Background: an optimization exercise with open tools, aiming at small area, a short achievable clock period and few clock cycles. Do not read the settings as production practice. RTL that was checked went through simulation tests only; none was proved equivalent to the original. The series may have gaps, and a smaller design here may also do less where the tests do not look. Function not checked in runs 2 to 7, 13 and 14: the RTL went through the layout flow alone. Power and IR-drop figures of this design are not reliable: the tool's default activity estimate is inflated in some of its runs.

==> flow/design.v <==
module mux #(
    DATA_WIDTH = 32
) (
    input   logic [DATA_WIDTH-1:0]  in0,
    input   logic [DATA_WIDTH-1:0]  in1,
    input   logic                   sel,
    output  logic [DATA_WIDTH-1:0]  out
);
    assign out = sel ? in1 : in0;
endmodule
module  mux4 #(
    parameter   DATA_WIDTH = 32
) (
    input logic [DATA_WIDTH - 1: 0]     in0,
    input logic [DATA_WIDTH - 1: 0]     in1,
    input logic [DATA_WIDTH - 1: 0]     in2,
    input logic [DATA_WIDTH - 1: 0]     in3,
    input logic [1:0]                   sel,
    output logic [DATA_WIDTH - 1: 0]    out 
);
logic [DATA_WIDTH - 1: 0] mux0_out;
logic [DATA_WIDTH - 1: 0] mux1_out;
mux mux0(
    .in0    (in0),
    .in1    (in1),
    .sel    (sel[0]),
    .out    (mux0_out)
);
mux mux1(
    .in0    (in2),
    .in1    (in3),
    .sel    (sel[0]),
    .out    (mux1_out)
);
mux muxMSB(
    .in0    (mux0_out),
    .in1    (mux1_out),
    .sel    (sel[1]),
    .out    (out)
);
endmodule
module Adder(
    input logic [31:0]                in0,
    input logic [31:0]                in1,
    output logic[31:0]                out 
);
always_comb begin
    out = in0 + in1;
end
endmodule
module PCreg (
    input logic [31:0]          next_PC,         
    input logic                 rst,             
    input logic                 clk,             
    input logic                 stall_in,
    output logic [31:0]         PC               
);
logic [31:0] sreg;                               
logic hold;                                      
always_ff @(posedge clk or posedge rst)
    if (rst) begin
        sreg <= 32'b0;                         
        hold <= 1'b1;                          
    end
    else if (hold) begin
        sreg <= 32'b0;                           
        hold <= 1'b0;                      
    end
    else if (!stall_in)
        sreg <= next_PC;                       
assign PC = sreg;                                
endmodule
module ff1 (
    input logic             clk,
    input logic [31:0]      InstrF,
    input logic [31:0]      PCF,
    input logic [31:0]      inc_PCF,
    input logic             stall_in,
    output logic [31:0]     InstrD,
    output logic [31:0]     PCD,
    output logic [31:0]     inc_PCD
);
always_ff @ (posedge clk)
    begin
        if (!stall_in) begin
            InstrD <= InstrF; 
            PCD <= PCF;
            inc_PCD <= inc_PCF;
        end
    end
endmodule
module fetch (
    input logic             clk,
    input logic             rst,
    input logic             PCSrc,
    input logic [31:0]      PCTarget,
    input logic             stall_in,
    input logic             Flush,
    output logic [31:0]     imem_addr,
    input logic [31:0]      imem_rdata,
    output logic [31:0]     InstrD,
    output logic [31:0]     PCD,
    output logic [31:0]     inc_PCD
);
wire [31:0]         PCNext;
wire [31:0]         PC;
wire [31:0]         inc_PC;
wire [31:0]         InstrF;
wire [31:0]         Instr;
mux PC_mux(
    .in0        (inc_PC),
    .in1        (PCTarget),
    .sel        (PCSrc),
    .out        (PCNext)
);
PCreg PCreg(
    .next_PC    (PCNext),
    .rst        (rst),
    .clk        (clk),
    .stall_in   (stall_in),
    .PC         (PC)
);
Adder PC_inc_adder(
    .in0        (PC),
    .in1        (32'h0004),
    .out        (inc_PC)
);
assign imem_addr = PC;
assign InstrF = imem_rdata;
mux FLush_mux(
    .in0        (InstrF),
    .in1        (32'h0013),    
    .sel        (Flush),
    .out        (Instr)
);
ff1 FD_FF(
    .clk        (clk),
    .InstrF     (Instr),
    .PCF        (PC),
    .inc_PCF    (inc_PC),
    .stall_in   (stall_in),
    .InstrD     (InstrD),
    .PCD        (PCD),
    .inc_PCD    (inc_PCD)
);
endmodule
module CU (
    input logic [2:0]       funct3,
    input logic [6:0]       op,
    input logic             funct7_5,
    input logic             Flush,
    input logic             stall_in,
    output logic [2:0]      ImmSrc,
    output logic            MemWrite,
    output logic            RegWrite,
    output logic [3:0]      ALUctrl,
    output logic            ALUSrcA,
    output logic            ALUSrcB,
    output logic [1:0]      ResultSrc,
    output logic            Branch,
    output logic            Jump
);
always_comb begin
    ImmSrc = 3'b000;
    ResultSrc = 2'b00;
    ALUSrcA = 1'b0;
    ALUSrcB = 1'b0;
    ALUctrl = 4'b0000;
    RegWrite = 1'b0;
    MemWrite = 1'b0;
    Branch = 1'b0;
    Jump = 1'b0;
    if (!Flush) begin
        case(op)
            7'b0110011: begin
                if (!stall_in)
                    RegWrite = 1'b1;
                case(funct3)
                    3'b000: begin
                        ALUctrl = funct7_5 ? 4'b0001 : 4'b0000;
                    end
                    3'b100: begin
                        ALUctrl = 4'b0100;
                    end
                    3'b110: begin
                        ALUctrl = 4'b0011;
                    end
                    3'b111: begin
                        ALUctrl = 4'b0010;
                    end
                    3'b001: begin
                        ALUctrl = 4'b0101;
                    end
                    3'b101: begin
                        ALUctrl = funct7_5 ? 4'b0111 : 4'b0110;  
                    end
                    3'b010: begin
                        ALUctrl = 4'b1001;
                    end
                    3'b011: begin
                        ALUctrl = 4'b1010;
                        ImmSrc = 3'b001;
                    end
                endcase
            end
            7'b0010011: begin
                if (!stall_in)
                    RegWrite = 1'b1;
                ALUSrcB = 1'b1;
                case(funct3)
                    3'b000: begin
                        ALUctrl = 4'b0000;
                    end
                    3'b100: begin
                        ALUctrl = 4'b0100;
                    end
                    3'b110: begin
                        ALUctrl = 4'b0011;
                    end
                    3'b111: begin
                        ALUctrl = 4'b0010;
                    end
                    3'b001: begin
                        if (~funct7_5) begin
                            ALUctrl = 4'b0101;
                            ImmSrc = 3'b001;
                        end
                    end
                    3'b101: begin
                        ALUctrl = funct7_5 ? 4'b1000 : 4'b0110;
                        ImmSrc = 3'b001;
                    end
                    3'b010: begin
                        ALUctrl = 4'b1001;
                    end
                    3'b011: begin
                        ALUctrl = 4'b1010;
                    end
                endcase
            end
            7'b0000011: begin
                if (!stall_in)
                    RegWrite = 1'b1;
                ALUctrl = 4'b0000;
                ALUSrcB = 1'b1;
                if (!stall_in)
                    ResultSrc = 2'b01;   
            end
            7'b0100011: begin
                if (!stall_in)
                    MemWrite = 1'b1;
                ALUctrl = 4'b0000;
                ALUSrcB = 1'b1;
                ImmSrc = 3'b010;
            end
            7'b0110111: begin
                if (!stall_in)
                    RegWrite = 1'b1;
                ALUctrl = 4'b1011;
                ALUSrcB = 1'b1;
                ImmSrc = 3'b100;
            end
            7'b0010111: begin
                if (!stall_in)
                    RegWrite = 1'b1;
                ALUSrcA = 1'b1;
                ALUSrcB = 1'b1;
                ImmSrc = 3'b100;
                ALUctrl = 4'b0000;       
            end
            7'b1101111: begin
                if (!stall_in)
                    RegWrite = 1'b1;
                ALUSrcA = 1'b1;
                ALUSrcB = 1'b1;
                ImmSrc = 3'b101;
                ResultSrc = 2'b10;
                if (!stall_in)
                    Jump = 1'b1;
            end
            7'b1100111: begin
                if (!stall_in) begin
                    RegWrite = 1'b1;
                    Jump = 1'b1;
                end
                ALUSrcA = 1'b0;
                ALUSrcB = 1'b1;
                ResultSrc = 2'b10;
            end
            7'b1100011: begin
                if (!stall_in)
                    Branch = 1'b1;
                ALUSrcA = 1'b1;
                ALUSrcB = 1'b1;
                ImmSrc = 3'b011;
            end
        endcase
    end
end
endmodule
module regfile #(
    parameter ADDR_WIDTH = 5,           
    DATA_WIDTH = 32
)(
    input logic                     clk,
    input logic [ADDR_WIDTH-1:0]    A1,
    input logic [ADDR_WIDTH-1:0]    A2,
    input logic [ADDR_WIDTH-1:0]    A3,
    input logic                     WE3,  
    input logic [DATA_WIDTH-1:0]    WD3,
    output logic [DATA_WIDTH-1:0]   RD1,
    output logic [DATA_WIDTH-1:0]   RD2,
    output logic [DATA_WIDTH-1:0]   a0
);
logic [DATA_WIDTH-1:0] regfile_array [2**ADDR_WIDTH-1:1];
always_comb begin
        if (A1 == 5'b00000)
            RD1 = '0;
        else if (WE3 && A3 == A1)
            RD1 = WD3;
        else
            RD1 = regfile_array[A1];
        if (A2 == 5'b00000)
            RD2 = '0;
        else if (WE3 && A3 == A2)
            RD2 = WD3;
        else
            RD2 = regfile_array[A2];
        a0 = regfile_array[5'b01010];
    end
always_ff @(posedge clk)
    begin
        if(WE3 == 1'b1 && A3 != 5'b00000)
            regfile_array[A3] <= WD3;
    end
endmodule
module sign_ext (
    input   logic [31:7]      Instr,
    input   logic [2:0]       ImmSrc,
    output  logic [31:0]      ImmExt
);
always_comb begin
    case (ImmSrc)
        3'b000: ImmExt = {{20{Instr[31]}}, Instr[31:20]};
        3'b001: ImmExt = {{20{1'b0}}, Instr[31:20]};
        3'b010: ImmExt = {{20{Instr[31]}}, Instr[31:25], Instr[11:7]};
        3'b011: ImmExt = {{20{Instr[31]}}, Instr[7], Instr[30:25], Instr[11:8], 1'b0};
        3'b100: ImmExt = {Instr[31:12], {12{1'b0}}};
        3'b101: ImmExt = {{11{Instr[31]}}, Instr[31], Instr[19:12], Instr[20], Instr[30:21], 1'b0};
        default: begin
            ImmExt = 32'b0;
        end
    endcase
end
endmodule
module ff2 (
    input logic             clk,
    input logic             rst,
    input logic             JumpD,
    input logic             BranchD,
    input logic             RegWriteD,
    input logic [1:0]       ResultSrcD,
    input logic             MemWriteD,
    input logic [3:0]       ALUCtrlD,
    input logic             ALUSrcAD,
    input logic             ALUSrcBD,
    input logic [31:0]      RD1D,
    input logic [31:0]      RD2D,
    input logic [31:0]      ImmExtD,
    input logic [31:0]      PCD,
    input logic [2:0]       funct3D,
    input logic [4:0]       RdD,
    input logic [4:0]       Rs1D,
    input logic [4:0]       Rs2D,
    input logic [31:0]      inc_PCD,
    input logic             stall_cache,
    output logic             JumpE,
    output logic             BranchE,
    output logic             RegWriteE,
    output logic [1:0]       ResultSrcE,
    output logic             MemWriteE,
    output logic [3:0]       ALUCtrlE,
    output logic             ALUSrcAE,
    output logic             ALUSrcBE,
    output logic [31:0]      RD1E,
    output logic [31:0]      RD2E,
    output logic [31:0]      ImmExtE,
    output logic [31:0]      PCE,
    output logic [2:0]       funct3E,
    output logic [4:0]       RdE,
    output logic [4:0]       Rs1E,
    output logic [4:0]       Rs2E,
    output logic [31:0]      inc_PCE
);
always_ff @(posedge clk or posedge rst) begin
    if (rst) begin
        JumpE <= 1'b0;
        BranchE <= 1'b0;
        RegWriteE <= 1'b0;
        ResultSrcE <= 2'b00;
        MemWriteE <= 1'b0;
    end
    else if (!stall_cache) begin
        JumpE <= JumpD;
        BranchE <= BranchD;
        RegWriteE <= RegWriteD; 
        ResultSrcE <= ResultSrcD;
        MemWriteE <= MemWriteD;
    end
end
always_ff @(posedge clk) begin
    if (!stall_cache) begin
        ALUCtrlE <= ALUCtrlD;
        ALUSrcAE <= ALUSrcAD;
        ALUSrcBE <= ALUSrcBD;
        RD1E <= RD1D;
        RD2E <= RD2D;
        ImmExtE <= ImmExtD;
        PCE <= PCD;
        funct3E <= funct3D;
        RdE <= RdD;
        Rs1E <= Rs1D;
        Rs2E <= Rs2D;
        inc_PCE <= inc_PCD;
    end
end
endmodule
module decode (
    input logic                 clk,
    input logic                 rst,
    input logic [31:0]          InstrD,
    input logic [31:0]          PCD,
    input logic [31:0]          inc_PCD,
    input logic                 RegWriteW,
    input logic [4:0]           RdW,
    input logic [31:0]          ResultW,
    input logic                 Flush,
    input logic                 stall_in,
    input logic                 stall_cache,
    output logic                JumpE,
    output logic                BranchE,
    output logic                RegWriteE,
    output logic [1:0]          ResultSrcE,
    output logic                MemWriteE,
    output logic [3:0]          ALUCtrlE,
    output logic                ALUSrcAE,
    output logic                ALUSrcBE,
    output logic [31:0]         RD1E,
    output logic [31:0]         RD2E,
    output logic [31:0]         ImmExtE,
    output logic [31:0]         PCE,
    output logic [2:0]          funct3E,
    output logic [4:0]          RdE,
    output logic [4:0]          Rs1D,
    output logic [4:0]          Rs2D,
    output logic [4:0]          Rs1E,
    output logic [4:0]          Rs2E,
    output logic [31:0]         inc_PCE,
    output logic [31:0]         a0
);
wire                JumpD;
wire                BranchD;
wire                RegWriteD;
wire [1:0]          ResultSrcD;
wire                MemWriteD;
wire [3:0]          ALUCtrlD;
wire                ALUSrcAD;
wire                ALUSrcBD;
wire [31:0]         RD1D;
wire [31:0]         RD2D;
wire [31:0]         ImmExtD;
wire [2:0]          ImmSrc;
assign Rs1D = InstrD[19:15];
assign Rs2D = InstrD[24:20];
CU control_unit(
    .funct3         (InstrD[14:12]),
    .op             (InstrD[6:0]),
    .funct7_5       (InstrD[30]),
    .Flush          (Flush),
    .stall_in       (stall_in),
    .ImmSrc         (ImmSrc),
    .MemWrite       (MemWriteD),
    .RegWrite       (RegWriteD),
    .ALUctrl        (ALUCtrlD),
    .ALUSrcA        (ALUSrcAD),
    .ALUSrcB        (ALUSrcBD),
    .ResultSrc      (ResultSrcD),
    .Branch         (BranchD),
    .Jump           (JumpD)
);
regfile RegFile(
    .clk            (clk),
    .A1             (InstrD[19:15]),
    .A2             (InstrD[24:20]),
    .A3             (RdW),
    .WE3            (RegWriteW),
    .WD3            (ResultW),
    .RD1            (RD1D),
    .RD2            (RD2D),
    .a0             (a0)
);
sign_ext signext(
    .Instr          (InstrD[31:7]),
    .ImmSrc         (ImmSrc),
    .ImmExt         (ImmExtD)
);
ff2 DE_FF(
    .clk            (clk),
    .rst            (rst),
    .JumpD          (JumpD),
    .BranchD        (BranchD),
    .RegWriteD      (RegWriteD),
    .ResultSrcD     (ResultSrcD),
    .MemWriteD      (MemWriteD),
    .ALUCtrlD       (ALUCtrlD),
    .ALUSrcAD       (ALUSrcAD),
    .ALUSrcBD       (ALUSrcBD),
    .RD1D           (RD1D),
    .RD2D           (RD2D),
    .ImmExtD        (ImmExtD),
    .PCD            (PCD),
    .funct3D        (InstrD[14:12]),
    .RdD            (InstrD[11:7]),
    .Rs1D           (InstrD[19:15]),
    .Rs2D           (InstrD[24:20]),
    .inc_PCD        (inc_PCD),
    .stall_cache    (stall_cache),
    .JumpE          (JumpE),
    .BranchE        (BranchE),
    .RegWriteE      (RegWriteE),
    .ResultSrcE     (ResultSrcE),
    .MemWriteE      (MemWriteE),
    .ALUCtrlE       (ALUCtrlE),
    .ALUSrcAE       (ALUSrcAE),
    .ALUSrcBE       (ALUSrcBE),
    .RD1E           (RD1E),
    .RD2E           (RD2E),
    .ImmExtE        (ImmExtE),
    .PCE            (PCE),
    .funct3E        (funct3E),
    .RdE            (RdE),
    .Rs1E           (Rs1E),
    .Rs2E           (Rs2E),
    .inc_PCE        (inc_PCE)
);
endmodule
module ALU #(
    DATA_WIDTH = 32
) (
    input logic     [DATA_WIDTH-1:0]    ALUop1,
    input logic     [DATA_WIDTH-1:0]    ALUop2,
    input logic     [3:0]               ALUctrl,
    output logic    [DATA_WIDTH-1:0]    ALUout   
);
always_comb begin
    case(ALUctrl)
        4'b0000: ALUout = ALUop1 + ALUop2;           
        4'b0001: ALUout = ALUop1 - ALUop2;           
        4'b0010: ALUout = ALUop1 & ALUop2;           
        4'b0011: ALUout = ALUop1 | ALUop2;           
        4'b0100: ALUout = ALUop1 ^ ALUop2;           
        4'b0101: ALUout = ALUop1 << ALUop2[4:0];        
        4'b0110: ALUout = ALUop1 >> ALUop2[4:0];        
        4'b0111: ALUout = $signed(ALUop1) >>> ALUop2[4:0];       
        4'b1000: ALUout = $signed(ALUop1) >>> ALUop2[4:0];     
        4'b1001: ALUout = ($signed(ALUop1) < $signed(ALUop2)) ? 32'd1 : 32'd0;  
        4'b1010: ALUout = (ALUop1 < ALUop2) ? 32'd1 : 32'd0;  
        4'b1011: ALUout = ALUop2;
        default: begin
            ALUout = 32'b0;
        end
    endcase
end
endmodule
module Comparator(
    input logic [31:0]      rs1,
    input logic [31:0]      rs2,
    input logic [2:0]       funct3,
    output logic            Relation     
);
always_comb begin
    case (funct3)
        3'b000: Relation = (rs1 == rs2);
        3'b001: Relation = ~(rs1 == rs2);
        3'b100: Relation = ($signed(rs1) < $signed(rs2));
        3'b101: Relation = ~($signed(rs1) < $signed(rs2));
        3'b110: Relation = (rs1 < rs2);
        3'b111: Relation = ~(rs1 < rs2);
        default: Relation = 0;
    endcase
end
endmodule
module ff3 (
    input logic             clk,
    input logic             rst,
    input logic             RegWriteE,
    input logic [1:0]       ResultSrcE,
    input logic             MemWriteE,
    input logic [31:0]      ALUoutE,
    input logic [2:0]       funct3E,
    input logic [4:0]       RdE,
    input logic [31:0]      Rd2E,
    input logic [31:0]      inc_PCE,
    input logic             stall_cache,
    output logic            RegWriteM,
    output logic [1:0]      ResultSrcM,
    output logic            MemWriteM,
    output logic [31:0]     ALUoutM,
    output logic [2:0]      funct3M,
    output logic [31:0]     Rd2M,
    output logic [4:0]      RdM,
    output logic [31:0]     inc_PCM
);
always_ff @ (posedge clk or posedge rst) begin
    if (rst) begin
        RegWriteM <= 1'b0;
        ResultSrcM <= 2'b00;
        MemWriteM <= 1'b0;
    end
    else if (!stall_cache) begin
        RegWriteM <= RegWriteE;
        ResultSrcM <= ResultSrcE;
        MemWriteM <= MemWriteE;
    end
end
always_ff @ (posedge clk) begin
    if (!stall_cache) begin
        ALUoutM <= ALUoutE;
        funct3M <= funct3E;
        RdM <= RdE;
        Rd2M <= Rd2E;
        inc_PCM <= inc_PCE;
    end
end
endmodule
module execute (
    input logic             clk,
    input logic             rst,
    input logic             JumpE,
    input logic             BranchE,
    input logic             RegWriteE,
    input logic [1:0]       ResultSrcE,
    input logic             MemWriteE,
    input logic [3:0]       ALUCtrlE,
    input logic             ALUSrcAE,
    input logic             ALUSrcBE,
    input logic [31:0]      RD1E,
    input logic [31:0]      RD2E,
    input logic [31:0]      ImmExtE,
    input logic [31:0]      PCE,
    input logic [2:0]       funct3E,
    input logic [4:0]       RdE,
    input logic [31:0]      inc_PCE,
    input logic [1:0]       ForwardA,
    input logic [1:0]       ForwardB,
    input logic [31:0]      ResultW,
    input logic [31:0]      ALUoutM_i,
    input logic             stall_cache,
    output logic [31:0]     PCTarget,
    output logic            PCSrc,
    output logic            RegWriteM,
    output logic [1:0]      ResultSrcM,
    output logic            MemWriteM,
    output logic [31:0]     ALUoutM_o,
    output logic [2:0]      funct3M,
    output logic [4:0]      RdM,
    output logic [31:0]     Rd2M,
    output logic [31:0]     inc_PCM
);
logic                       Relation;
wire [31:0]                 SrcA;
wire [31:0]                 SrcB;
wire [31:0]                 ALUoutE;
logic [31:0]                Rd1;
logic [31:0]                Rd2;
mux4 ForwardA_mux(
    .in0                    (RD1E),
    .in1                    (ResultW),
    .in2                    (ALUoutM_i),
    .in3                    (32'd0000),
    .sel                    (ForwardA),
    .out                    (Rd1)
);
mux4 ForwardB_mux(
    .in0                    (RD2E),
    .in1                    (ResultW),
    .in2                    (ALUoutM_i),
    .in3                    (32'd0000),
    .sel                    (ForwardB),
    .out                    (Rd2)
);
mux SrcA_mux(
    .in0                    (Rd1),
    .in1                    (PCE),
    .sel                    (ALUSrcAE),
    .out                    (SrcA)
);
mux SrcB_mux(
    .in0                    (Rd2),
    .in1                    (ImmExtE),
    .sel                    (ALUSrcBE),
    .out                    (SrcB)
);
Comparator comparator_unit(
    .rs1                    (Rd1),
    .rs2                    (Rd2),
    .funct3                 (funct3E),
    .Relation               (Relation)
);
ALU ALU_unit(
    .ALUop1                 (SrcA),
    .ALUop2                 (SrcB),
    .ALUctrl                (ALUCtrlE),
    .ALUout                 (ALUoutE)
);
ff3 EM_FF(
    .clk                    (clk),
    .rst                    (rst),
    .RegWriteE              (RegWriteE),
    .ResultSrcE             (ResultSrcE),
    .MemWriteE              (MemWriteE),
    .ALUoutE                (ALUoutE),
    .funct3E                (funct3E),
    .RdE                    (RdE),
    .Rd2E                   (Rd2),
    .inc_PCE                (inc_PCE),
    .stall_cache            (stall_cache),
    .RegWriteM              (RegWriteM),
    .ResultSrcM             (ResultSrcM),
    .MemWriteM              (MemWriteM),
    .ALUoutM                (ALUoutM_o),
    .funct3M                (funct3M),
    .RdM                    (RdM),
    .Rd2M                   (Rd2M),
    .inc_PCM                (inc_PCM)
);
assign PCSrc = (BranchE & Relation) | JumpE;
assign PCTarget = ALUoutE;
endmodule
module setascache #(
    parameter DATA_WIDTH = 32
) (
    input logic clk,
    input logic rst,
    input logic WE,                   
    input logic [DATA_WIDTH-1:0] RD,   
    input logic ready,                
    input logic [DATA_WIDTH-1:0] WD,  
    input logic [DATA_WIDTH-1:0] A,   
    input logic Read,
    input logic [2:0] funct3,         
    output logic stall_cache,               
    output logic hit,                 
    output logic fetch,               
    output logic writeback,           
    output logic [DATA_WIDTH-1:0] WB_DATA,   
    output logic [DATA_WIDTH-1:0] WB_addr,
    output logic [DATA_WIDTH-1:0] DATA_OUT   
);
    logic [3:0] U;
    logic [3:0] ValidityBit0, ValidityBit1;
    logic [3:0] DB0, DB1;     
    logic [27:0] tag0 [4];
    logic [27:0] tag1 [4];
    logic [DATA_WIDTH-1:0] data0 [4];
    logic [DATA_WIDTH-1:0] data1 [4];
    logic [27:0] tag;
    logic [1:0] set;
    logic [DATA_WIDTH-1:0] Data;
    logic way_hit;
    logic fill;
    always_comb begin
        tag = A[31:4];   
        set = A[3:2];    
    end
    assign fetch = !hit && (Read || WE);
    assign fill = fetch && ready;
    always_comb begin
        hit = 0;
        way_hit = 0;
        stall_cache = 0;
        writeback = 0;
        WB_DATA = '0;
        WB_addr = '0;
        DATA_OUT = '0;
        Data = '0;
        if (ValidityBit0[set] && (tag0[set] == tag)) begin
            hit = 1;
            Data = data0[set];
            way_hit = 0;  
        end 
        else if (ValidityBit1[set] && (tag1[set] == tag)) begin
            hit = 1;
            Data = data1[set];
            way_hit = 1;  
        end 
        else if (Read || WE) begin
            hit = 0;
            stall_cache = 1;   
            if (U[set] == 0) begin
                if (DB0[set]) begin
                    writeback = 1;
                    WB_addr = {tag0[set], set, 2'b00};
                    WB_DATA = data0[set];
                end
            end else begin
                if (DB1[set]) begin
                    writeback = 1;
                    WB_addr = {tag1[set], set, 2'b00};
                    WB_DATA = data1[set];
                end
            end
        end
        if (Read && hit) begin
                case (funct3)
                    3'b000: begin                                            
                        case (A[1:0])
                            2'b00: DATA_OUT = {{24{Data[7]}}, Data[7:0]};
                            2'b01: DATA_OUT = {{24{Data[15]}}, Data[15:8]};
                            2'b10: DATA_OUT = {{24{Data[23]}}, Data[23:16]};
                            2'b11: DATA_OUT = {{24{Data[31]}}, Data[31:24]};      
                        endcase
                    end 
                    3'b001: begin                                            
                        if (A[1]) begin
                            DATA_OUT = {{16{Data[31]}}, Data[31:16]};
                        end 
                        else begin
                            DATA_OUT = {{16{Data[15]}}, Data[15:0]};
                        end
                    end          
                    3'b010: DATA_OUT = Data;                                 
                    3'b100: begin                                            
                        case (A[1:0])
                            2'b00: DATA_OUT = {{24{1'b0}}, Data[7:0]};
                            2'b01: DATA_OUT = {{24{1'b0}}, Data[15:8]};
                            2'b10: DATA_OUT = {{24{1'b0}}, Data[23:16]};
                            2'b11: DATA_OUT = {{24{1'b0}}, Data[31:24]};      
                        endcase
                    end
                    3'b101: begin                                            
                        if (A[1]) begin
                            DATA_OUT = {{16{1'b0}}, Data[31:16]};
                        end 
                        else begin
                            DATA_OUT = {{16{1'b0}}, Data[15:0]};
                        end
                    end           
                    default: DATA_OUT = 32'b0;                         
                endcase
            end
    end
    always_ff @(posedge clk or posedge rst) begin
        if (rst) begin
            U <= '0;
            ValidityBit0 <= '0;
            ValidityBit1 <= '0;
            DB0 <= '0;
            DB1 <= '0;
            for (int i = 0; i < 4; i++) begin
                tag0[i] <= '0;
                tag1[i] <= '0;
            end
        end 
        else begin
            if (hit) begin
                U[set] <= !(way_hit);
            end 
            if (hit && WE) begin
                if (way_hit == 0) begin 
                    DB0[set] <= 1;  
                    U[set] <= 1;
                end else begin
                    DB1[set] <= 1;  
                    U[set] <= 0;
                end
            end
            if (fill) begin  
                if (U[set] == 0) begin
                    DB0[set] <= 0;           
                    ValidityBit0[set] <= 1;
                    tag0[set] <= tag;
                    U[set] <= 1;             
                end 
                else begin
                    DB1[set] <= 0;           
                    ValidityBit1[set] <= 1;
                    tag1[set] <= tag;
                    U[set] <= 0;             
                end
            end
        end
    end
    always_ff @(posedge clk) begin
        if (hit && WE) begin  
            if (way_hit == 0) begin 
                case (funct3)
                    3'b000: begin  
                        case (A[1:0])
                            2'b00: data0[set][7:0] <= WD[7:0];
                            2'b01: data0[set][15:8] <= WD[7:0];
                            2'b10: data0[set][23:16] <= WD[7:0];
                            2'b11: data0[set][31:24] <= WD[7:0];       
                        endcase
                    end
                    3'b001: begin
                        if (A[1]) begin
                            data0[set][31:16] <= WD[15:0];     
                        end
                        else begin
                            data0[set][15:0] <= WD[15:0];
                        end
                    end
                    3'b010: data0[set] <= WD;                 
                    default: ;
                endcase
            end else begin
                case (funct3)
                    3'b000: begin  
                        case (A[1:0])
                            2'b00: data1[set][7:0] <= WD[7:0];
                            2'b01: data1[set][15:8] <= WD[7:0];
                            2'b10: data1[set][23:16] <= WD[7:0];
                            2'b11: data1[set][31:24] <= WD[7:0];       
                        endcase
                    end
                    3'b001: begin
                        if (A[1]) begin
                            data1[set][31:16] <= WD[15:0];     
                        end
                        else begin
                            data1[set][15:0] <= WD[15:0];
                        end
                    end
                    3'b010: data1[set] <= WD;                 
                    default: ;
                endcase
            end
        end
        if (fill) begin
            if (U[set] == 0)
                data0[set] <= RD;  
            else
                data1[set] <= RD;
        end
    end
endmodule
module ff4 (
    input logic                     clk,
    input logic                     rst,
    input logic                     RegWriteM,
    input logic [1:0]               ResultSrcM,
    input logic [31:0]              ALUoutM,
    input logic [31:0]              ReadDataM,  
    input logic [4:0]               RdM,
    input logic [31:0]              inc_PCM,
    input logic                     stall_cache,
    output logic                    RegWriteW,
    output logic [1:0]              ResultSrcW,
    output logic [31:0]             ALUoutW,
    output logic [31:0]             ReadDataW,
    output logic [4:0]              RdW,
    output logic [31:0]             inc_PCW
);
always_ff @ (posedge clk or posedge rst)
    begin
        if (rst) begin
            RegWriteW <= 1'b0;
        end
        else if (!stall_cache) begin
            RegWriteW <= RegWriteM;
        end
    end
always_ff @ (posedge clk)
    begin
        if (!stall_cache) begin
            ResultSrcW <= ResultSrcM;
            ALUoutW <= ALUoutM;
            ReadDataW <= ReadDataM;
            RdW <= RdM;
            inc_PCW <= inc_PCM;
        end
    end
endmodule
module memory(
    input logic                 clk, 
    input logic                 rst,
    input logic                 RegWriteM, 
    input logic [1:0]           ResultSrcM, 
    input logic                 MemWriteM, 
    input logic [31:0]          ALUoutM_i, 
    input logic [31:0]          Rd2M, 
    input logic [2:0]           funct3M, 
    input logic [4:0]           RdM, 
    input logic [31:0]          inc_PCM,  
    output logic                dmem_req,
    output logic [31:0]         dmem_addr,
    input logic [31:0]          dmem_rdata,
    input logic                 dmem_ready,
    output logic                dmem_we,
    output logic [31:0]         dmem_waddr,
    output logic [31:0]         dmem_wdata,
    output logic                RegWriteW, 
    output logic [1:0]          ResultSrcW, 
    output logic [31:0]         ALUoutW, 
    output logic [31:0]         ReadDataW,  
    output logic [4:0]          RdW, 
    output logic [31:0]         inc_PCW, 
    output logic                stall_cache
);
logic [31:0]            ReadDataM;
wire                    fetch;
wire                    writeback;
wire  [31:0]            WB_addr;
wire  [31:0]            WB_DATA;
assign dmem_req   = fetch;
assign dmem_addr  = {ALUoutM_i[31:2], 2'b00};
assign dmem_we    = writeback;
assign dmem_waddr = WB_addr;
assign dmem_wdata = WB_DATA;
ff4 MW_FF(
    .clk                        (clk),
    .rst                        (rst),
    .RegWriteM                  (RegWriteM),
    .ResultSrcM                 (ResultSrcM),
    .ALUoutM                    (ALUoutM_i),
    .ReadDataM                  (ReadDataM),
    .RdM                        (RdM),
    .inc_PCM                    (inc_PCM),
    .stall_cache                (stall_cache),
    .RegWriteW                  (RegWriteW),
    .ResultSrcW                 (ResultSrcW),
    .ALUoutW                    (ALUoutW),
    .ReadDataW                  (ReadDataW),
    .RdW                        (RdW),
    .inc_PCW                    (inc_PCW)
);
setascache two_way_cache (
    .clk                        (clk),
    .WE                         (MemWriteM),
    .RD                         (dmem_rdata),
    .ready                      (dmem_ready),
    .fetch                      (fetch),        
    .A                          (ALUoutM_i),
    .WD                         (Rd2M),
    .rst                        (rst),
    .funct3                     (funct3M),
    .Read                       (ResultSrcM[0]),
    .stall_cache                (stall_cache),
    .hit                        (),    
    .DATA_OUT                   (ReadDataM),
    .WB_DATA                    (WB_DATA),
    .WB_addr                    (WB_addr),
    .writeback                  (writeback)                    
);
endmodule
module writeback(
    input logic [1:0]               ResultSrcW,
    input logic [31:0]              ALUoutW,
    input logic [31:0]              ReadDataW,
    input logic [31:0]              inc_PCW,
    output logic [31:0]             ResultW
);
mux4 Result_mux(
    .in0                            (ALUoutW),
    .in1                            (ReadDataW),
    .in2                            (inc_PCW),
    .in3                            (32'h0000),
    .sel                            (ResultSrcW),
    .out                            (ResultW)
);
endmodule
module hazard_unit( 
    input logic             rst,
    input logic [4:0]       Rs1D,            
    input logic [4:0]       Rs2D,            
    input logic [4:0]       Rs1E,            
    input logic [4:0]       Rs2E,            
    input logic [4:0]       RdE,             
    input logic [4:0]       RdM,             
    input logic [4:0]       RdW,             
    input logic             RegWriteM,       
    input logic             RegWriteW,
    input logic             LoadE,           
    input logic             PCSrc,           
    output logic [1:0]      ForwardA,       
    output logic [1:0]      ForwardB,        
    output logic            Stall,           
    output logic            Flush            
);
always_comb begin
    Stall = 1'b0;
    Flush = (PCSrc || rst) ? 1'b1: 1'b0;  
    ForwardA = 2'b00;
    ForwardB = 2'b00;
    if (RegWriteM && (RdM == Rs1E) && (Rs1E != 5'b00000)) begin
        ForwardA = 2'b10;  
    end
    else if (RegWriteW && (RdW == Rs1E) && (Rs1E != 5'b00000)) begin
        ForwardA = 2'b01;  
    end
    if(RegWriteM && (RdM == Rs2E) && (Rs2E != 5'b00000)) begin
        ForwardB = 2'b10;  
    end
    else if (RegWriteW && (RdW == Rs2E) && (Rs2E != 5'b00000)) begin
        ForwardB = 2'b01;  
    end
    if(LoadE && ((RdE == Rs1D) || (RdE == Rs2D)))
        Stall = 1'b1;
end
endmodule
module top(
    input   logic           clk,
    input   logic           rst,
    output  logic [31:0]    imem_addr,
    input   logic [31:0]    imem_rdata,
    output  logic           dmem_req,
    output  logic [31:0]    dmem_addr,
    input   logic [31:0]    dmem_rdata,
    input   logic           dmem_ready,
    output  logic           dmem_we,
    output  logic [31:0]    dmem_waddr,
    output  logic [31:0]    dmem_wdata,
    output  logic [31:0]    a0
);
wire                        PCSrc;
wire [4:0]                  RdW;
wire                        RegWriteW;
wire [31:0]                 ResultW;
wire [31:0]                 PCTarget;
wire                        Stall;
wire                        Flush;
wire [1:0]                  ForwardA;
wire [1:0]                  ForwardB;
wire [4:0]                  Rs1D;
wire [4:0]                  Rs2D;
wire [4:0]                  Rs1E;
wire [4:0]                  Rs2E;
wire [31:0]                 InstrD;
wire [31:0]                 PCD;
wire [31:0]                 inc_PCD;
wire                        JumpE;
wire                        BranchE;
wire                        RegWriteE;
wire [1:0]                  ResultSrcE;
wire                        MemWriteE;
wire [3:0]                  ALUCtrlE;
wire                        ALUSrcAE;
wire                        ALUSrcBE;
wire [31:0]                 RD1E;
wire [31:0]                 RD2E;
wire [31:0]                 ImmExtE;
wire [31:0]                 PCE;
wire [2:0]                  funct3E;
wire [4:0]                  RdE;
wire [31:0]                 inc_PCE;
wire                        RegWriteM;
wire [1:0]                  ResultSrcM;
wire                        MemWriteM;
wire [31:0]                 ALUoutM;
wire [31:0]                 Rd2M;
wire [2:0]                  funct3M;
wire [4:0]                  RdM;
wire [31:0]                 inc_PCM;
wire [1:0]                  ResultSrcW;
wire [31:0]                 ALUoutW;
wire [31:0]                 ReadDataW;
wire [31:0]                 inc_PCW;
wire                        stall_in;
wire                        stall_cache;
assign stall_in = (stall_cache || Stall);
fetch fetch(
    .clk                    (clk),
    .rst                    (rst),
    .PCSrc                  (PCSrc),
    .PCTarget               (PCTarget),
    .stall_in               (stall_in),
    .Flush                  (Flush),
    .imem_addr              (imem_addr),
    .imem_rdata             (imem_rdata),
    .InstrD                 (InstrD),
    .PCD                    (PCD),
    .inc_PCD                (inc_PCD)
);
decode decode(
    .clk                    (clk),
    .rst                    (rst),
    .InstrD                 (InstrD),
    .PCD                    (PCD),
    .inc_PCD                (inc_PCD),
    .RegWriteW              (RegWriteW),
    .RdW                    (RdW),
    .ResultW                (ResultW),
    .stall_in               (stall_in),
    .stall_cache            (stall_cache),
    .Flush                  (Flush),
    .JumpE                  (JumpE),
    .BranchE                (BranchE),
    .RegWriteE              (RegWriteE),
    .ResultSrcE             (ResultSrcE),
    .MemWriteE              (MemWriteE),
    .ALUCtrlE               (ALUCtrlE),
    .ALUSrcAE               (ALUSrcAE),
    .ALUSrcBE               (ALUSrcBE),
    .RD1E                   (RD1E),
    .RD2E                   (RD2E),
    .ImmExtE                (ImmExtE),
    .PCE                    (PCE),
    .funct3E                (funct3E),
    .Rs1D                   (Rs1D),
    .Rs2D                   (Rs2D),
    .Rs1E                   (Rs1E),
    .Rs2E                   (Rs2E),
    .RdE                    (RdE),
    .inc_PCE                (inc_PCE),
    .a0                     (a0)
);
execute exectue(
    .clk                    (clk),
    .rst                    (rst),
    .JumpE                  (JumpE),
    .BranchE                (BranchE),
    .RegWriteE              (RegWriteE),
    .ResultSrcE             (ResultSrcE),
    .MemWriteE              (MemWriteE),
    .ALUCtrlE               (ALUCtrlE),
    .ALUSrcAE               (ALUSrcAE),
    .ALUSrcBE               (ALUSrcBE),
    .RD1E                   (RD1E),
    .RD2E                   (RD2E),
    .ImmExtE                (ImmExtE),
    .PCE                    (PCE),
    .funct3E                (funct3E),
    .RdE                    (RdE),
    .inc_PCE                (inc_PCE),
    .ForwardA               (ForwardA),
    .ForwardB               (ForwardB),
    .ResultW                (ResultW),
    .ALUoutM_i              (ALUoutM),
    .stall_cache            (stall_cache),
    .PCTarget               (PCTarget),
    .PCSrc                  (PCSrc),
    .RegWriteM              (RegWriteM),
    .ResultSrcM             (ResultSrcM),
    .MemWriteM              (MemWriteM),
    .ALUoutM_o              (ALUoutM),
    .funct3M                (funct3M),
    .Rd2M                   (Rd2M),
    .RdM                    (RdM),
    .inc_PCM                (inc_PCM)
);
memory memory(
    .clk                    (clk),
    .RegWriteM              (RegWriteM),
    .ResultSrcM             (ResultSrcM),
    .MemWriteM              (MemWriteM),
    .ALUoutM_i              (ALUoutM),
    .Rd2M                   (Rd2M),
    .funct3M                (funct3M),
    .RdM                    (RdM),
    .inc_PCM                (inc_PCM),
    .dmem_req               (dmem_req),
    .dmem_addr              (dmem_addr),
    .dmem_rdata             (dmem_rdata),
    .dmem_ready             (dmem_ready),
    .dmem_we                (dmem_we),
    .dmem_waddr             (dmem_waddr),
    .dmem_wdata             (dmem_wdata),
    .RegWriteW              (RegWriteW),
    .ResultSrcW             (ResultSrcW),
    .ALUoutW                (ALUoutW),
    .ReadDataW              (ReadDataW),
    .RdW                    (RdW),
    .inc_PCW                (inc_PCW),
    .stall_cache            (stall_cache),
    .rst                    (rst)
);
writeback writeback(
    .ResultSrcW             (ResultSrcW),
    .ALUoutW                (ALUoutW),
    .ReadDataW              (ReadDataW),
    .inc_PCW                (inc_PCW),
    .ResultW                (ResultW)
);
hazard_unit hazard_unit(
    .rst                    (rst),
    .Rs1D                   (Rs1D),
    .Rs2D                   (Rs2D),
    .Rs1E                   (Rs1E),
    .Rs2E                   (Rs2E),
    .RdE                    (RdE),
    .RdM                    (RdM),
    .RdW                    (RdW),
    .RegWriteM              (RegWriteM),
    .RegWriteW              (RegWriteW),
    .LoadE                  (ResultSrcE[0]),
    .PCSrc                  (PCSrc),
    .ForwardA               (ForwardA),
    .ForwardB               (ForwardB),
    .Stall                  (Stall),
    .Flush                  (Flush)
);
endmodule
==> flow/run.sh <==
#!/bin/bash
# synth_recipe.tcl (not shown) runs the flow's synth.tcl, then flattens the netlist and writes it again
# the make line also repeats each setting of config.mk as NAME=value (left out here)
make -C /OpenROAD-flow-scripts/flow DESIGN_CONFIG=/design/flow/config.mk WORK_HOME=/design/flow/orfs CLKGATE_MAP_FILE= SYNTH_SCRIPT=/design/flow/synth_recipe.tcl finish
==> flow/config.mk <==
export PLATFORM = sky130hd
export DESIGN_NAME = top
export DESIGN_NICKNAME = top
export VERILOG_FILES = /design/flow/design.v
export SDC_FILE = /design/flow/constraint.sdc
export NUM_CORES = 4
export LEC_CHECK = 0
export CAP_MARGIN = 20
export CORE_MARGIN = 2
export CORE_UTILIZATION = 40
export PLACE_DENSITY = 0.6
export SLEW_MARGIN = 20
==> flow/constraint.sdc <==
create_clock -name core_clock -period 10.0 [get_ports {clk}]
set_input_delay 2.0000 -clock core_clock [delete_from_list [all_inputs] [get_ports {clk}]]
set_output_delay 2.0000 -clock core_clock [all_outputs]
set_load 0.01 [all_outputs]
==> run_results.csv, run 1 <==
group,metric,value,unit
run_status,outcome,"no timing/DRC/antenna violations",
detailed_routing,viasPerCell,6.426,
place,place_inst,10750,
critical_path,startpoint_type,"flip-flop",
floorplan,core_area,254200,µm²
critical_path,slowest_stage,"ha_4",
synth,muxShareOfSynthArea,18.79,%
synth,netlist_area,102200,µm²
worst_hold_path,holdPathEnd,"memory.MW_FF.inc_PCW[20]$_DFFE_PN_",
sta,holdWs,0.3818,ns
cells_and_area,largest-register,"decode.RegFile.regfile_array",
place,place.port_buffers,224,
sta,period_needed,8.172,ns
sta,setup_viol,0,
critical_path,crit_path_end_kind,"output pin",
floorplan,chipWidth,509.5,µm
detailed_routing,wl,385.0,mm
floorplan,initial_core_util,40.21,%
detailed_routing,route.detailed.drc,0,
sta,rsz0062_at_grt,"no",
grt,use_met1,39.42,%
synth,yosys_warnings,15,
cells_and_area,multi_input_area,40260,µm²
clock_tree,htree_levels,4,
cells_and_area,num-nonclk-inverters,216,
cells_and_area,design_area,116200,µm²
critical_path,reg2reg_slack,2.48,ns
grt,grt.total_usage,29.16,%
detailed_routing,met3_wirelength,37.63,mm
synth,synth_xor_xnor_area_share,1.088,%
sta,hold_viol,0,
clock_tree,clk_latency,0.90,ns
cells_and_area,reg.largest.list,"decode.RegFile.regfile_array x992, memory.two_way_cache.data0 x128, memory.two_way_cache.data1 x128",
critical_path,crit_family,"buffers and inverters",
detailed_routing,wl_met2,176.5,mm
floorplan,fp-row-count,185,
synth,ys_seq_area_share,57.95,%
critical_path,r2r_end,"fetch.PCreg.sreg[0]$_DFFE_PP0P_",
critical_path,r2r_cells,21,
cells_and_area,syn2layout_area_growth,13.70,%
sta,max_freq,122.4,MHz
synth,yosys.area_share.simple,7.459,%
critical_path,path_cells,"inv_1 -> ha_4 -> buf_4 -> buf_4 -> mux2i_1 -> xnor2_1 -> nand4_1 -> nor4_1 -> nand2_1 -> nor3b_4 -> o21ai_4 -> o21bai_4 -> buf_12 -> nor2_1 -> clkdlybuf4s50_1",
grt,grt_max_degree,146,
place,post-place-ws,2.643,ns
cells_and_area,multi_input_area_share,34.64,%
floorplan,design.die.area,259600,µm²
detailed_routing,drt_iter0_markers,10030,
place,place_area,108700,µm²
cells_and_area,buffer_area_share,3.613,%
synth,ys_ff_latch,2021,
critical_path,slowest_delay,0.75,ns
clock_tree,post_cts_resized,0,
detailed_routing,postRouteAntennaNets,0,
sta,skew,0.06134,ns
critical_path,crit_start,"exectue.EM_FF.ALUoutM[3]$_DFFE_PN_",
clock_tree,numCtsBuffers,214,
critical_path,arrival,6.17,ns
cells_and_area,num_antenna_cells,14,
worst_hold_path,hold_depth,0,
sta,setup_tns,0,ns
grt,grtUsageMet2,45.34,%
cells_and_area,layout_common_cells,"edfxtp_1 (1,731), nand2_1 (756), mux4_2 (520), mux2i_1 (477), nor2_1 (400)",
cells_and_area,final-clk-cell-share,6.407,%
critical_path,crit_top_cell,"buf_4",
sta,tightest_slew,1.173,ns
cells_and_area,fillCellCount,22410,
critical_path,crit_end,"dmem_waddr[3]",
synth,synth_top_area_share,50.86,%
detailed_routing,vias,71730,
sta,fin_ws,1.828,ns
cells_and_area,dominant_cells,"sequential cells",
detailed_routing,routedLengthMet1,150.9,mm
synth,syn_area_per_cell,13.59,µm²
synth,synth_top_family_by_area,"multiplexers",
synth,yosys.area.top_type,"edfxtp_1",
detailed_routing,wl_per_cell,34.50,µm
clock_tree,ctsRootBufferMaster,"clkbuf_16",
grt,grt_antenna_before_repair,21,
clock_tree,clock-sinks,2021,
cells_and_area,final_common_cell,"edfxtp_1",
synth,synthFlopType,"edfxtp_1",
clock_tree,ctsHoldBuffers,0,
synth,synthArstFlopShare,14.25,%
critical_path,reg2reg_from,"memory.MW_FF.ResultSrcW[1]$_DFFE_PN_",
synth,ys_types,101,
cells_and_area,largest_reg_flops,992,
Testbench counts for the RTL of run 1, summed over its fixed seeds: cycles 94,057.
Run 1, cell placement:
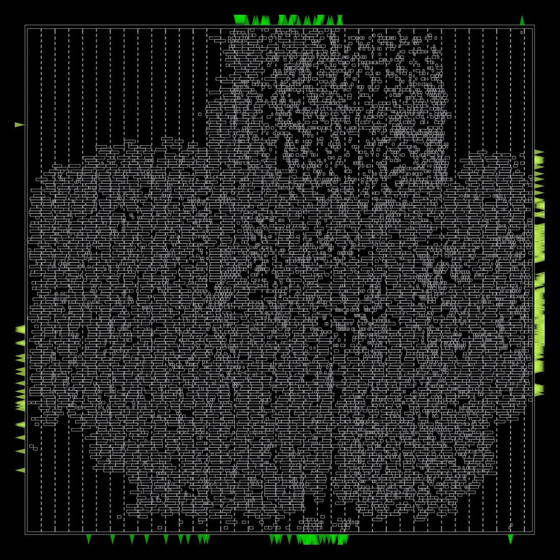
sequential cells: 2,021
# Taps: 3,366
fin util: 45.72%

Run 1, static IR drop:
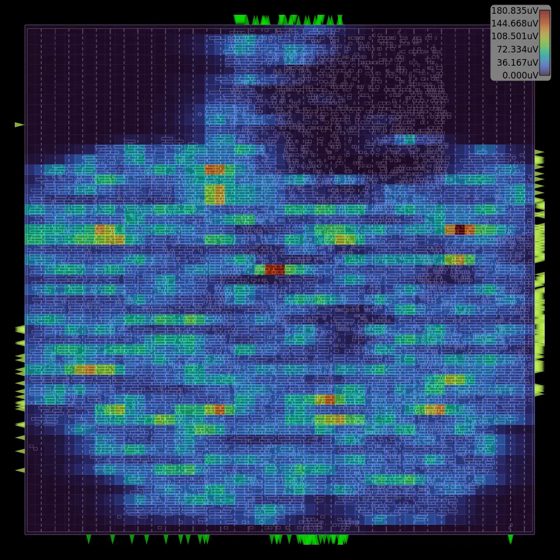

Run 1, sequential cells grouped by signal name:
Drawn at 1 px/µm. Other sequential cells in the stronger gray, the rest of the logic in the fainter gray.
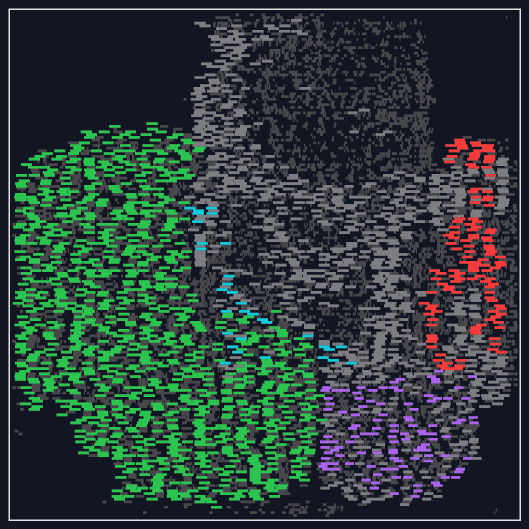
| color | netlist name | flops |
|---|---|---|
| cyan | decode.DE_FF.RD2E | 32 |
| green | decode.RegFile.regfile_array | 992 |
| purple | memory.two_way_cache.tag0 | 112 |
| red | memory.two_way_cache.data0 | 128 |
not colored: 757
Seq/total area: 50.97%
total area of sequential cells: 59,230 µm²

==> run 2: a larger rewrite; changed files in full <==
==> flow/design.v <==
module regfile (
    input  logic        clk,
    input  logic [4:0]  ra1,
    input  logic [4:0]  ra2,
    input  logic        we,      
    input  logic [4:0]  wa,
    input  logic [31:0] wd,
    output logic [31:0] rd1,
    output logic [31:0] rd2,
    output logic [31:0] a0
);
logic [31:0] rf [1:31];
always_ff @(posedge clk)
    if (we) rf[wa] <= wd;
always_comb begin
    if (ra1 == 5'd0)           rd1 = '0;
    else if (we && wa == ra1)  rd1 = wd;
    else                       rd1 = rf[ra1];
    if (ra2 == 5'd0)           rd2 = '0;
    else if (we && wa == ra2)  rd2 = wd;
    else                       rd2 = rf[ra2];
end
assign a0 = rf[10];
endmodule
module top(
    input   logic           clk,
    input   logic           rst,
    output  logic [31:0]    imem_addr,
    input   logic [31:0]    imem_rdata,
    output  logic           dmem_req,
    output  logic [31:0]    dmem_addr,
    input   logic [31:0]    dmem_rdata,
    input   logic           dmem_ready,
    output  logic           dmem_we,
    output  logic [31:0]    dmem_waddr,
    output  logic [31:0]    dmem_wdata,
    output  logic [31:0]    a0
);
localparam logic [23:0] DREGION = 24'h000100;
logic        stallM;             
logic        stallD;             
logic        redirE;             
logic [31:0] tgtE;
logic        redirD;             
logic [31:0] tgtD;
logic [31:0] pcF;
always_ff @(posedge clk or posedge rst)
    if (rst)
        pcF <= '0;
    else if (!stallM) begin
        if (redirE)       pcF <= tgtE;
        else if (!stallD) pcF <= redirD ? tgtD : pcF + 32'd4;
    end
assign imem_addr = pcF;
logic        vD;
logic [31:0] instrD, pcD;
always_ff @(posedge clk or posedge rst)
    if (rst)
        vD <= 1'b0;
    else if (!stallM) begin
        if (redirE || redirD) vD <= 1'b0;
        else if (!stallD)     vD <= 1'b1;
    end
always_ff @(posedge clk)
    if (!stallM && !stallD) begin
        instrD <= imem_rdata;
        pcD    <= pcF;
    end
wire [4:0] opc = instrD[6:2];
wire [2:0] f3D = instrD[14:12];
wire [4:0] rs1 = instrD[19:15];
wire [4:0] rs2 = instrD[24:20];
wire [4:0] rdD = instrD[11:7];
wire isLoad   = opc == 5'b00000;
wire isStore  = opc == 5'b01000;
wire isOpImm  = opc == 5'b00100;
wire isOp     = opc == 5'b01100;
wire isLui    = opc == 5'b01101;
wire isAuipc  = opc == 5'b00101;
wire isJal    = opc == 5'b11011;
wire isJalr   = opc == 5'b11001;
wire isBranch = opc == 5'b11000;
wire usesRs1 = isLoad | isStore | isOpImm | isOp | isJalr | isBranch;
wire usesRs2 = isOp | isStore | isBranch;
wire wrD     = vD & (isLoad | isOpImm | isOp | isLui | isAuipc | isJal | isJalr) & (rdD != 5'd0);
wire [31:0] immI = {{20{instrD[31]}}, instrD[31:20]};
wire [31:0] immS = {{20{instrD[31]}}, instrD[31:25], instrD[11:7]};
wire [31:0] immB = {{20{instrD[31]}}, instrD[7], instrD[30:25], instrD[11:8], 1'b0};
wire [31:0] immU = {instrD[31:12], 12'b0};
wire [31:0] immJ = {{12{instrD[31]}}, instrD[19:12], instrD[20], instrD[30:21], 1'b0};
wire [31:0] tgtImm = isBranch ? immB : isJal ? immJ : immU;
assign tgtD = pcD + tgtImm;
wire [31:0] pcD4 = pcD + 32'd4;
wire predD = isJal | (isBranch & instrD[31]);
logic        wrE, ldE, stE, brE, jrE, predE;
logic [4:0]  rdE;
logic        wrM, ldM, stM;
logic [4:0]  rdM;
logic        wrW;
logic [4:0]  rdW;
logic [31:0] resM, resW;
assign stallD = vD & ldE & (((rdE == rs1) & usesRs1) | ((rdE == rs2) & usesRs2));
assign redirD = vD & predD & !stallD;
logic [31:0] rf1, rf2;
regfile rf (
    .clk (clk),
    .ra1 (rs1),
    .ra2 (rs2),
    .we  (wrW),
    .wa  (rdW),
    .wd  (resW),
    .rd1 (rf1),
    .rd2 (rf2),
    .a0  (a0)
);
wire [31:0] opBD  = usesRs2 ? rf2 : immI;
wire [31:0] auxD  = isStore ? immS :
                    isLui   ? immU :
                    (isJal | isJalr | (isBranch & predD)) ? pcD4 :
                    tgtD;                
wire aluOp  = isOp | isOpImm;
wire selAdd = (aluOp & f3D == 3'b000) | isLoad | isStore;
wire selSlt = aluOp & f3D == 3'b010;
wire selSltu= aluOp & f3D == 3'b011;
wire selXor = aluOp & f3D == 3'b100;
wire selOr  = aluOp & f3D == 3'b110;
wire selAnd = aluOp & f3D == 3'b111;
wire selSll = aluOp & f3D == 3'b001;
wire selSr  = aluOp & f3D == 3'b101;
wire selAux = isLui | isAuipc | isJal | isJalr;
wire subD   = (isOp & f3D == 3'b000 & instrD[30]) | selSlt | selSltu | isBranch;
wire sraD   = instrD[30];
wire fAM = wrE & (rdE == rs1);
wire fAW = !fAM & wrM & (rdM == rs1);
wire fBM = usesRs2 & wrE & (rdE == rs2);
wire fBW = usesRs2 & !fBM & wrM & (rdM == rs2);
logic [31:0] opA, opB, aux;
logic [2:0]  f3E;
logic        sAdd, sSlt, sSltu, sXor, sOr, sAnd, sSll, sSr, sAux, subE, sraE;
logic        eAM, eAW, eBM, eBW;
wire killE = !vD | stallD | redirE;
always_ff @(posedge clk or posedge rst)
    if (rst) begin
        wrE <= 1'b0; ldE <= 1'b0; stE <= 1'b0; brE <= 1'b0; jrE <= 1'b0;
    end else if (!stallM) begin
        wrE <= wrD & !killE;
        ldE <= isLoad & !killE;
        stE <= isStore & !killE;
        brE <= isBranch & !killE;
        jrE <= isJalr & !killE;
    end
always_ff @(posedge clk)
    if (!stallM) begin
        predE <= predD;
        rdE   <= rdD;
        f3E   <= f3D;
        opA   <= rf1;
        opB   <= opBD;
        aux   <= auxD;
        sAdd <= selAdd; sSlt <= selSlt; sSltu <= selSltu; sXor <= selXor;
        sOr  <= selOr;  sAnd <= selAnd; sSll  <= selSll;  sSr  <= selSr;
        sAux <= selAux; subE <= subD;   sraE  <= sraD;
        eAM <= fAM; eAW <= fAW; eBM <= fBM; eBW <= fBW;
    end
wire [31:0] A  = eAM ? resM : eAW ? resW : opA;
wire [31:0] Bf = eBM ? resM : eBW ? resW : opB;
wire [31:0] B  = stE ? aux : Bf;
wire [31:0] Bx = subE ? ~B : B;
wire [32:0] sum = {1'b0, A} + {1'b0, Bx} + {32'd0, subE};
wire ltu = !sum[32];
wire lt  = (A[31] ^ B[31]) ? A[31] : sum[31];
wire eq  = (A == B);
logic taken;
always_comb
    case (f3E)
        3'b000:  taken = eq;
        3'b001:  taken = !eq;
        3'b100:  taken = lt;
        3'b101:  taken = !lt;
        3'b110:  taken = ltu;
        3'b111:  taken = !ltu;
        default: taken = 1'b0;
    endcase
assign redirE = (brE & (taken ^ predE)) | jrE;
assign tgtE   = jrE ? {sum[31:1], 1'b0} : aux;
logic [31:0] shIn, shRev, shOut;
always_comb
    for (int i = 0; i < 32; i++) shRev[i] = A[31 - i];
assign shIn = sSll ? shRev : A;
wire         shFill = sraE & A[31] & !sSll;
wire [63:0]  shWide = {{32{shFill}}, shIn} >> B[4:0];
logic [31:0] shL;
always_comb
    for (int i = 0; i < 32; i++) shL[i] = shWide[31 - i];
assign shOut = sSll ? shL : shWide[31:0];
wire [31:0] resE = ({32{sAdd}}  & sum[31:0])
                 | ({32{sSlt}}  & {31'd0, lt})
                 | ({32{sSltu}} & {31'd0, ltu})
                 | ({32{sXor}}  & (A ^ B))
                 | ({32{sOr}}   & (A | B))
                 | ({32{sAnd}}  & (A & B))
                 | ({32{sSll | sSr}} & shOut)
                 | ({32{sAux}}  & aux);
logic [31:0] stdM;
logic [2:0]  f3M;
always_ff @(posedge clk or posedge rst)
    if (rst) begin
        wrM <= 1'b0; ldM <= 1'b0; stM <= 1'b0;
    end else if (!stallM) begin
        wrM <= wrE; ldM <= ldE; stM <= stE;
    end
always_ff @(posedge clk)
    if (!stallM) begin
        resM <= resE;
        stdM <= Bf;
        rdM  <= rdE;
        f3M  <= f3E;
    end
logic [31:0] cdata [8];
logic [2:0]  ctag  [8];
logic [7:0]  cvalid, cdirty;
wire [2:0] idx   = resM[4:2];
wire [2:0] tagA  = resM[7:5];
wire       inReg = resM[31:8] == DREGION;
wire [31:0] lineData = cdata[idx];
wire       hit   = inReg & cvalid[idx] & (ctag[idx] == tagA);
wire       memop = ldM | stM;
wire       vdirty = cvalid[idx] & cdirty[idx];
wire       isSW  = stM & (f3M[1:0] == 2'b10);
wire       noFetch = isSW & inReg & !vdirty;      
wire       needMem = memop & !hit & !noFetch;
assign stallM     = needMem & !dmem_ready;
assign dmem_req   = needMem;
assign dmem_addr  = {resM[31:2], 2'b00};
assign dmem_we    = needMem & inReg & vdirty;
assign dmem_waddr = {DREGION, ctag[idx], idx, 2'b00};
assign dmem_wdata = lineData;
wire [31:0] word = hit ? lineData : dmem_rdata;
wire [1:0] bo = resM[1:0];
logic [31:0] merged;
always_comb begin
    merged = word;
    if (stM) case (f3M[1:0])
        2'b00: merged[8*bo +: 8] = stdM[7:0];
        2'b01: merged[16*bo[1] +: 16] = stdM[15:0];
        default: merged = stdM;
    endcase
end
wire cwrite = memop & inReg & !stallM & (stM | !hit);
always_ff @(posedge clk or posedge rst)
    if (rst) begin
        cvalid <= '0;
        cdirty <= '0;
    end else if (cwrite) begin
        cvalid[idx] <= 1'b1;
        cdirty[idx] <= stM | (hit & cdirty[idx]);
    end
always_ff @(posedge clk)
    if (cwrite) begin
        cdata[idx] <= merged;
        ctag[idx]  <= tagA;
    end
logic [31:0] ldv;
always_comb begin
    logic [15:0] h;
    logic [7:0]  b;
    h = bo[1] ? word[31:16] : word[15:0];
    b = bo[0] ? h[15:8] : h[7:0];
    case (f3M)
        3'b000:  ldv = {{24{b[7]}}, b};
        3'b001:  ldv = {{16{h[15]}}, h};
        3'b100:  ldv = {24'd0, b};
        3'b101:  ldv = {16'd0, h};
        default: ldv = word;
    endcase
end
always_ff @(posedge clk or posedge rst)
    if (rst)
        wrW <= 1'b0;
    else if (!stallM)
        wrW <= wrM;
always_ff @(posedge clk)
    if (!stallM) begin
        resW <= ldM ? ldv : resM;
        rdW  <= rdM;
    end
endmodule
Run 2, static IR drop:
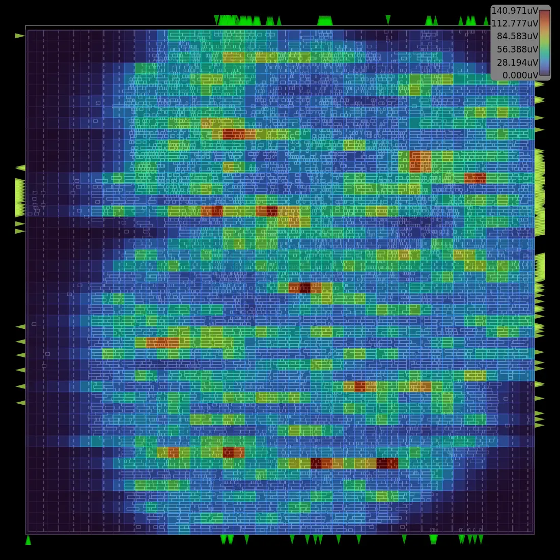

Run 2, sequential cells grouped by signal name:
Drawn at 1 px/µm. Other sequential cells in the stronger gray, the rest of the logic in the fainter gray.
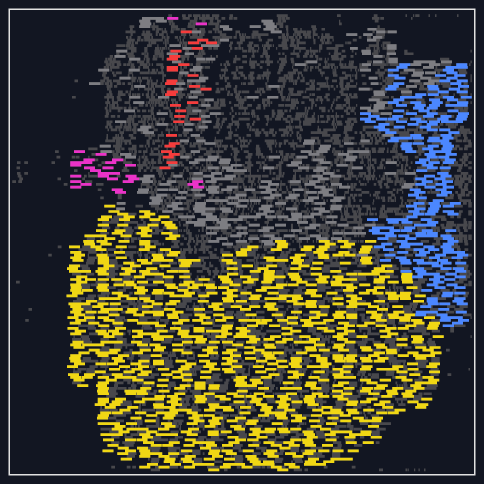
Seq/total area: 50.47%
total area of sequential cells: 48,570 µm²

Run 2, cell placement:
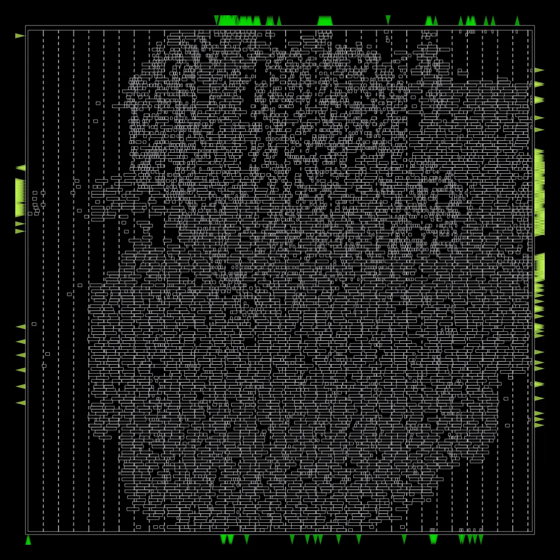
fin util: 45.83%
# Taps: 2,805

==> run 2 against run 1 <==
Critical path depth up 7. Clock skew is 0.0064 ns lower. Final area down 17%. Synthesized area decreased by 17%. Flip-flop and latch count decreased by 392. Routed wire length shrank 26%. Via count down 22%. Worst hold slack gained 0.082 ns. Maximum frequency grew 15%.
==> run_results.csv, run 2 <==
group,metric,value,unit
critical_path,r2r_cells,22,
cells_and_area,num_antenna_cells,1,
cells_and_area,largest-register,"rf.rf",
detailed_routing,viasPerCell,6.255,
place,place_area,90260,µm²
synth,synth_top_family_by_area,"multiplexers",
place,post-place-ws,3.149,ns
synth,synth_compound_area_share,8.529,%
clock_tree,htree_levels,4,
cells_and_area,num-nonclk-inverters,166,
floorplan,design.die.area,215300,µm²
worst_hold_path,hold_depth,1,
place,place.port_buffers,198,
critical_path,crit_required,10.67,ns
critical_path,crit_top_cell,"buf_4",
clock_tree,clock_path_buffers,3,
critical_path,critPathMaxFanout,32,
synth,synth_top_area_share,55.46,%
detailed_routing,drt_iter0_markers,7572,
grt,grt_antenna_before_repair,17,
sta,rsz0062_at_grt,"no",
critical_path,slowest_stage,"edfxtp_1",
synth,ys_seq_area_share,57.36,%
synth,syn_area_per_cell,14.42,µm²
synth,yosys_warnings,2,
critical_path,critical_path_class,"reg2reg",
grt,grt_max_degree,137,
synth,yosys.area.top_type,"edfxtp_1",
cells_and_area,nClkBuffers,212,
critical_path,crit_path_end_kind,"flip-flop",
floorplan,die_h,464.0,µm
floorplan,core_area,210000,µm²
grt,grtUsageMet2,39.56,%
synth,synth_xor_xnor_area_share,1.821,%
cells_and_area,fillCellCount,18190,
sta,finalCritPeriodShare,70.84,%
detailed_routing,routedLengthMet1,116.4,mm
worst_hold_path,hp-start,"cvalid[3]$_DFFE_PP0P_",
floorplan,initial_core_util,40.30,%
clock_tree,ctsRootBufferMaster,"clkbuf_16",
synth,synth-adder-area-share,2.028,%
synth,synthFlopType,"edfxtp_1",
synth,yosys-top-cells-count,"edfxtp_1 (1,563), mux4_2 (596), a21oi_1 (431)",
sta,skew,0.05492,ns
synth,yosys.area_share.simple,5.813,%
grt,busiest_layer,"met2",
critical_path,path_cells,"buf_4 -> mux2_2 -> mux2i_1 -> o21a_1 -> buf_4 -> xnor2_1 -> inv_1 -> fa_1 -> nand2b_1 -> a21oi_1 -> o41ai_1 -> buf_4 -> o21ai_0 -> nand4b_1 -> a21oi_1 -> mux2i_1 -> a311oi_4 -> nor4_4 -> buf_4 -> or3_1 -> buf_4 -> o211ai_1",
synth,ys_ff_latch,1629,
detailed_routing,wl_met2,128.3,mm
cells_and_area,fin_cells,8973,
detailed_routing,postRouteAntennaNets,0,
synth,synth.most_common_cell,"edfxtp_1",
place,place_inst,8637,
synth,synthTopCellsByArea,"edfxtp_1 (55%), mux4_2 (16%), mux2i_1 (4.0%)",
floorplan,chipWidth,464.0,µm
worst_hold_path,hold_class,"reg2reg",
critical_path,reg2reg_from,"eBW$_DFFE_PN_",
sta,slew_headroom,13.15,%
flow_run,maxCapViolCount,0,
sta,fin_ws,2.916,ns
clock_tree,clk_latency,0.86,ns
floorplan,io_pins,229,
cells_and_area,final_common_cell,"edfxtp_1",
sta,holdWs,0.4636,ns
grt,grt_pass1_wl,404.3,mm
detailed_routing,route.detailed.drc,0,
clock_tree,clk_pin_slew,0.06,ns
sta,period_needed,7.084,ns
detailed_routing,wl,284.1,mm
critical_path,crit_start,"eBW$_DFFE_PN_",
critical_path,r2r_end,"pcF[31]$_DFFE_PP0P_",
sta,hold_viol,0,
grt,grt_pass1_vias,55310,
place,hpwl,184.3,mm
detailed_routing,vias,56130,
cells_and_area,nNonClkBuffers,395,
grt,grt-ovfl-total,0,
grt,use_met1,36.59,%
critical_path,slowest_delay,0.72,ns
cells_and_area,layout_common_cells,"edfxtp_1 (1,563), mux4_2 (596), a21oi_1 (431), nor2_1 (390), mux2i_1 (337)",
sta,setup_viol,0,
clock_tree,numCtsBuffers,175,
place,gp_congestion,0.9461,
clock_tree,postCtsSetupBuffers,0,
cells_and_area,multi_input_area,34060,µm²
detailed_routing,met3_wirelength,26.38,mm
grt,grt.total_usage,25.98,%
cells_and_area,final-clk-cell-share,6.033,%
synth,netlist_area,84630,µm²
sta,tightest_slew,1.267,ns
sta,setup_tns,0,ns
cells_and_area,design_area,96240,µm²
critical_path,arrival,7.75,ns
clock_tree,post_cts_resized,0,
critical_path,crit_family,"buffers and inverters",
cells_and_area,buffer_area_share,3.799,%
sta,maxSlewViolCount,0,
synth,synth_edf_count,1563,
cells_and_area,multi_input_cells,3653,
synth,syn_inst,5868,
synth,ys_types,80,
clock_tree,cts_tree,"yes",
clock_tree,ctsHoldBuffers,0,
critical_path,startpoint_type,"flip-flop",
cells_and_area,nets,6223,
cells_and_area,dominant_cells,"sequential cells",
synth,synthArstFlopShare,3.560,%
cells_and_area,reg.largest.list,"rf.rf x992, cdata x256",
sta,max_freq,141.2,MHz
detailed_routing,top_layer,"met5",
cells_and_area,flops_and_latches,1629,
synth,muxShareOfSynthArea,21.52,%
worst_hold_path,holdPathEnd,"cvalid[3]$_DFFE_PP0P_",
critical_path,crit_cells,22,
run_status,outcome,"no timing/DRC/antenna violations",
critical_path,reg2reg_slack,2.92,ns
floorplan,fp-row-count,168,
detailed_routing,wl_per_cell,31.66,µm
cells_and_area,layout-drive-gt1-share,20.71,%
cells_and_area,largest_reg_flops,992,
cells_and_area,syn2layout_area_growth,13.71,%
cells_and_area,multi_input_area_share,35.39,%
clock_tree,clock-sinks,1629,
critical_path,crit_end,"pcF[31]$_DFFE_PP0P_",
==> inputs of run 3 (changes only) <==
--- a/flow/config.mk
+++ b/flow/config.mk
@@ -5,8 +5,10 @@
 export SDC_FILE = /design/flow/constraint.sdc
 export NUM_CORES = 4
 export LEC_CHECK = 0
+export ABC_CLOCK_PERIOD_IN_PS = 3000
 export CAP_MARGIN = 20
 export CORE_MARGIN = 2
 export CORE_UTILIZATION = 40
 export PLACE_DENSITY = 0.6
+export SETUP_SLACK_MARGIN = 5
 export SLEW_MARGIN = 20
==> run 3 against run 2 <==
Critical path type is now reg2out. Maximum frequency is 37% higher. First-iteration DRC count is 0.88% higher. Synthesized area stayed put. Sequential share of layout area is 1.5 points lower. Worst setup slack better by 1.9 ns.
==> run_results.csv, run 3 <==
group,metric,value,unit
synth,synthTopCellsByArea,"edfxtp_1 (55%), mux4_2 (16%), mux2i_1 (4.0%)",
critical_path,slowest_delay,0.49,ns
detailed_routing,viasPerCell,6.260,
cells_and_area,fillCellCount,18030,
cells_and_area,num-nonclk-inverters,166,
place,post-place-ws,2.726,ns
floorplan,io_pins,229,
cells_and_area,final-clk-cell-share,5.891,%
synth,netlist_area,84630,µm²
cells_and_area,nNonClkBuffers,558,
clock_tree,clock_path_buffers,3,
synth,syn_area_per_cell,14.42,µm²
detailed_routing,routedLengthMet1,116.5,mm
sta,max_freq,193.5,MHz
cells_and_area,final_common_cell,"edfxtp_1",
synth,synth-adder-area-share,2.028,%
synth,synthArstFlopShare,3.560,%
clock_tree,clock-sinks,1629,
detailed_routing,drt_pass1_iterations,9,
floorplan,die_h,464.0,µm
grt,grt_max_degree,147,
sta,holdWs,0.4650,ns
cells_and_area,multi_input_cells,3654,
floorplan,design.die.area,215300,µm²
cells_and_area,nets,6384,
place,hpwl,185.2,mm
cells_and_area,reg.largest.list,"rf.rf x992, cdata x256",
flow_run,maxCapViolCount,0,
grt,grt_pass1_wl,415.3,mm
grt,grt.total_usage,26.74,%
synth,yosys-top-cells-count,"edfxtp_1 (1,563), mux4_2 (596), a21oi_1 (431)",
detailed_routing,postRouteAntennaNets,0,
synth,synth.most_common_cell,"edfxtp_1",
clock_tree,ctsRootBufferMaster,"clkbuf_16",
cells_and_area,multi_input_area,35020,µm²
detailed_routing,drt_iter0_markers,7639,
critical_path,reg2reg_slack,4.84,ns
cells_and_area,buffer_area_share,5.651,%
floorplan,fp-row-count,168,
sta,period_needed,5.168,ns
place,place_area,90240,µm²
critical_path,startpoint_type,"flip-flop",
synth,synth_top_area_share,55.46,%
sta,fin_ws,4.832,ns
grt,grt_antenna_before_repair,18,
detailed_routing,met3_wirelength,27.97,mm
clock_tree,postCtsSetupBuffers,127,
floorplan,core_area,210000,µm²
synth,yosys.area_share.simple,5.813,%
sta,setup_viol,0,
synth,synth_xor_xnor_area_share,1.821,%
floorplan,initial_core_util,40.30,%
clock_tree,numCtsBuffers,172,
floorplan,taps,2805,
run_status,outcome,"no timing/DRC/antenna violations",
sta,slew_headroom,25.22,%
critical_path,arrival,3.17,ns
grt,busiest_layer,"met2",
cells_and_area,seqCellArea,48580,µm²
synth,ys_types,80,
critical_path,critical_path_class,"reg2out",
critical_path,r2r_end,"pcF[27]$_DFFE_PP0P_",
grt,use_met1,36.01,%
sta,rsz0062_at_grt,"yes",
cells_and_area,post-route-util,47.25,%
cells_and_area,fin_cells,9130,
sta,maxSlewViolCount,0,
critical_path,critical_path_buf_inv_count,3,
worst_hold_path,hp-start,"cvalid[2]$_DFFE_PP0P_",
synth,ys_ff_latch,1629,
cells_and_area,multi_input_area_share,35.29,%
clock_tree,htree_levels,4,
place,place.port_buffers,198,
critical_path,crit_family,"multiplexers",
place,gp_congestion,0.9654,
detailed_routing,wl_per_cell,32.14,µm
grt,grt_pass1_vias,56240,
cells_and_area,syn2layout_area_growth,17.24,%
critical_path,reg2reg_from,"eBW$_DFFE_PN_",
sta,finalCritPeriodShare,51.68,%
critical_path,r2r_cells,23,
critical_path,crit_required,8.00,ns
cells_and_area,layout-drive-gt1-share,25.27,%
critical_path,critPathMaxFanout,5,
worst_hold_path,hold_depth,1,
synth,ys_seq_area_share,57.36,%
sta,setup_tns,0,ns
worst_hold_path,hold_class,"reg2reg",
floorplan,chipWidth,464.0,µm
cells_and_area,dominant_cells,"sequential cells",
critical_path,crit_end,"dmem_we",
synth,syn_inst,5868,
critical_path,crit_path_end_kind,"output pin",
grt,grt-ovfl-total,0,
synth,yosys_warnings,2,
critical_path,path_cells,"buf_12 -> mux4_2 -> mux2_4 -> xnor2_4 -> nor4_4 -> clkbuf_16 -> nor4b_4 -> buf_2",
critical_path,crit_cells,8,
clock_tree,ctsHoldBuffers,0,
cells_and_area,flops_and_latches,1629,
synth,muxShareOfSynthArea,21.52,%
cells_and_area,nClkBuffers,210,
cells_and_area,design_area,99220,µm²
synth,synth_top_family_by_area,"multiplexers",
place,place_inst,8634,
cells_and_area,largest-register,"rf.rf",
cells_and_area,num_antenna_cells,5,
sta,tightest_slew,1.119,ns
synth,synth_edf_count,1563,
clock_tree,post_cts_resized,295,
sta,hold_viol,0,
detailed_routing,top_layer,"met5",
cells_and_area,largest_reg_flops,992,
clock_tree,clk_pin_slew,0.06,ns
detailed_routing,route.detailed.drc,0,
synth,yosys.area.top_type,"edfxtp_1",
grt,grtUsageMet2,41.54,%
cells_and_area,layout_common_cells,"edfxtp_1 (1,563), mux4_2 (596), a21oi_1 (383), nor2_1 (366), mux2i_1 (317)",
synth,synthFlopType,"edfxtp_1",
clock_tree,cts_tree,"yes",
detailed_routing,wl_met2,134.8,mm
synth,synth_compound_area_share,8.529,%
critical_path,slowest_stage,"mux4_2",
worst_hold_path,holdPathEnd,"cvalid[2]$_DFFE_PP0P_",
Run 3, M3 wires:
Drawn at 1 px/µm.
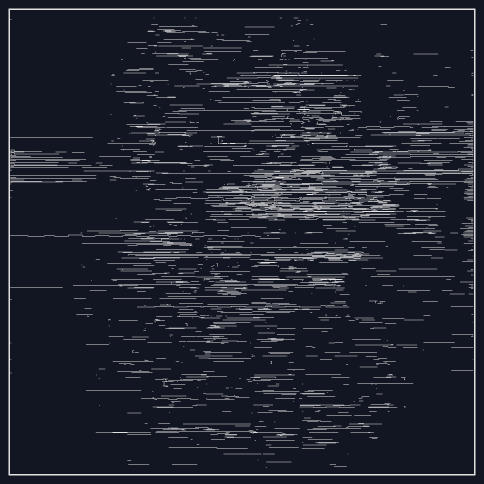
longest straight run: 184 µm
share of all routed wire: 9.5%
nets with wire on the layer: 935
main direction: horizontal
M3 GR Usage: 6.299%
via count: 57,160
WL final: 293.5 mm

Run 3, sequential cells grouped by signal name:
Drawn at 1 px/µm. Other sequential cells in the stronger gray, the rest of the logic in the fainter gray.
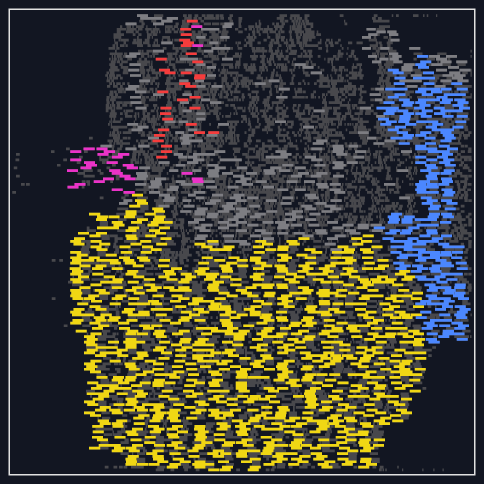
| color | netlist name | flops |
|---|---|---|
| blue | cdata | 256 |
| magenta | instrD | 30 |
| red | aux | 32 |
| yellow | rf.rf | 992 |
Seq/total area: 48.96%

Run 3, clock network drawn from the DEF:
Drawn at 1 px/µm.
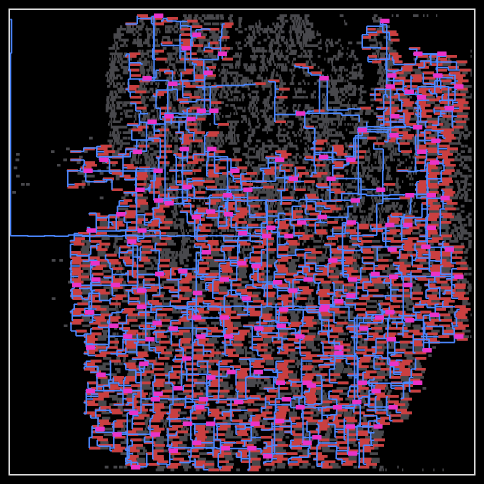
[blue] clock wires | length: 20.7 mm
[magenta] cells driving clock nets | count: 172
[red] flip-flops | count: 1,629
flops lie: all over the die
routed clock nets: 173
worst-skew pair later-pin latency: 0.85 ns
clk_skew: 0.07497 ns

Run 3, static IR drop:
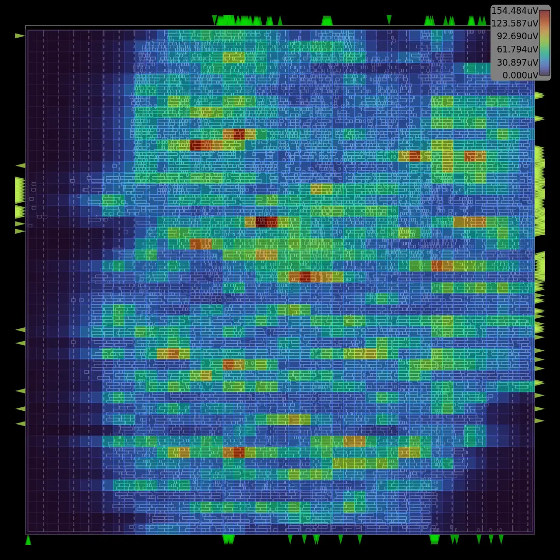

==> inputs of run 4 (changes only) <==
--- a/flow/design.v
+++ b/flow/design.v
@@ -44,13 +44,12 @@
 logic        redirD;             
 logic [31:0] tgtD;
 logic [31:0] pcF;
+wire  [31:0] pcSeq = stallD ? pcF : redirD ? tgtD : pcF + 32'd4;
 always_ff @(posedge clk or posedge rst)
     if (rst)
         pcF <= '0;
-    else if (!stallM) begin
-        if (redirE)       pcF <= tgtE;
-        else if (!stallD) pcF <= redirD ? tgtD : pcF + 32'd4;
-    end
+    else if (!stallM)
+        pcF <= redirE ? tgtE : pcSeq;
 assign imem_addr = pcF;
 logic        vD;
 logic [31:0] instrD, pcD;
@@ -128,7 +127,7 @@
 wire selSll = aluOp & f3D == 3'b001;
 wire selSr  = aluOp & f3D == 3'b101;
 wire selAux = isLui | isAuipc | isJal | isJalr;
-wire subD   = (isOp & f3D == 3'b000 & instrD[30]) | selSlt | selSltu | isBranch;
+wire subD   = isOp & f3D == 3'b000 & instrD[30];
 wire sraD   = instrD[30];
 wire fAM = wrE & (rdE == rs1);
 wire fAW = !fAM & wrM & (rdM == rs1);
@@ -165,11 +164,10 @@
 wire [31:0] A  = eAM ? resM : eAW ? resW : opA;
 wire [31:0] Bf = eBM ? resM : eBW ? resW : opB;
 wire [31:0] B  = stE ? aux : Bf;
-wire [31:0] Bx = subE ? ~B : B;
-wire [32:0] sum = {1'b0, A} + {1'b0, Bx} + {32'd0, subE};
-wire ltu = !sum[32];
-wire lt  = (A[31] ^ B[31]) ? A[31] : sum[31];
-wire eq  = (A == B);
+wire [31:0] sum = A + (subE ? ~B : B) + {31'd0, subE};
+wire eq  = (A == Bf);
+wire ltu = A < Bf;
+wire lt  = (A[31] ^ Bf[31]) ? A[31] : ltu;
 logic taken;
 always_comb
     case (f3E)
@@ -193,7 +191,7 @@
 always_comb
     for (int i = 0; i < 32; i++) shL[i] = shWide[31 - i];
 assign shOut = sSll ? shL : shWide[31:0];
-wire [31:0] resE = ({32{sAdd}}  & sum[31:0])
+wire [31:0] resE = ({32{sAdd}}  & sum)
                  | ({32{sSlt}}  & {31'd0, lt})
                  | ({32{sSltu}} & {31'd0, ltu})
                  | ({32{sXor}}  & (A ^ B))
@@ -201,8 +199,26 @@
                  | ({32{sAnd}}  & (A & B))
                  | ({32{sSll | sSr}} & shOut)
                  | ({32{sAux}}  & aux);
+logic [31:0] cdata [8];
+logic [2:0]  ctag  [8];
+logic [7:0]  cvalid, cdirty;
+logic        cwrite;
+logic [31:0] merged;
+logic        wdirty;
+wire  [2:0]  idxM = resM[4:2];
+wire [2:0] idxE = sum[4:2];
+wire       byp  = cwrite & (idxM == idxE);
+wire [31:0] lnDataE  = byp ? merged    : cdata[idxE];
+wire [2:0]  lnTagE   = byp ? resM[7:5] : ctag[idxE];
+wire        lnValidE = byp | cvalid[idxE];
+wire        lnDirtyE = byp ? wdirty    : cdirty[idxE];
+wire        hitTagE  = lnValidE & (lnTagE == sum[7:5]);
+wire        inRegE   = sum[31:8] == DREGION;
 logic [31:0] stdM;
 logic [2:0]  f3M;
+logic [31:0] lnData;
+logic [2:0]  lnTag;
+logic        lnVD, hitTagM, inRegM;
 always_ff @(posedge clk or posedge rst)
     if (rst) begin
         wrM <= 1'b0; ldM <= 1'b0; stM <= 1'b0;
@@ -211,33 +227,37 @@
     end
 always_ff @(posedge clk)
     if (!stallM) begin
-        resM <= resE;
-        stdM <= Bf;
-        rdM  <= rdE;
-        f3M  <= f3E;
+        resM    <= resE;
+        stdM    <= Bf;
+        rdM     <= rdE;
+        f3M     <= f3E;
+        lnData  <= lnDataE;
+        lnTag   <= lnTagE;
+        lnVD    <= lnValidE & lnDirtyE;
+        hitTagM <= hitTagE;
+        inRegM  <= inRegE;
     end
-logic [31:0] cdata [8];
-logic [2:0]  ctag  [8];
-logic [7:0]  cvalid, cdirty;
-wire [2:0] idx   = resM[4:2];
-wire [2:0] tagA  = resM[7:5];
-wire       inReg = resM[31:8] == DREGION;
-wire [31:0] lineData = cdata[idx];
-wire       hit   = inReg & cvalid[idx] & (ctag[idx] == tagA);
-wire       memop = ldM | stM;
-wire       vdirty = cvalid[idx] & cdirty[idx];
-wire       isSW  = stM & (f3M[1:0] == 2'b10);
-wire       noFetch = isSW & inReg & !vdirty;      
-wire       needMem = memop & !hit & !noFetch;
-assign stallM     = needMem & !dmem_ready;
-assign dmem_req   = needMem;
-assign dmem_addr  = {resM[31:2], 2'b00};
-assign dmem_we    = needMem & inReg & vdirty;
-assign dmem_waddr = {DREGION, ctag[idx], idx, 2'b00};
-assign dmem_wdata = lineData;
-wire [31:0] word = hit ? lineData : dmem_rdata;
+logic        pbValid, pfPend, pfBusy;
+logic [5:0]  pbAddr, pfAddr;
+logic [31:0] pbData;
+wire memop    = ldM | stM;
+wire cacheHit = hitTagM & inRegM;
+wire pbHit    = ldM & inRegM & pbValid & (pbAddr == resM[7:2]);
+wire isSW     = stM & (f3M[1:0] == 2'b10);
+wire noFetch  = isSW & inRegM & !cacheHit & !lnVD;    
+wire needMem  = memop & !cacheHit & !pbHit & !noFetch;
+wire pfOwn    = pfBusy | (pfPend & !memop);           
+wire pfJoin     = ldM & inRegM & pfBusy & (pfAddr == resM[7:2]);
+wire demGo    = needMem & !pfOwn;
+wire done     = !needMem | (demGo & dmem_ready) | (pfJoin & dmem_ready);
+assign stallM     = memop & !done;
+assign dmem_req   = pfOwn | needMem;
+assign dmem_addr  = pfOwn ? {DREGION, pfAddr, 2'b00} : {resM[31:2], 2'b00};
+assign dmem_we    = demGo & inRegM & lnVD;
+assign dmem_waddr = {DREGION, lnTag, idxM, 2'b00};
+assign dmem_wdata = lnData;
+wire [31:0] word = cacheHit ? lnData : pbHit ? pbData : dmem_rdata;
 wire [1:0] bo = resM[1:0];
-logic [31:0] merged;
 always_comb begin
     merged = word;
     if (stM) case (f3M[1:0])
@@ -246,20 +266,43 @@
         default: merged = stdM;
     endcase
 end
-wire cwrite = memop & inReg & !stallM & (stM | !hit);
+assign cwrite = memop & inRegM & !stallM & (stM | (!cacheHit & !pbHit & !pfJoin));
+assign wdirty = stM | (cacheHit & lnVD);
 always_ff @(posedge clk or posedge rst)
     if (rst) begin
         cvalid <= '0;
         cdirty <= '0;
     end else if (cwrite) begin
-        cvalid[idx] <= 1'b1;
-        cdirty[idx] <= stM | (hit & cdirty[idx]);
+        cvalid[idxM] <= 1'b1;
+        cdirty[idxM] <= wdirty;
     end
 always_ff @(posedge clk)
     if (cwrite) begin
-        cdata[idx] <= merged;
-        ctag[idx]  <= tagA;
+        cdata[idxM] <= merged;
+        ctag[idxM]  <= resM[7:5];
     end
+wire pfDone  = pfOwn & dmem_ready;
+wire trigger = ldM & inRegM & !stallM & !cacheHit & !(pfOwn & !dmem_ready);
+wire wbPb    = demGo & dmem_ready & dmem_we & ({lnTag, idxM} == pbAddr);
+always_ff @(posedge clk or posedge rst)
+    if (rst) begin
+        pbValid <= 1'b0;
+        pfPend  <= 1'b0;
+        pfBusy  <= 1'b0;
+    end else begin
+        pfBusy <= pfOwn & !dmem_ready;
+        if (trigger)    pfPend <= 1'b1;
+        else if (pfOwn) pfPend <= 1'b0;
+        if (pfDone)     pbValid <= 1'b1;
+        else if (wbPb)  pbValid <= 1'b0;
+    end
+always_ff @(posedge clk) begin
+    if (trigger) pfAddr <= resM[7:2] + 6'd1;
+    if (pfDone) begin
+        pbData <= dmem_rdata;
+        pbAddr <= pfAddr;
+    end
+end
 logic [31:0] ldv;
 always_comb begin
     logic [15:0] h;
Run 4, static IR drop:
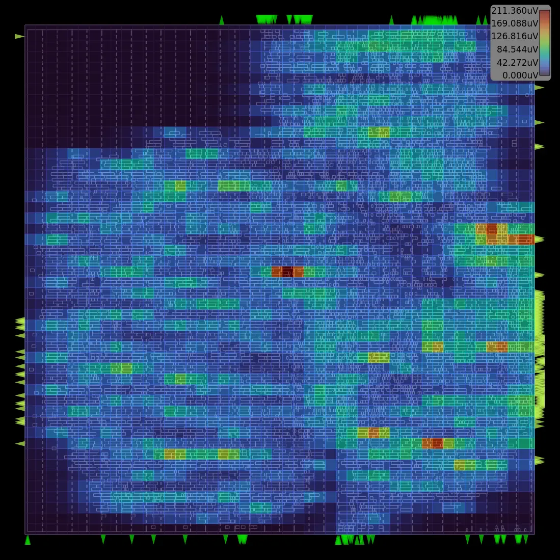

Run 4, M3 wires:
Drawn at 1 px/µm.
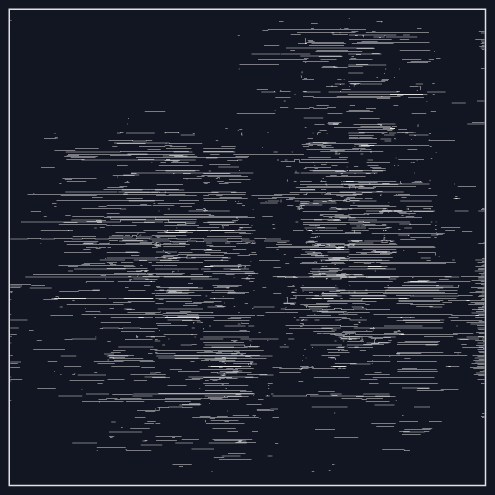
main direction: horizontal
nets with wire on the layer: 873
share of all routed wire: 9.5%
WL final: 300.1 mm
M3 GR Usage: 5.152%

Run 4, sequential cells grouped by signal name:
Drawn at 1 px/µm. Other sequential cells in the stronger gray, the rest of the logic in the fainter gray.
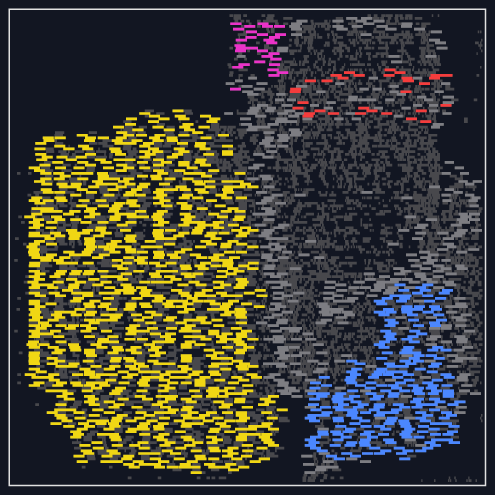
| color | netlist name | flops |
|---|---|---|
| blue | cdata | 256 |
| magenta | instrD | 30 |
| red | aux | 32 |
| yellow | rf.rf | 992 |
not colored: 401

==> run 4 against run 3 <==
Maximum frequency is 3.1% higher. Clock skew fell by 0.021 ns. Still clean on timing, DRC and antenna. Critical path type is now reg2reg.
==> run_results.csv, run 4 <==
group,metric,value,unit
synth,synth_xor_xnor_area_share,2.007,%
detailed_routing,drt_pass1_iterations,8,
synth,yosys.area.top_type,"edfxtp_1",
clock_tree,ctsHoldBuffers,0,
synth,synth-adder-area-share,2.402,%
critical_path,arrival,5.66,ns
place,place.port_buffers,198,
synth,ys_ff_latch,1711,
clock_tree,clk_latency,0.87,ns
cells_and_area,final-clk-cell-share,5.802,%
synth,synthArstFlopShare,3.565,%
clock_tree,clock_path_buffers,3,
place,hpwl,188.3,mm
detailed_routing,wl_met2,138.0,mm
sta,maxSlewViolCount,0,
grt,grt_max_degree,152,
cells_and_area,layout-drive-gt1-share,24.46,%
critical_path,path_cells,"buf_6 -> bufbuf_16 -> mux2i_1 -> o21a_1 -> o21a_2 -> buf_12 -> xnor2_1 -> ha_4 -> a21o_1 -> and4_4 -> o2111ai_4 -> a311oi_4 -> buf_4 -> nor3_4 -> o31ai_2 -> a21oi_2 -> xnor2_2 -> or4_4 -> nor4_4",
detailed_routing,top_layer,"met5",
cells_and_area,post-route-util,46.99,%
critical_path,r2r_end,"inRegM$_DFFE_PN_",
cells_and_area,nets,6556,
grt,grt_antenna_before_repair,17,
synth,ys_seq_area_share,57.55,%
sta,setup_tns,0,ns
critical_path,critPathMaxFanout,20,
sta,skew,0.05400,ns
clock_tree,postCtsSetupBuffers,104,
clock_tree,htree_levels,4,
cells_and_area,largest_reg_flops,992,
critical_path,reg2reg_slack,4.99,ns
worst_hold_path,hold_depth,1,
place,gp_congestion,0.9877,
clock_tree,numCtsBuffers,184,
grt,use_met1,36.35,%
synth,synth_top_area_share,55.72,%
critical_path,slowest_delay,0.48,ns
worst_hold_path,hold_class,"reg2reg",
critical_path,crit_required,10.64,ns
detailed_routing,postRouteAntennaNets,0,
critical_path,critical_path_class,"reg2reg",
synth,synthFlopType,"edfxtp_1",
cells_and_area,flops_and_latches,1711,
grt,busiest_layer,"met2",
clock_tree,cts_tree,"yes",
worst_hold_path,hp-start,"cvalid[2]$_DFFE_PP0P_",
cells_and_area,buffer_area_share,5.192,%
run_status,outcome,"no timing/DRC/antenna violations",
worst_hold_path,holdPathEnd,"cvalid[2]$_DFFE_PP0P_",
critical_path,crit_path_end_kind,"flip-flop",
cells_and_area,fillCellCount,18940,
cells_and_area,nNonClkBuffers,561,
critical_path,crit_start,"eBW$_DFFE_PN_",
synth,synth_top_family_by_area,"multiplexers",
cells_and_area,num_antenna_cells,4,
sta,setup_viol,0,
cells_and_area,largest-register,"rf.rf",
sta,max_freq,199.6,MHz
critical_path,r2r_cells,19,
synth,yosys_warnings,2,
sta,fin_ws,4.989,ns
synth,muxShareOfSynthArea,21.20,%
detailed_routing,drt_iter0_markers,7137,
cells_and_area,seqCellArea,51040,µm²
floorplan,core_area,219900,µm²
clock_tree,clk_pin_slew,0.06,ns
cells_and_area,reg.largest.list,"rf.rf x992, cdata x256",
floorplan,design.die.area,225400,µm²
critical_path,crit_family,"compound AO/OA/AOI/OAI gates",
synth,yosys-top-cells-count,"edfxtp_1 (1,645), mux4_2 (673), nor2_1 (412)",
sta,slew_headroom,22.75,%
cells_and_area,nClkBuffers,230,
grt,grt_pass1_wl,420.8,mm
cells_and_area,multi_input_cells,3707,
## Run 5: files that changed since run 4, shown whole
==> flow/design.v <==
module regfile (
    input  logic        clk,
    input  logic [4:0]  ra1,
    input  logic [4:0]  ra2,
    input  logic        we,      
    input  logic [4:0]  wa,
    input  logic [31:0] wd,
    output logic [31:0] rd1,
    output logic [31:0] rd2,
    output logic [31:0] a0
);
logic [31:0] rf [1:31];
always_ff @(posedge clk)
    if (we) rf[wa] <= wd;
always_comb begin
    if (ra1 == 5'd0)           rd1 = '0;
    else if (we && wa == ra1)  rd1 = wd;
    else                       rd1 = rf[ra1];
    if (ra2 == 5'd0)           rd2 = '0;
    else if (we && wa == ra2)  rd2 = wd;
    else                       rd2 = rf[ra2];
end
assign a0 = rf[10];
endmodule
module top(
    input   logic           clk,
    input   logic           rst,
    output  logic [31:0]    imem_addr,
    input   logic [31:0]    imem_rdata,
    output  logic           dmem_req,
    output  logic [31:0]    dmem_addr,
    input   logic [31:0]    dmem_rdata,
    input   logic           dmem_ready,
    output  logic           dmem_we,
    output  logic [31:0]    dmem_waddr,
    output  logic [31:0]    dmem_wdata,
    output  logic [31:0]    a0
);
localparam logic [23:0] DREGION = 24'h000100;
function automatic logic [32:0] add32(input logic [31:0] a, input logic [31:0] b, input logic ci);
    logic [31:0] g, p, gg, pp;
    g = a & b;
    p = a ^ b;
    gg = g;
    pp = p;
    gg[0] = g[0] | (p[0] & ci);
    for (int d = 1; d < 32; d = d * 2)
        for (int i = 31; i >= d; i--) begin
            gg[i] = gg[i] | (pp[i] & gg[i - d]);
            pp[i] = pp[i] & pp[i - d];
        end
    add32 = {gg[31], p ^ {gg[30:0], ci}};
endfunction
logic        stallM;             
logic        stallD;             
logic        redirE;             
logic [31:0] tgtE;
logic        redirD;             
logic [31:0] tgtD;
logic [31:0] pcF;
wire  [31:0] pcSeq = stallD ? pcF : redirD ? tgtD : pcF + 32'd4;
always_ff @(posedge clk or posedge rst)
    if (rst)
        pcF <= '0;
    else if (!stallM)
        pcF <= redirE ? tgtE : pcSeq;
assign imem_addr = pcF;
logic        vD;
logic [31:0] instrD, pcD;
always_ff @(posedge clk or posedge rst)
    if (rst)
        vD <= 1'b0;
    else if (!stallM) begin
        if (redirE || redirD) vD <= 1'b0;
        else if (!stallD)     vD <= 1'b1;
    end
always_ff @(posedge clk)
    if (!stallM && !stallD) begin
        instrD <= imem_rdata;
        pcD    <= pcF;
    end
wire [4:0] opc = instrD[6:2];
wire [2:0] f3D = instrD[14:12];
wire [4:0] rs1 = instrD[19:15];
wire [4:0] rs2 = instrD[24:20];
wire [4:0] rdD = instrD[11:7];
wire isLoad   = opc == 5'b00000;
wire isStore  = opc == 5'b01000;
wire isOpImm  = opc == 5'b00100;
wire isOp     = opc == 5'b01100;
wire isLui    = opc == 5'b01101;
wire isAuipc  = opc == 5'b00101;
wire isJal    = opc == 5'b11011;
wire isJalr   = opc == 5'b11001;
wire isBranch = opc == 5'b11000;
wire usesRs1 = isLoad | isStore | isOpImm | isOp | isJalr | isBranch;
wire usesRs2 = isOp | isStore | isBranch;
wire wrD     = vD & (isLoad | isOpImm | isOp | isLui | isAuipc | isJal | isJalr) & (rdD != 5'd0);
wire [31:0] immI = {{20{instrD[31]}}, instrD[31:20]};
wire [31:0] immS = {{20{instrD[31]}}, instrD[31:25], instrD[11:7]};
wire [31:0] immB = {{20{instrD[31]}}, instrD[7], instrD[30:25], instrD[11:8], 1'b0};
wire [31:0] immU = {instrD[31:12], 12'b0};
wire [31:0] immJ = {{12{instrD[31]}}, instrD[19:12], instrD[20], instrD[30:21], 1'b0};
wire [31:0] tgtImm = isBranch ? immB : isJal ? immJ : immU;
wire [32:0] tgtSum = add32(pcD, tgtImm, 1'b0);
assign tgtD = tgtSum[31:0];
wire [31:0] pcD4 = pcD + 32'd4;
wire predD = isJal | (isBranch & instrD[31]);
logic        wrE, ldE, stE, brE, jrE, predE;
logic [4:0]  rdE;
logic        wrM, ldM, stM;
logic [4:0]  rdM;
logic        wrW;
logic [4:0]  rdW;
logic [31:0] resM, resW;
assign stallD = vD & ldE & (((rdE == rs1) & usesRs1) | ((rdE == rs2) & usesRs2));
assign redirD = vD & predD & !stallD;
logic [31:0] rf1, rf2;
regfile rf (
    .clk (clk),
    .ra1 (rs1),
    .ra2 (rs2),
    .we  (wrW),
    .wa  (rdW),
    .wd  (resW),
    .rd1 (rf1),
    .rd2 (rf2),
    .a0  (a0)
);
wire [31:0] opBD  = (isOp | isBranch) ? rf2 : isStore ? immS : immI;
wire [31:0] auxD  = isStore ? rf2 :
                    isLui   ? immU :
                    (isJal | isJalr | (isBranch & predD)) ? pcD4 :
                    tgtD;                
wire aluOp  = isOp | isOpImm;
wire selAdd = (aluOp & f3D == 3'b000) | isLoad | isStore;
wire selSlt = aluOp & f3D == 3'b010;
wire selSltu= aluOp & f3D == 3'b011;
wire selXor = aluOp & f3D == 3'b100;
wire selOr  = aluOp & f3D == 3'b110;
wire selAnd = aluOp & f3D == 3'b111;
wire selSll = aluOp & f3D == 3'b001;
wire selSr  = aluOp & f3D == 3'b101;
wire selAux = isLui | isAuipc | isJal | isJalr;
wire subD   = (isOp & f3D == 3'b000 & instrD[30]) | selSlt | selSltu | isBranch;
wire sraD   = instrD[30];
wire fAM = wrE & (rdE == rs1);
wire fAW = !fAM & wrM & (rdM == rs1);
wire useB = isOp | isBranch;
wire fBM = useB & wrE & (rdE == rs2);
wire fBW = useB & !fBM & wrM & (rdM == rs2);
wire fSM = isStore & wrE & (rdE == rs2);
wire fSW = isStore & !fSM & wrM & (rdM == rs2);
logic [31:0] opA, opB, aux;
logic [2:0]  f3E;
logic        sAdd, sSlt, sSltu, sXor, sOr, sAnd, sSll, sSr, sAux, subE, sraE;
logic        eAM, eAW, eBM, eBW, eSM, eSW;
wire killE = !vD | stallD | redirE;
always_ff @(posedge clk or posedge rst)
    if (rst) begin
        wrE <= 1'b0; ldE <= 1'b0; stE <= 1'b0; brE <= 1'b0; jrE <= 1'b0;
    end else if (!stallM) begin
        wrE <= wrD & !killE;
        ldE <= isLoad & !killE;
        stE <= isStore & !killE;
        brE <= isBranch & !killE;
        jrE <= isJalr & !killE;
    end
always_ff @(posedge clk)
    if (!stallM) begin
        predE <= predD;
        rdE   <= rdD;
        f3E   <= f3D;
        opA   <= rf1;
        opB   <= opBD;
        aux   <= auxD;
        sAdd <= selAdd; sSlt <= selSlt; sSltu <= selSltu; sXor <= selXor;
        sOr  <= selOr;  sAnd <= selAnd; sSll  <= selSll;  sSr  <= selSr;
        sAux <= selAux; subE <= subD;   sraE  <= sraD;
        eAM <= fAM; eAW <= fAW; eBM <= fBM; eBW <= fBW; eSM <= fSM; eSW <= fSW;
    end
wire [31:0] A  = eAM ? resM : eAW ? resW : opA;
wire [31:0] Bf = eBM ? resM : eBW ? resW : opB;
wire [31:0] B  = Bf;
wire [31:0] stdE = eSM ? resM : eSW ? resW : aux;    
wire [32:0] sumc = add32(A, subE ? ~B : B, subE);
wire [31:0] sum  = sumc[31:0];
wire eq  = (A == B);
wire ltu = !sumc[32];
wire lt  = (A[31] ^ B[31]) ? A[31] : sum[31];
logic taken;
always_comb
    case (f3E)
        3'b000:  taken = eq;
        3'b001:  taken = !eq;
        3'b100:  taken = lt;
        3'b101:  taken = !lt;
        3'b110:  taken = ltu;
        3'b111:  taken = !ltu;
        default: taken = 1'b0;
    endcase
assign redirE = (brE & (taken ^ predE)) | jrE;
assign tgtE   = jrE ? {sum[31:1], 1'b0} : aux;
logic [31:0] shIn, shRev, shOut;
always_comb
    for (int i = 0; i < 32; i++) shRev[i] = A[31 - i];
assign shIn = sSll ? shRev : A;
wire         shFill = sraE & A[31] & !sSll;
wire [63:0]  shWide = {{32{shFill}}, shIn} >> B[4:0];
logic [31:0] shL;
always_comb
    for (int i = 0; i < 32; i++) shL[i] = shWide[31 - i];
assign shOut = sSll ? shL : shWide[31:0];
wire [31:0] resE = ({32{sAdd}}  & sum)
                 | ({32{sSlt}}  & {31'd0, lt})
                 | ({32{sSltu}} & {31'd0, ltu})
                 | ({32{sXor}}  & (A ^ B))
                 | ({32{sOr}}   & (A | B))
                 | ({32{sAnd}}  & (A & B))
                 | ({32{sSll | sSr}} & shOut)
                 | ({32{sAux}}  & aux);
logic [31:0] cdata [8];
logic [2:0]  ctag  [8];
logic [7:0]  cvalid, cdirty;
logic        cwrite;
logic [31:0] merged;
logic        wdirty;
wire  [2:0]  idxM = resM[4:2];
wire [2:0] idxE = sum[4:2];
wire       byp  = cwrite & (idxM == idxE);
wire [31:0] lnDataE  = byp ? merged    : cdata[idxE];
wire [2:0]  lnTagE   = byp ? resM[7:5] : ctag[idxE];
wire        lnValidE = byp | cvalid[idxE];
wire        lnDirtyE = byp ? wdirty    : cdirty[idxE];
wire        lnVDE    = lnValidE & lnDirtyE;
wire        hitE     = lnValidE & (lnTagE == sum[7:5]);
logic [31:0] stdM;
logic [2:0]  f3M;
logic [31:0] lnData;
logic [2:0]  lnTag;
logic        lnVD, cacheHit;
always_ff @(posedge clk or posedge rst)
    if (rst) begin
        wrM <= 1'b0; ldM <= 1'b0; stM <= 1'b0;
    end else if (!stallM) begin
        wrM <= wrE; ldM <= ldE; stM <= stE;
    end
always_ff @(posedge clk)
    if (!stallM) begin
        resM     <= resE;
        stdM     <= stdE;
        rdM      <= rdE;
        f3M      <= f3E;
        lnData   <= lnDataE;
        lnTag    <= lnTagE;
        lnVD     <= lnVDE;
        cacheHit <= hitE;
    end
logic        reqR, weR, ownPF;
logic [29:0] addrR;
logic        pbValid, pfPend;
logic [5:0]  pbAddr, pfAddr;
logic [31:0] pbData;
wire memop   = ldM | stM;
wire inRegM  = resM[31:8] == DREGION;
wire pbHit   = ldM & pbValid & (pbAddr == resM[7:2]);
wire noFetch = stM & (f3M[1:0] == 2'b10) & !cacheHit & !lnVD;
wire needMem = memop & !cacheHit & !pbHit & !noFetch;
wire demGo   = reqR & !ownPF;                           
wire pfJoin  = ldM & reqR & ownPF & (addrR[5:0] == resM[7:2]);
wire done    = !needMem | ((demGo | pfJoin) & dmem_ready);
assign stallM     = memop & !done;
assign dmem_req   = reqR;
assign dmem_addr  = {addrR, 2'b00};
assign dmem_we    = weR;
assign dmem_waddr = {DREGION, lnTag, idxM, 2'b00};
assign dmem_wdata = lnData;
wire [31:0] word = cacheHit ? lnData : pbHit ? pbData : dmem_rdata;
wire [1:0] bo = resM[1:0];
always_comb begin
    merged = word;
    if (stM) case (f3M[1:0])
        2'b00: merged[8*bo +: 8] = stdM[7:0];
        2'b01: merged[16*bo[1] +: 16] = stdM[15:0];
        default: merged = stdM;
    endcase
end
assign cwrite = memop & inRegM & !stallM & (stM | (!cacheHit & !pbHit & !pfJoin));
assign wdirty = stM | (cacheHit & lnVD);
always_ff @(posedge clk or posedge rst)
    if (rst) begin
        cvalid <= '0;
        cdirty <= '0;
    end else if (cwrite) begin
        cvalid[idxM] <= 1'b1;
        cdirty[idxM] <= wdirty;
    end
always_ff @(posedge clk)
    if (cwrite) begin
        cdata[idxM] <= merged;
        ctag[idxM]  <= resM[7:5];
    end
wire       cont    = reqR & !dmem_ready;                
wire       pfDone  = reqR & ownPF & dmem_ready;
wire       wbPb    = demGo & dmem_ready & weR & ({lnTag, idxM} == pbAddr);
wire       pbValidN = pfDone | (pbValid & !wbPb);
wire [5:0] pbAddrN  = pfDone ? addrR[5:0] : pbAddr;
wire       trigger = ldM & !stallM & !cacheHit;
wire       pfPendN = trigger | pfPend;
wire [5:0] pfAddrN = trigger ? resM[7:2] + 6'd1 : pfAddr;
wire pbHitE   = ldE & pbValidN & (pbAddrN == sum[7:2]);
wire noFetchE = stE & (f3E[1:0] == 2'b10) & !hitE & !lnVDE;
wire needE    = (ldE | stE) & !hitE & !pbHitE & !noFetchE;
wire nNeed    = stallM ? needMem : needE;
wire [29:0] nAddr = stallM ? resM[31:2] : sum[31:2];
wire nWe      = stallM ? lnVD : lnVDE;
wire issuePF  = !cont & !nNeed & pfPendN;
always_ff @(posedge clk or posedge rst)
    if (rst) begin
        reqR    <= 1'b0;
        weR     <= 1'b0;
        ownPF   <= 1'b0;
        pbValid <= 1'b0;
        pfPend  <= 1'b0;
    end else begin
        if (!cont) begin
            reqR  <= nNeed | pfPendN;
            weR   <= nNeed & nWe;
            ownPF <= !nNeed;
        end
        pfPend  <= pfPendN & !issuePF;
        pbValid <= pbValidN;
    end
always_ff @(posedge clk) begin
    if (!cont)
        addrR <= nNeed ? nAddr : {DREGION, pfAddrN};
    pfAddr <= pfAddrN;
    if (pfDone) begin
        pbData <= dmem_rdata;
        pbAddr <= addrR[5:0];
    end
end
logic [31:0] ldv;
always_comb begin
    logic [15:0] h;
    logic [7:0]  b;
    h = bo[1] ? word[31:16] : word[15:0];
    b = bo[0] ? h[15:8] : h[7:0];
    case (f3M)
        3'b000:  ldv = {{24{b[7]}}, b};
        3'b001:  ldv = {{16{h[15]}}, h};
        3'b100:  ldv = {24'd0, b};
        3'b101:  ldv = {16'd0, h};
        default: ldv = word;
    endcase
end
always_ff @(posedge clk or posedge rst)
    if (rst)
        wrW <= 1'b0;
    else if (!stallM)
        wrW <= wrM;
always_ff @(posedge clk)
    if (!stallM) begin
        resW <= ldM ? ldv : resM;
        rdW  <= rdM;
    end
endmodule
==> flow/config.mk <==
export PLATFORM = sky130hd
export DESIGN_NAME = top
export DESIGN_NICKNAME = top
export VERILOG_FILES = /design/flow/design.v
export SDC_FILE = /design/flow/constraint.sdc
export NUM_CORES = 4
export LEC_CHECK = 0
export CAP_MARGIN = 20
export CORE_MARGIN = 2
export CORE_UTILIZATION = 40
export PLACE_DENSITY = 0.6
export SETUP_SLACK_MARGIN = 5
export SLEW_MARGIN = 20
Run 5, clock network drawn from the DEF:
Drawn at 1 px/µm.
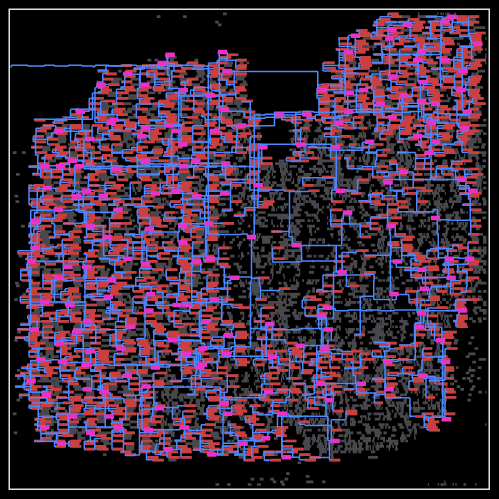
[red] flip-flops | count: 1,744
[magenta] cells driving clock nets | count: 186
[blue] clock wires | length: 22.8 mm
routed clock nets: 187
flops lie: all over the die

Run 5, sequential cells grouped by signal name:
Drawn at 1 px/µm. Other sequential cells in the stronger gray, the rest of the logic in the fainter gray.
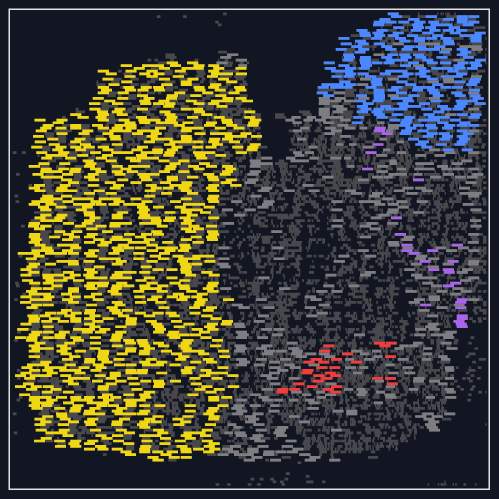
| color | netlist name | flops |
|---|---|---|
| red | aux | 32 |
| blue | cdata | 256 |
| purple | addrR | 30 |
| yellow | rf.rf | 992 |
not colored: 434
total area of sequential cells: 51,890 µm²
fin util: 46.76%
Seq/total area: 49.44%

Run 5, cell placement:
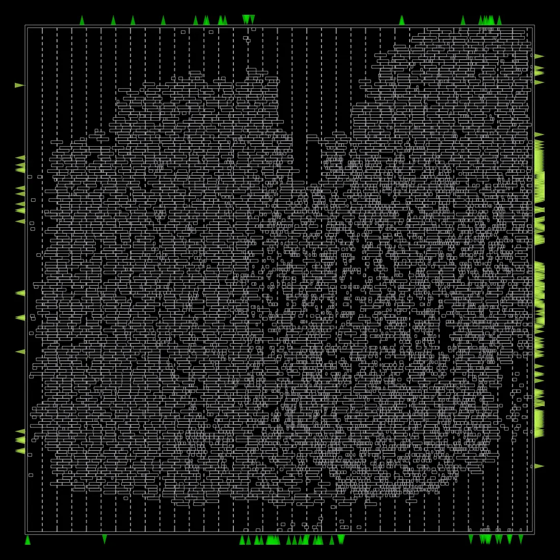
# Taps: 2,992
Post-Layout Cell Count: 9,692
cell row count: 174

==> run 5 against run 4 <==
Clock skew is 0.026 ns higher. Critical path depth is 2 higher. Worst hold slack better by 0.0062 ns. Register-to-register slack worse by 0.21 ns. Worst setup slack worse by 0.21 ns. Flip-flop and latch count is 33 higher. Sequential share of layout area hardly changed. Core utilization is 0.23 points lower. Largest cell class unchanged. Highest routed layer unchanged.
==> run_results.csv, run 5 <==
group,metric,value,unit
run_status,outcome,"no timing/DRC/antenna violations",
grt,grt_max_degree,120,
synth,syn_inst,6261,
clock_tree,clk_pin_slew,0.07,ns
sta,max_freq,191.6,MHz
critical_path,path_cells,"buf_12 -> nor2b_4 -> a21o_4 -> buf_12 -> buf_4 -> a21oi_2 -> fa_2 -> nor2b_2 -> o31a_1 -> o2111ai_4 -> a2111oi_4 -> o211ai_1 -> and3_1 -> a311o_1 -> buf_4 -> nor3_4 -> buf_12 -> buf_4 -> nor2_4 -> mux2_2 -> a221o_1",
place,place_area,95950,µm²
critical_path,crit_end,"pcF[25]$_DFFE_PP0P_",
critical_path,crit_required,10.71,ns
synth,synthTopCellsByArea,"edfxtp_1 (55%), mux4_2 (16%), mux2i_1 (3.9%)",
place,place_inst,9184,
clock_tree,ctsRootBufferMaster,"clkbuf_16",
sta,hold_viol,0,
floorplan,initial_core_util,40.14,%
clock_tree,clock-sinks,1744,
floorplan,design.die.area,229000,µm²
worst_hold_path,hp-start,"pfPend$_DFF_PP0_",
synth,synth.most_common_cell,"edfxtp_1",
critical_path,critical_path_buf_inv_count,6,
clock_tree,cts_tree,"yes",
sta,skew,0.08035,ns
synth,ys_seq_area_share,57.58,%
detailed_routing,wl_met2,146.2,mm
synth,synth-adder-area-share,1.933,%
cells_and_area,design_area,105000,µm²
detailed_routing,top_layer,"met5",
cells_and_area,reg.largest.list,"rf.rf x992, cdata x256",
clock_tree,clock_path_buffers,3,
cells_and_area,multi_input_cells,3912,
synth,yosys.area_share.simple,5.881,%
critical_path,slowest_delay,0.54,ns
detailed_routing,wl_per_cell,32.74,µm
grt,grt_pass1_wl,444.9,mm
sta,fin_ws,4.781,ns
cells_and_area,multi_input_area,37180,µm²
sta,maxSlewViolCount,0,
flow_run,maxCapViolCount,0,
place,gp_congestion,0.9738,
cells_and_area,layout_common_cells,"edfxtp_1 (1,663), mux4_2 (631), nand2_1 (526), mux2i_1 (346), nor2_1 (319)",
critical_path,critical_path_class,"reg2reg",
synth,yosys_warnings,2,
grt,grtUsageMet2,42.40,%
clock_tree,ctsHoldBuffers,0,
cells_and_area,nClkBuffers,230,
detailed_routing,viasPerCell,6.257,
clock_tree,postCtsSetupBuffers,95,
critical_path,crit_cells,21,
cells_and_area,fillCellCount,19450,
cells_and_area,layout-drive-gt1-share,22.77,%
cells_and_area,buffer_area_share,5.037,%
grt,grt_antenna_before_repair,6,
sta,rsz0062_at_grt,"yes",
clock_tree,clk_latency,0.86,ns
synth,yosys-top-cells-count,"edfxtp_1 (1,663), mux4_2 (631), nand2_1 (529)",
detailed_routing,drt_pass1_iterations,6,
place,place.port_buffers,198,
sta,period_needed,5.219,ns
worst_hold_path,hold_depth,1,
critical_path,arrival,5.93,ns
grt,use_met3,4.939,%
synth,syn_area_per_cell,14.39,µm²
synth,synth_edf_count,1663,
cells_and_area,dominant_cells,"sequential cells",
clock_tree,numCtsBuffers,186,
grt,grt.total_usage,27.06,%
clock_tree,post_cts_resized,202,
critical_path,slowest_stage,"edfxtp_1",
critical_path,startpoint_type,"flip-flop",
synth,netlist_area,90100,µm²
synth,yosys.area.top_type,"edfxtp_1",
clock_tree,htree_levels,4,
grt,use_met1,37.49,%
place,post-place-ws,2.686,ns
synth,synth_xor_xnor_area_share,1.993,%
synth,synth_top_family_by_area,"multiplexers",
critical_path,r2r_cells,21,
sta,tightest_slew,1.290,ns
worst_hold_path,hold_class,"reg2reg",
grt,grt-ovfl-total,0,
cells_and_area,largest_reg_flops,992,
detailed_routing,route.detailed.drc,0,
floorplan,io_pins,229,
critical_path,r2r_end,"pcF[25]$_DFFE_PP0P_",
synth,synth_top_area_share,55.43,%
sta,slew_headroom,13.61,%
cells_and_area,nets,6741,
cells_and_area,final-clk-cell-share,5.962,%
floorplan,die_h,478.6,µm
place,hpwl,208.5,mm
sta,finalCritPeriodShare,52.19,%
critical_path,crit_path_end_kind,"flip-flop",
critical_path,crit_family,"compound AO/OA/AOI/OAI gates",
synth,muxShareOfSynthArea,20.27,%
synth,synthArstFlopShare,3.612,%
detailed_routing,met3_wirelength,28.20,mm
sta,setup_tns,0,ns
detailed_routing,routedLengthMet1,128.2,mm
cells_and_area,num-nonclk-inverters,150,
cells_and_area,flops_and_latches,1744,
grt,grt_pass1_vias,58900,
sta,holdWs,0.4687,ns
cells_and_area,final_common_cell,"edfxtp_1",
sta,setup_viol,0,
critical_path,critPathMaxFanout,6,
detailed_routing,vias,60640,
critical_path,reg2reg_slack,4.78,ns
cells_and_area,multi_input_area_share,35.42,%
cells_and_area,syn2layout_area_growth,16.49,%
cells_and_area,num_antenna_cells,4,
cells_and_area,nNonClkBuffers,542,
synth,ys_ff_latch,1744,
detailed_routing,wl,317.3,mm
synth,synth_compound_area_share,9.512,%
detailed_routing,drt_iter0_markers,7490,
floorplan,core_area,224500,µm²
worst_hold_path,holdPathEnd,"reqR$_DFFE_PP0N_",
floorplan,chipWidth,478.6,µm
cells_and_area,largest-register,"rf.rf",
detailed_routing,postRouteAntennaNets,0,
synth,ys_types,92,
synth,synthFlopType,"edfxtp_1",
critical_path,crit_start,"eBM$_DFFE_PN_",
grt,busiest_layer,"met2",
critical_path,reg2reg_from,"eBM$_DFFE_PN_",
==> inputs of run 6 (changes only) <==
--- a/flow/design.v
+++ b/flow/design.v
@@ -3,6 +3,7 @@
     input  logic [4:0]  ra1,
     input  logic [4:0]  ra2,
     input  logic        we,      
+    input  logic        byp,     
     input  logic [4:0]  wa,
     input  logic [31:0] wd,
     output logic [31:0] rd1,
@@ -14,10 +15,10 @@
     if (we) rf[wa] <= wd;
 always_comb begin
     if (ra1 == 5'd0)           rd1 = '0;
-    else if (we && wa == ra1)  rd1 = wd;
+    else if (byp && wa == ra1) rd1 = wd;
     else                       rd1 = rf[ra1];
     if (ra2 == 5'd0)           rd2 = '0;
-    else if (we && wa == ra2)  rd2 = wd;
+    else if (byp && wa == ra2) rd2 = wd;
     else                       rd2 = rf[ra2];
 end
 assign a0 = rf[10];
@@ -66,7 +67,7 @@
         pcF <= redirE ? tgtE : pcSeq;
 assign imem_addr = pcF;
 logic        vD;
-logic [31:0] instrD, pcD;
+logic [31:0] instrD;
 always_ff @(posedge clk or posedge rst)
     if (rst)
         vD <= 1'b0;
@@ -77,7 +78,6 @@
 always_ff @(posedge clk)
     if (!stallM && !stallD) begin
         instrD <= imem_rdata;
-        pcD    <= pcF;
     end
 wire [4:0] opc = instrD[6:2];
 wire [2:0] f3D = instrD[14:12];
@@ -102,17 +102,17 @@
 wire [31:0] immU = {instrD[31:12], 12'b0};
 wire [31:0] immJ = {{12{instrD[31]}}, instrD[19:12], instrD[20], instrD[30:21], 1'b0};
 wire [31:0] tgtImm = isBranch ? immB : isJal ? immJ : immU;
-wire [32:0] tgtSum = add32(pcD, tgtImm, 1'b0);
+wire [31:0] csaS = ~(pcF ^ tgtImm ^ 32'h3);
+wire [31:0] csaC = (pcF & tgtImm) | ((pcF | tgtImm) & 32'hFFFF_FFFC);
+wire [32:0] tgtSum = add32(csaS, {csaC[30:0], 1'b0}, 1'b0);
 assign tgtD = tgtSum[31:0];
-wire [31:0] pcD4 = pcD + 32'd4;
+wire [31:0] pcD4 = pcF;
 wire predD = isJal | (isBranch & instrD[31]);
 logic        wrE, ldE, stE, brE, jrE, predE;
 logic [4:0]  rdE;
 logic        wrM, ldM, stM;
 logic [4:0]  rdM;
-logic        wrW;
-logic [4:0]  rdW;
-logic [31:0] resM, resW;
+logic [31:0] resM, resultM;
 assign stallD = vD & ldE & (((rdE == rs1) & usesRs1) | ((rdE == rs2) & usesRs2));
 assign redirD = vD & predD & !stallD;
 logic [31:0] rf1, rf2;
@@ -120,9 +120,10 @@
     .clk (clk),
     .ra1 (rs1),
     .ra2 (rs2),
-    .we  (wrW),
-    .wa  (rdW),
-    .wd  (resW),
+    .we  (wrM & !stallM),
+    .byp (wrM),
+    .wa  (rdM),
+    .wd  (resultM),
     .rd1 (rf1),
     .rd2 (rf2),
     .a0  (a0)
@@ -145,16 +146,12 @@
 wire subD   = (isOp & f3D == 3'b000 & instrD[30]) | selSlt | selSltu | isBranch;
 wire sraD   = instrD[30];
 wire fAM = wrE & (rdE == rs1);
-wire fAW = !fAM & wrM & (rdM == rs1);
-wire useB = isOp | isBranch;
-wire fBM = useB & wrE & (rdE == rs2);
-wire fBW = useB & !fBM & wrM & (rdM == rs2);
+wire fBM = (isOp | isBranch) & wrE & (rdE == rs2);
 wire fSM = isStore & wrE & (rdE == rs2);
-wire fSW = isStore & !fSM & wrM & (rdM == rs2);
 logic [31:0] opA, opB, aux;
 logic [2:0]  f3E;
 logic        sAdd, sSlt, sSltu, sXor, sOr, sAnd, sSll, sSr, sAux, subE, sraE;
-logic        eAM, eAW, eBM, eBW, eSM, eSW;
+logic        eAM, eBM, eSM;
 wire killE = !vD | stallD | redirE;
 always_ff @(posedge clk or posedge rst)
     if (rst) begin
@@ -177,12 +174,12 @@
         sAdd <= selAdd; sSlt <= selSlt; sSltu <= selSltu; sXor <= selXor;
         sOr  <= selOr;  sAnd <= selAnd; sSll  <= selSll;  sSr  <= selSr;
         sAux <= selAux; subE <= subD;   sraE  <= sraD;
-        eAM <= fAM; eAW <= fAW; eBM <= fBM; eBW <= fBW; eSM <= fSM; eSW <= fSW;
+        eAM <= fAM; eBM <= fBM; eSM <= fSM;
     end
-wire [31:0] A  = eAM ? resM : eAW ? resW : opA;
-wire [31:0] Bf = eBM ? resM : eBW ? resW : opB;
+wire [31:0] A  = eAM ? resM : opA;
+wire [31:0] Bf = eBM ? resM : opB;
 wire [31:0] B  = Bf;
-wire [31:0] stdE = eSM ? resM : eSW ? resW : aux;    
+wire [31:0] stdE = eSM ? resM : aux;    
 wire [32:0] sumc = add32(A, subE ? ~B : B, subE);
 wire [31:0] sum  = sumc[31:0];
 wire eq  = (A == B);
@@ -354,14 +351,5 @@
         default: ldv = word;
     endcase
 end
-always_ff @(posedge clk or posedge rst)
-    if (rst)
-        wrW <= 1'b0;
-    else if (!stallM)
-        wrW <= wrM;
-always_ff @(posedge clk)
-    if (!stallM) begin
-        resW <= ldM ? ldv : resM;
-        rdW  <= rdM;
-    end
+assign resultM = ldM ? ldv : resM;
 endmodule
==> run 6 against run 5 <==
Sequential share of layout area fell by 0.17 points. Highest routed layer unchanged. Clock-buffer cell count shrank 6. Via count is 2.5% lower. Synthesized cell count shrank 4.7%. Largest cell class unchanged. Worst hold slack better by 0.0072 ns. Final cell count shrank 5.0%. Critical path type unchanged. First-iteration DRC count rose by 15%. Still clean on timing, DRC and antenna. Global-route usage grew 0.32 points.
==> run_results.csv, run 6 <==
group,metric,value,unit
run_status,outcome,"no timing/DRC/antenna violations",
synth,synthTopCellsByArea,"edfxtp_1 (55%), mux4_2 (17%), mux2i_1 (3.7%)",
grt,use_met1,37.70,%
critical_path,r2r_cells,13,
synth,syn_inst,5965,
synth,netlist_area,87580,µm²
critical_path,critical_path_class,"reg2reg",
clock_tree,numCtsBuffers,180,
floorplan,design.die.area,222700,µm²
cells_and_area,flops_and_latches,1671,
cells_and_area,reg.largest.list,"rf.rf x992, cdata x256",
critical_path,startpoint_type,"flip-flop",
sta,rsz0062_at_grt,"yes",
cells_and_area,buffer_area_share,4.288,%
place,place.port_buffers,198,
cells_and_area,layout-drive-gt1-share,23.31,%
cells_and_area,design_area,100900,µm²
detailed_routing,wl,312.5,mm
cells_and_area,nClkBuffers,224,
cells_and_area,final-clk-cell-share,5.925,%
detailed_routing,top_layer,"met5",
detailed_routing,viasPerCell,6.424,
critical_path,crit_top_cell,"nor2_1",
worst_hold_path,hp-start,"pfAddr[0]$_DFF_P_",
critical_path,crit_end,"pcF[28]$_DFFE_PP0P_",
clock_tree,postCtsSetupBuffers,49,
synth,yosys.area.top_type,"edfxtp_1",
grt,busiest_layer,"met2",
cells_and_area,nets,6428,
sta,finalCritPeriodShare,51.29,%
cells_and_area,num_antenna_cells,5,
place,hpwl,204.8,mm
place,place_area,93410,µm²
cells_and_area,largest-register,"rf.rf",
floorplan,core_area,217400,µm²
critical_path,slowest_stage,"edfxtp_1",
detailed_routing,postRouteAntennaNets,0,
cells_and_area,multi_input_area,36460,µm²
cells_and_area,fillCellCount,18800,
clock_tree,clock_path_buffers,3,
cells_and_area,final_common_cell,"edfxtp_1",
cells_and_area,multi_input_area_share,36.14,%
floorplan,chipWidth,471.9,µm
synth,synth.most_common_cell,"edfxtp_1",
cells_and_area,num-nonclk-inverters,214,
synth,ys_ff_latch,1671,
floorplan,io_pins,229,
clock_tree,clk_latency,0.87,ns
synth,yosys-top-cells-count,"edfxtp_1 (1,591), mux4_2 (667), nand2_1 (414)",
sta,fin_ws,4.871,ns
critical_path,reg2reg_from,"resM[9]$_DFFE_PN_",
grt,grt_pass1_vias,56320,
detailed_routing,drt_pass1_iterations,7,
place,gp_congestion,0.9907,
detailed_routing,route.detailed.drc,0,
grt,grt_antenna_before_repair,17,
critical_path,path_cells,"mux2i_1 -> ha_1 -> nor4_1 -> nand4_1 -> nor3_1 -> nor2_1 -> o31a_1 -> nor2_1 -> and3_4 -> nor3_2 -> buf_6 -> a211oi_2 -> o31ai_1",
flow_run,maxCapViolCount,0,
sta,slew_headroom,15.73,%
cells_and_area,largest_reg_flops,992,
synth,yosys.area_share.simple,5.464,%
detailed_routing,met3_wirelength,28.94,mm
critical_path,crit_family,"simple AND/OR/NAND/NOR gates",
worst_hold_path,hold_class,"reg2reg",
cells_and_area,syn2layout_area_growth,15.17,%
synth,synth_xor_xnor_area_share,1.644,%
clock_tree,clock-sinks,1671,
grt,use_met3,4.655,%
critical_path,critPathMaxFanout,26,
floorplan,initial_core_util,40.29,%
sta,skew,0.09113,ns
critical_path,slowest_delay,0.79,ns
critical_path,critical_path_buf_inv_count,1,
synth,ys_seq_area_share,56.73,%
cells_and_area,multi_input_cells,3662,
critical_path,r2r_end,"pcF[28]$_DFFE_PP0P_",
synth,ys_types,98,
sta,period_needed,5.129,ns
clock_tree,htree_levels,4,
synth,synth_edf_count,1591,
cells_and_area,dominant_cells,"sequential cells",
cells_and_area,fin_cells,9203,
detailed_routing,wl_met2,144.0,mm
synth,synthFlopType,"edfxtp_1",
synth,synth-adder-area-share,2.389,%
sta,maxSlewViolCount,0,
detailed_routing,routedLengthMet1,123.0,mm
worst_hold_path,hold_depth,1,
cells_and_area,nNonClkBuffers,466,
synth,synth_compound_area_share,9.102,%
critical_path,crit_cells,13,
clock_tree,cts_tree,"yes",
clock_tree,ctsRootBufferMaster,"clkbuf_16",
synth,synthArstFlopShare,3.710,%
synth,yosys_warnings,2,
cells_and_area,layout_common_cells,"edfxtp_1 (1,591), mux4_2 (667), nand2_1 (412), nor2_1 (310), mux2i_1 (286)",
place,post-place-ws,2.771,ns
Run 6, sequential cells grouped by signal name:
Drawn at 1 px/µm. Other sequential cells in the stronger gray, the rest of the logic in the fainter gray.
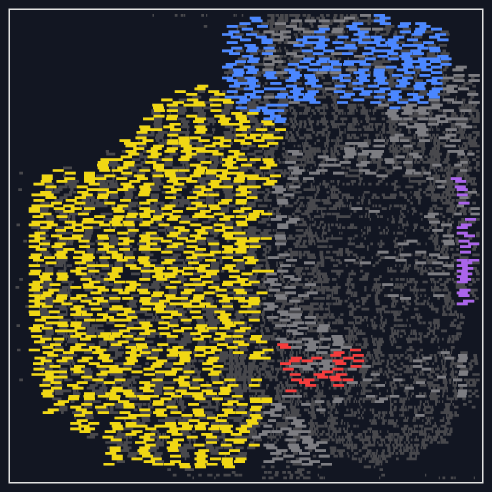
Seq/total area: 49.27%
fin util: 46.40%

Run 6, static IR drop:
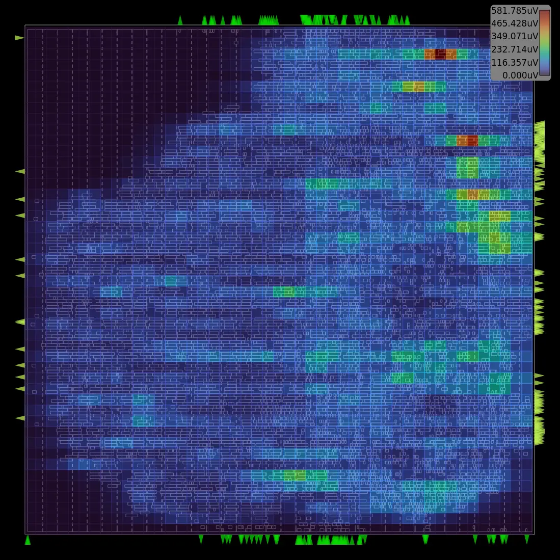

Run 6, cell placement:
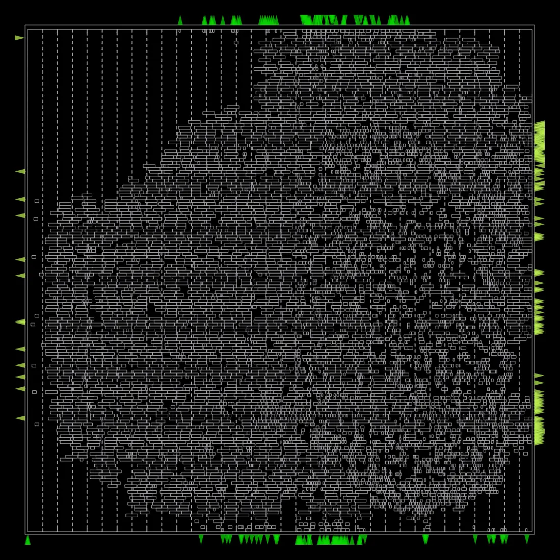
cell row count: 171
# Taps: 2,854

Run 6, clock network drawn from the DEF:
Drawn at 1 px/µm.
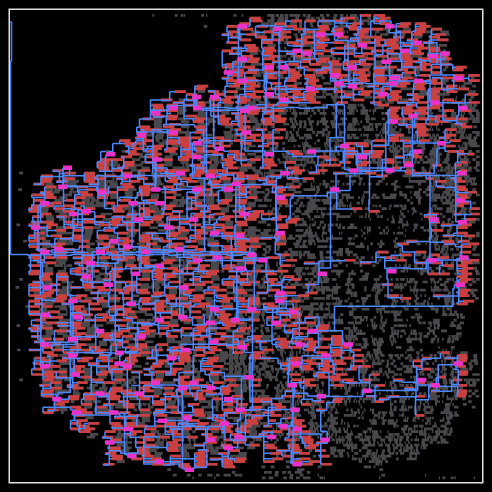

==> inputs of run 7 (changes only) <==
==> flow/flow/run.sh (new file) <==
#!/bin/bash
set -euo pipefail
bash standard.sh SETUP_SLACK_MARGIN=6 finish > standard.log 2>&1
==> flow/standard.sh (new file) <==
#!/bin/bash
# synth_recipe.tcl (not shown) runs the flow's synth.tcl, then flattens the netlist and writes it again
# the make line also repeats each setting of config.mk as NAME=value (left out here)
make -C /OpenROAD-flow-scripts/flow DESIGN_CONFIG=/design/flow/config.mk WORK_HOME=/design/flow/orfs CLKGATE_MAP_FILE= SYNTH_SCRIPT=/design/flow/synth_recipe.tcl "${@:-finish}"
--- a/flow/config.mk
+++ b/flow/config.mk
@@ -9,5 +9,4 @@
 export CORE_MARGIN = 2
 export CORE_UTILIZATION = 40
 export PLACE_DENSITY = 0.6
-export SETUP_SLACK_MARGIN = 5
 export SLEW_MARGIN = 20
removed: flow/run.sh
Run 7, clock network drawn from the DEF:
Drawn at 1 px/µm.
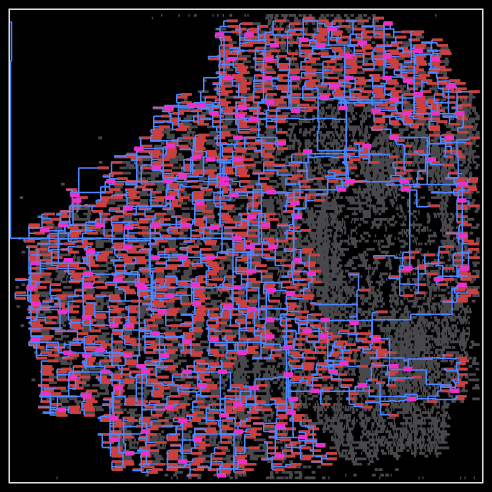
worst-skew pair later-pin latency: 0.87 ns

Run 7, M3 wires:
Drawn at 1 px/µm.
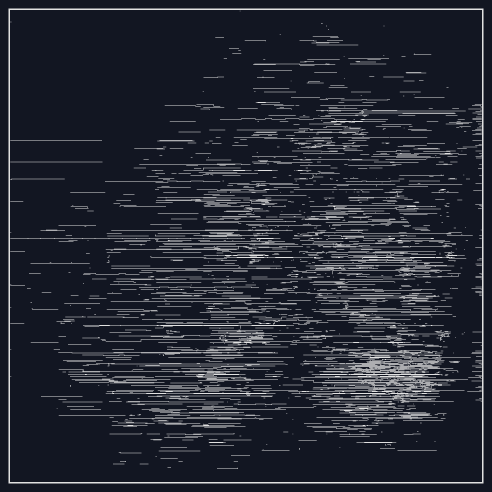
longest straight run: 181 µm
wire length on this layer: 37.0 mm
nets with wire on the layer: 1,155

==> run 7 against run 6 <==
Final area is 9.6% higher. Largest cell class unchanged. Maximum frequency is 11% higher. Routed wire length is 7.6% higher. Sequential share of layout area is 4.3 points lower. Core utilization is 4.5 points higher. Critical path type unchanged. Via count is 6.4% higher. Synthesized area stayed put. Worst hold slack worse by 0.0036 ns. Flip-flop and latch count stayed put. Still clean.
==> run_results.csv, run 7 <==
group,metric,value,unit
run_status,outcome,"no timing/DRC/antenna violations",
sta,rsz0062_at_grt,"yes",
cells_and_area,multi_input_area,40600,µm²
worst_hold_path,hp-start,"pfAddr[1]$_DFF_P_",
place,place.port_buffers,198,
cells_and_area,final_common_cell,"edfxtp_1",
place,post-place-ws,3.350,ns
sta,setup_tns,0,ns
detailed_routing,drt_iter0_markers,8449,
cells_and_area,syn2layout_area_growth,26.27,%
cells_and_area,layout-drive-gt1-share,35.47,%
synth,yosys.area.top_type,"edfxtp_1",
critical_path,slowest_delay,0.99,ns
synth,yosys_warnings,2,
grt,use_met1,38.39,%
synth,muxShareOfSynthArea,21.65,%
critical_path,r2r_cells,19,
grt,grtUsageMet2,45.35,%
clock_tree,ctsRootBufferMaster,"clkbuf_16",
critical_path,reg2reg_slack,5.38,ns
critical_path,r2r_end,"pcF[10]$_DFFE_PP0P_",
detailed_routing,routedLengthMet1,126.0,mm
synth,synth_top_family_by_area,"multiplexers",
worst_hold_path,hold_depth,1,
grt,busiest_layer,"met2",
detailed_routing,top_layer,"met5",
sta,finalCritPeriodShare,46.17,%
detailed_routing,postRouteAntennaNets,0,
sta,hold_viol,0,
grt,use_met3,7.626,%
cells_and_area,fin_cells,9700,
cells_and_area,design_area,110600,µm²
floorplan,io_pins,229,
cells_and_area,buffer_area_share,9.111,%
clock_tree,clk_pin_slew,0.06,ns
grt,grt_pass1_wl,463.8,mm
critical_path,crit_cells,19,
cells_and_area,num_antenna_cells,10,
sta,tightest_slew,1.092,ns
synth,synthFlopType,"edfxtp_1",
sta,max_freq,216.6,MHz
cells_and_area,nNonClkBuffers,935,
critical_path,slowest_stage,"edfxtp_1",
sta,period_needed,4.617,ns
sta,slew_headroom,27.11,%
grt,grt_max_degree,124,
floorplan,design.die.area,222700,µm²
detailed_routing,vias,62900,
place,hpwl,201.9,mm
sta,fin_ws,5.383,ns
critical_path,arrival,5.36,ns
cells_and_area,seqCellArea,49740,µm²
critical_path,critical_path_class,"reg2reg",
clock_tree,clock_path_buffers,3,
clock_tree,ctsHoldBuffers,0,
synth,synth_xor_xnor_area_share,1.644,%
clock_tree,clock-sinks,1671,
sta,setup_viol,0,
clock_tree,post_cts_resized,829,
cells_and_area,nets,6927,
clock_tree,htree_levels,4,
critical_path,crit_start,"resM[22]$_DFFE_PN_",
synth,synth_top_area_share,54.55,%
detailed_routing,wl_met2,152.5,mm
cells_and_area,multi_input_cells,3689,
synth,ys_types,98,
synth,synthTopCellsByArea,"edfxtp_1 (55%), mux4_2 (17%), mux2i_1 (3.7%)",
clock_tree,cts_tree,"yes",
worst_hold_path,hold_class,"reg2reg",
detailed_routing,met3_wirelength,36.95,mm
synth,synth_edf_count,1591,
grt,grt-ovfl-total,0,
detailed_routing,wl,336.2,mm
detailed_routing,viasPerCell,6.485,
critical_path,path_cells,"mux2i_4 -> buf_4 -> ha_1 -> nor4_2 -> nand4_1 -> buf_4 -> nor2_2 -> buf_4 -> o211a_1 -> o31a_1 -> nand3_2 -> nor3_4 -> buf_6 -> nor3_4 -> buf_6 -> buf_6 -> buf_16 -> a211oi_4 -> o31ai_4",
synth,ys_ff_latch,1671,
synth,synth_compound_area_share,9.102,%
floorplan,die_h,471.9,µm
floorplan,initial_core_util,40.29,%
cells_and_area,num-nonclk-inverters,219,
synth,synth-adder-area-share,2.389,%
flow_run,maxCapViolCount,0,
synth,ys_seq_area_share,56.73,%
synth,yosys.area_share.simple,5.464,%
cells_and_area,final-clk-cell-share,5.159,%
detailed_routing,drt_pass1_iterations,6,
synth,synthArstFlopShare,3.710,%
critical_path,reg2reg_from,"resM[22]$_DFFE_PN_",
cells_and_area,layout_common_cells,"edfxtp_1 (1,591), mux4_2 (667), buf_4 (472), nand2_1 (379), nor2_1 (287)",
cells_and_area,dominant_cells,"sequential cells",
place,place_inst,8803,
critical_path,startpoint_type,"flip-flop",
floorplan,taps,2854,
floorplan,fp-row-count,171,
cells_and_area,largest_reg_flops,992,
critical_path,crit_required,10.74,ns
sta,maxSlewViolCount,0,
clock_tree,postCtsSetupBuffers,374,
place,place_area,93770,µm²
detailed_routing,route.detailed.drc,0,
clock_tree,numCtsBuffers,178,
Run 7, cell placement:
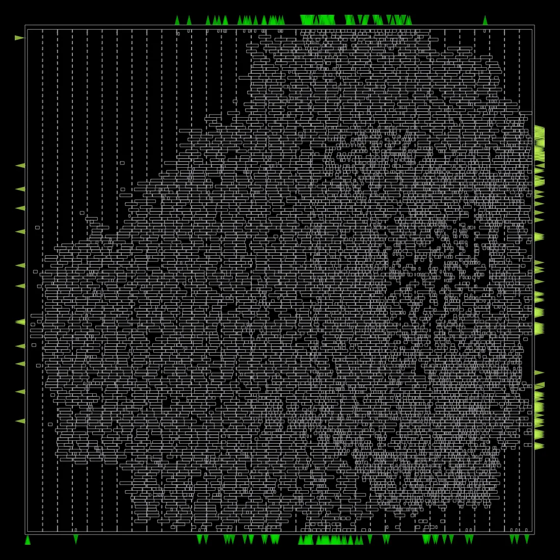
Seq/total area: 44.97%
filler cell count in the final layout: 17,740
sequential cells: 1,671
Core Area: 217,400 µm²
fin util: 50.88%

==> inputs of run 8 (changes only) <==
--- a/flow/design.v
+++ b/flow/design.v
@@ -113,6 +113,7 @@
 logic        wrM, ldM, stM;
 logic [4:0]  rdM;
 logic [31:0] resM, resultM;
+logic [31:0] fwdM;           
 assign stallD = vD & ldE & (((rdE == rs1) & usesRs1) | ((rdE == rs2) & usesRs2));
 assign redirD = vD & predD & !stallD;
 logic [31:0] rf1, rf2;
@@ -176,10 +177,10 @@
         sAux <= selAux; subE <= subD;   sraE  <= sraD;
         eAM <= fAM; eBM <= fBM; eSM <= fSM;
     end
-wire [31:0] A  = eAM ? resM : opA;
-wire [31:0] Bf = eBM ? resM : opB;
+wire [31:0] A  = eAM ? fwdM : opA;
+wire [31:0] Bf = eBM ? fwdM : opB;
 wire [31:0] B  = Bf;
-wire [31:0] stdE = eSM ? resM : aux;    
+wire [31:0] stdE = eSM ? fwdM : aux;    
 wire [32:0] sumc = add32(A, subE ? ~B : B, subE);
 wire [31:0] sum  = sumc[31:0];
 wire eq  = (A == B);
@@ -245,6 +246,7 @@
 always_ff @(posedge clk)
     if (!stallM) begin
         resM     <= resE;
+        if (wrE) fwdM <= resE;
         stdM     <= stdE;
         rdM      <= rdE;
         f3M      <= f3E;
@@ -308,10 +310,11 @@
 wire pbHitE   = ldE & pbValidN & (pbAddrN == sum[7:2]);
 wire noFetchE = stE & (f3E[1:0] == 2'b10) & !hitE & !lnVDE;
 wire needE    = (ldE | stE) & !hitE & !pbHitE & !noFetchE;
+wire nMemop   = stallM | ldE | stE;
 wire nNeed    = stallM ? needMem : needE;
 wire [29:0] nAddr = stallM ? resM[31:2] : sum[31:2];
 wire nWe      = stallM ? lnVD : lnVDE;
-wire issuePF  = !cont & !nNeed & pfPendN;
+wire issuePF  = !cont & !nMemop & pfPendN;
 always_ff @(posedge clk or posedge rst)
     if (rst) begin
         reqR    <= 1'b0;
@@ -321,16 +324,16 @@
         pfPend  <= 1'b0;
     end else begin
         if (!cont) begin
-            reqR  <= nNeed | pfPendN;
+            reqR  <= nNeed | issuePF;
             weR   <= nNeed & nWe;
-            ownPF <= !nNeed;
+            ownPF <= !nMemop;
         end
         pfPend  <= pfPendN & !issuePF;
         pbValid <= pbValidN;
     end
 always_ff @(posedge clk) begin
     if (!cont)
-        addrR <= nNeed ? nAddr : {DREGION, pfAddrN};
+        addrR <= nMemop ? nAddr : {DREGION, pfAddrN};
     pfAddr <= pfAddrN;
     if (pfDone) begin
         pbData <= dmem_rdata;
==> run 8 against run 7 <==
Critical path depth is 1 higher. Global-route usage is 0.35 points lower. Routed wire length is 1.4% lower. Core utilization is 1.3 points lower. Sequential share of layout area is 1.6 points higher. Clock-buffer cell count is 1 higher. Worst setup slack better by 0.074 ns. Worst hold slack worse by 0.0051 ns. Synthesized area is 0.88% higher. Flip-flop and latch count is 32 higher. First-iteration DRC count is 0.80% higher. Critical endpoint is now pcF[13]$_DFFE_PP0P_. Largest cell class unchanged. Highest routed layer unchanged.
==> run_results.csv, run 8 <==
group,metric,value,unit
clock_tree,clock-sinks,1703,
flow_run,maxCapViolCount,0,
critical_path,crit_required,10.73,ns
worst_hold_path,holdPathEnd,"cvalid[5]$_DFFE_PP0P_",
detailed_routing,top_layer,"met5",
synth,yosys_warnings,2,
worst_hold_path,hold_depth,1,
detailed_routing,drt_pass1_iterations,8,
floorplan,fp-row-count,172,
synth,synth.most_common_cell,"edfxtp_1",
cells_and_area,nClkBuffers,225,
cells_and_area,fillCellCount,18350,
clock_tree,post_cts_resized,777,
grt,use_met1,38.67,%
grt,grt_max_degree,127,
detailed_routing,routedLengthMet1,127.4,mm
critical_path,reg2reg_from,"eBM$_DFFE_PN_",
cells_and_area,nets,6750,
run_status,outcome,"no timing/DRC/antenna violations",
cells_and_area,seqCellArea,50700,µm²
synth,syn_inst,6026,
synth,synthTopCellsByArea,"edfxtp_1 (55%), mux4_2 (17%), mux2i_1 (3.7%)",
critical_path,r2r_cells,20,
cells_and_area,seq_area_share,46.55,%
synth,synth_compound_area_share,8.842,%
synth,muxShareOfSynthArea,21.14,%
detailed_routing,vias,61400,
place,place_inst,8944,
critical_path,path_cells,"buf_6 -> buf_8 -> buf_16 -> buf_12 -> mux2i_4 -> xnor2_1 -> ha_2 -> nand2_1 -> o21ai_1 -> nand4_1 -> nand4_1 -> buf_6 -> o2111ai_4 -> mux2_4 -> o2111a_2 -> o41ai_4 -> buf_4 -> buf_12 -> nand2b_4 -> o221ai_2",
critical_path,crit_start,"eBM$_DFFE_PN_",
synth,synthArstFlopShare,3.641,%
grt,grt.total_usage,28.94,%
grt,grt-ovfl-total,0,
sta,finalCritPeriodShare,45.44,%
synth,syn_area_per_cell,14.66,µm²
place,post-place-ws,2.944,ns
cells_and_area,design_area,108900,µm²
critical_path,critPathMaxFanout,8,
cells_and_area,multi_input_area,39420,µm²
clock_tree,postCtsSetupBuffers,224,
detailed_routing,drt_iter0_markers,8517,
synth,synthFlopType,"edfxtp_1",
floorplan,taps,2958,
synth,yosys.area.top_type,"edfxtp_1",
grt,busiest_layer,"met2",
synth,synth_top_area_share,55.16,%
grt,use_met3,6.622,%
clock_tree,clock_path_buffers,3,
detailed_routing,wl_met2,149.9,mm
critical_path,slowest_stage,"ha_2",
critical_path,critical_path_buf_inv_count,7,
critical_path,startpoint_type,"flip-flop",
sta,skew,0.06222,ns
sta,max_freq,220.1,MHz
worst_hold_path,hold_class,"reg2reg",
cells_and_area,flops_and_latches,1703,
critical_path,critical_path_class,"reg2reg",
detailed_routing,met3_wirelength,33.94,mm
critical_path,r2r_end,"pcF[13]$_DFFE_PP0P_",
floorplan,initial_core_util,40.21,%
critical_path,reg2reg_slack,5.46,ns
synth,synth_xor_xnor_area_share,1.716,%
cells_and_area,layout-drive-gt1-share,32.17,%
cells_and_area,reg.largest.list,"rf.rf x992, cdata x256",
cells_and_area,layout_common_cells,"edfxtp_1 (1,623), mux4_2 (651), nand2_1 (385), buf_4 (324), nor2_1 (280)",
sta,period_needed,4.544,ns
synth,yosys.area_share.simple,5.510,%
cells_and_area,nNonClkBuffers,726,
detailed_routing,viasPerCell,6.369,
sta,fin_ws,5.456,ns
synth,synth_edf_count,1623,
grt,grtUsageMet2,44.18,%
clock_tree,clk_pin_slew,0.06,ns
clock_tree,ctsHoldBuffers,0,
grt,grt_pass1_vias,59310,
place,gp_congestion,0.9918,
cells_and_area,fin_cells,9640,
cells_and_area,post-route-util,49.57,%
place,hpwl,203.5,mm
critical_path,slowest_delay,0.43,ns
clock_tree,htree_levels,4,
detailed_routing,wl,331.6,mm
Testbench counts for the RTL of run 8, summed over its fixed seeds: cycles 73,124.
Run 8, clock network drawn from the DEF:
Drawn at 1 px/µm.
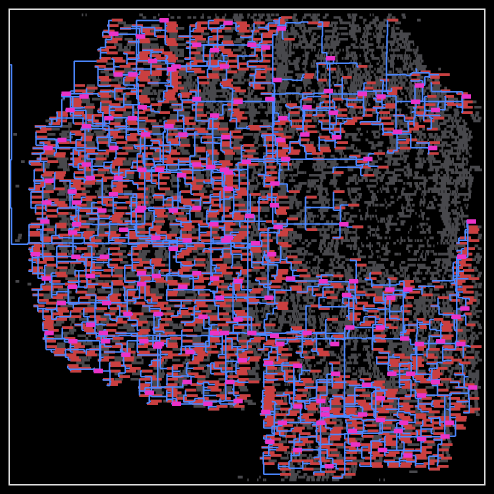
[red] flip-flops | count: 1,703
[blue] clock wires | length: 22.0 mm
[magenta] cells driving clock nets | count: 185
flops lie: all over the die
routed clock nets: 186

Run 8, static IR drop:
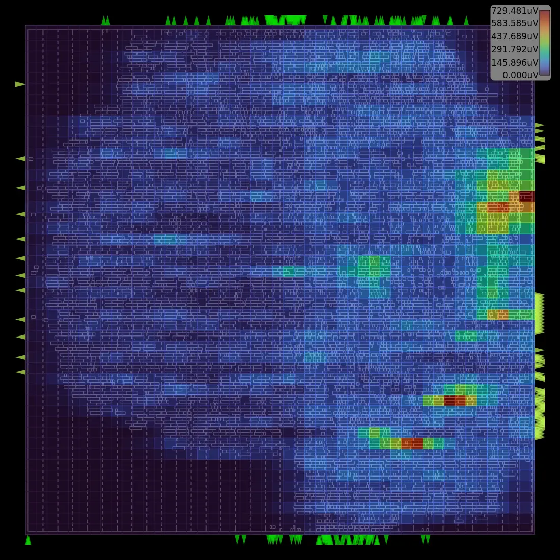

Run 8, M3 wires:
Drawn at 1 px/µm.
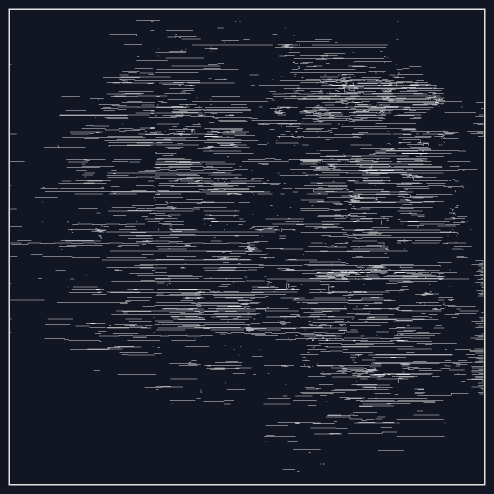
main direction: horizontal
nets with wire on the layer: 1,007

Run 8, cell placement:
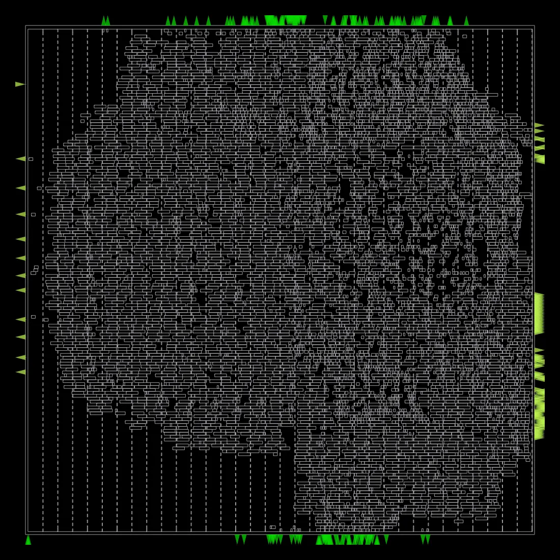

==> inputs of run 9 (changes only) <==
==> flow/flow/run.sh (replaced) <==
#!/bin/bash
set -euo pipefail
bash standard.sh SETUP_SLACK_MARGIN=6.2 TNS_END_PERCENT=5 finish > standard.log 2>&1
Run 9, cell placement:
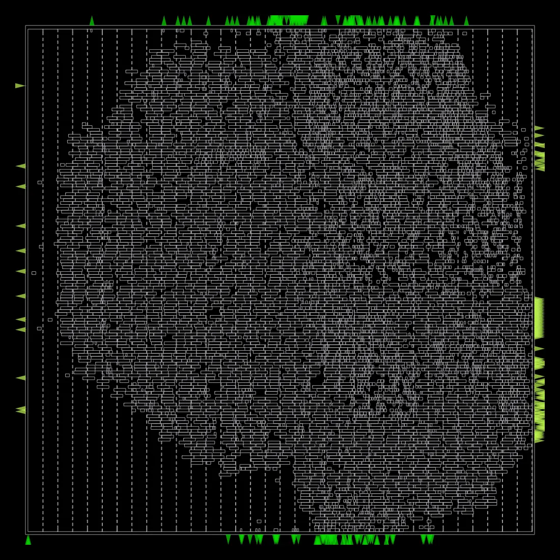
# Taps: 2,958
filler cell count in the final layout: 18,060

Run 9, static IR drop:
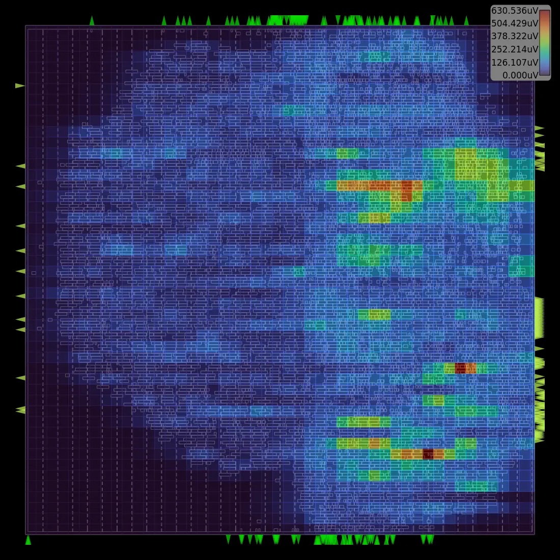

Run 9, clock network drawn from the DEF:
Drawn at 1 px/µm.
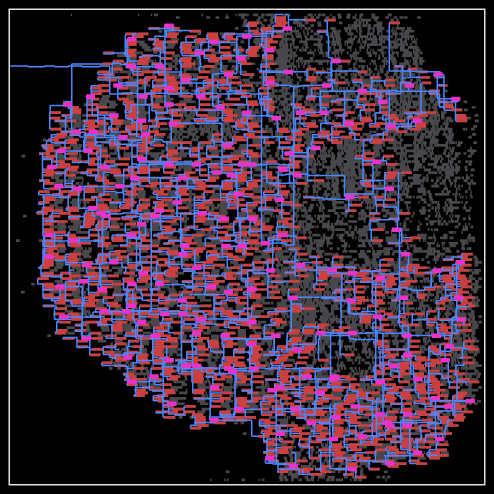
clk_skew: 0.09906 ns
worst-skew pair later-pin latency: 0.90 ns

==> run 9 against run 8 <==
Still clean. Final cell count increased by 0.99%. Worst hold slack lost 0.0029 ns. Routed wire length up 0.51%. Critical path depth increased by 1. First-iteration DRC count grew 4.7%. Synthesized cell count is the same. Final area increased by 1.3%. Register-to-register slack gained 0.04 ns. Maximum frequency increased by 0.84%. Largest cell class unchanged.
==> run_results.csv, run 9 <==
group,metric,value,unit
run_status,outcome,"no timing/DRC/antenna violations",
critical_path,path_cells,"buf_6 -> buf_16 -> mux2i_4 -> buf_12 -> buf_4 -> buf_6 -> ha_1 -> nor4_2 -> nand4_1 -> buf_4 -> or3_4 -> a21oi_2 -> a41oi_2 -> o211a_1 -> a41oi_4 -> o41ai_4 -> buf_4 -> buf_12 -> buf_16 -> o21bai_4 -> o31ai_2",
detailed_routing,wl_met2,151.7,mm
cells_and_area,dominant_cells,"sequential cells",
critical_path,crit_required,10.76,ns
grt,grt.total_usage,27.88,%
grt,busiest_layer,"met2",
synth,ys_types,92,
critical_path,crit_end,"pcF[21]$_DFFE_PP0P_",
critical_path,startpoint_type,"flip-flop",
sta,max_freq,221.9,MHz
place,place_area,94420,µm²
floorplan,design.die.area,224700,µm²
clock_tree,ctsRootBufferMaster,"clkbuf_16",
synth,synth_top_area_share,55.16,%
critical_path,crit_cells,21,
synth,ys_seq_area_share,57.32,%
floorplan,fp-row-count,172,
cells_and_area,nNonClkBuffers,823,
detailed_routing,route.detailed.drc,0,
floorplan,die_h,474.0,µm
place,place.port_buffers,198,
cells_and_area,largest-register,"rf.rf",
clock_tree,htree_levels,4,
cells_and_area,nets,6849,
sta,maxSlewViolCount,0,
floorplan,io_pins,229,
detailed_routing,viasPerCell,6.417,
place,gp_congestion,1.006,
grt,grt-ovfl-total,0,
critical_path,critical_path_class,"reg2reg",
flow_run,maxCapViolCount,0,
sta,setup_tns,0,ns
synth,yosys_warnings,2,
critical_path,reg2reg_slack,5.49,ns
clock_tree,ctsHoldBuffers,0,
critical_path,critPathMaxFanout,12,
grt,grt_pass1_wl,445.5,mm
detailed_routing,vias,62470,
synth,synthTopCellsByArea,"edfxtp_1 (55%), mux4_2 (17%), mux2i_1 (3.7%)",
cells_and_area,largest_reg_flops,992,
clock_tree,numCtsBuffers,183,
cells_and_area,final-clk-cell-share,5.426,%
cells_and_area,fin_cells,9735,
synth,synth-adder-area-share,2.368,%
clock_tree,clk_pin_slew,0.06,ns
clock_tree,clock_path_buffers,3,
worst_hold_path,hold_class,"reg2reg",
sta,fin_ws,5.494,ns
detailed_routing,met3_wirelength,37.21,mm
worst_hold_path,holdPathEnd,"cvalid[4]$_DFFE_PP0P_",
synth,synth.most_common_cell,"edfxtp_1",
synth,synth_xor_xnor_area_share,1.716,%
cells_and_area,buffer_area_share,8.755,%
cells_and_area,flops_and_latches,1703,
floorplan,core_area,219700,µm²
cells_and_area,post-route-util,50.21,%
cells_and_area,design_area,110300,µm²
place,post-place-ws,3.061,ns
detailed_routing,top_layer,"met5",
cells_and_area,seq_area_share,45.93,%
critical_path,crit_family,"buffers and inverters",
grt,use_met3,5.813,%
synth,synth_edf_count,1623,
cells_and_area,seqCellArea,50670,µm²
detailed_routing,wl,333.3,mm
sta,setup_viol,0,
detailed_routing,drt_iter0_markers,8921,
clock_tree,post_cts_resized,595,
sta,hold_viol,0,
synth,synth_top_family_by_area,"multiplexers",
synth,ys_ff_latch,1703,
worst_hold_path,hp-start,"cvalid[4]$_DFFE_PP0P_",
sta,tightest_slew,1.323,ns
cells_and_area,layout-drive-gt1-share,32.61,%
cells_and_area,multi_input_cells,3689,
grt,grt_antenna_before_repair,17,
grt,grt_max_degree,132,
place,hpwl,200.7,mm
synth,netlist_area,88350,µm²
detailed_routing,routedLengthMet1,122.7,mm
synth,yosys.area.top_type,"edfxtp_1",
cells_and_area,layout_common_cells,"edfxtp_1 (1,623), mux4_2 (651), nand2_1 (390), buf_4 (358), nor2_1 (280)",
synth,muxShareOfSynthArea,21.14,%
grt,grt_pass1_vias,58670,
place,place_inst,8939,
clock_tree,postCtsSetupBuffers,187,
synth,synth_compound_area_share,8.842,%
grt,use_met1,36.74,%
floorplan,initial_core_util,40.21,%
clock_tree,cts_tree,"yes",
clock_tree,clock-sinks,1703,
critical_path,slowest_delay,0.48,ns
grt,grtUsageMet2,43.36,%
cells_and_area,num-nonclk-inverters,216,
critical_path,arrival,5.27,ns
cells_and_area,syn2layout_area_growth,24.85,%
cells_and_area,reg.largest.list,"rf.rf x992, cdata x256",
critical_path,r2r_cells,21,
critical_path,crit_start,"eBM$_DFFE_PN_",
worst_hold_path,hold_depth,1,
cells_and_area,nClkBuffers,222,
detailed_routing,drt_pass1_iterations,7,
cells_and_area,multi_input_area_share,35.73,%
cells_and_area,final_common_cell,"edfxtp_1",
sta,holdWs,0.4643,ns
critical_path,r2r_end,"pcF[21]$_DFFE_PP0P_",
synth,synthFlopType,"edfxtp_1",
detailed_routing,wl_per_cell,34.24,µm
critical_path,crit_top_cell,"buf_4",
critical_path,slowest_stage,"edfxtp_1",
sta,finalCritPeriodShare,45.06,%
critical_path,critical_path_buf_inv_count,9,
synth,syn_area_per_cell,14.66,µm²
synth,syn_inst,6026,
cells_and_area,num_antenna_cells,4,
synth,synthArstFlopShare,3.641,%
floorplan,chipWidth,474.0,µm
detailed_routing,postRouteAntennaNets,0,
sta,rsz0062_at_grt,"yes",
synth,yosys-top-cells-count,"edfxtp_1 (1,623), mux4_2 (651), nand2_1 (411)",
sta,slew_headroom,11.65,%
critical_path,reg2reg_from,"eBM$_DFFE_PN_",
sta,period_needed,4.506,ns
synth,yosys.area_share.simple,5.510,%
critical_path,crit_path_end_kind,"flip-flop",
cells_and_area,multi_input_area,39410,µm²
==> inputs of run 10 (changes only) <==
==> flow/flow/run.sh (replaced) <==
#!/bin/bash
set -euo pipefail
bash standard.sh SETUP_SLACK_MARGIN=5.5 "BUFFER_PORTS_ARGS=-buffer_cell sky130_fd_sc_hd__buf_4" finish > standard.log 2>&1
Run 10, clock network drawn from the DEF:
Drawn at 1 px/µm.
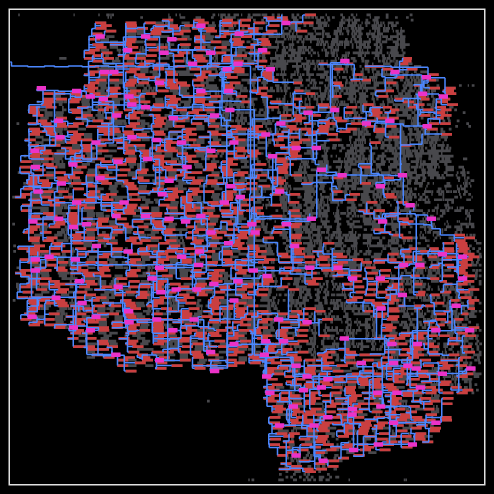
[magenta] cells driving clock nets | count: 182
[red] flip-flops | count: 1,703
[blue] clock wires | length: 21.3 mm
routed clock nets: 183
clk_skew: 0.06350 ns
worst-skew pair later-pin latency: 0.86 ns

Run 10, cell placement:
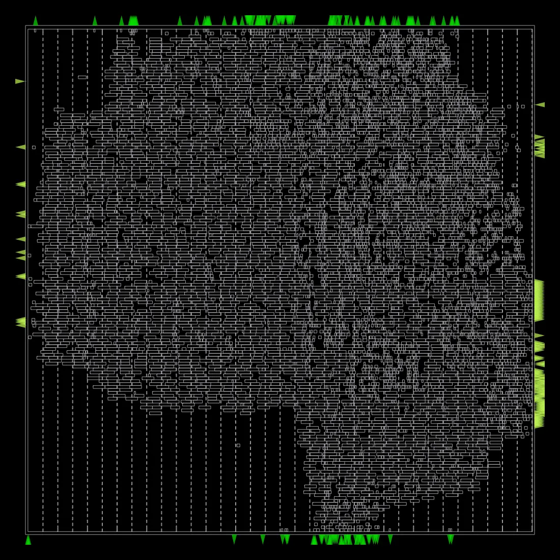
Seq/total area: 48.65%
Core Area: 219,700 µm²

==> run 10 against run 9 <==
Still clean on timing, DRC and antenna. Sequential share of layout area rose by 2.7 points. Die area did not move. Maximum frequency fell by 2.2%. Clock skew fell by 0.036 ns. Routed wire length fell by 7.0%. Final area fell by 5.6%. Final cell count fell by 2.8%. Worst hold slack got worse by 0.0015 ns. Worst setup slack got worse by 0.10 ns. Critical path type unchanged.
==> run_results.csv, run 10 <==
group,metric,value,unit
floorplan,taps,2958,
critical_path,crit_cells,21,
cells_and_area,layout-drive-gt1-share,30.05,%
synth,synth_top_family_by_area,"multiplexers",
flow_run,maxCapViolCount,0,
detailed_routing,route.detailed.drc,0,
critical_path,path_cells,"buf_12 -> buf_12 -> clkbuf_16 -> buf_6 -> mux2i_4 -> xnor2_1 -> ha_2 -> a21o_1 -> a2111oi_4 -> o31a_1 -> a41oi_2 -> buf_6 -> nand3_4 -> mux2i_4 -> buf_6 -> o2111a_2 -> o41ai_4 -> buf_4 -> buf_12 -> nand2b_4 -> o211ai_1",
sta,rsz0062_at_grt,"yes",
floorplan,io_pins,229,
run_status,outcome,"no timing/DRC/antenna violations",
clock_tree,clock_path_buffers,3,
critical_path,crit_family,"compound AO/OA/AOI/OAI gates",
sta,holdWs,0.4627,ns
synth,synth_compound_area_share,8.842,%
synth,ys_ff_latch,1703,
sta,maxSlewViolCount,0,
worst_hold_path,hold_class,"reg2reg",
clock_tree,post_cts_resized,218,
cells_and_area,final-clk-cell-share,5.828,%
worst_hold_path,holdPathEnd,"cvalid[3]$_DFFE_PP0P_",
sta,max_freq,217.0,MHz
floorplan,initial_core_util,40.21,%
grt,grt-ovfl-total,0,
synth,synth.most_common_cell,"edfxtp_1",
clock_tree,clock-sinks,1703,
sta,setup_tns,0,ns
critical_path,critical_path_class,"reg2reg",
detailed_routing,met3_wirelength,34.50,mm
detailed_routing,vias,60330,
detailed_routing,wl,309.9,mm
detailed_routing,wl_per_cell,32.74,µm
cells_and_area,nClkBuffers,213,
synth,synthFlopType,"edfxtp_1",
sta,slew_headroom,7.364,%
cells_and_area,nets,6587,
synth,yosys.area.top_type,"edfxtp_1",
clock_tree,ctsHoldBuffers,0,
critical_path,r2r_end,"pcF[14]$_DFFE_PP0P_",
place,hpwl,195.5,mm
synth,synth_edf_count,1623,
cells_and_area,fillCellCount,18840,
cells_and_area,dominant_cells,"sequential cells",
critical_path,crit_path_end_kind,"flip-flop",
critical_path,crit_required,10.73,ns
place,gp_congestion,1.041,
clock_tree,cts_tree,"yes",
clock_tree,clk_pin_slew,0.06,ns
grt,busiest_layer,"met2",
grt,grt_pass1_vias,57770,
clock_tree,postCtsSetupBuffers,59,
synth,yosys_warnings,2,
cells_and_area,largest-register,"rf.rf",
sta,tightest_slew,1.390,ns
cells_and_area,buffer_area_share,4.899,%
detailed_routing,top_layer,"met5",
floorplan,fp-row-count,172,
cells_and_area,fin_cells,9466,
critical_path,reg2reg_slack,5.39,ns
cells_and_area,multi_input_area,37760,µm²
place,place_area,93910,µm²
sta,hold_viol,0,
critical_path,reg2reg_from,"eBM$_DFFE_PN_",
sta,finalCritPeriodShare,46.08,%
grt,grt.total_usage,26.64,%
cells_and_area,num_antenna_cells,6,
sta,period_needed,4.608,ns
synth,syn_inst,6026,
synth,ys_seq_area_share,57.32,%
synth,yosys.area_share.simple,5.510,%
synth,syn_area_per_cell,14.66,µm²
place,place_inst,8938,
grt,use_met1,36.09,%
detailed_routing,postRouteAntennaNets,0,
floorplan,chipWidth,474.0,µm
detailed_routing,wl_met2,138.8,mm
worst_hold_path,hp-start,"cvalid[3]$_DFFE_PP0P_",
critical_path,slowest_delay,0.44,ns
critical_path,crit_end,"pcF[14]$_DFFE_PP0P_",
detailed_routing,drt_pass1_iterations,9,
sta,fin_ws,5.392,ns
grt,grt_pass1_wl,428.5,mm
cells_and_area,design_area,104100,µm²
synth,ys_types,92,
critical_path,startpoint_type,"flip-flop",
cells_and_area,nNonClkBuffers,571,
cells_and_area,multi_input_area_share,36.25,%
sta,setup_viol,0,
cells_and_area,final_common_cell,"edfxtp_1",
clock_tree,htree_levels,4,
critical_path,slowest_stage,"edfxtp_1",
floorplan,design.die.area,224700,µm²
synth,muxShareOfSynthArea,21.14,%
cells_and_area,syn2layout_area_growth,17.87,%
cells_and_area,multi_input_cells,3683,
synth,synthArstFlopShare,3.641,%
grt,grtUsageMet2,40.32,%
place,place.port_buffers,198,
detailed_routing,routedLengthMet1,118.0,mm
cells_and_area,largest_reg_flops,992,
cells_and_area,num-nonclk-inverters,213,
critical_path,r2r_cells,21,
synth,synth_top_area_share,55.16,%
cells_and_area,layout_common_cells,"edfxtp_1 (1,623), mux4_2 (651), buf_4 (499), nand2_1 (400), nor2_1 (287)",
critical_path,arrival,5.34,ns
grt,grt_antenna_before_repair,25,
cells_and_area,reg.largest.list,"rf.rf x992, cdata x256",
detailed_routing,drt_iter0_markers,9044,
clock_tree,numCtsBuffers,182,
synth,netlist_area,88350,µm²
clock_tree,ctsRootBufferMaster,"clkbuf_16",
critical_path,critPathMaxFanout,7,
critical_path,crit_start,"eBM$_DFFE_PN_",
Run 10, sequential cells grouped by signal name:
Drawn at 1 px/µm. Other sequential cells in the stronger gray, the rest of the logic in the fainter gray.
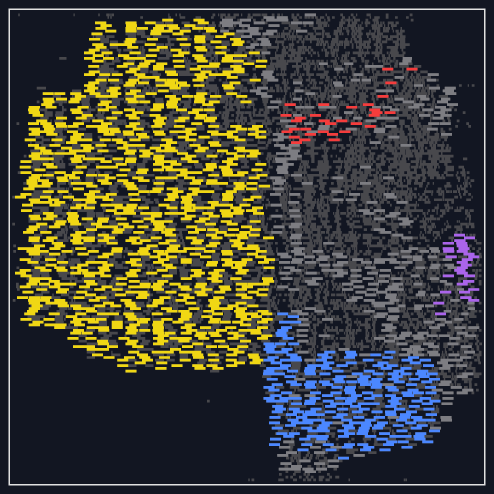
| color | netlist name | flops |
|---|---|---|
| blue | cdata | 256 |
| red | aux | 32 |
| yellow | rf.rf | 992 |
| purple | addrR | 30 |
not colored: 393
fin util: 47.40%
total area of sequential cells: 50,670 µm²

==> inputs of run 11 (changes only) <==
==> flow/flow/run.sh (replaced) <==
#!/bin/bash
set -euo pipefail
bash standard.sh SETUP_SLACK_MARGIN=6 "BUFFER_PORTS_ARGS=-buffer_cell sky130_fd_sc_hd__buf_4" finish > standard.log 2>&1
Run 11, static IR drop:
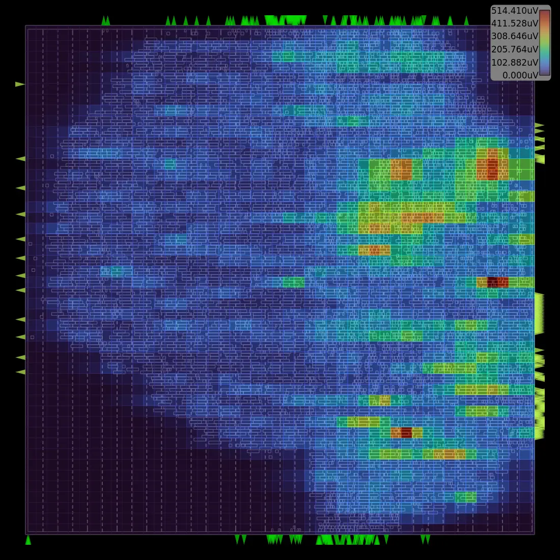

Run 11, cell placement:
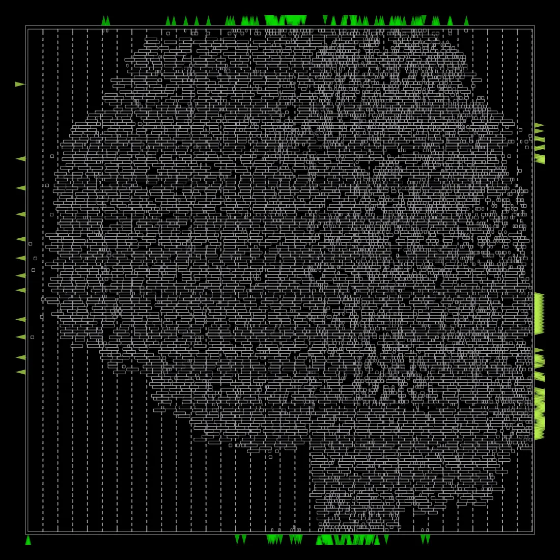
sequential cells: 1,703
cell row count: 172

==> run 11 against run 10 <==
Routed wire length grew 3.7%. Die area is the same. Non-clock buffer count grew 138. Global-route usage grew 1.2 points. Final cell count grew 1.7%. Worst hold slack gained 0.0068 ns. Via count grew 2.2%. Critical path depth shrank 3. Still clean on timing, DRC and antenna.
==> run_results.csv, run 11 <==
group,metric,value,unit
synth,synth_xor_xnor_area_share,1.716,%
cells_and_area,fillCellCount,18530,
cells_and_area,design_area,107200,µm²
sta,setup_tns,0,ns
clock_tree,ctsHoldBuffers,0,
clock_tree,clock_path_buffers,3,
grt,use_met1,37.15,%
synth,yosys_warnings,2,
synth,yosys.area.top_type,"edfxtp_1",
sta,maxSlewViolCount,0,
synth,syn_inst,6026,
cells_and_area,nClkBuffers,237,
critical_path,startpoint_type,"flip-flop",
clock_tree,cts_tree,"yes",
worst_hold_path,hp-start,"cvalid[1]$_DFFE_PP0P_",
critical_path,r2r_end,"pcF[3]$_DFFE_PP0P_",
synth,synth_top_family_by_area,"multiplexers",
synth,netlist_area,88350,µm²
synth,syn_area_per_cell,14.66,µm²
place,place_inst,8934,
grt,busiest_layer,"met2",
critical_path,slowest_delay,0.51,ns
place,place_area,93940,µm²
detailed_routing,routedLengthMet1,121.6,mm
cells_and_area,largest_reg_flops,992,
synth,synthFlopType,"edfxtp_1",
critical_path,path_cells,"buf_12 -> buf_16 -> buf_12 -> mux2i_4 -> ha_4 -> nor4_4 -> nand4_1 -> or3_1 -> a21oi_1 -> a41oi_1 -> o211a_1 -> o2111a_2 -> buf_4 -> nor2_4 -> buf_12 -> buf_4 -> mux2i_1 -> o21ai_1",
clock_tree,postCtsSetupBuffers,204,
place,place.port_buffers,198,
cells_and_area,multi_input_cells,3684,
detailed_routing,wl_per_cell,33.40,µm
worst_hold_path,hold_depth,1,
sta,period_needed,4.465,ns
run_status,outcome,"no timing/DRC/antenna violations",
grt,grt_pass1_vias,58640,
cells_and_area,reg.largest.list,"rf.rf x992, cdata x256",
sta,max_freq,224.0,MHz
cells_and_area,final_common_cell,"edfxtp_1",
critical_path,crit_family,"simple AND/OR/NAND/NOR gates",
cells_and_area,layout_common_cells,"edfxtp_1 (1,623), mux4_2 (651), buf_4 (528), nand2_1 (393), nor2_1 (282)",
synth,synthTopCellsByArea,"edfxtp_1 (55%), mux4_2 (17%), mux2i_1 (3.7%)",
sta,finalCritPeriodShare,44.65,%
sta,fin_ws,5.535,ns
cells_and_area,num_antenna_cells,13,
critical_path,crit_start,"eBM$_DFFE_PN_",
synth,synth_top_area_share,55.16,%
cells_and_area,layout-drive-gt1-share,33.67,%
place,gp_congestion,1.031,
critical_path,critPathMaxFanout,8,
detailed_routing,viasPerCell,6.407,
synth,ys_ff_latch,1703,
synth,ys_seq_area_share,57.32,%
critical_path,reg2reg_slack,5.54,ns
detailed_routing,vias,61660,
synth,synthArstFlopShare,3.641,%
synth,muxShareOfSynthArea,21.14,%
grt,grt-ovfl-total,0,
Run 11, clock network drawn from the DEF:
Drawn at 1 px/µm.
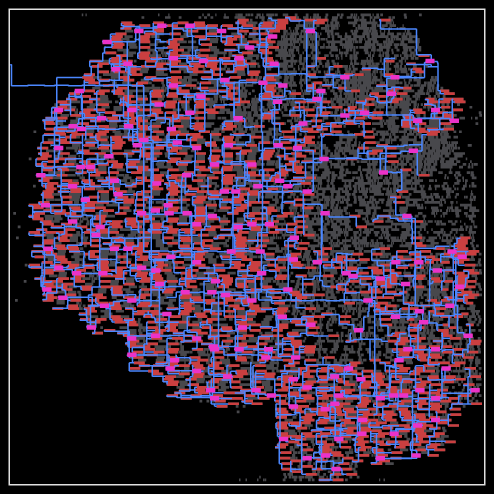
[red] flip-flops | count: 1,703
[blue] clock wires | length: 22.0 mm
[magenta] cells driving clock nets | count: 186
routed clock nets: 187
flops lie: all over the die

==> inputs of run 12 (changes only) <==
==> flow/flow/run.sh (replaced) <==
#!/bin/bash
set -euo pipefail
bash standard.sh SETUP_SLACK_MARGIN=5.5 finish > standard.log 2>&1
Run 12, clock network drawn from the DEF:
Drawn at 1 px/µm.
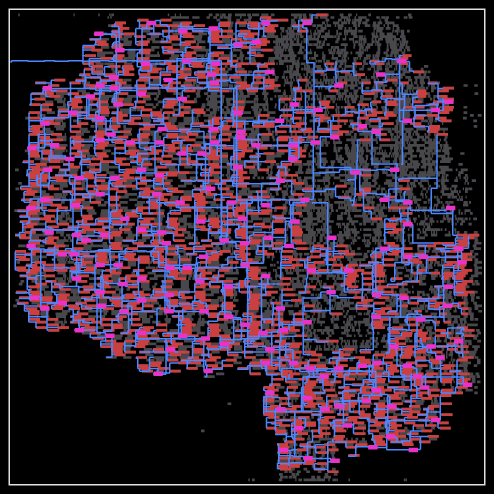
[blue] clock wires | length: 21.5 mm
[magenta] cells driving clock nets | count: 184
[red] flip-flops | count: 1,703
flops lie: all over the die
worst-skew pair later-pin latency: 0.85 ns
clk_skew: 0.03995 ns

Run 12, static IR drop:
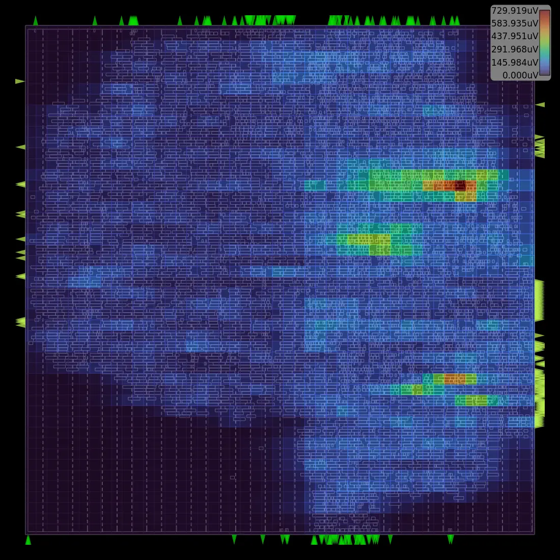

Run 12, cell placement:
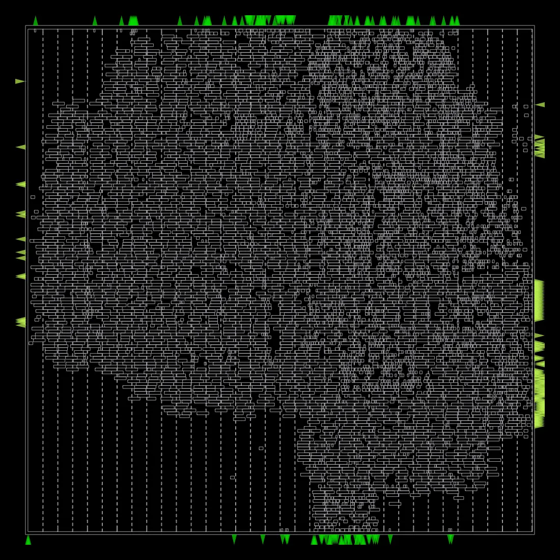
fin util: 47.50%
Seq/total area: 48.54%
filler cell count in the final layout: 18,780
Post-Layout Cell Count: 9,450

==> run 12 against run 11 <==
Still clean on timing, DRC and antenna. Synthesized cell count did not move. Critical path depth did not move. Worst hold slack got worse by 0.0034 ns. Final area fell by 2.7%. Clock-buffer cell count fell by 19. Clock skew fell by 0.033 ns. Global-route usage fell by 1.2 points. Critical endpoint is now resM[30]$_DFFE_PN_.
==> run_results.csv, run 12 <==
group,metric,value,unit
run_status,outcome,"no timing/DRC/antenna violations",
critical_path,path_cells,"buf_6 -> mux2i_4 -> buf_12 -> inv_16 -> a2bb2oi_4 -> nand2_2 -> fa_2 -> nor2b_2 -> o31a_1 -> buf_12 -> o2111ai_4 -> a41oi_4 -> buf_4 -> a21oi_1 -> o21bai_1 -> a21oi_1 -> xnor2_1 -> a221o_1",
critical_path,arrival,5.26,ns
critical_path,crit_required,10.69,ns
grt,busiest_layer,"met2",
critical_path,critical_path_buf_inv_count,5,
place,place.port_buffers,198,
detailed_routing,route.detailed.drc,0,
sta,holdWs,0.4661,ns
critical_path,r2r_end,"resM[30]$_DFFE_PN_",
grt,grt_pass1_wl,428.7,mm
cells_and_area,largest-register,"rf.rf",
grt,grtUsageMet2,40.55,%
critical_path,slowest_stage,"xnor2_1",
synth,synth_compound_area_share,8.842,%
synth,ys_seq_area_share,57.32,%
cells_and_area,nNonClkBuffers,546,
floorplan,design.die.area,224700,µm²
cells_and_area,num-nonclk-inverters,214,
synth,syn_area_per_cell,14.66,µm²
cells_and_area,reg.largest.list,"rf.rf x992, cdata x256",
clock_tree,numCtsBuffers,184,
critical_path,slowest_delay,0.81,ns
place,place_inst,8935,
cells_and_area,num_antenna_cells,7,
clock_tree,clk_pin_slew,0.07,ns
critical_path,reg2reg_slack,5.43,ns
sta,slew_headroom,18.99,%
detailed_routing,drt_pass1_iterations,8,
synth,yosys.area.top_type,"edfxtp_1",
critical_path,crit_start,"eBM$_DFFE_PN_",
sta,hold_viol,0,
detailed_routing,wl_per_cell,32.69,µm
critical_path,reg2reg_from,"eBM$_DFFE_PN_",
grt,grt-ovfl-total,0,
cells_and_area,layout_common_cells,"edfxtp_1 (1,623), mux4_2 (651), nand2_1 (404), nor2_1 (285), mux2i_1 (268)",
flow_run,maxCapViolCount,0,
critical_path,crit_end,"resM[30]$_DFFE_PN_",
place,gp_congestion,1.049,
place,place_area,94420,µm²
cells_and_area,final-clk-cell-share,5.990,%
cells_and_area,dominant_cells,"sequential cells",
critical_path,startpoint_type,"flip-flop",
sta,period_needed,4.572,ns
detailed_routing,routedLengthMet1,118.1,mm
cells_and_area,layout-drive-gt1-share,26.31,%
sta,maxSlewViolCount,0,
grt,grt_antenna_before_repair,16,
critical_path,crit_path_end_kind,"flip-flop",
synth,synthTopCellsByArea,"edfxtp_1 (55%), mux4_2 (17%), mux2i_1 (3.7%)",
detailed_routing,vias,60240,
critical_path,critPathMaxFanout,4,
floorplan,fp-row-count,172,
detailed_routing,postRouteAntennaNets,0,
cells_and_area,multi_input_area_share,35.97,%
synth,synth_edf_count,1623,
synth,yosys-top-cells-count,"edfxtp_1 (1,623), mux4_2 (651), nand2_1 (411)",
synth,yosys_warnings,2,
cells_and_area,final_common_cell,"edfxtp_1",
sta,fin_ws,5.428,ns
sta,finalCritPeriodShare,45.72,%
grt,use_met1,35.44,%
synth,synth_top_area_share,55.16,%
cells_and_area,nets,6568,
floorplan,taps,2958,
floorplan,chipWidth,474.0,µm
detailed_routing,top_layer,"met5",
clock_tree,ctsRootBufferMaster,"clkbuf_16",
grt,use_met3,6.579,%
worst_hold_path,hold_class,"reg2reg",
worst_hold_path,hold_depth,1,
sta,rsz0062_at_grt,"yes",
synth,ys_types,92,
cells_and_area,nClkBuffers,218,
detailed_routing,wl_met2,139.7,mm
synth,yosys.area_share.simple,5.510,%
synth,netlist_area,88350,µm²
synth,synth.most_common_cell,"edfxtp_1",
floorplan,io_pins,229,
synth,synth_top_family_by_area,"multiplexers",
floorplan,initial_core_util,40.21,%
sta,setup_tns,0,ns
sta,tightest_slew,1.215,ns
place,hpwl,194.6,mm
grt,grt_max_degree,115,
clock_tree,clock-sinks,1703,
cells_and_area,multi_input_area,37540,µm²
detailed_routing,viasPerCell,6.375,
synth,muxShareOfSynthArea,21.14,%
synth,ys_ff_latch,1703,
worst_hold_path,holdPathEnd,"cvalid[1]$_DFFE_PP0P_",
clock_tree,ctsHoldBuffers,0,
floorplan,core_area,219700,µm²
cells_and_area,multi_input_cells,3686,
critical_path,critical_path_class,"reg2reg",
clock_tree,htree_levels,4,
sta,setup_viol,0,
detailed_routing,met3_wirelength,33.08,mm
critical_path,r2r_cells,18,
detailed_routing,wl,308.9,mm
clock_tree,post_cts_resized,218,
clock_tree,cts_tree,"yes",
critical_path,crit_family,"compound AO/OA/AOI/OAI gates",
cells_and_area,design_area,104400,µm²
synth,synth-adder-area-share,2.368,%
synth,synthFlopType,"edfxtp_1",
cells_and_area,flops_and_latches,1703,
synth,synthArstFlopShare,3.641,%
cells_and_area,seqCellArea,50670,µm²
Run 12, sequential cells grouped by signal name:
Drawn at 1 px/µm. Other sequential cells in the stronger gray, the rest of the logic in the fainter gray.
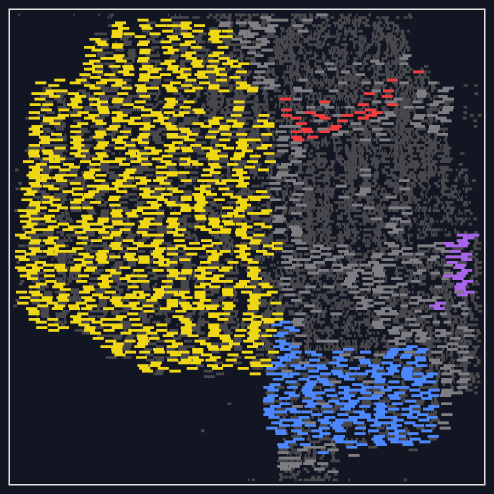

==> inputs of run 13 (changes only) <==
--- a/flow/design.v
+++ b/flow/design.v
@@ -3,23 +3,23 @@
     input  logic [4:0]  ra1,
     input  logic [4:0]  ra2,
     input  logic        we,      
-    input  logic        byp,     
     input  logic [4:0]  wa,
     input  logic [31:0] wd,
     output logic [31:0] rd1,
     output logic [31:0] rd2,
     output logic [31:0] a0
 );
-logic [31:0] rf [1:31];
+logic [31:1][31:0] rf;
 always_ff @(posedge clk)
-    if (we) rf[wa] <= wd;
+    for (int i = 1; i < 32; i++)
+        if (we && wa == i) rf[i] <= wd;
 always_comb begin
-    if (ra1 == 5'd0)           rd1 = '0;
-    else if (byp && wa == ra1) rd1 = wd;
-    else                       rd1 = rf[ra1];
-    if (ra2 == 5'd0)           rd2 = '0;
-    else if (byp && wa == ra2) rd2 = wd;
-    else                       rd2 = rf[ra2];
+    rd1 = '0;
+    rd2 = '0;
+    for (int i = 1; i < 32; i++) begin
+        rd1 = rd1 | ({32{ra1 == i}} & rf[i]);
+        rd2 = rd2 | ({32{ra2 == i}} & rf[i]);
+    end
 end
 assign a0 = rf[10];
 endmodule
@@ -108,12 +108,12 @@
 assign tgtD = tgtSum[31:0];
 wire [31:0] pcD4 = pcF;
 wire predD = isJal | (isBranch & instrD[31]);
-logic        wrE, ldE, stE, brE, jrE, predE;
+logic        wrE, ldE, stE, brE, jrE;
+logic        bEq, bLt, bLtu, bInv;    
 logic [4:0]  rdE;
 logic        wrM, ldM, stM;
 logic [4:0]  rdM;
-logic [31:0] resM, resultM;
-logic [31:0] fwdM;           
+logic [31:0] resE, resM, resultM;
 assign stallD = vD & ldE & (((rdE == rs1) & usesRs1) | ((rdE == rs2) & usesRs2));
 assign redirD = vD & predD & !stallD;
 logic [31:0] rf1, rf2;
@@ -122,15 +122,28 @@
     .ra1 (rs1),
     .ra2 (rs2),
     .we  (wrM & !stallM),
-    .byp (wrM),
     .wa  (rdM),
     .wd  (resultM),
     .rd1 (rf1),
     .rd2 (rf2),
     .a0  (a0)
 );
-wire [31:0] opBD  = (isOp | isBranch) ? rf2 : isStore ? immS : immI;
-wire [31:0] auxD  = isStore ? rf2 :
+wire fA   = wrE & (rdE == rs1);
+wire fB   = wrE & (rdE == rs2);
+wire bypA = wrM & (rdM == rs1);
+wire bypB = wrM & (rdM == rs2);
+wire takeB = isOp | isBranch;               
+wire [31:0] opAD = ({32{fA}}               & resE)
+                 | ({32{!fA & bypA}}       & resultM)
+                 | ({32{!fA & !bypA}}      & rf1);
+wire [31:0] opBD = ({32{takeB & fB}}       & resE)
+                 | ({32{takeB & !fB & bypB}}  & resultM)
+                 | ({32{takeB & !fB & !bypB}} & rf2)
+                 | ({32{!takeB}}           & (isStore ? immS : immI));
+wire [31:0] valB = ({32{fB}}               & resE)
+                 | ({32{!fB & bypB}}       & resultM)
+                 | ({32{!fB & !bypB}}      & rf2);
+wire [31:0] auxD  = isStore ? valB :
                     isLui   ? immU :
                     (isJal | isJalr | (isBranch & predD)) ? pcD4 :
                     tgtD;                
@@ -146,13 +159,9 @@
 wire selAux = isLui | isAuipc | isJal | isJalr;
 wire subD   = (isOp & f3D == 3'b000 & instrD[30]) | selSlt | selSltu | isBranch;
 wire sraD   = instrD[30];
-wire fAM = wrE & (rdE == rs1);
-wire fBM = (isOp | isBranch) & wrE & (rdE == rs2);
-wire fSM = isStore & wrE & (rdE == rs2);
 logic [31:0] opA, opB, aux;
 logic [2:0]  f3E;
 logic        sAdd, sSlt, sSltu, sXor, sOr, sAnd, sSll, sSr, sAux, subE, sraE;
-logic        eAM, eBM, eSM;
 wire killE = !vD | stallD | redirE;
 always_ff @(posedge clk or posedge rst)
     if (rst) begin
@@ -166,38 +175,29 @@
     end
 always_ff @(posedge clk)
     if (!stallM) begin
-        predE <= predD;
+        bEq  <= f3D[2:1] == 2'b00;
+        bLt  <= f3D[2:1] == 2'b10;
+        bLtu <= f3D[2:1] == 2'b11;
+        bInv <= f3D[0] ^ predD;
         rdE   <= rdD;
         f3E   <= f3D;
-        opA   <= rf1;
+        opA   <= opAD;
         opB   <= opBD;
         aux   <= auxD;
         sAdd <= selAdd; sSlt <= selSlt; sSltu <= selSltu; sXor <= selXor;
         sOr  <= selOr;  sAnd <= selAnd; sSll  <= selSll;  sSr  <= selSr;
         sAux <= selAux; subE <= subD;   sraE  <= sraD;
-        eAM <= fAM; eBM <= fBM; eSM <= fSM;
     end
-wire [31:0] A  = eAM ? fwdM : opA;
-wire [31:0] Bf = eBM ? fwdM : opB;
-wire [31:0] B  = Bf;
-wire [31:0] stdE = eSM ? fwdM : aux;    
+wire [31:0] A  = opA;
+wire [31:0] B  = opB;
+wire [31:0] stdE = aux;                 
 wire [32:0] sumc = add32(A, subE ? ~B : B, subE);
 wire [31:0] sum  = sumc[31:0];
 wire eq  = (A == B);
 wire ltu = !sumc[32];
 wire lt  = (A[31] ^ B[31]) ? A[31] : sum[31];
-logic taken;
-always_comb
-    case (f3E)
-        3'b000:  taken = eq;
-        3'b001:  taken = !eq;
-        3'b100:  taken = lt;
-        3'b101:  taken = !lt;
-        3'b110:  taken = ltu;
-        3'b111:  taken = !ltu;
-        default: taken = 1'b0;
-    endcase
-assign redirE = (brE & (taken ^ predE)) | jrE;
+wire cond = (bEq & eq) | (bLt & lt) | (bLtu & ltu);
+assign redirE = (brE & (cond ^ bInv)) | jrE;
 assign tgtE   = jrE ? {sum[31:1], 1'b0} : aux;
 logic [31:0] shIn, shRev, shOut;
 always_comb
@@ -209,7 +209,7 @@
 always_comb
     for (int i = 0; i < 32; i++) shL[i] = shWide[31 - i];
 assign shOut = sSll ? shL : shWide[31:0];
-wire [31:0] resE = ({32{sAdd}}  & sum)
+assign resE = ({32{sAdd}}  & sum)
                  | ({32{sSlt}}  & {31'd0, lt})
                  | ({32{sSltu}} & {31'd0, ltu})
                  | ({32{sXor}}  & (A ^ B))
@@ -236,7 +236,7 @@
 logic [2:0]  f3M;
 logic [31:0] lnData;
 logic [2:0]  lnTag;
-logic        lnVD, cacheHit;
+logic        lnVD, cacheHit, pbHit;
 always_ff @(posedge clk or posedge rst)
     if (rst) begin
         wrM <= 1'b0; ldM <= 1'b0; stM <= 1'b0;
@@ -246,7 +246,6 @@
 always_ff @(posedge clk)
     if (!stallM) begin
         resM     <= resE;
-        if (wrE) fwdM <= resE;
         stdM     <= stdE;
         rdM      <= rdE;
         f3M      <= f3E;
@@ -262,7 +261,6 @@
 logic [31:0] pbData;
 wire memop   = ldM | stM;
 wire inRegM  = resM[31:8] == DREGION;
-wire pbHit   = ldM & pbValid & (pbAddr == resM[7:2]);
 wire noFetch = stM & (f3M[1:0] == 2'b10) & !cacheHit & !lnVD;
 wire needMem = memop & !cacheHit & !pbHit & !noFetch;
 wire demGo   = reqR & !ownPF;                           
@@ -310,6 +308,8 @@
 wire pbHitE   = ldE & pbValidN & (pbAddrN == sum[7:2]);
 wire noFetchE = stE & (f3E[1:0] == 2'b10) & !hitE & !lnVDE;
 wire needE    = (ldE | stE) & !hitE & !pbHitE & !noFetchE;
+always_ff @(posedge clk)
+    if (!stallM) pbHit <= pbHitE;
 wire nMemop   = stallM | ldE | stE;
 wire nNeed    = stallM ? needMem : needE;
 wire [29:0] nAddr = stallM ? resM[31:2] : sum[31:2];
==> flow/flow/run.sh (replaced) <==
#!/bin/bash
set -euo pipefail
bash standard.sh SETUP_SLACK_MARGIN=5.5 "BUFFER_PORTS_ARGS=-buffer_cell sky130_fd_sc_hd__buf_4" finish > standard.log 2>&1
Run 13, sequential cells grouped by signal name:
Drawn at 1 px/µm. Other sequential cells in the stronger gray, the rest of the logic in the fainter gray.
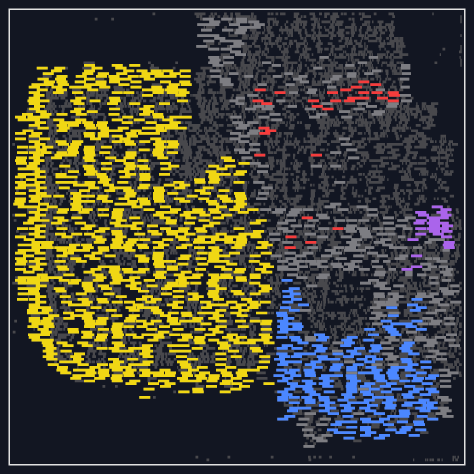
| color | netlist name | flops |
|---|---|---|
| blue | cdata | 256 |
| yellow | rf.rf | 992 |
| red | aux | 32 |
| purple | addrR | 30 |

Run 13, clock network drawn from the DEF:
Drawn at 1 px/µm.
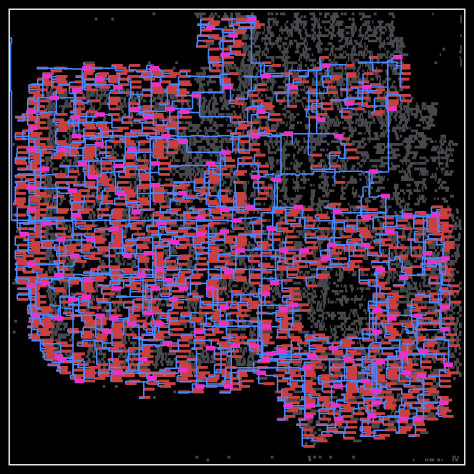
[blue] clock wires | length: 20.8 mm
[magenta] cells driving clock nets | count: 173
[red] flip-flops | count: 1,667
flops lie: all over the die
routed clock nets: 174
worst-skew pair later-pin latency: 0.87 ns

==> run 13 against run 12 <==
Still clean. Final area is 9.1% lower. Register-to-register slack worse by 0.11 ns. Via count is 11% higher. Synthesized cell count is 4.7% higher. Critical path depth is 8 lower. Sequential share of layout area is 3.8 points higher. Synthesized area is 8.3% lower. Critical endpoint is now opA[7]$_DFFE_PN_.
==> run_results.csv, run 13 <==
group,metric,value,unit
sta,maxSlewViolCount,0,
flow_run,maxCapViolCount,0,
grt,grt.total_usage,34.74,%
worst_hold_path,holdPathEnd,"f3M[2]$_DFFE_PN_",
synth,yosys.area.top_type,"edfxtp_1",
sta,skew,0.06161,ns
detailed_routing,drt_iter0_markers,13890,
synth,synthArstFlopShare,3.719,%
cells_and_area,design_area,94870,µm²
clock_tree,clock-sinks,1667,
sta,period_needed,4.685,ns
critical_path,crit_path_end_kind,"flip-flop",
clock_tree,clk_pin_slew,0.07,ns
critical_path,r2r_end,"opA[7]$_DFFE_PN_",
synth,synth_top_family_by_area,"compound AO/OA/AOI/OAI gates",
sta,finalCritPeriodShare,46.85,%
cells_and_area,seq_area_share,52.30,%
floorplan,die_h,454.0,µm
critical_path,critPathMaxFanout,24,
detailed_routing,viasPerCell,7.073,
synth,syn_inst,6312,
worst_hold_path,hold_depth,0,
run_status,outcome,"no timing/DRC/antenna violations",
critical_path,crit_end,"opA[7]$_DFFE_PN_",
synth,yosys-top-cells-count,"edfxtp_1 (1,592), a22oi_1 (671), nand2_1 (471)",
critical_path,reg2reg_slack,5.32,ns
sta,fin_ws,5.315,ns
cells_and_area,final-clk-cell-share,6.170,%
cells_and_area,flops_and_latches,1667,
place,post-place-ws,3.948,ns
detailed_routing,drt_pass1_iterations,13,
synth,synthTopCellsByArea,"edfxtp_1 (59%), a22oi_1 (6.2%), mux4_2 (3.0%)",
critical_path,crit_start,"instrD[17]$_DFFE_PP_",
floorplan,design.die.area,206100,µm²
clock_tree,cts_tree,"yes",
place,place_inst,8973,
worst_hold_path,hp-start,"f3E[2]$_DFFE_PN_",
grt,grt-ovfl-total,0,
grt,grt_max_degree,163,
sta,max_freq,213.5,MHz
critical_path,path_cells,"nand3b_1 -> nor2_4 -> buf_4 -> a22o_1 -> a221oi_1 -> nand4_1 -> nor3_1 -> nand2_1 -> o211ai_1 -> o21ai_0",
clock_tree,clock_path_buffers,3,
synth,ys_seq_area_share,61.27,%
sta,tightest_slew,1.434,ns
floorplan,initial_core_util,40.15,%
critical_path,slowest_delay,0.83,ns
grt,grt_pass1_wl,496.9,mm
detailed_routing,top_layer,"met5",
critical_path,slowest_stage,"edfxtp_1",
sta,hold_viol,0,
synth,syn_area_per_cell,12.83,µm²
synth,synth_edf_count,1592,
detailed_routing,vias,66700,
critical_path,critical_path_class,"reg2reg",
critical_path,r2r_cells,10,
grt,grt_antenna_before_repair,24,
floorplan,io_pins,229,
cells_and_area,multi_input_cells,3962,
synth,ys_types,87,
critical_path,critical_path_buf_inv_count,1,
synth,muxShareOfSynthArea,5.795,%
synth,synth-adder-area-share,2.583,%
synth,synth_xor_xnor_area_share,1.763,%
critical_path,startpoint_type,"flip-flop",
clock_tree,postCtsSetupBuffers,43,
cells_and_area,layout-drive-gt1-share,19.77,%
critical_path,crit_cells,10,
cells_and_area,seqCellArea,49620,µm²
cells_and_area,largest-register,"rf.rf",
floorplan,chipWidth,454.0,µm
grt,grt_pass1_vias,61230,
Run 13, cell placement:
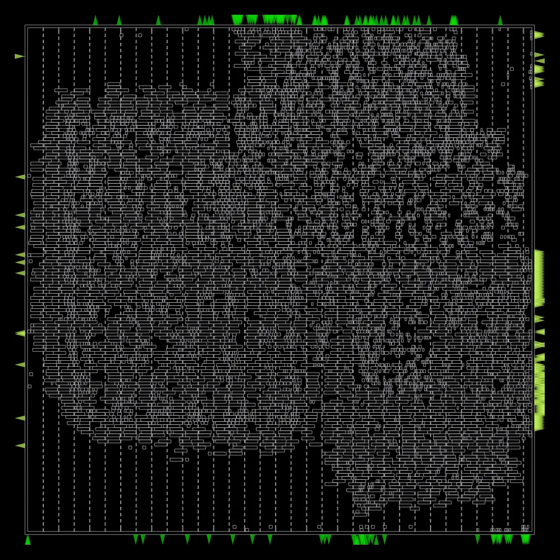
# Taps: 2,672
Core Area: 201,700 µm²
fin util: 47.04%

==> inputs of run 14 (changes only) <==
--- a/flow/design.v
+++ b/flow/design.v
@@ -9,19 +9,12 @@
     output logic [31:0] rd2,
     output logic [31:0] a0
 );
-logic [31:1][31:0] rf;
+logic [31:0] rf [1:31];
 always_ff @(posedge clk)
-    for (int i = 1; i < 32; i++)
-        if (we && wa == i) rf[i] <= wd;
-always_comb begin
-    rd1 = '0;
-    rd2 = '0;
-    for (int i = 1; i < 32; i++) begin
-        rd1 = rd1 | ({32{ra1 == i}} & rf[i]);
-        rd2 = rd2 | ({32{ra2 == i}} & rf[i]);
-    end
-end
-assign a0 = rf[10];
+    if (we) rf[wa] <= wd;
+assign rd1 = (ra1 == 5'd0) ? '0 : rf[ra1];
+assign rd2 = (ra2 == 5'd0) ? '0 : rf[ra2];
+assign a0  = rf[10];
 endmodule
 module top(
     input   logic           clk,
Run 14, sequential cells grouped by signal name:
Drawn at 1 px/µm. Other sequential cells in the stronger gray, the rest of the logic in the fainter gray.
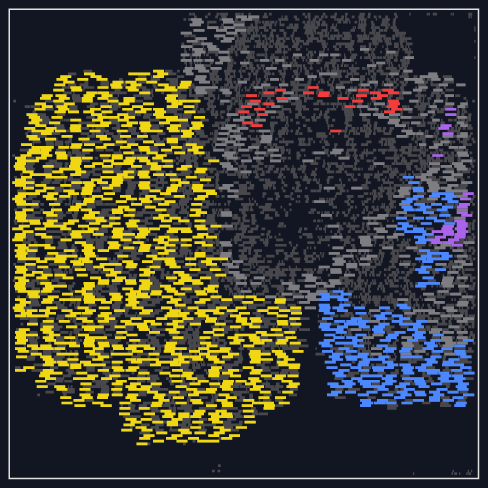
fin util: 46.40%
Seq/total area: 50.16%
total area of sequential cells: 49,850 µm²

Run 14, cell placement:
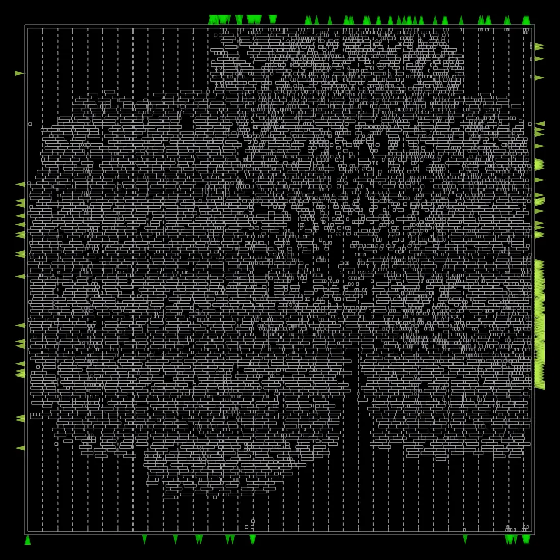
sequential cells: 1,677
Post-Layout Cell Count: 9,005
cell row count: 170
filler cell count in the final layout: 18,560

Run 14, static IR drop:
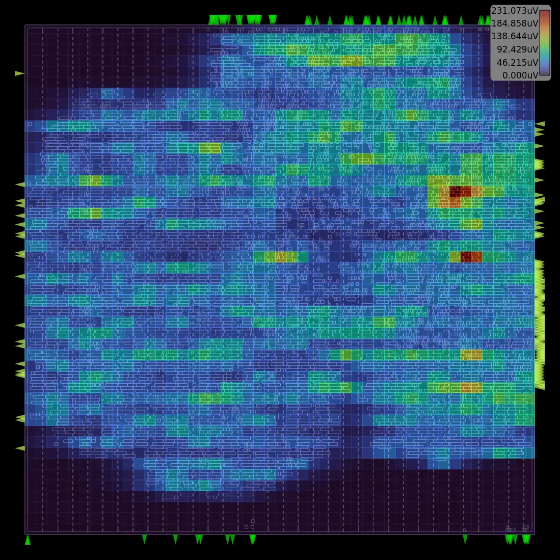

==> run 14 against run 13 <==
Flip-flop and latch count increased by 10. Register-to-register slack improved by 0.11 ns. Synthesized cell count decreased by 8.9%. Synthesized area increased by 6.3%. Final cell count decreased by 4.5%. Core utilization decreased by 0.63 points. Critical path depth increased by 3. Clock skew decreased by 0.0045 ns. Worst setup slack improved by 0.089 ns. Non-clock buffer count decreased by 84.
==> run_results.csv, run 14 <==
group,metric,value,unit
critical_path,slowest_stage,"a221oi_1",
synth,synth-adder-area-share,2.446,%
sta,fin_ws,5.405,ns
critical_path,crit_required,10.56,ns
place,place_area,91390,µm²
synth,synth_top_area_share,55.56,%
synth,synth.most_common_cell,"edfxtp_1",
cells_and_area,layout_common_cells,"edfxtp_1 (1,592), mux4_2 (675), buf_4 (436), nor2_1 (355), nand2_1 (339)",
worst_hold_path,hold_depth,0,
sta,maxSlewViolCount,0,
synth,ys_types,91,
floorplan,design.die.area,218800,µm²
grt,grt-ovfl-total,0,
cells_and_area,num_antenna_cells,2,
sta,skew,0.05712,ns
detailed_routing,vias,57020,
cells_and_area,final-clk-cell-share,6.219,%
floorplan,io_pins,229,
grt,use_met1,36.98,%
sta,rsz0062_at_grt,"yes",
clock_tree,htree_levels,4,
grt,busiest_layer,"met2",
critical_path,slowest_delay,0.41,ns
floorplan,initial_core_util,40.17,%
sta,setup_tns,0,ns
cells_and_area,nNonClkBuffers,479,
floorplan,core_area,214200,µm²
critical_path,critical_path_buf_inv_count,4,
critical_path,crit_top_cell,"o21ai_0",
detailed_routing,viasPerCell,6.332,
clock_tree,clk_pin_slew,0.07,ns
synth,synthArstFlopShare,3.697,%
detailed_routing,route.detailed.drc,0,
critical_path,crit_path_end_kind,"flip-flop",
grt,use_met3,5.084,%
cells_and_area,design_area,99390,µm²
sta,holdWs,0.4194,ns
cells_and_area,buffer_area_share,4.003,%
detailed_routing,met3_wirelength,27.67,mm
grt,grt_pass1_vias,55560,
cells_and_area,multi_input_cells,3445,
cells_and_area,final_common_cell,"edfxtp_1",
place,hpwl,197.3,mm
critical_path,path_cells,"buf_4 -> mux2_2 -> mux2i_2 -> mux4_2 -> o21ai_0 -> a21oi_1 -> buf_4 -> o21ai_0 -> o21ai_0 -> inv_4 -> a221oi_1 -> buf_4 -> o21ai_0",
clock_tree,post_cts_resized,144,
critical_path,crit_end,"aux[29]$_DFFE_PN_",
place,place_inst,8576,
sta,hold_viol,0,
detailed_routing,drt_iter0_markers,7967,
clock_tree,ctsHoldBuffers,0,
cells_and_area,largest-register,"rf.rf",
sta,tightest_slew,1.141,ns
worst_hold_path,hp-start,"f3E[2]$_DFFE_PN_",
clock_tree,cts_tree,"yes",
clock_tree,clk_latency,0.86,ns
run_status,outcome,"no timing/DRC/antenna violations",
grt,grt_antenna_before_repair,16,
grt,grtUsageMet2,42.12,%
synth,ys_ff_latch,1677,
detailed_routing,postRouteAntennaNets,0,
place,post-place-ws,4.088,ns
clock_tree,postCtsSetupBuffers,47,
clock_tree,clock_path_buffers,3,
synth,synthFlopType,"edfxtp_1",
sta,slew_headroom,23.12,%
detailed_routing,drt_pass1_iterations,6,
cells_and_area,nets,6245,
grt,grt.total_usage,26.76,%
synth,ys_seq_area_share,57.89,%
place,place.port_buffers,198,
worst_hold_path,hold_class,"reg2reg",
detailed_routing,wl,298.3,mm
==> inputs of run 15 (changes only) <==
--- a/flow/design.v
+++ b/flow/design.v
@@ -9,12 +9,19 @@
     output logic [31:0] rd2,
     output logic [31:0] a0
 );
-logic [31:0] rf [1:31];
+logic [31:1][31:0] rf;
 always_ff @(posedge clk)
-    if (we) rf[wa] <= wd;
-assign rd1 = (ra1 == 5'd0) ? '0 : rf[ra1];
-assign rd2 = (ra2 == 5'd0) ? '0 : rf[ra2];
-assign a0  = rf[10];
+    for (int i = 1; i < 32; i++)
+        if (we && wa == i) rf[i] <= wd;
+always_comb begin
+    rd1 = '0;
+    rd2 = '0;
+    for (int i = 1; i < 32; i++) begin
+        rd1 = rd1 | ({32{ra1 == i}} & rf[i]);
+        rd2 = rd2 | ({32{ra2 == i}} & rf[i]);
+    end
+end
+assign a0 = rf[10];
 endmodule
 module top(
     input   logic           clk,
@@ -125,17 +132,9 @@
 wire fB   = wrE & (rdE == rs2);
 wire bypA = wrM & (rdM == rs1);
 wire bypB = wrM & (rdM == rs2);
-wire takeB = isOp | isBranch;               
-wire [31:0] opAD = ({32{fA}}               & resE)
-                 | ({32{!fA & bypA}}       & resultM)
-                 | ({32{!fA & !bypA}}      & rf1);
-wire [31:0] opBD = ({32{takeB & fB}}       & resE)
-                 | ({32{takeB & !fB & bypB}}  & resultM)
-                 | ({32{takeB & !fB & !bypB}} & rf2)
-                 | ({32{!takeB}}           & (isStore ? immS : immI));
-wire [31:0] valB = ({32{fB}}               & resE)
-                 | ({32{!fB & bypB}}       & resultM)
-                 | ({32{!fB & !bypB}}      & rf2);
+wire [31:0] valA = fA ? resE : bypA ? resultM : rf1;
+wire [31:0] valB = fB ? resE : bypB ? resultM : rf2;
+wire [31:0] opBD  = (isOp | isBranch) ? valB : isStore ? immS : immI;
 wire [31:0] auxD  = isStore ? valB :
                     isLui   ? immU :
                     (isJal | isJalr | (isBranch & predD)) ? pcD4 :
@@ -174,7 +173,7 @@
         bInv <= f3D[0] ^ predD;
         rdE   <= rdD;
         f3E   <= f3D;
-        opA   <= opAD;
+        opA   <= valA;
         opB   <= opBD;
         aux   <= auxD;
         sAdd <= selAdd; sSlt <= selSlt; sSltu <= selSltu; sXor <= selXor;
Run 15, cell placement:
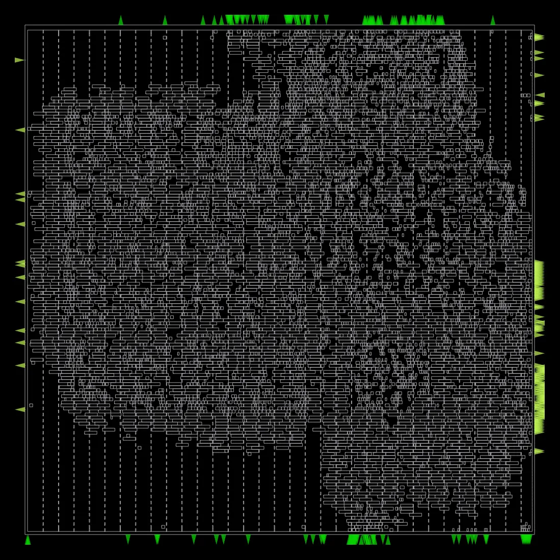
Post-Layout Cell Count: 9,511
sequential cells: 1,667

Run 15, static IR drop:
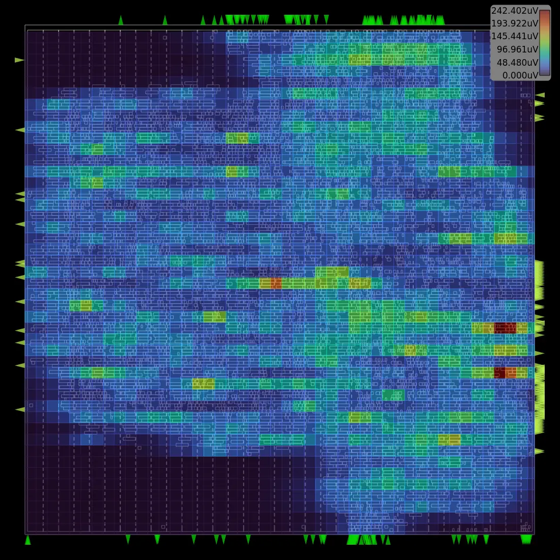

Run 15, M3 wires:
Drawn at 1 px/µm.
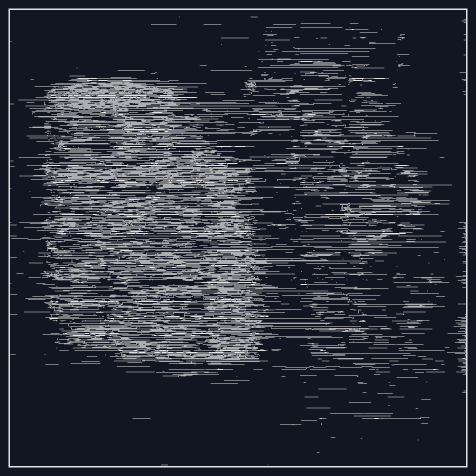
nets with wire on the layer: 1,304
share of all routed wire: 15%
main direction: horizontal
longest straight run: 247 µm
wire length on this layer: 59.1 mm
via count: 67,540
WL final: 382.0 mm
M3 GR Usage: 14.29%

==> run 15 against run 14 <==
Sequential share of layout area is 1.9 points higher. Register-to-register slack worse by 0.08 ns. Via count is 18% higher. Synthesized cell count is 12% higher. Flip-flop and latch count is 10 lower. Die area is 4.9% lower. Still clean on timing, DRC and antenna. Clock skew is 0.015 ns higher.
==> run_results.csv, run 15 <==
group,metric,value,unit
run_status,outcome,"no timing/DRC/antenna violations",
grt,grt_pass1_wl,512.7,mm
synth,netlist_area,81750,µm²
synth,yosys.area.top_type,"edfxtp_1",
clock_tree,postCtsSetupBuffers,42,
sta,skew,0.07181,ns
detailed_routing,top_layer,"met5",
cells_and_area,syn2layout_area_growth,16.65,%
grt,grt_pass1_vias,62260,
critical_path,critPathMaxFanout,21,
flow_run,maxCapViolCount,0,
synth,synth_top_area_share,58.47,%
critical_path,r2r_cells,11,
synth,synthFlopType,"edfxtp_1",
critical_path,slowest_delay,0.67,ns
place,place.port_buffers,198,
critical_path,critical_path_class,"reg2reg",
synth,synth_edf_count,1592,
synth,synthTopCellsByArea,"edfxtp_1 (58%), a22oi_1 (6.6%), mux4_2 (3.5%)",
cells_and_area,layout_common_cells,"edfxtp_1 (1,592), a22oi_1 (719), buf_4 (516), nand2_1 (476), nor2_1 (302)",
sta,setup_tns,0,ns
sta,tightest_slew,1.185,ns
critical_path,path_cells,"nand3b_1 -> nor2_4 -> buf_4 -> buf_4 -> a222oi_1 -> nand3_1 -> nor2_1 -> nand3_1 -> o211ai_1 -> o21ai_0 -> mux2_2",
cells_and_area,nClkBuffers,224,
sta,rsz0062_at_grt,"yes",
synth,synth_top_family_by_area,"compound AO/OA/AOI/OAI gates",
cells_and_area,reg.largest.list,"rf.rf x992, cdata x256",
detailed_routing,drt_iter0_markers,14710,
critical_path,startpoint_type,"flip-flop",
synth,muxShareOfSynthArea,5.834,%
place,gp_congestion,1.026,
floorplan,initial_core_util,40.33,%
detailed_routing,route.detailed.drc,0,
critical_path,crit_start,"instrD[23]$_DFFE_PP_",
grt,grt_antenna_before_repair,17,
cells_and_area,largest_reg_flops,992,
critical_path,crit_family,"compound AO/OA/AOI/OAI gates",
grt,grt_max_degree,71,
synth,synth_xor_xnor_area_share,1.716,%
synth,yosys_warnings,2,
cells_and_area,multi_input_area,31170,µm²
cells_and_area,design_area,95370,µm²
sta,finalCritPeriodShare,46.46,%
critical_path,crit_end,"opB[9]$_DFFE_PN_",
critical_path,crit_required,10.58,ns
detailed_routing,postRouteAntennaNets,0,
sta,slew_headroom,20.14,%
clock_tree,post_cts_resized,117,
cells_and_area,final_common_cell,"edfxtp_1",
sta,holdWs,0.4468,ns
floorplan,taps,2672,
clock_tree,clk_latency,0.89,ns
place,place_area,87440,µm²
sta,setup_viol,0,
cells_and_area,post-route-util,47.04,%
synth,synth_compound_area_share,17.30,%
place,place_inst,9066,
clock_tree,clk_pin_slew,0.06,ns
cells_and_area,seqCellArea,49620,µm²
detailed_routing,viasPerCell,7.101,
clock_tree,htree_levels,4,
clock_tree,clock_path_buffers,3,
floorplan,chipWidth,456.1,µm
Testbench counts for the RTL of run 15, summed over its fixed seeds: cycles 73,124.
Run 15, clock network drawn from the DEF:
Drawn at 1 px/µm.
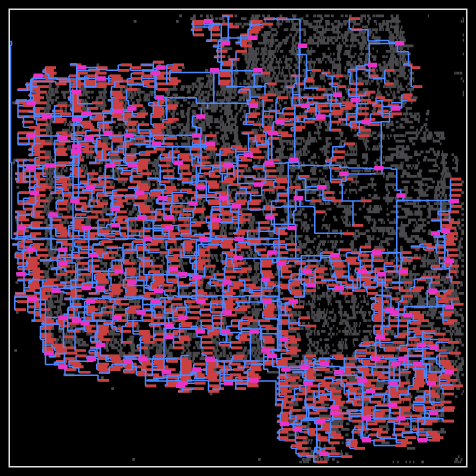

==> inputs of run 16 (changes only) <==
==> flow/flow/run.sh (replaced) <==
#!/bin/bash
set -euo pipefail
bash standard.sh SETUP_SLACK_MARGIN=6 "BUFFER_PORTS_ARGS=-buffer_cell sky130_fd_sc_hd__buf_4" finish > standard.log 2>&1
--- a/flow/config.mk
+++ b/flow/config.mk
@@ -8,5 +8,6 @@
 export CAP_MARGIN = 20
 export CORE_MARGIN = 2
 export CORE_UTILIZATION = 40
+export CTS_BUF_LIST = sky130_fd_sc_hd__clkbuf_8
 export PLACE_DENSITY = 0.6
 export SLEW_MARGIN = 20
Run 16, clock network drawn from the DEF:
Drawn at 1 px/µm.
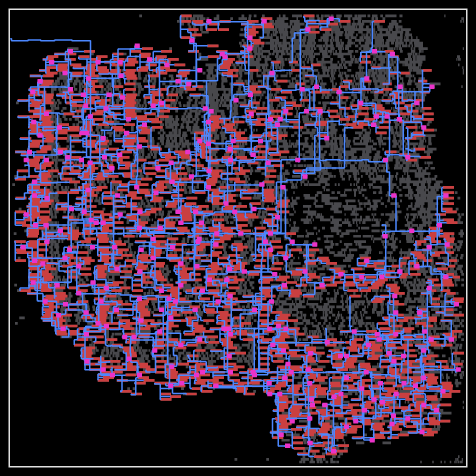
[red] flip-flops | count: 1,667
[blue] clock wires | length: 23.4 mm
[magenta] cells driving clock nets | count: 302
flops lie: all over the die
routed clock nets: 303

Run 16, sequential cells grouped by signal name:
Drawn at 1 px/µm. Other sequential cells in the stronger gray, the rest of the logic in the fainter gray.
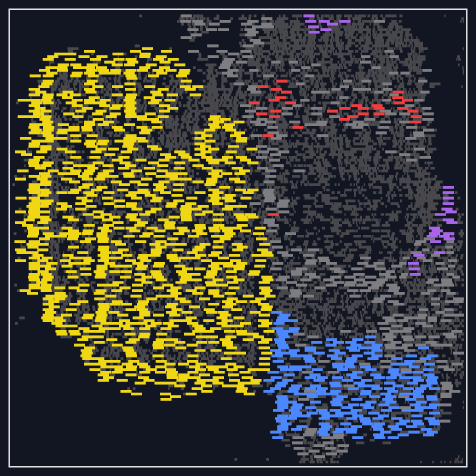
| color | netlist name | flops |
|---|---|---|
| purple | addrR | 30 |
| blue | cdata | 256 |
| yellow | rf.rf | 992 |
| red | aux | 32 |
not colored: 357

==> run 16 against run 15 <==
Clock-buffer cell count grew 90. Critical endpoint is now aux[30]$_DFFE_PN_. Critical path depth grew 9. Worst hold slack lost 0.030 ns. Final cell count grew 3.9%. Flip-flop and latch count is the same. Via count grew 4.5%. Global-route usage grew 1.3 points.
==> run_results.csv, run 16 <==
group,metric,value,unit
run_status,outcome,"no timing/DRC/antenna violations",
critical_path,slowest_delay,0.45,ns
detailed_routing,met3_wirelength,65.78,mm
cells_and_area,nets,7217,
cells_and_area,multi_input_area_share,33.66,%
worst_hold_path,holdPathEnd,"f3M[2]$_DFFE_PN_",
grt,use_met1,45.77,%
cells_and_area,largest_reg_flops,992,
sta,period_needed,4.563,ns
clock_tree,clk_latency,1.11,ns
clock_tree,clk_pin_slew,0.06,ns
detailed_routing,routedLengthMet1,135.9,mm
cells_and_area,multi_input_cells,4063,
synth,synthArstFlopShare,3.719,%
critical_path,crit_required,10.77,ns
grt,use_met3,14.58,%
critical_path,crit_top_cell,"buf_4",
synth,yosys.area.top_type,"edfxtp_1",
place,hpwl,232.1,mm
synth,yosys-top-cells-count,"edfxtp_1 (1,592), a22oi_1 (723), nand2_1 (477)",
sta,setup_viol,0,
clock_tree,ctsRootBufferMaster,"clkbuf_8",
cells_and_area,fin_cells,9886,
cells_and_area,flops_and_latches,1667,
cells_and_area,final-clk-cell-share,5.561,%
synth,synth-adder-area-share,2.559,%
critical_path,crit_start,"instrD[5]$_DFFE_PP_",
cells_and_area,reg.largest.list,"rf.rf x992, cdata x256",
grt,grt_pass1_vias,64810,
sta,slew_headroom,13.21,%
detailed_routing,top_layer,"met5",
cells_and_area,nNonClkBuffers,716,
place,gp_congestion,1.025,
critical_path,arrival,5.34,ns
critical_path,reg2reg_from,"instrD[5]$_DFFE_PP_",
critical_path,crit_family,"compound AO/OA/AOI/OAI gates",
sta,tightest_slew,1.297,ns
sta,maxSlewViolCount,0,
critical_path,critPathMaxFanout,4,
synth,synth_edf_count,1592,
synth,ys_ff_latch,1667,
synth,synth_top_area_share,58.47,%
flow_run,maxCapViolCount,0,
synth,syn_area_per_cell,12.73,µm²
worst_hold_path,hold_class,"reg2reg",
sta,skew,0.1032,ns
critical_path,critical_path_buf_inv_count,5,
cells_and_area,final_common_cell,"edfxtp_1",
clock_tree,post_cts_resized,362,
synth,synthFlopType,"edfxtp_1",
synth,synth_top_family_by_area,"compound AO/OA/AOI/OAI gates",
place,place.port_buffers,198,
grt,grt_max_degree,66,
cells_and_area,num-nonclk-inverters,234,
clock_tree,numCtsBuffers,302,
detailed_routing,viasPerCell,7.137,
detailed_routing,drt_iter0_markers,14910,
sta,fin_ws,5.437,ns
sta,hold_viol,0,
detailed_routing,postRouteAntennaNets,0,
clock_tree,ctsHoldBuffers,0,
critical_path,r2r_cells,20,
detailed_routing,wl_met2,163.9,mm
sta,setup_tns,0,ns
grt,grt.total_usage,36.54,%
place,post-place-ws,3.632,ns
cells_and_area,layout-drive-gt1-share,26.06,%
grt,grt-ovfl-total,0,
cells_and_area,nClkBuffers,314,
synth,ys_seq_area_share,60.69,%
critical_path,crit_path_end_kind,"flip-flop",
synth,ys_types,99,
detailed_routing,wl_per_cell,40.52,µm
cells_and_area,multi_input_area,33350,µm²
detailed_routing,route.detailed.drc,0,
synth,synth_xor_xnor_area_share,1.716,%
detailed_routing,drt_pass1_iterations,17,
sta,rsz0062_at_grt,"yes",
grt,busiest_layer,"met2",
critical_path,reg2reg_slack,5.44,ns
critical_path,r2r_end,"aux[30]$_DFFE_PN_",
place,place_area,87840,µm²
worst_hold_path,hp-start,"f3E[2]$_DFFE_PN_",
sta,max_freq,219.1,MHz
floorplan,io_pins,229,
cells_and_area,fillCellCount,17670,
critical_path,path_cells,"buf_4 -> nand2b_4 -> nor4b_4 -> buf_4 -> buf_4 -> a22oi_2 -> ha_1 -> inv_2 -> ha_4 -> nor2b_4 -> o31a_1 -> o211a_1 -> a31o_4 -> a2111oi_4 -> o31ai_2 -> xnor2_2 -> buf_4 -> nand2_2 -> a21oi_2 -> mux2_4",
synth,synthTopCellsByArea,"edfxtp_1 (58%), a22oi_1 (6.6%), mux4_2 (3.5%)",
place,place_inst,9051,
synth,netlist_area,81750,µm²
clock_tree,htree_levels,5,
worst_hold_path,hold_depth,0,
cells_and_area,buffer_area_share,6.353,%
grt,grtUsageMet2,52.14,%
grt,grt_antenna_before_repair,16,
floorplan,taps,2672,
critical_path,critical_path_class,"reg2reg",
cells_and_area,design_area,99080,µm²
cells_and_area,layout_common_cells,"edfxtp_1 (1,592), a22oi_1 (720), buf_4 (617), nand2_1 (465), clkbuf_8 (314)",
clock_tree,cts_tree,"yes",
floorplan,chipWidth,456.1,µm
clock_tree,clock_path_buffers,4,
detailed_routing,vias,70560,
floorplan,initial_core_util,40.33,%
critical_path,crit_end,"aux[30]$_DFFE_PN_",
synth,yosys_warnings,2,
synth,muxShareOfSynthArea,5.834,%
floorplan,design.die.area,208000,µm²
cells_and_area,largest-register,"rf.rf",
cells_and_area,syn2layout_area_growth,21.19,%
critical_path,startpoint_type,"flip-flop",
critical_path,crit_cells,20,
clock_tree,postCtsSetupBuffers,162,
synth,synth_compound_area_share,17.30,%
critical_path,slowest_stage,"a2111oi_4",
cells_and_area,dominant_cells,"sequential cells",
grt,grt_pass1_wl,532.0,mm
synth,synth.most_common_cell,"edfxtp_1",
sta,finalCritPeriodShare,45.63,%
detailed_routing,wl,400.5,mm
cells_and_area,seqCellArea,49620,µm²
clock_tree,clock-sinks,1667,
synth,syn_inst,6420,
synth,yosys.area_share.simple,8.166,%
floorplan,die_h,456.1,µm
cells_and_area,num_antenna_cells,19,
Run 16, cell placement:
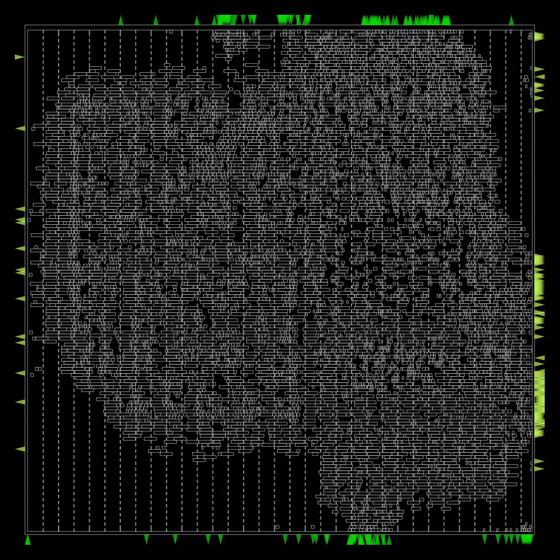
fin util: 48.87%
cell row count: 165
Core Area: 202,700 µm²
Seq/total area: 50.08%

==> inputs of run 17 (changes only) <==
--- a/flow/config.mk
+++ b/flow/config.mk
@@ -8,6 +8,5 @@
 export CAP_MARGIN = 20
 export CORE_MARGIN = 2
 export CORE_UTILIZATION = 40
-export CTS_BUF_LIST = sky130_fd_sc_hd__clkbuf_8
 export PLACE_DENSITY = 0.6
 export SLEW_MARGIN = 20
Run 17, M3 wires:
Drawn at 1 px/µm.
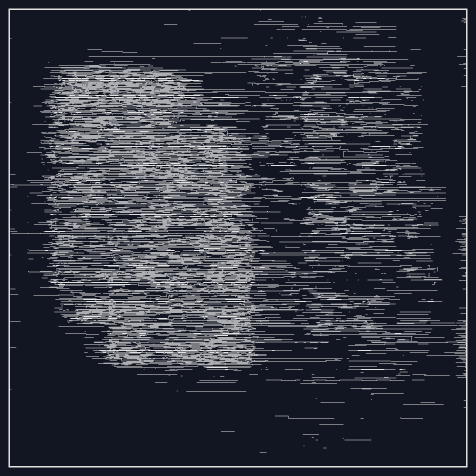
nets with wire on the layer: 1,436
main direction: horizontal

Run 17, sequential cells grouped by signal name:
Drawn at 1 px/µm. Other sequential cells in the stronger gray, the rest of the logic in the fainter gray.
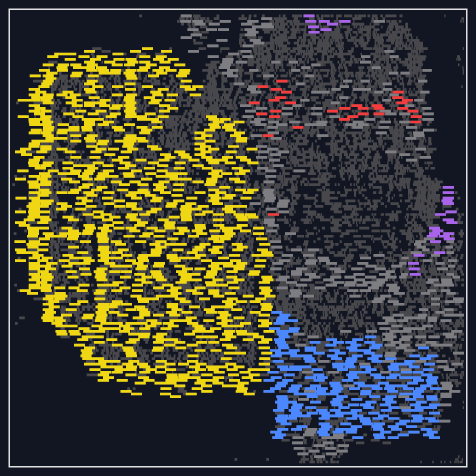
| color | netlist name | flops |
|---|---|---|
| purple | addrR | 30 |
| red | aux | 32 |
| blue | cdata | 256 |
| yellow | rf.rf | 992 |
not colored: 357

Run 17, clock network drawn from the DEF:
Drawn at 1 px/µm.
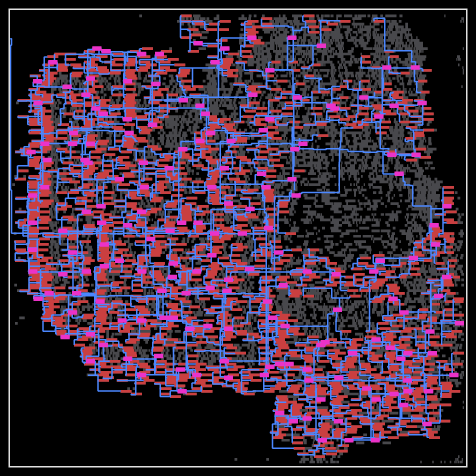
[red] flip-flops | count: 1,667
[magenta] cells driving clock nets | count: 179
[blue] clock wires | length: 21.1 mm
routed clock nets: 180
flops lie: all over the die
worst-skew pair later-pin latency: 0.89 ns
clk_skew: 0.08301 ns

==> run 17 against run 16 <==
Core utilization up 0.41 points. Worst setup slack gained 0.098 ns. Clock-buffer cell count shrank 98. Critical path depth shrank 2. Clock skew is 0.020 ns lower. Global-route usage up 0.25 points. Maximum frequency increased by 2.2%. Routed wire length rose by 0.29%. Critical path type unchanged. Critical endpoint is now aux[14]$_DFFE_PN_.
==> run_results.csv, run 17 <==
group,metric,value,unit
grt,busiest_layer,"met2",
clock_tree,postCtsSetupBuffers,178,
cells_and_area,seqCellArea,49620,µm²
sta,setup_tns,0,ns
sta,setup_viol,0,
detailed_routing,vias,70000,
synth,yosys.area.top_type,"edfxtp_1",
flow_run,maxCapViolCount,0,
worst_hold_path,hp-start,"f3E[2]$_DFFE_PN_",
synth,ys_seq_area_share,60.69,%
synth,syn_inst,6420,
sta,period_needed,4.466,ns
floorplan,fp-row-count,165,
grt,grt-ovfl-total,0,
worst_hold_path,holdPathEnd,"f3M[2]$_DFFE_PN_",
critical_path,critical_path_class,"reg2reg",
cells_and_area,design_area,99920,µm²
cells_and_area,layout-drive-gt1-share,25.57,%
critical_path,r2r_cells,18,
detailed_routing,routedLengthMet1,135.9,mm
critical_path,slowest_delay,0.46,ns
synth,netlist_area,81750,µm²
cells_and_area,largest-register,"rf.rf",
sta,tightest_slew,1.211,ns
cells_and_area,fin_cells,9714,
floorplan,chipWidth,456.1,µm
sta,hold_viol,0,
synth,synth_xor_xnor_area_share,1.716,%
cells_and_area,seq_area_share,49.66,%
critical_path,crit_path_end_kind,"flip-flop",
run_status,outcome,"no timing/DRC/antenna violations",
synth,yosys-top-cells-count,"edfxtp_1 (1,592), a22oi_1 (723), nand2_1 (477)",
cells_and_area,reg.largest.list,"rf.rf x992, cdata x256",
detailed_routing,met3_wirelength,66.81,mm
clock_tree,numCtsBuffers,179,
detailed_routing,drt_pass1_iterations,13,
synth,synth_top_family_by_area,"compound AO/OA/AOI/OAI gates",
critical_path,crit_end,"aux[14]$_DFFE_PN_",
cells_and_area,layout_common_cells,"edfxtp_1 (1,592), a22oi_1 (719), buf_4 (625), nand2_1 (466), nor2_1 (290)",
detailed_routing,drt_iter0_markers,15000,
cells_and_area,multi_input_area,33560,µm²
synth,muxShareOfSynthArea,5.834,%
critical_path,crit_cells,18,
sta,maxSlewViolCount,0,
cells_and_area,multi_input_area_share,33.59,%
clock_tree,clock_path_buffers,3,
synth,syn_area_per_cell,12.73,µm²
synth,ys_types,99,
critical_path,arrival,5.03,ns
cells_and_area,largest_reg_flops,992,
grt,grt.total_usage,36.79,%
cells_and_area,final_common_cell,"edfxtp_1",
grt,grt_max_degree,66,
floorplan,design.die.area,208000,µm²
critical_path,crit_family,"compound AO/OA/AOI/OAI gates",
synth,synthArstFlopShare,3.719,%
worst_hold_path,hold_depth,0,
detailed_routing,postRouteAntennaNets,0,
place,place_inst,9051,
synth,synth_top_area_share,58.47,%
critical_path,slowest_stage,"a211oi_2",
synth,synthTopCellsByArea,"edfxtp_1 (58%), a22oi_1 (6.6%), mux4_2 (3.5%)",
critical_path,reg2reg_slack,5.53,ns
clock_tree,cts_tree,"yes",
sta,slew_headroom,19.29,%
cells_and_area,nClkBuffers,216,
floorplan,taps,2672,
cells_and_area,multi_input_cells,4068,
place,place.port_buffers,198,
critical_path,crit_start,"instrD[5]$_DFFE_PP_",
cells_and_area,num-nonclk-inverters,236,
cells_and_area,fillCellCount,17460,
==> inputs of run 18 (changes only) <==
--- a/flow/config.mk
+++ b/flow/config.mk
@@ -7,6 +7,6 @@
 export LEC_CHECK = 0
 export CAP_MARGIN = 20
 export CORE_MARGIN = 2
-export CORE_UTILIZATION = 40
-export PLACE_DENSITY = 0.6
+export CORE_UTILIZATION = 50
+export PLACE_DENSITY = 0.7
 export SLEW_MARGIN = 20
Run 18, cell placement:
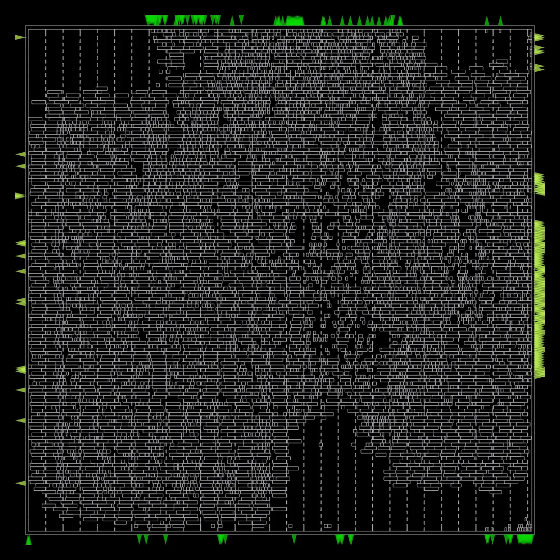
Core Area: 162,600 µm²
# Taps: 2,175
fin util: 61.41%
cell row count: 148

Run 18, M3 wires:
Drawn at 1 px/µm.
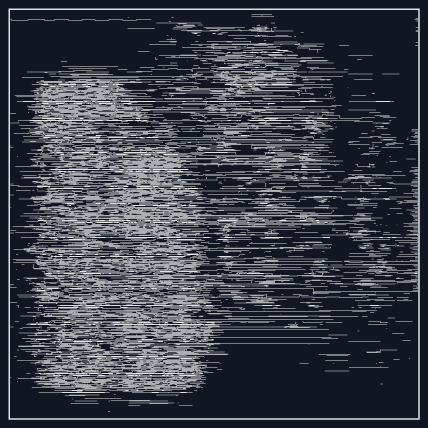
via count: 71,470
M3 GR Usage: 21.90%
WL final: 391.9 mm

Run 18, sequential cells grouped by signal name:
Drawn at 1.5 px/µm. Other sequential cells in the stronger gray, the rest of the logic in the fainter gray.
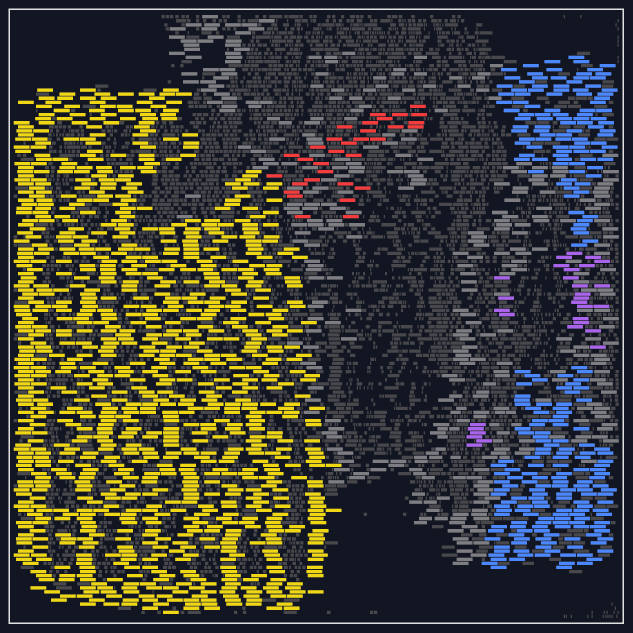
| color | netlist name | flops |
|---|---|---|
| red | aux | 32 |
| purple | addrR | 30 |
| blue | cdata | 256 |
| yellow | rf.rf | 992 |
not colored: 357

==> run 18 against run 17 <==
Synthesized area is the same. Maximum frequency shrank 0.52%. Clock-buffer cell count shrank 15. Core utilization grew 12 points. Worst setup slack lost 0.023 ns. Final cell count shrank 4.6%. Worst hold slack gained 0.0024 ns. Synthesized cell count is the same. Largest cell class unchanged.
==> run_results.csv, run 18 <==
group,metric,value,unit
detailed_routing,route.detailed.drc,0,
sta,setup_viol,0,
clock_tree,clk_pin_slew,0.07,ns
synth,synth_top_family_by_area,"compound AO/OA/AOI/OAI gates",
synth,synth_edf_count,1592,
sta,slew_headroom,4.510,%
cells_and_area,flops_and_latches,1667,
synth,muxShareOfSynthArea,5.834,%
critical_path,crit_top_cell,"o211ai_1",
critical_path,r2r_cells,18,
synth,yosys.area_share.simple,8.166,%
critical_path,critical_path_class,"reg2reg",
detailed_routing,top_layer,"met5",
critical_path,critical_path_buf_inv_count,3,
grt,grt_pass1_wl,516.4,mm
cells_and_area,largest_reg_flops,992,
grt,grt_max_degree,71,
sta,finalCritPeriodShare,44.89,%
sta,rsz0062_at_grt,"yes",
cells_and_area,multi_input_area_share,33.79,%
place,place.port_buffers,198,
critical_path,slowest_delay,0.46,ns
clock_tree,post_cts_resized,359,
sta,max_freq,222.8,MHz
floorplan,initial_core_util,50.28,%
clock_tree,postCtsSetupBuffers,171,
critical_path,crit_start,"instrD[2]$_DFFE_PP_",
synth,ys_types,99,
clock_tree,clock-sinks,1667,
synth,yosys_warnings,2,
grt,grtUsageMet2,61.63,%
sta,setup_tns,0,ns
cells_and_area,nNonClkBuffers,785,
cells_and_area,num-nonclk-inverters,234,
synth,yosys.area.top_type,"edfxtp_1",
synth,synth-adder-area-share,2.559,%
cells_and_area,buffer_area_share,7.008,%
cells_and_area,layout-drive-gt1-share,26.20,%
floorplan,chipWidth,408.4,µm
cells_and_area,nets,7156,
synth,synthFlopType,"edfxtp_1",
cells_and_area,final_common_cell,"edfxtp_1",
synth,syn_area_per_cell,12.73,µm²
cells_and_area,fillCellCount,12400,
detailed_routing,met3_wirelength,70.46,mm
detailed_routing,wl_per_cell,42.29,µm
grt,grt-ovfl-total,0,
sta,holdWs,0.4244,ns
cells_and_area,largest-register,"rf.rf",
clock_tree,clk_latency,0.88,ns
place,hpwl,226.1,mm
grt,grt.total_usage,44.51,%
critical_path,arrival,5.21,ns
grt,use_met1,53.18,%
clock_tree,ctsHoldBuffers,0,
synth,netlist_area,81750,µm²
cells_and_area,syn2layout_area_growth,22.12,%
cells_and_area,nClkBuffers,201,
synth,yosys-top-cells-count,"edfxtp_1 (1,592), a22oi_1 (723), nand2_1 (477)",
detailed_routing,drt_pass1_iterations,14,
sta,hold_viol,0,
worst_hold_path,hold_class,"reg2reg",
floorplan,io_pins,229,
sta,period_needed,4.489,ns
synth,syn_inst,6420,
detailed_routing,wl_met2,156.3,mm
place,gp_congestion,1.066,
clock_tree,ctsRootBufferMaster,"clkbuf_16",
synth,synth_compound_area_share,17.30,%
critical_path,path_cells,"nand2b_4 -> nor4b_4 -> buf_6 -> buf_4 -> a22oi_2 -> ha_1 -> inv_1 -> ha_4 -> nor2b_2 -> o31a_1 -> o211a_4 -> a31o_4 -> a2111oi_4 -> o31ai_2 -> xnor2_2 -> o211ai_1 -> o211ai_1 -> mux2_4",
flow_run,maxCapViolCount,0,
critical_path,crit_end,"pcF[30]$_DFFE_PP0P_",
cells_and_area,final-clk-cell-share,5.771,%
detailed_routing,postRouteAntennaNets,0,
cells_and_area,multi_input_area,33730,µm²
cells_and_area,reg.largest.list,"rf.rf x992, cdata x256",
worst_hold_path,hold_depth,0,
sta,maxSlewViolCount,0,
cells_and_area,design_area,99840,µm²
synth,ys_ff_latch,1667,
place,place_area,87330,µm²
cells_and_area,layout_common_cells,"edfxtp_1 (1,592), a22oi_1 (720), buf_4 (649), nand2_1 (461), nor2_1 (282)",
synth,synth.most_common_cell,"edfxtp_1",
grt,grt_antenna_before_repair,30,
run_status,outcome,"no timing/DRC/antenna violations",
cells_and_area,fin_cells,9268,
detailed_routing,viasPerCell,7.712,
sta,tightest_slew,1.427,ns
critical_path,slowest_stage,"edfxtp_1",
cells_and_area,seq_area_share,49.70,%
critical_path,startpoint_type,"flip-flop",
critical_path,crit_cells,18,

==> screenshots <==
Clock network drawn from the DEF.
Drawn at 1 px/µm.
panel A
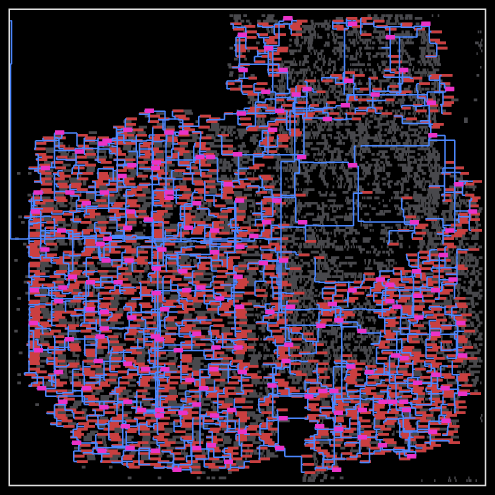
panel B
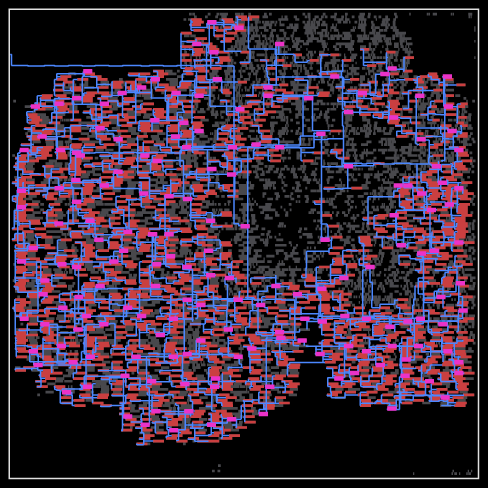
panel C
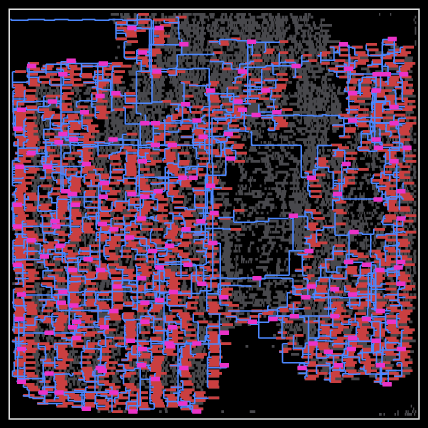
panel D
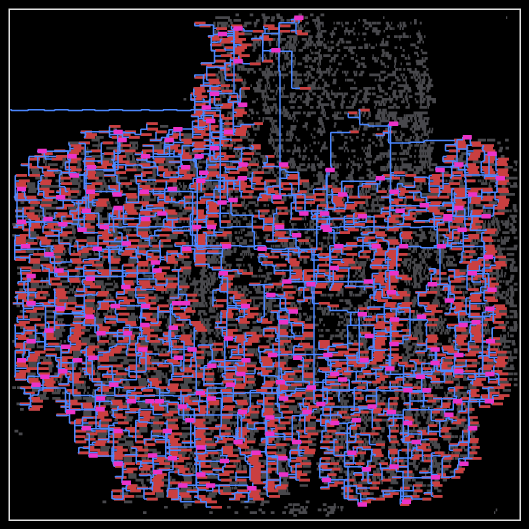
panel E
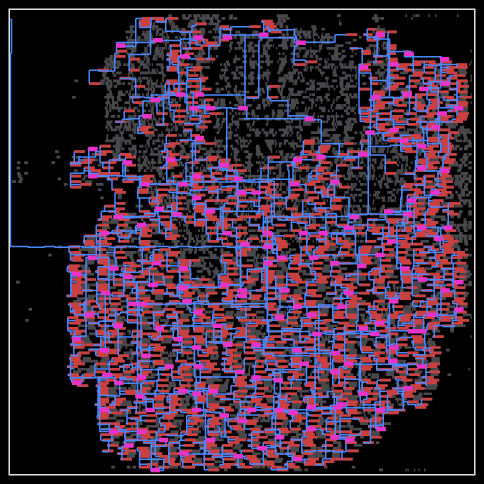
run 18 -> panel C
run 4 -> panel A
run 2 -> panel E
run 1 -> panel D
run 14 -> panel B
Of these, smallest die: panel C
Of these, most sequential cells: panel D

-- re-timing with driven ports --
How much do the figures lean on ideal ports? The routed layouts below were timed once more, with nothing changed but the port constraints.
Step 1 assumes that a clkbuf_16 drives the clock port and a buf_2 every other input.
Step 2 also shifts input and output timing later by t, the mid clock arrival at the registers, as if the neighbouring blocks saw the same clock.
a / b / c = no drivers / after step 1 / after step 2; a / b = the first two.
run | t (ns) | setup WS [ns] | latest minus earliest clock arrival (ns) | slew at the worst register clock pin (ns) | pins driven straight from the clock port
run 1 | 0.955 | 1.828 / 1.745 / 2.478 | 0.071 / 0.071 | 0.07 / 0.07 | 1
run 2 | 0.935 | 2.916 / 2.916 / 2.916 | 0.078 / 0.077 | 0.07 / 0.07 | 1
run 3 | 0.902 | 4.832 / 4.743 / 4.837 | 0.075 / 0.075 | 0.08 / 0.08 | 1
run 4 | 0.932 | 4.989 / 4.985 / 4.812 | 0.057 / 0.057 | 0.08 / 0.08 | 1
run 5 | 0.909 | 4.781 / 4.781 / 4.138 | 0.081 / 0.081 | 0.07 / 0.07 | 1
run 6 | 0.914 | 4.871 / 4.871 / 4.186 | 0.094 / 0.095 | 0.07 / 0.07 | 1
run 7 | 0.921 | 5.383 / 5.383 / 4.965 | 0.082 / 0.082 | 0.07 / 0.07 | 1
run 8 | 0.916 | 5.456 / 5.456 / 4.910 | 0.074 / 0.074 | 0.07 / 0.07 | 1
run 9 | 0.943 | 5.494 / 5.494 / 4.833 | 0.099 / 0.100 | 0.07 / 0.07 | 1
run 10 | 0.919 | 5.392 / 5.392 / 4.758 | 0.065 / 0.065 | 0.07 / 0.07 | 1
run 11 | 0.928 | 5.535 / 5.535 / 5.110 | 0.073 / 0.073 | 0.07 / 0.07 | 1
run 12 | 0.930 | 5.428 / 5.428 / 4.631 | 0.042 / 0.042 | 0.08 / 0.08 | 1
run 13 | 0.921 | 5.315 / 5.315 / 4.612 | 0.063 / 0.063 | 0.07 / 0.07 | 1
run 14 | 0.916 | 5.405 / 5.428 / 4.544 | 0.061 / 0.062 | 0.07 / 0.07 | 1
run 15 | 0.942 | 5.354 / 5.354 / 4.513 | 0.073 / 0.073 | 0.07 / 0.07 | 1
run 16 | 1.156 | 5.437 / 5.437 / 4.656 | 0.107 / 0.107 | 0.09 / 0.09 | 1
run 17 | 0.935 | 5.534 / 5.534 / 4.937 | 0.086 / 0.086 | 0.08 / 0.08 | 1
run 18 | 0.940 | 5.511 / 5.511 / 5.008 | 0.066 / 0.066 | 0.08 / 0.08 | 1
After both steps every run listed still meets setup and hold. The setup slack of run 14, which loses most, moves by +0.023 ns with the drivers and by -0.861 ns with both steps.
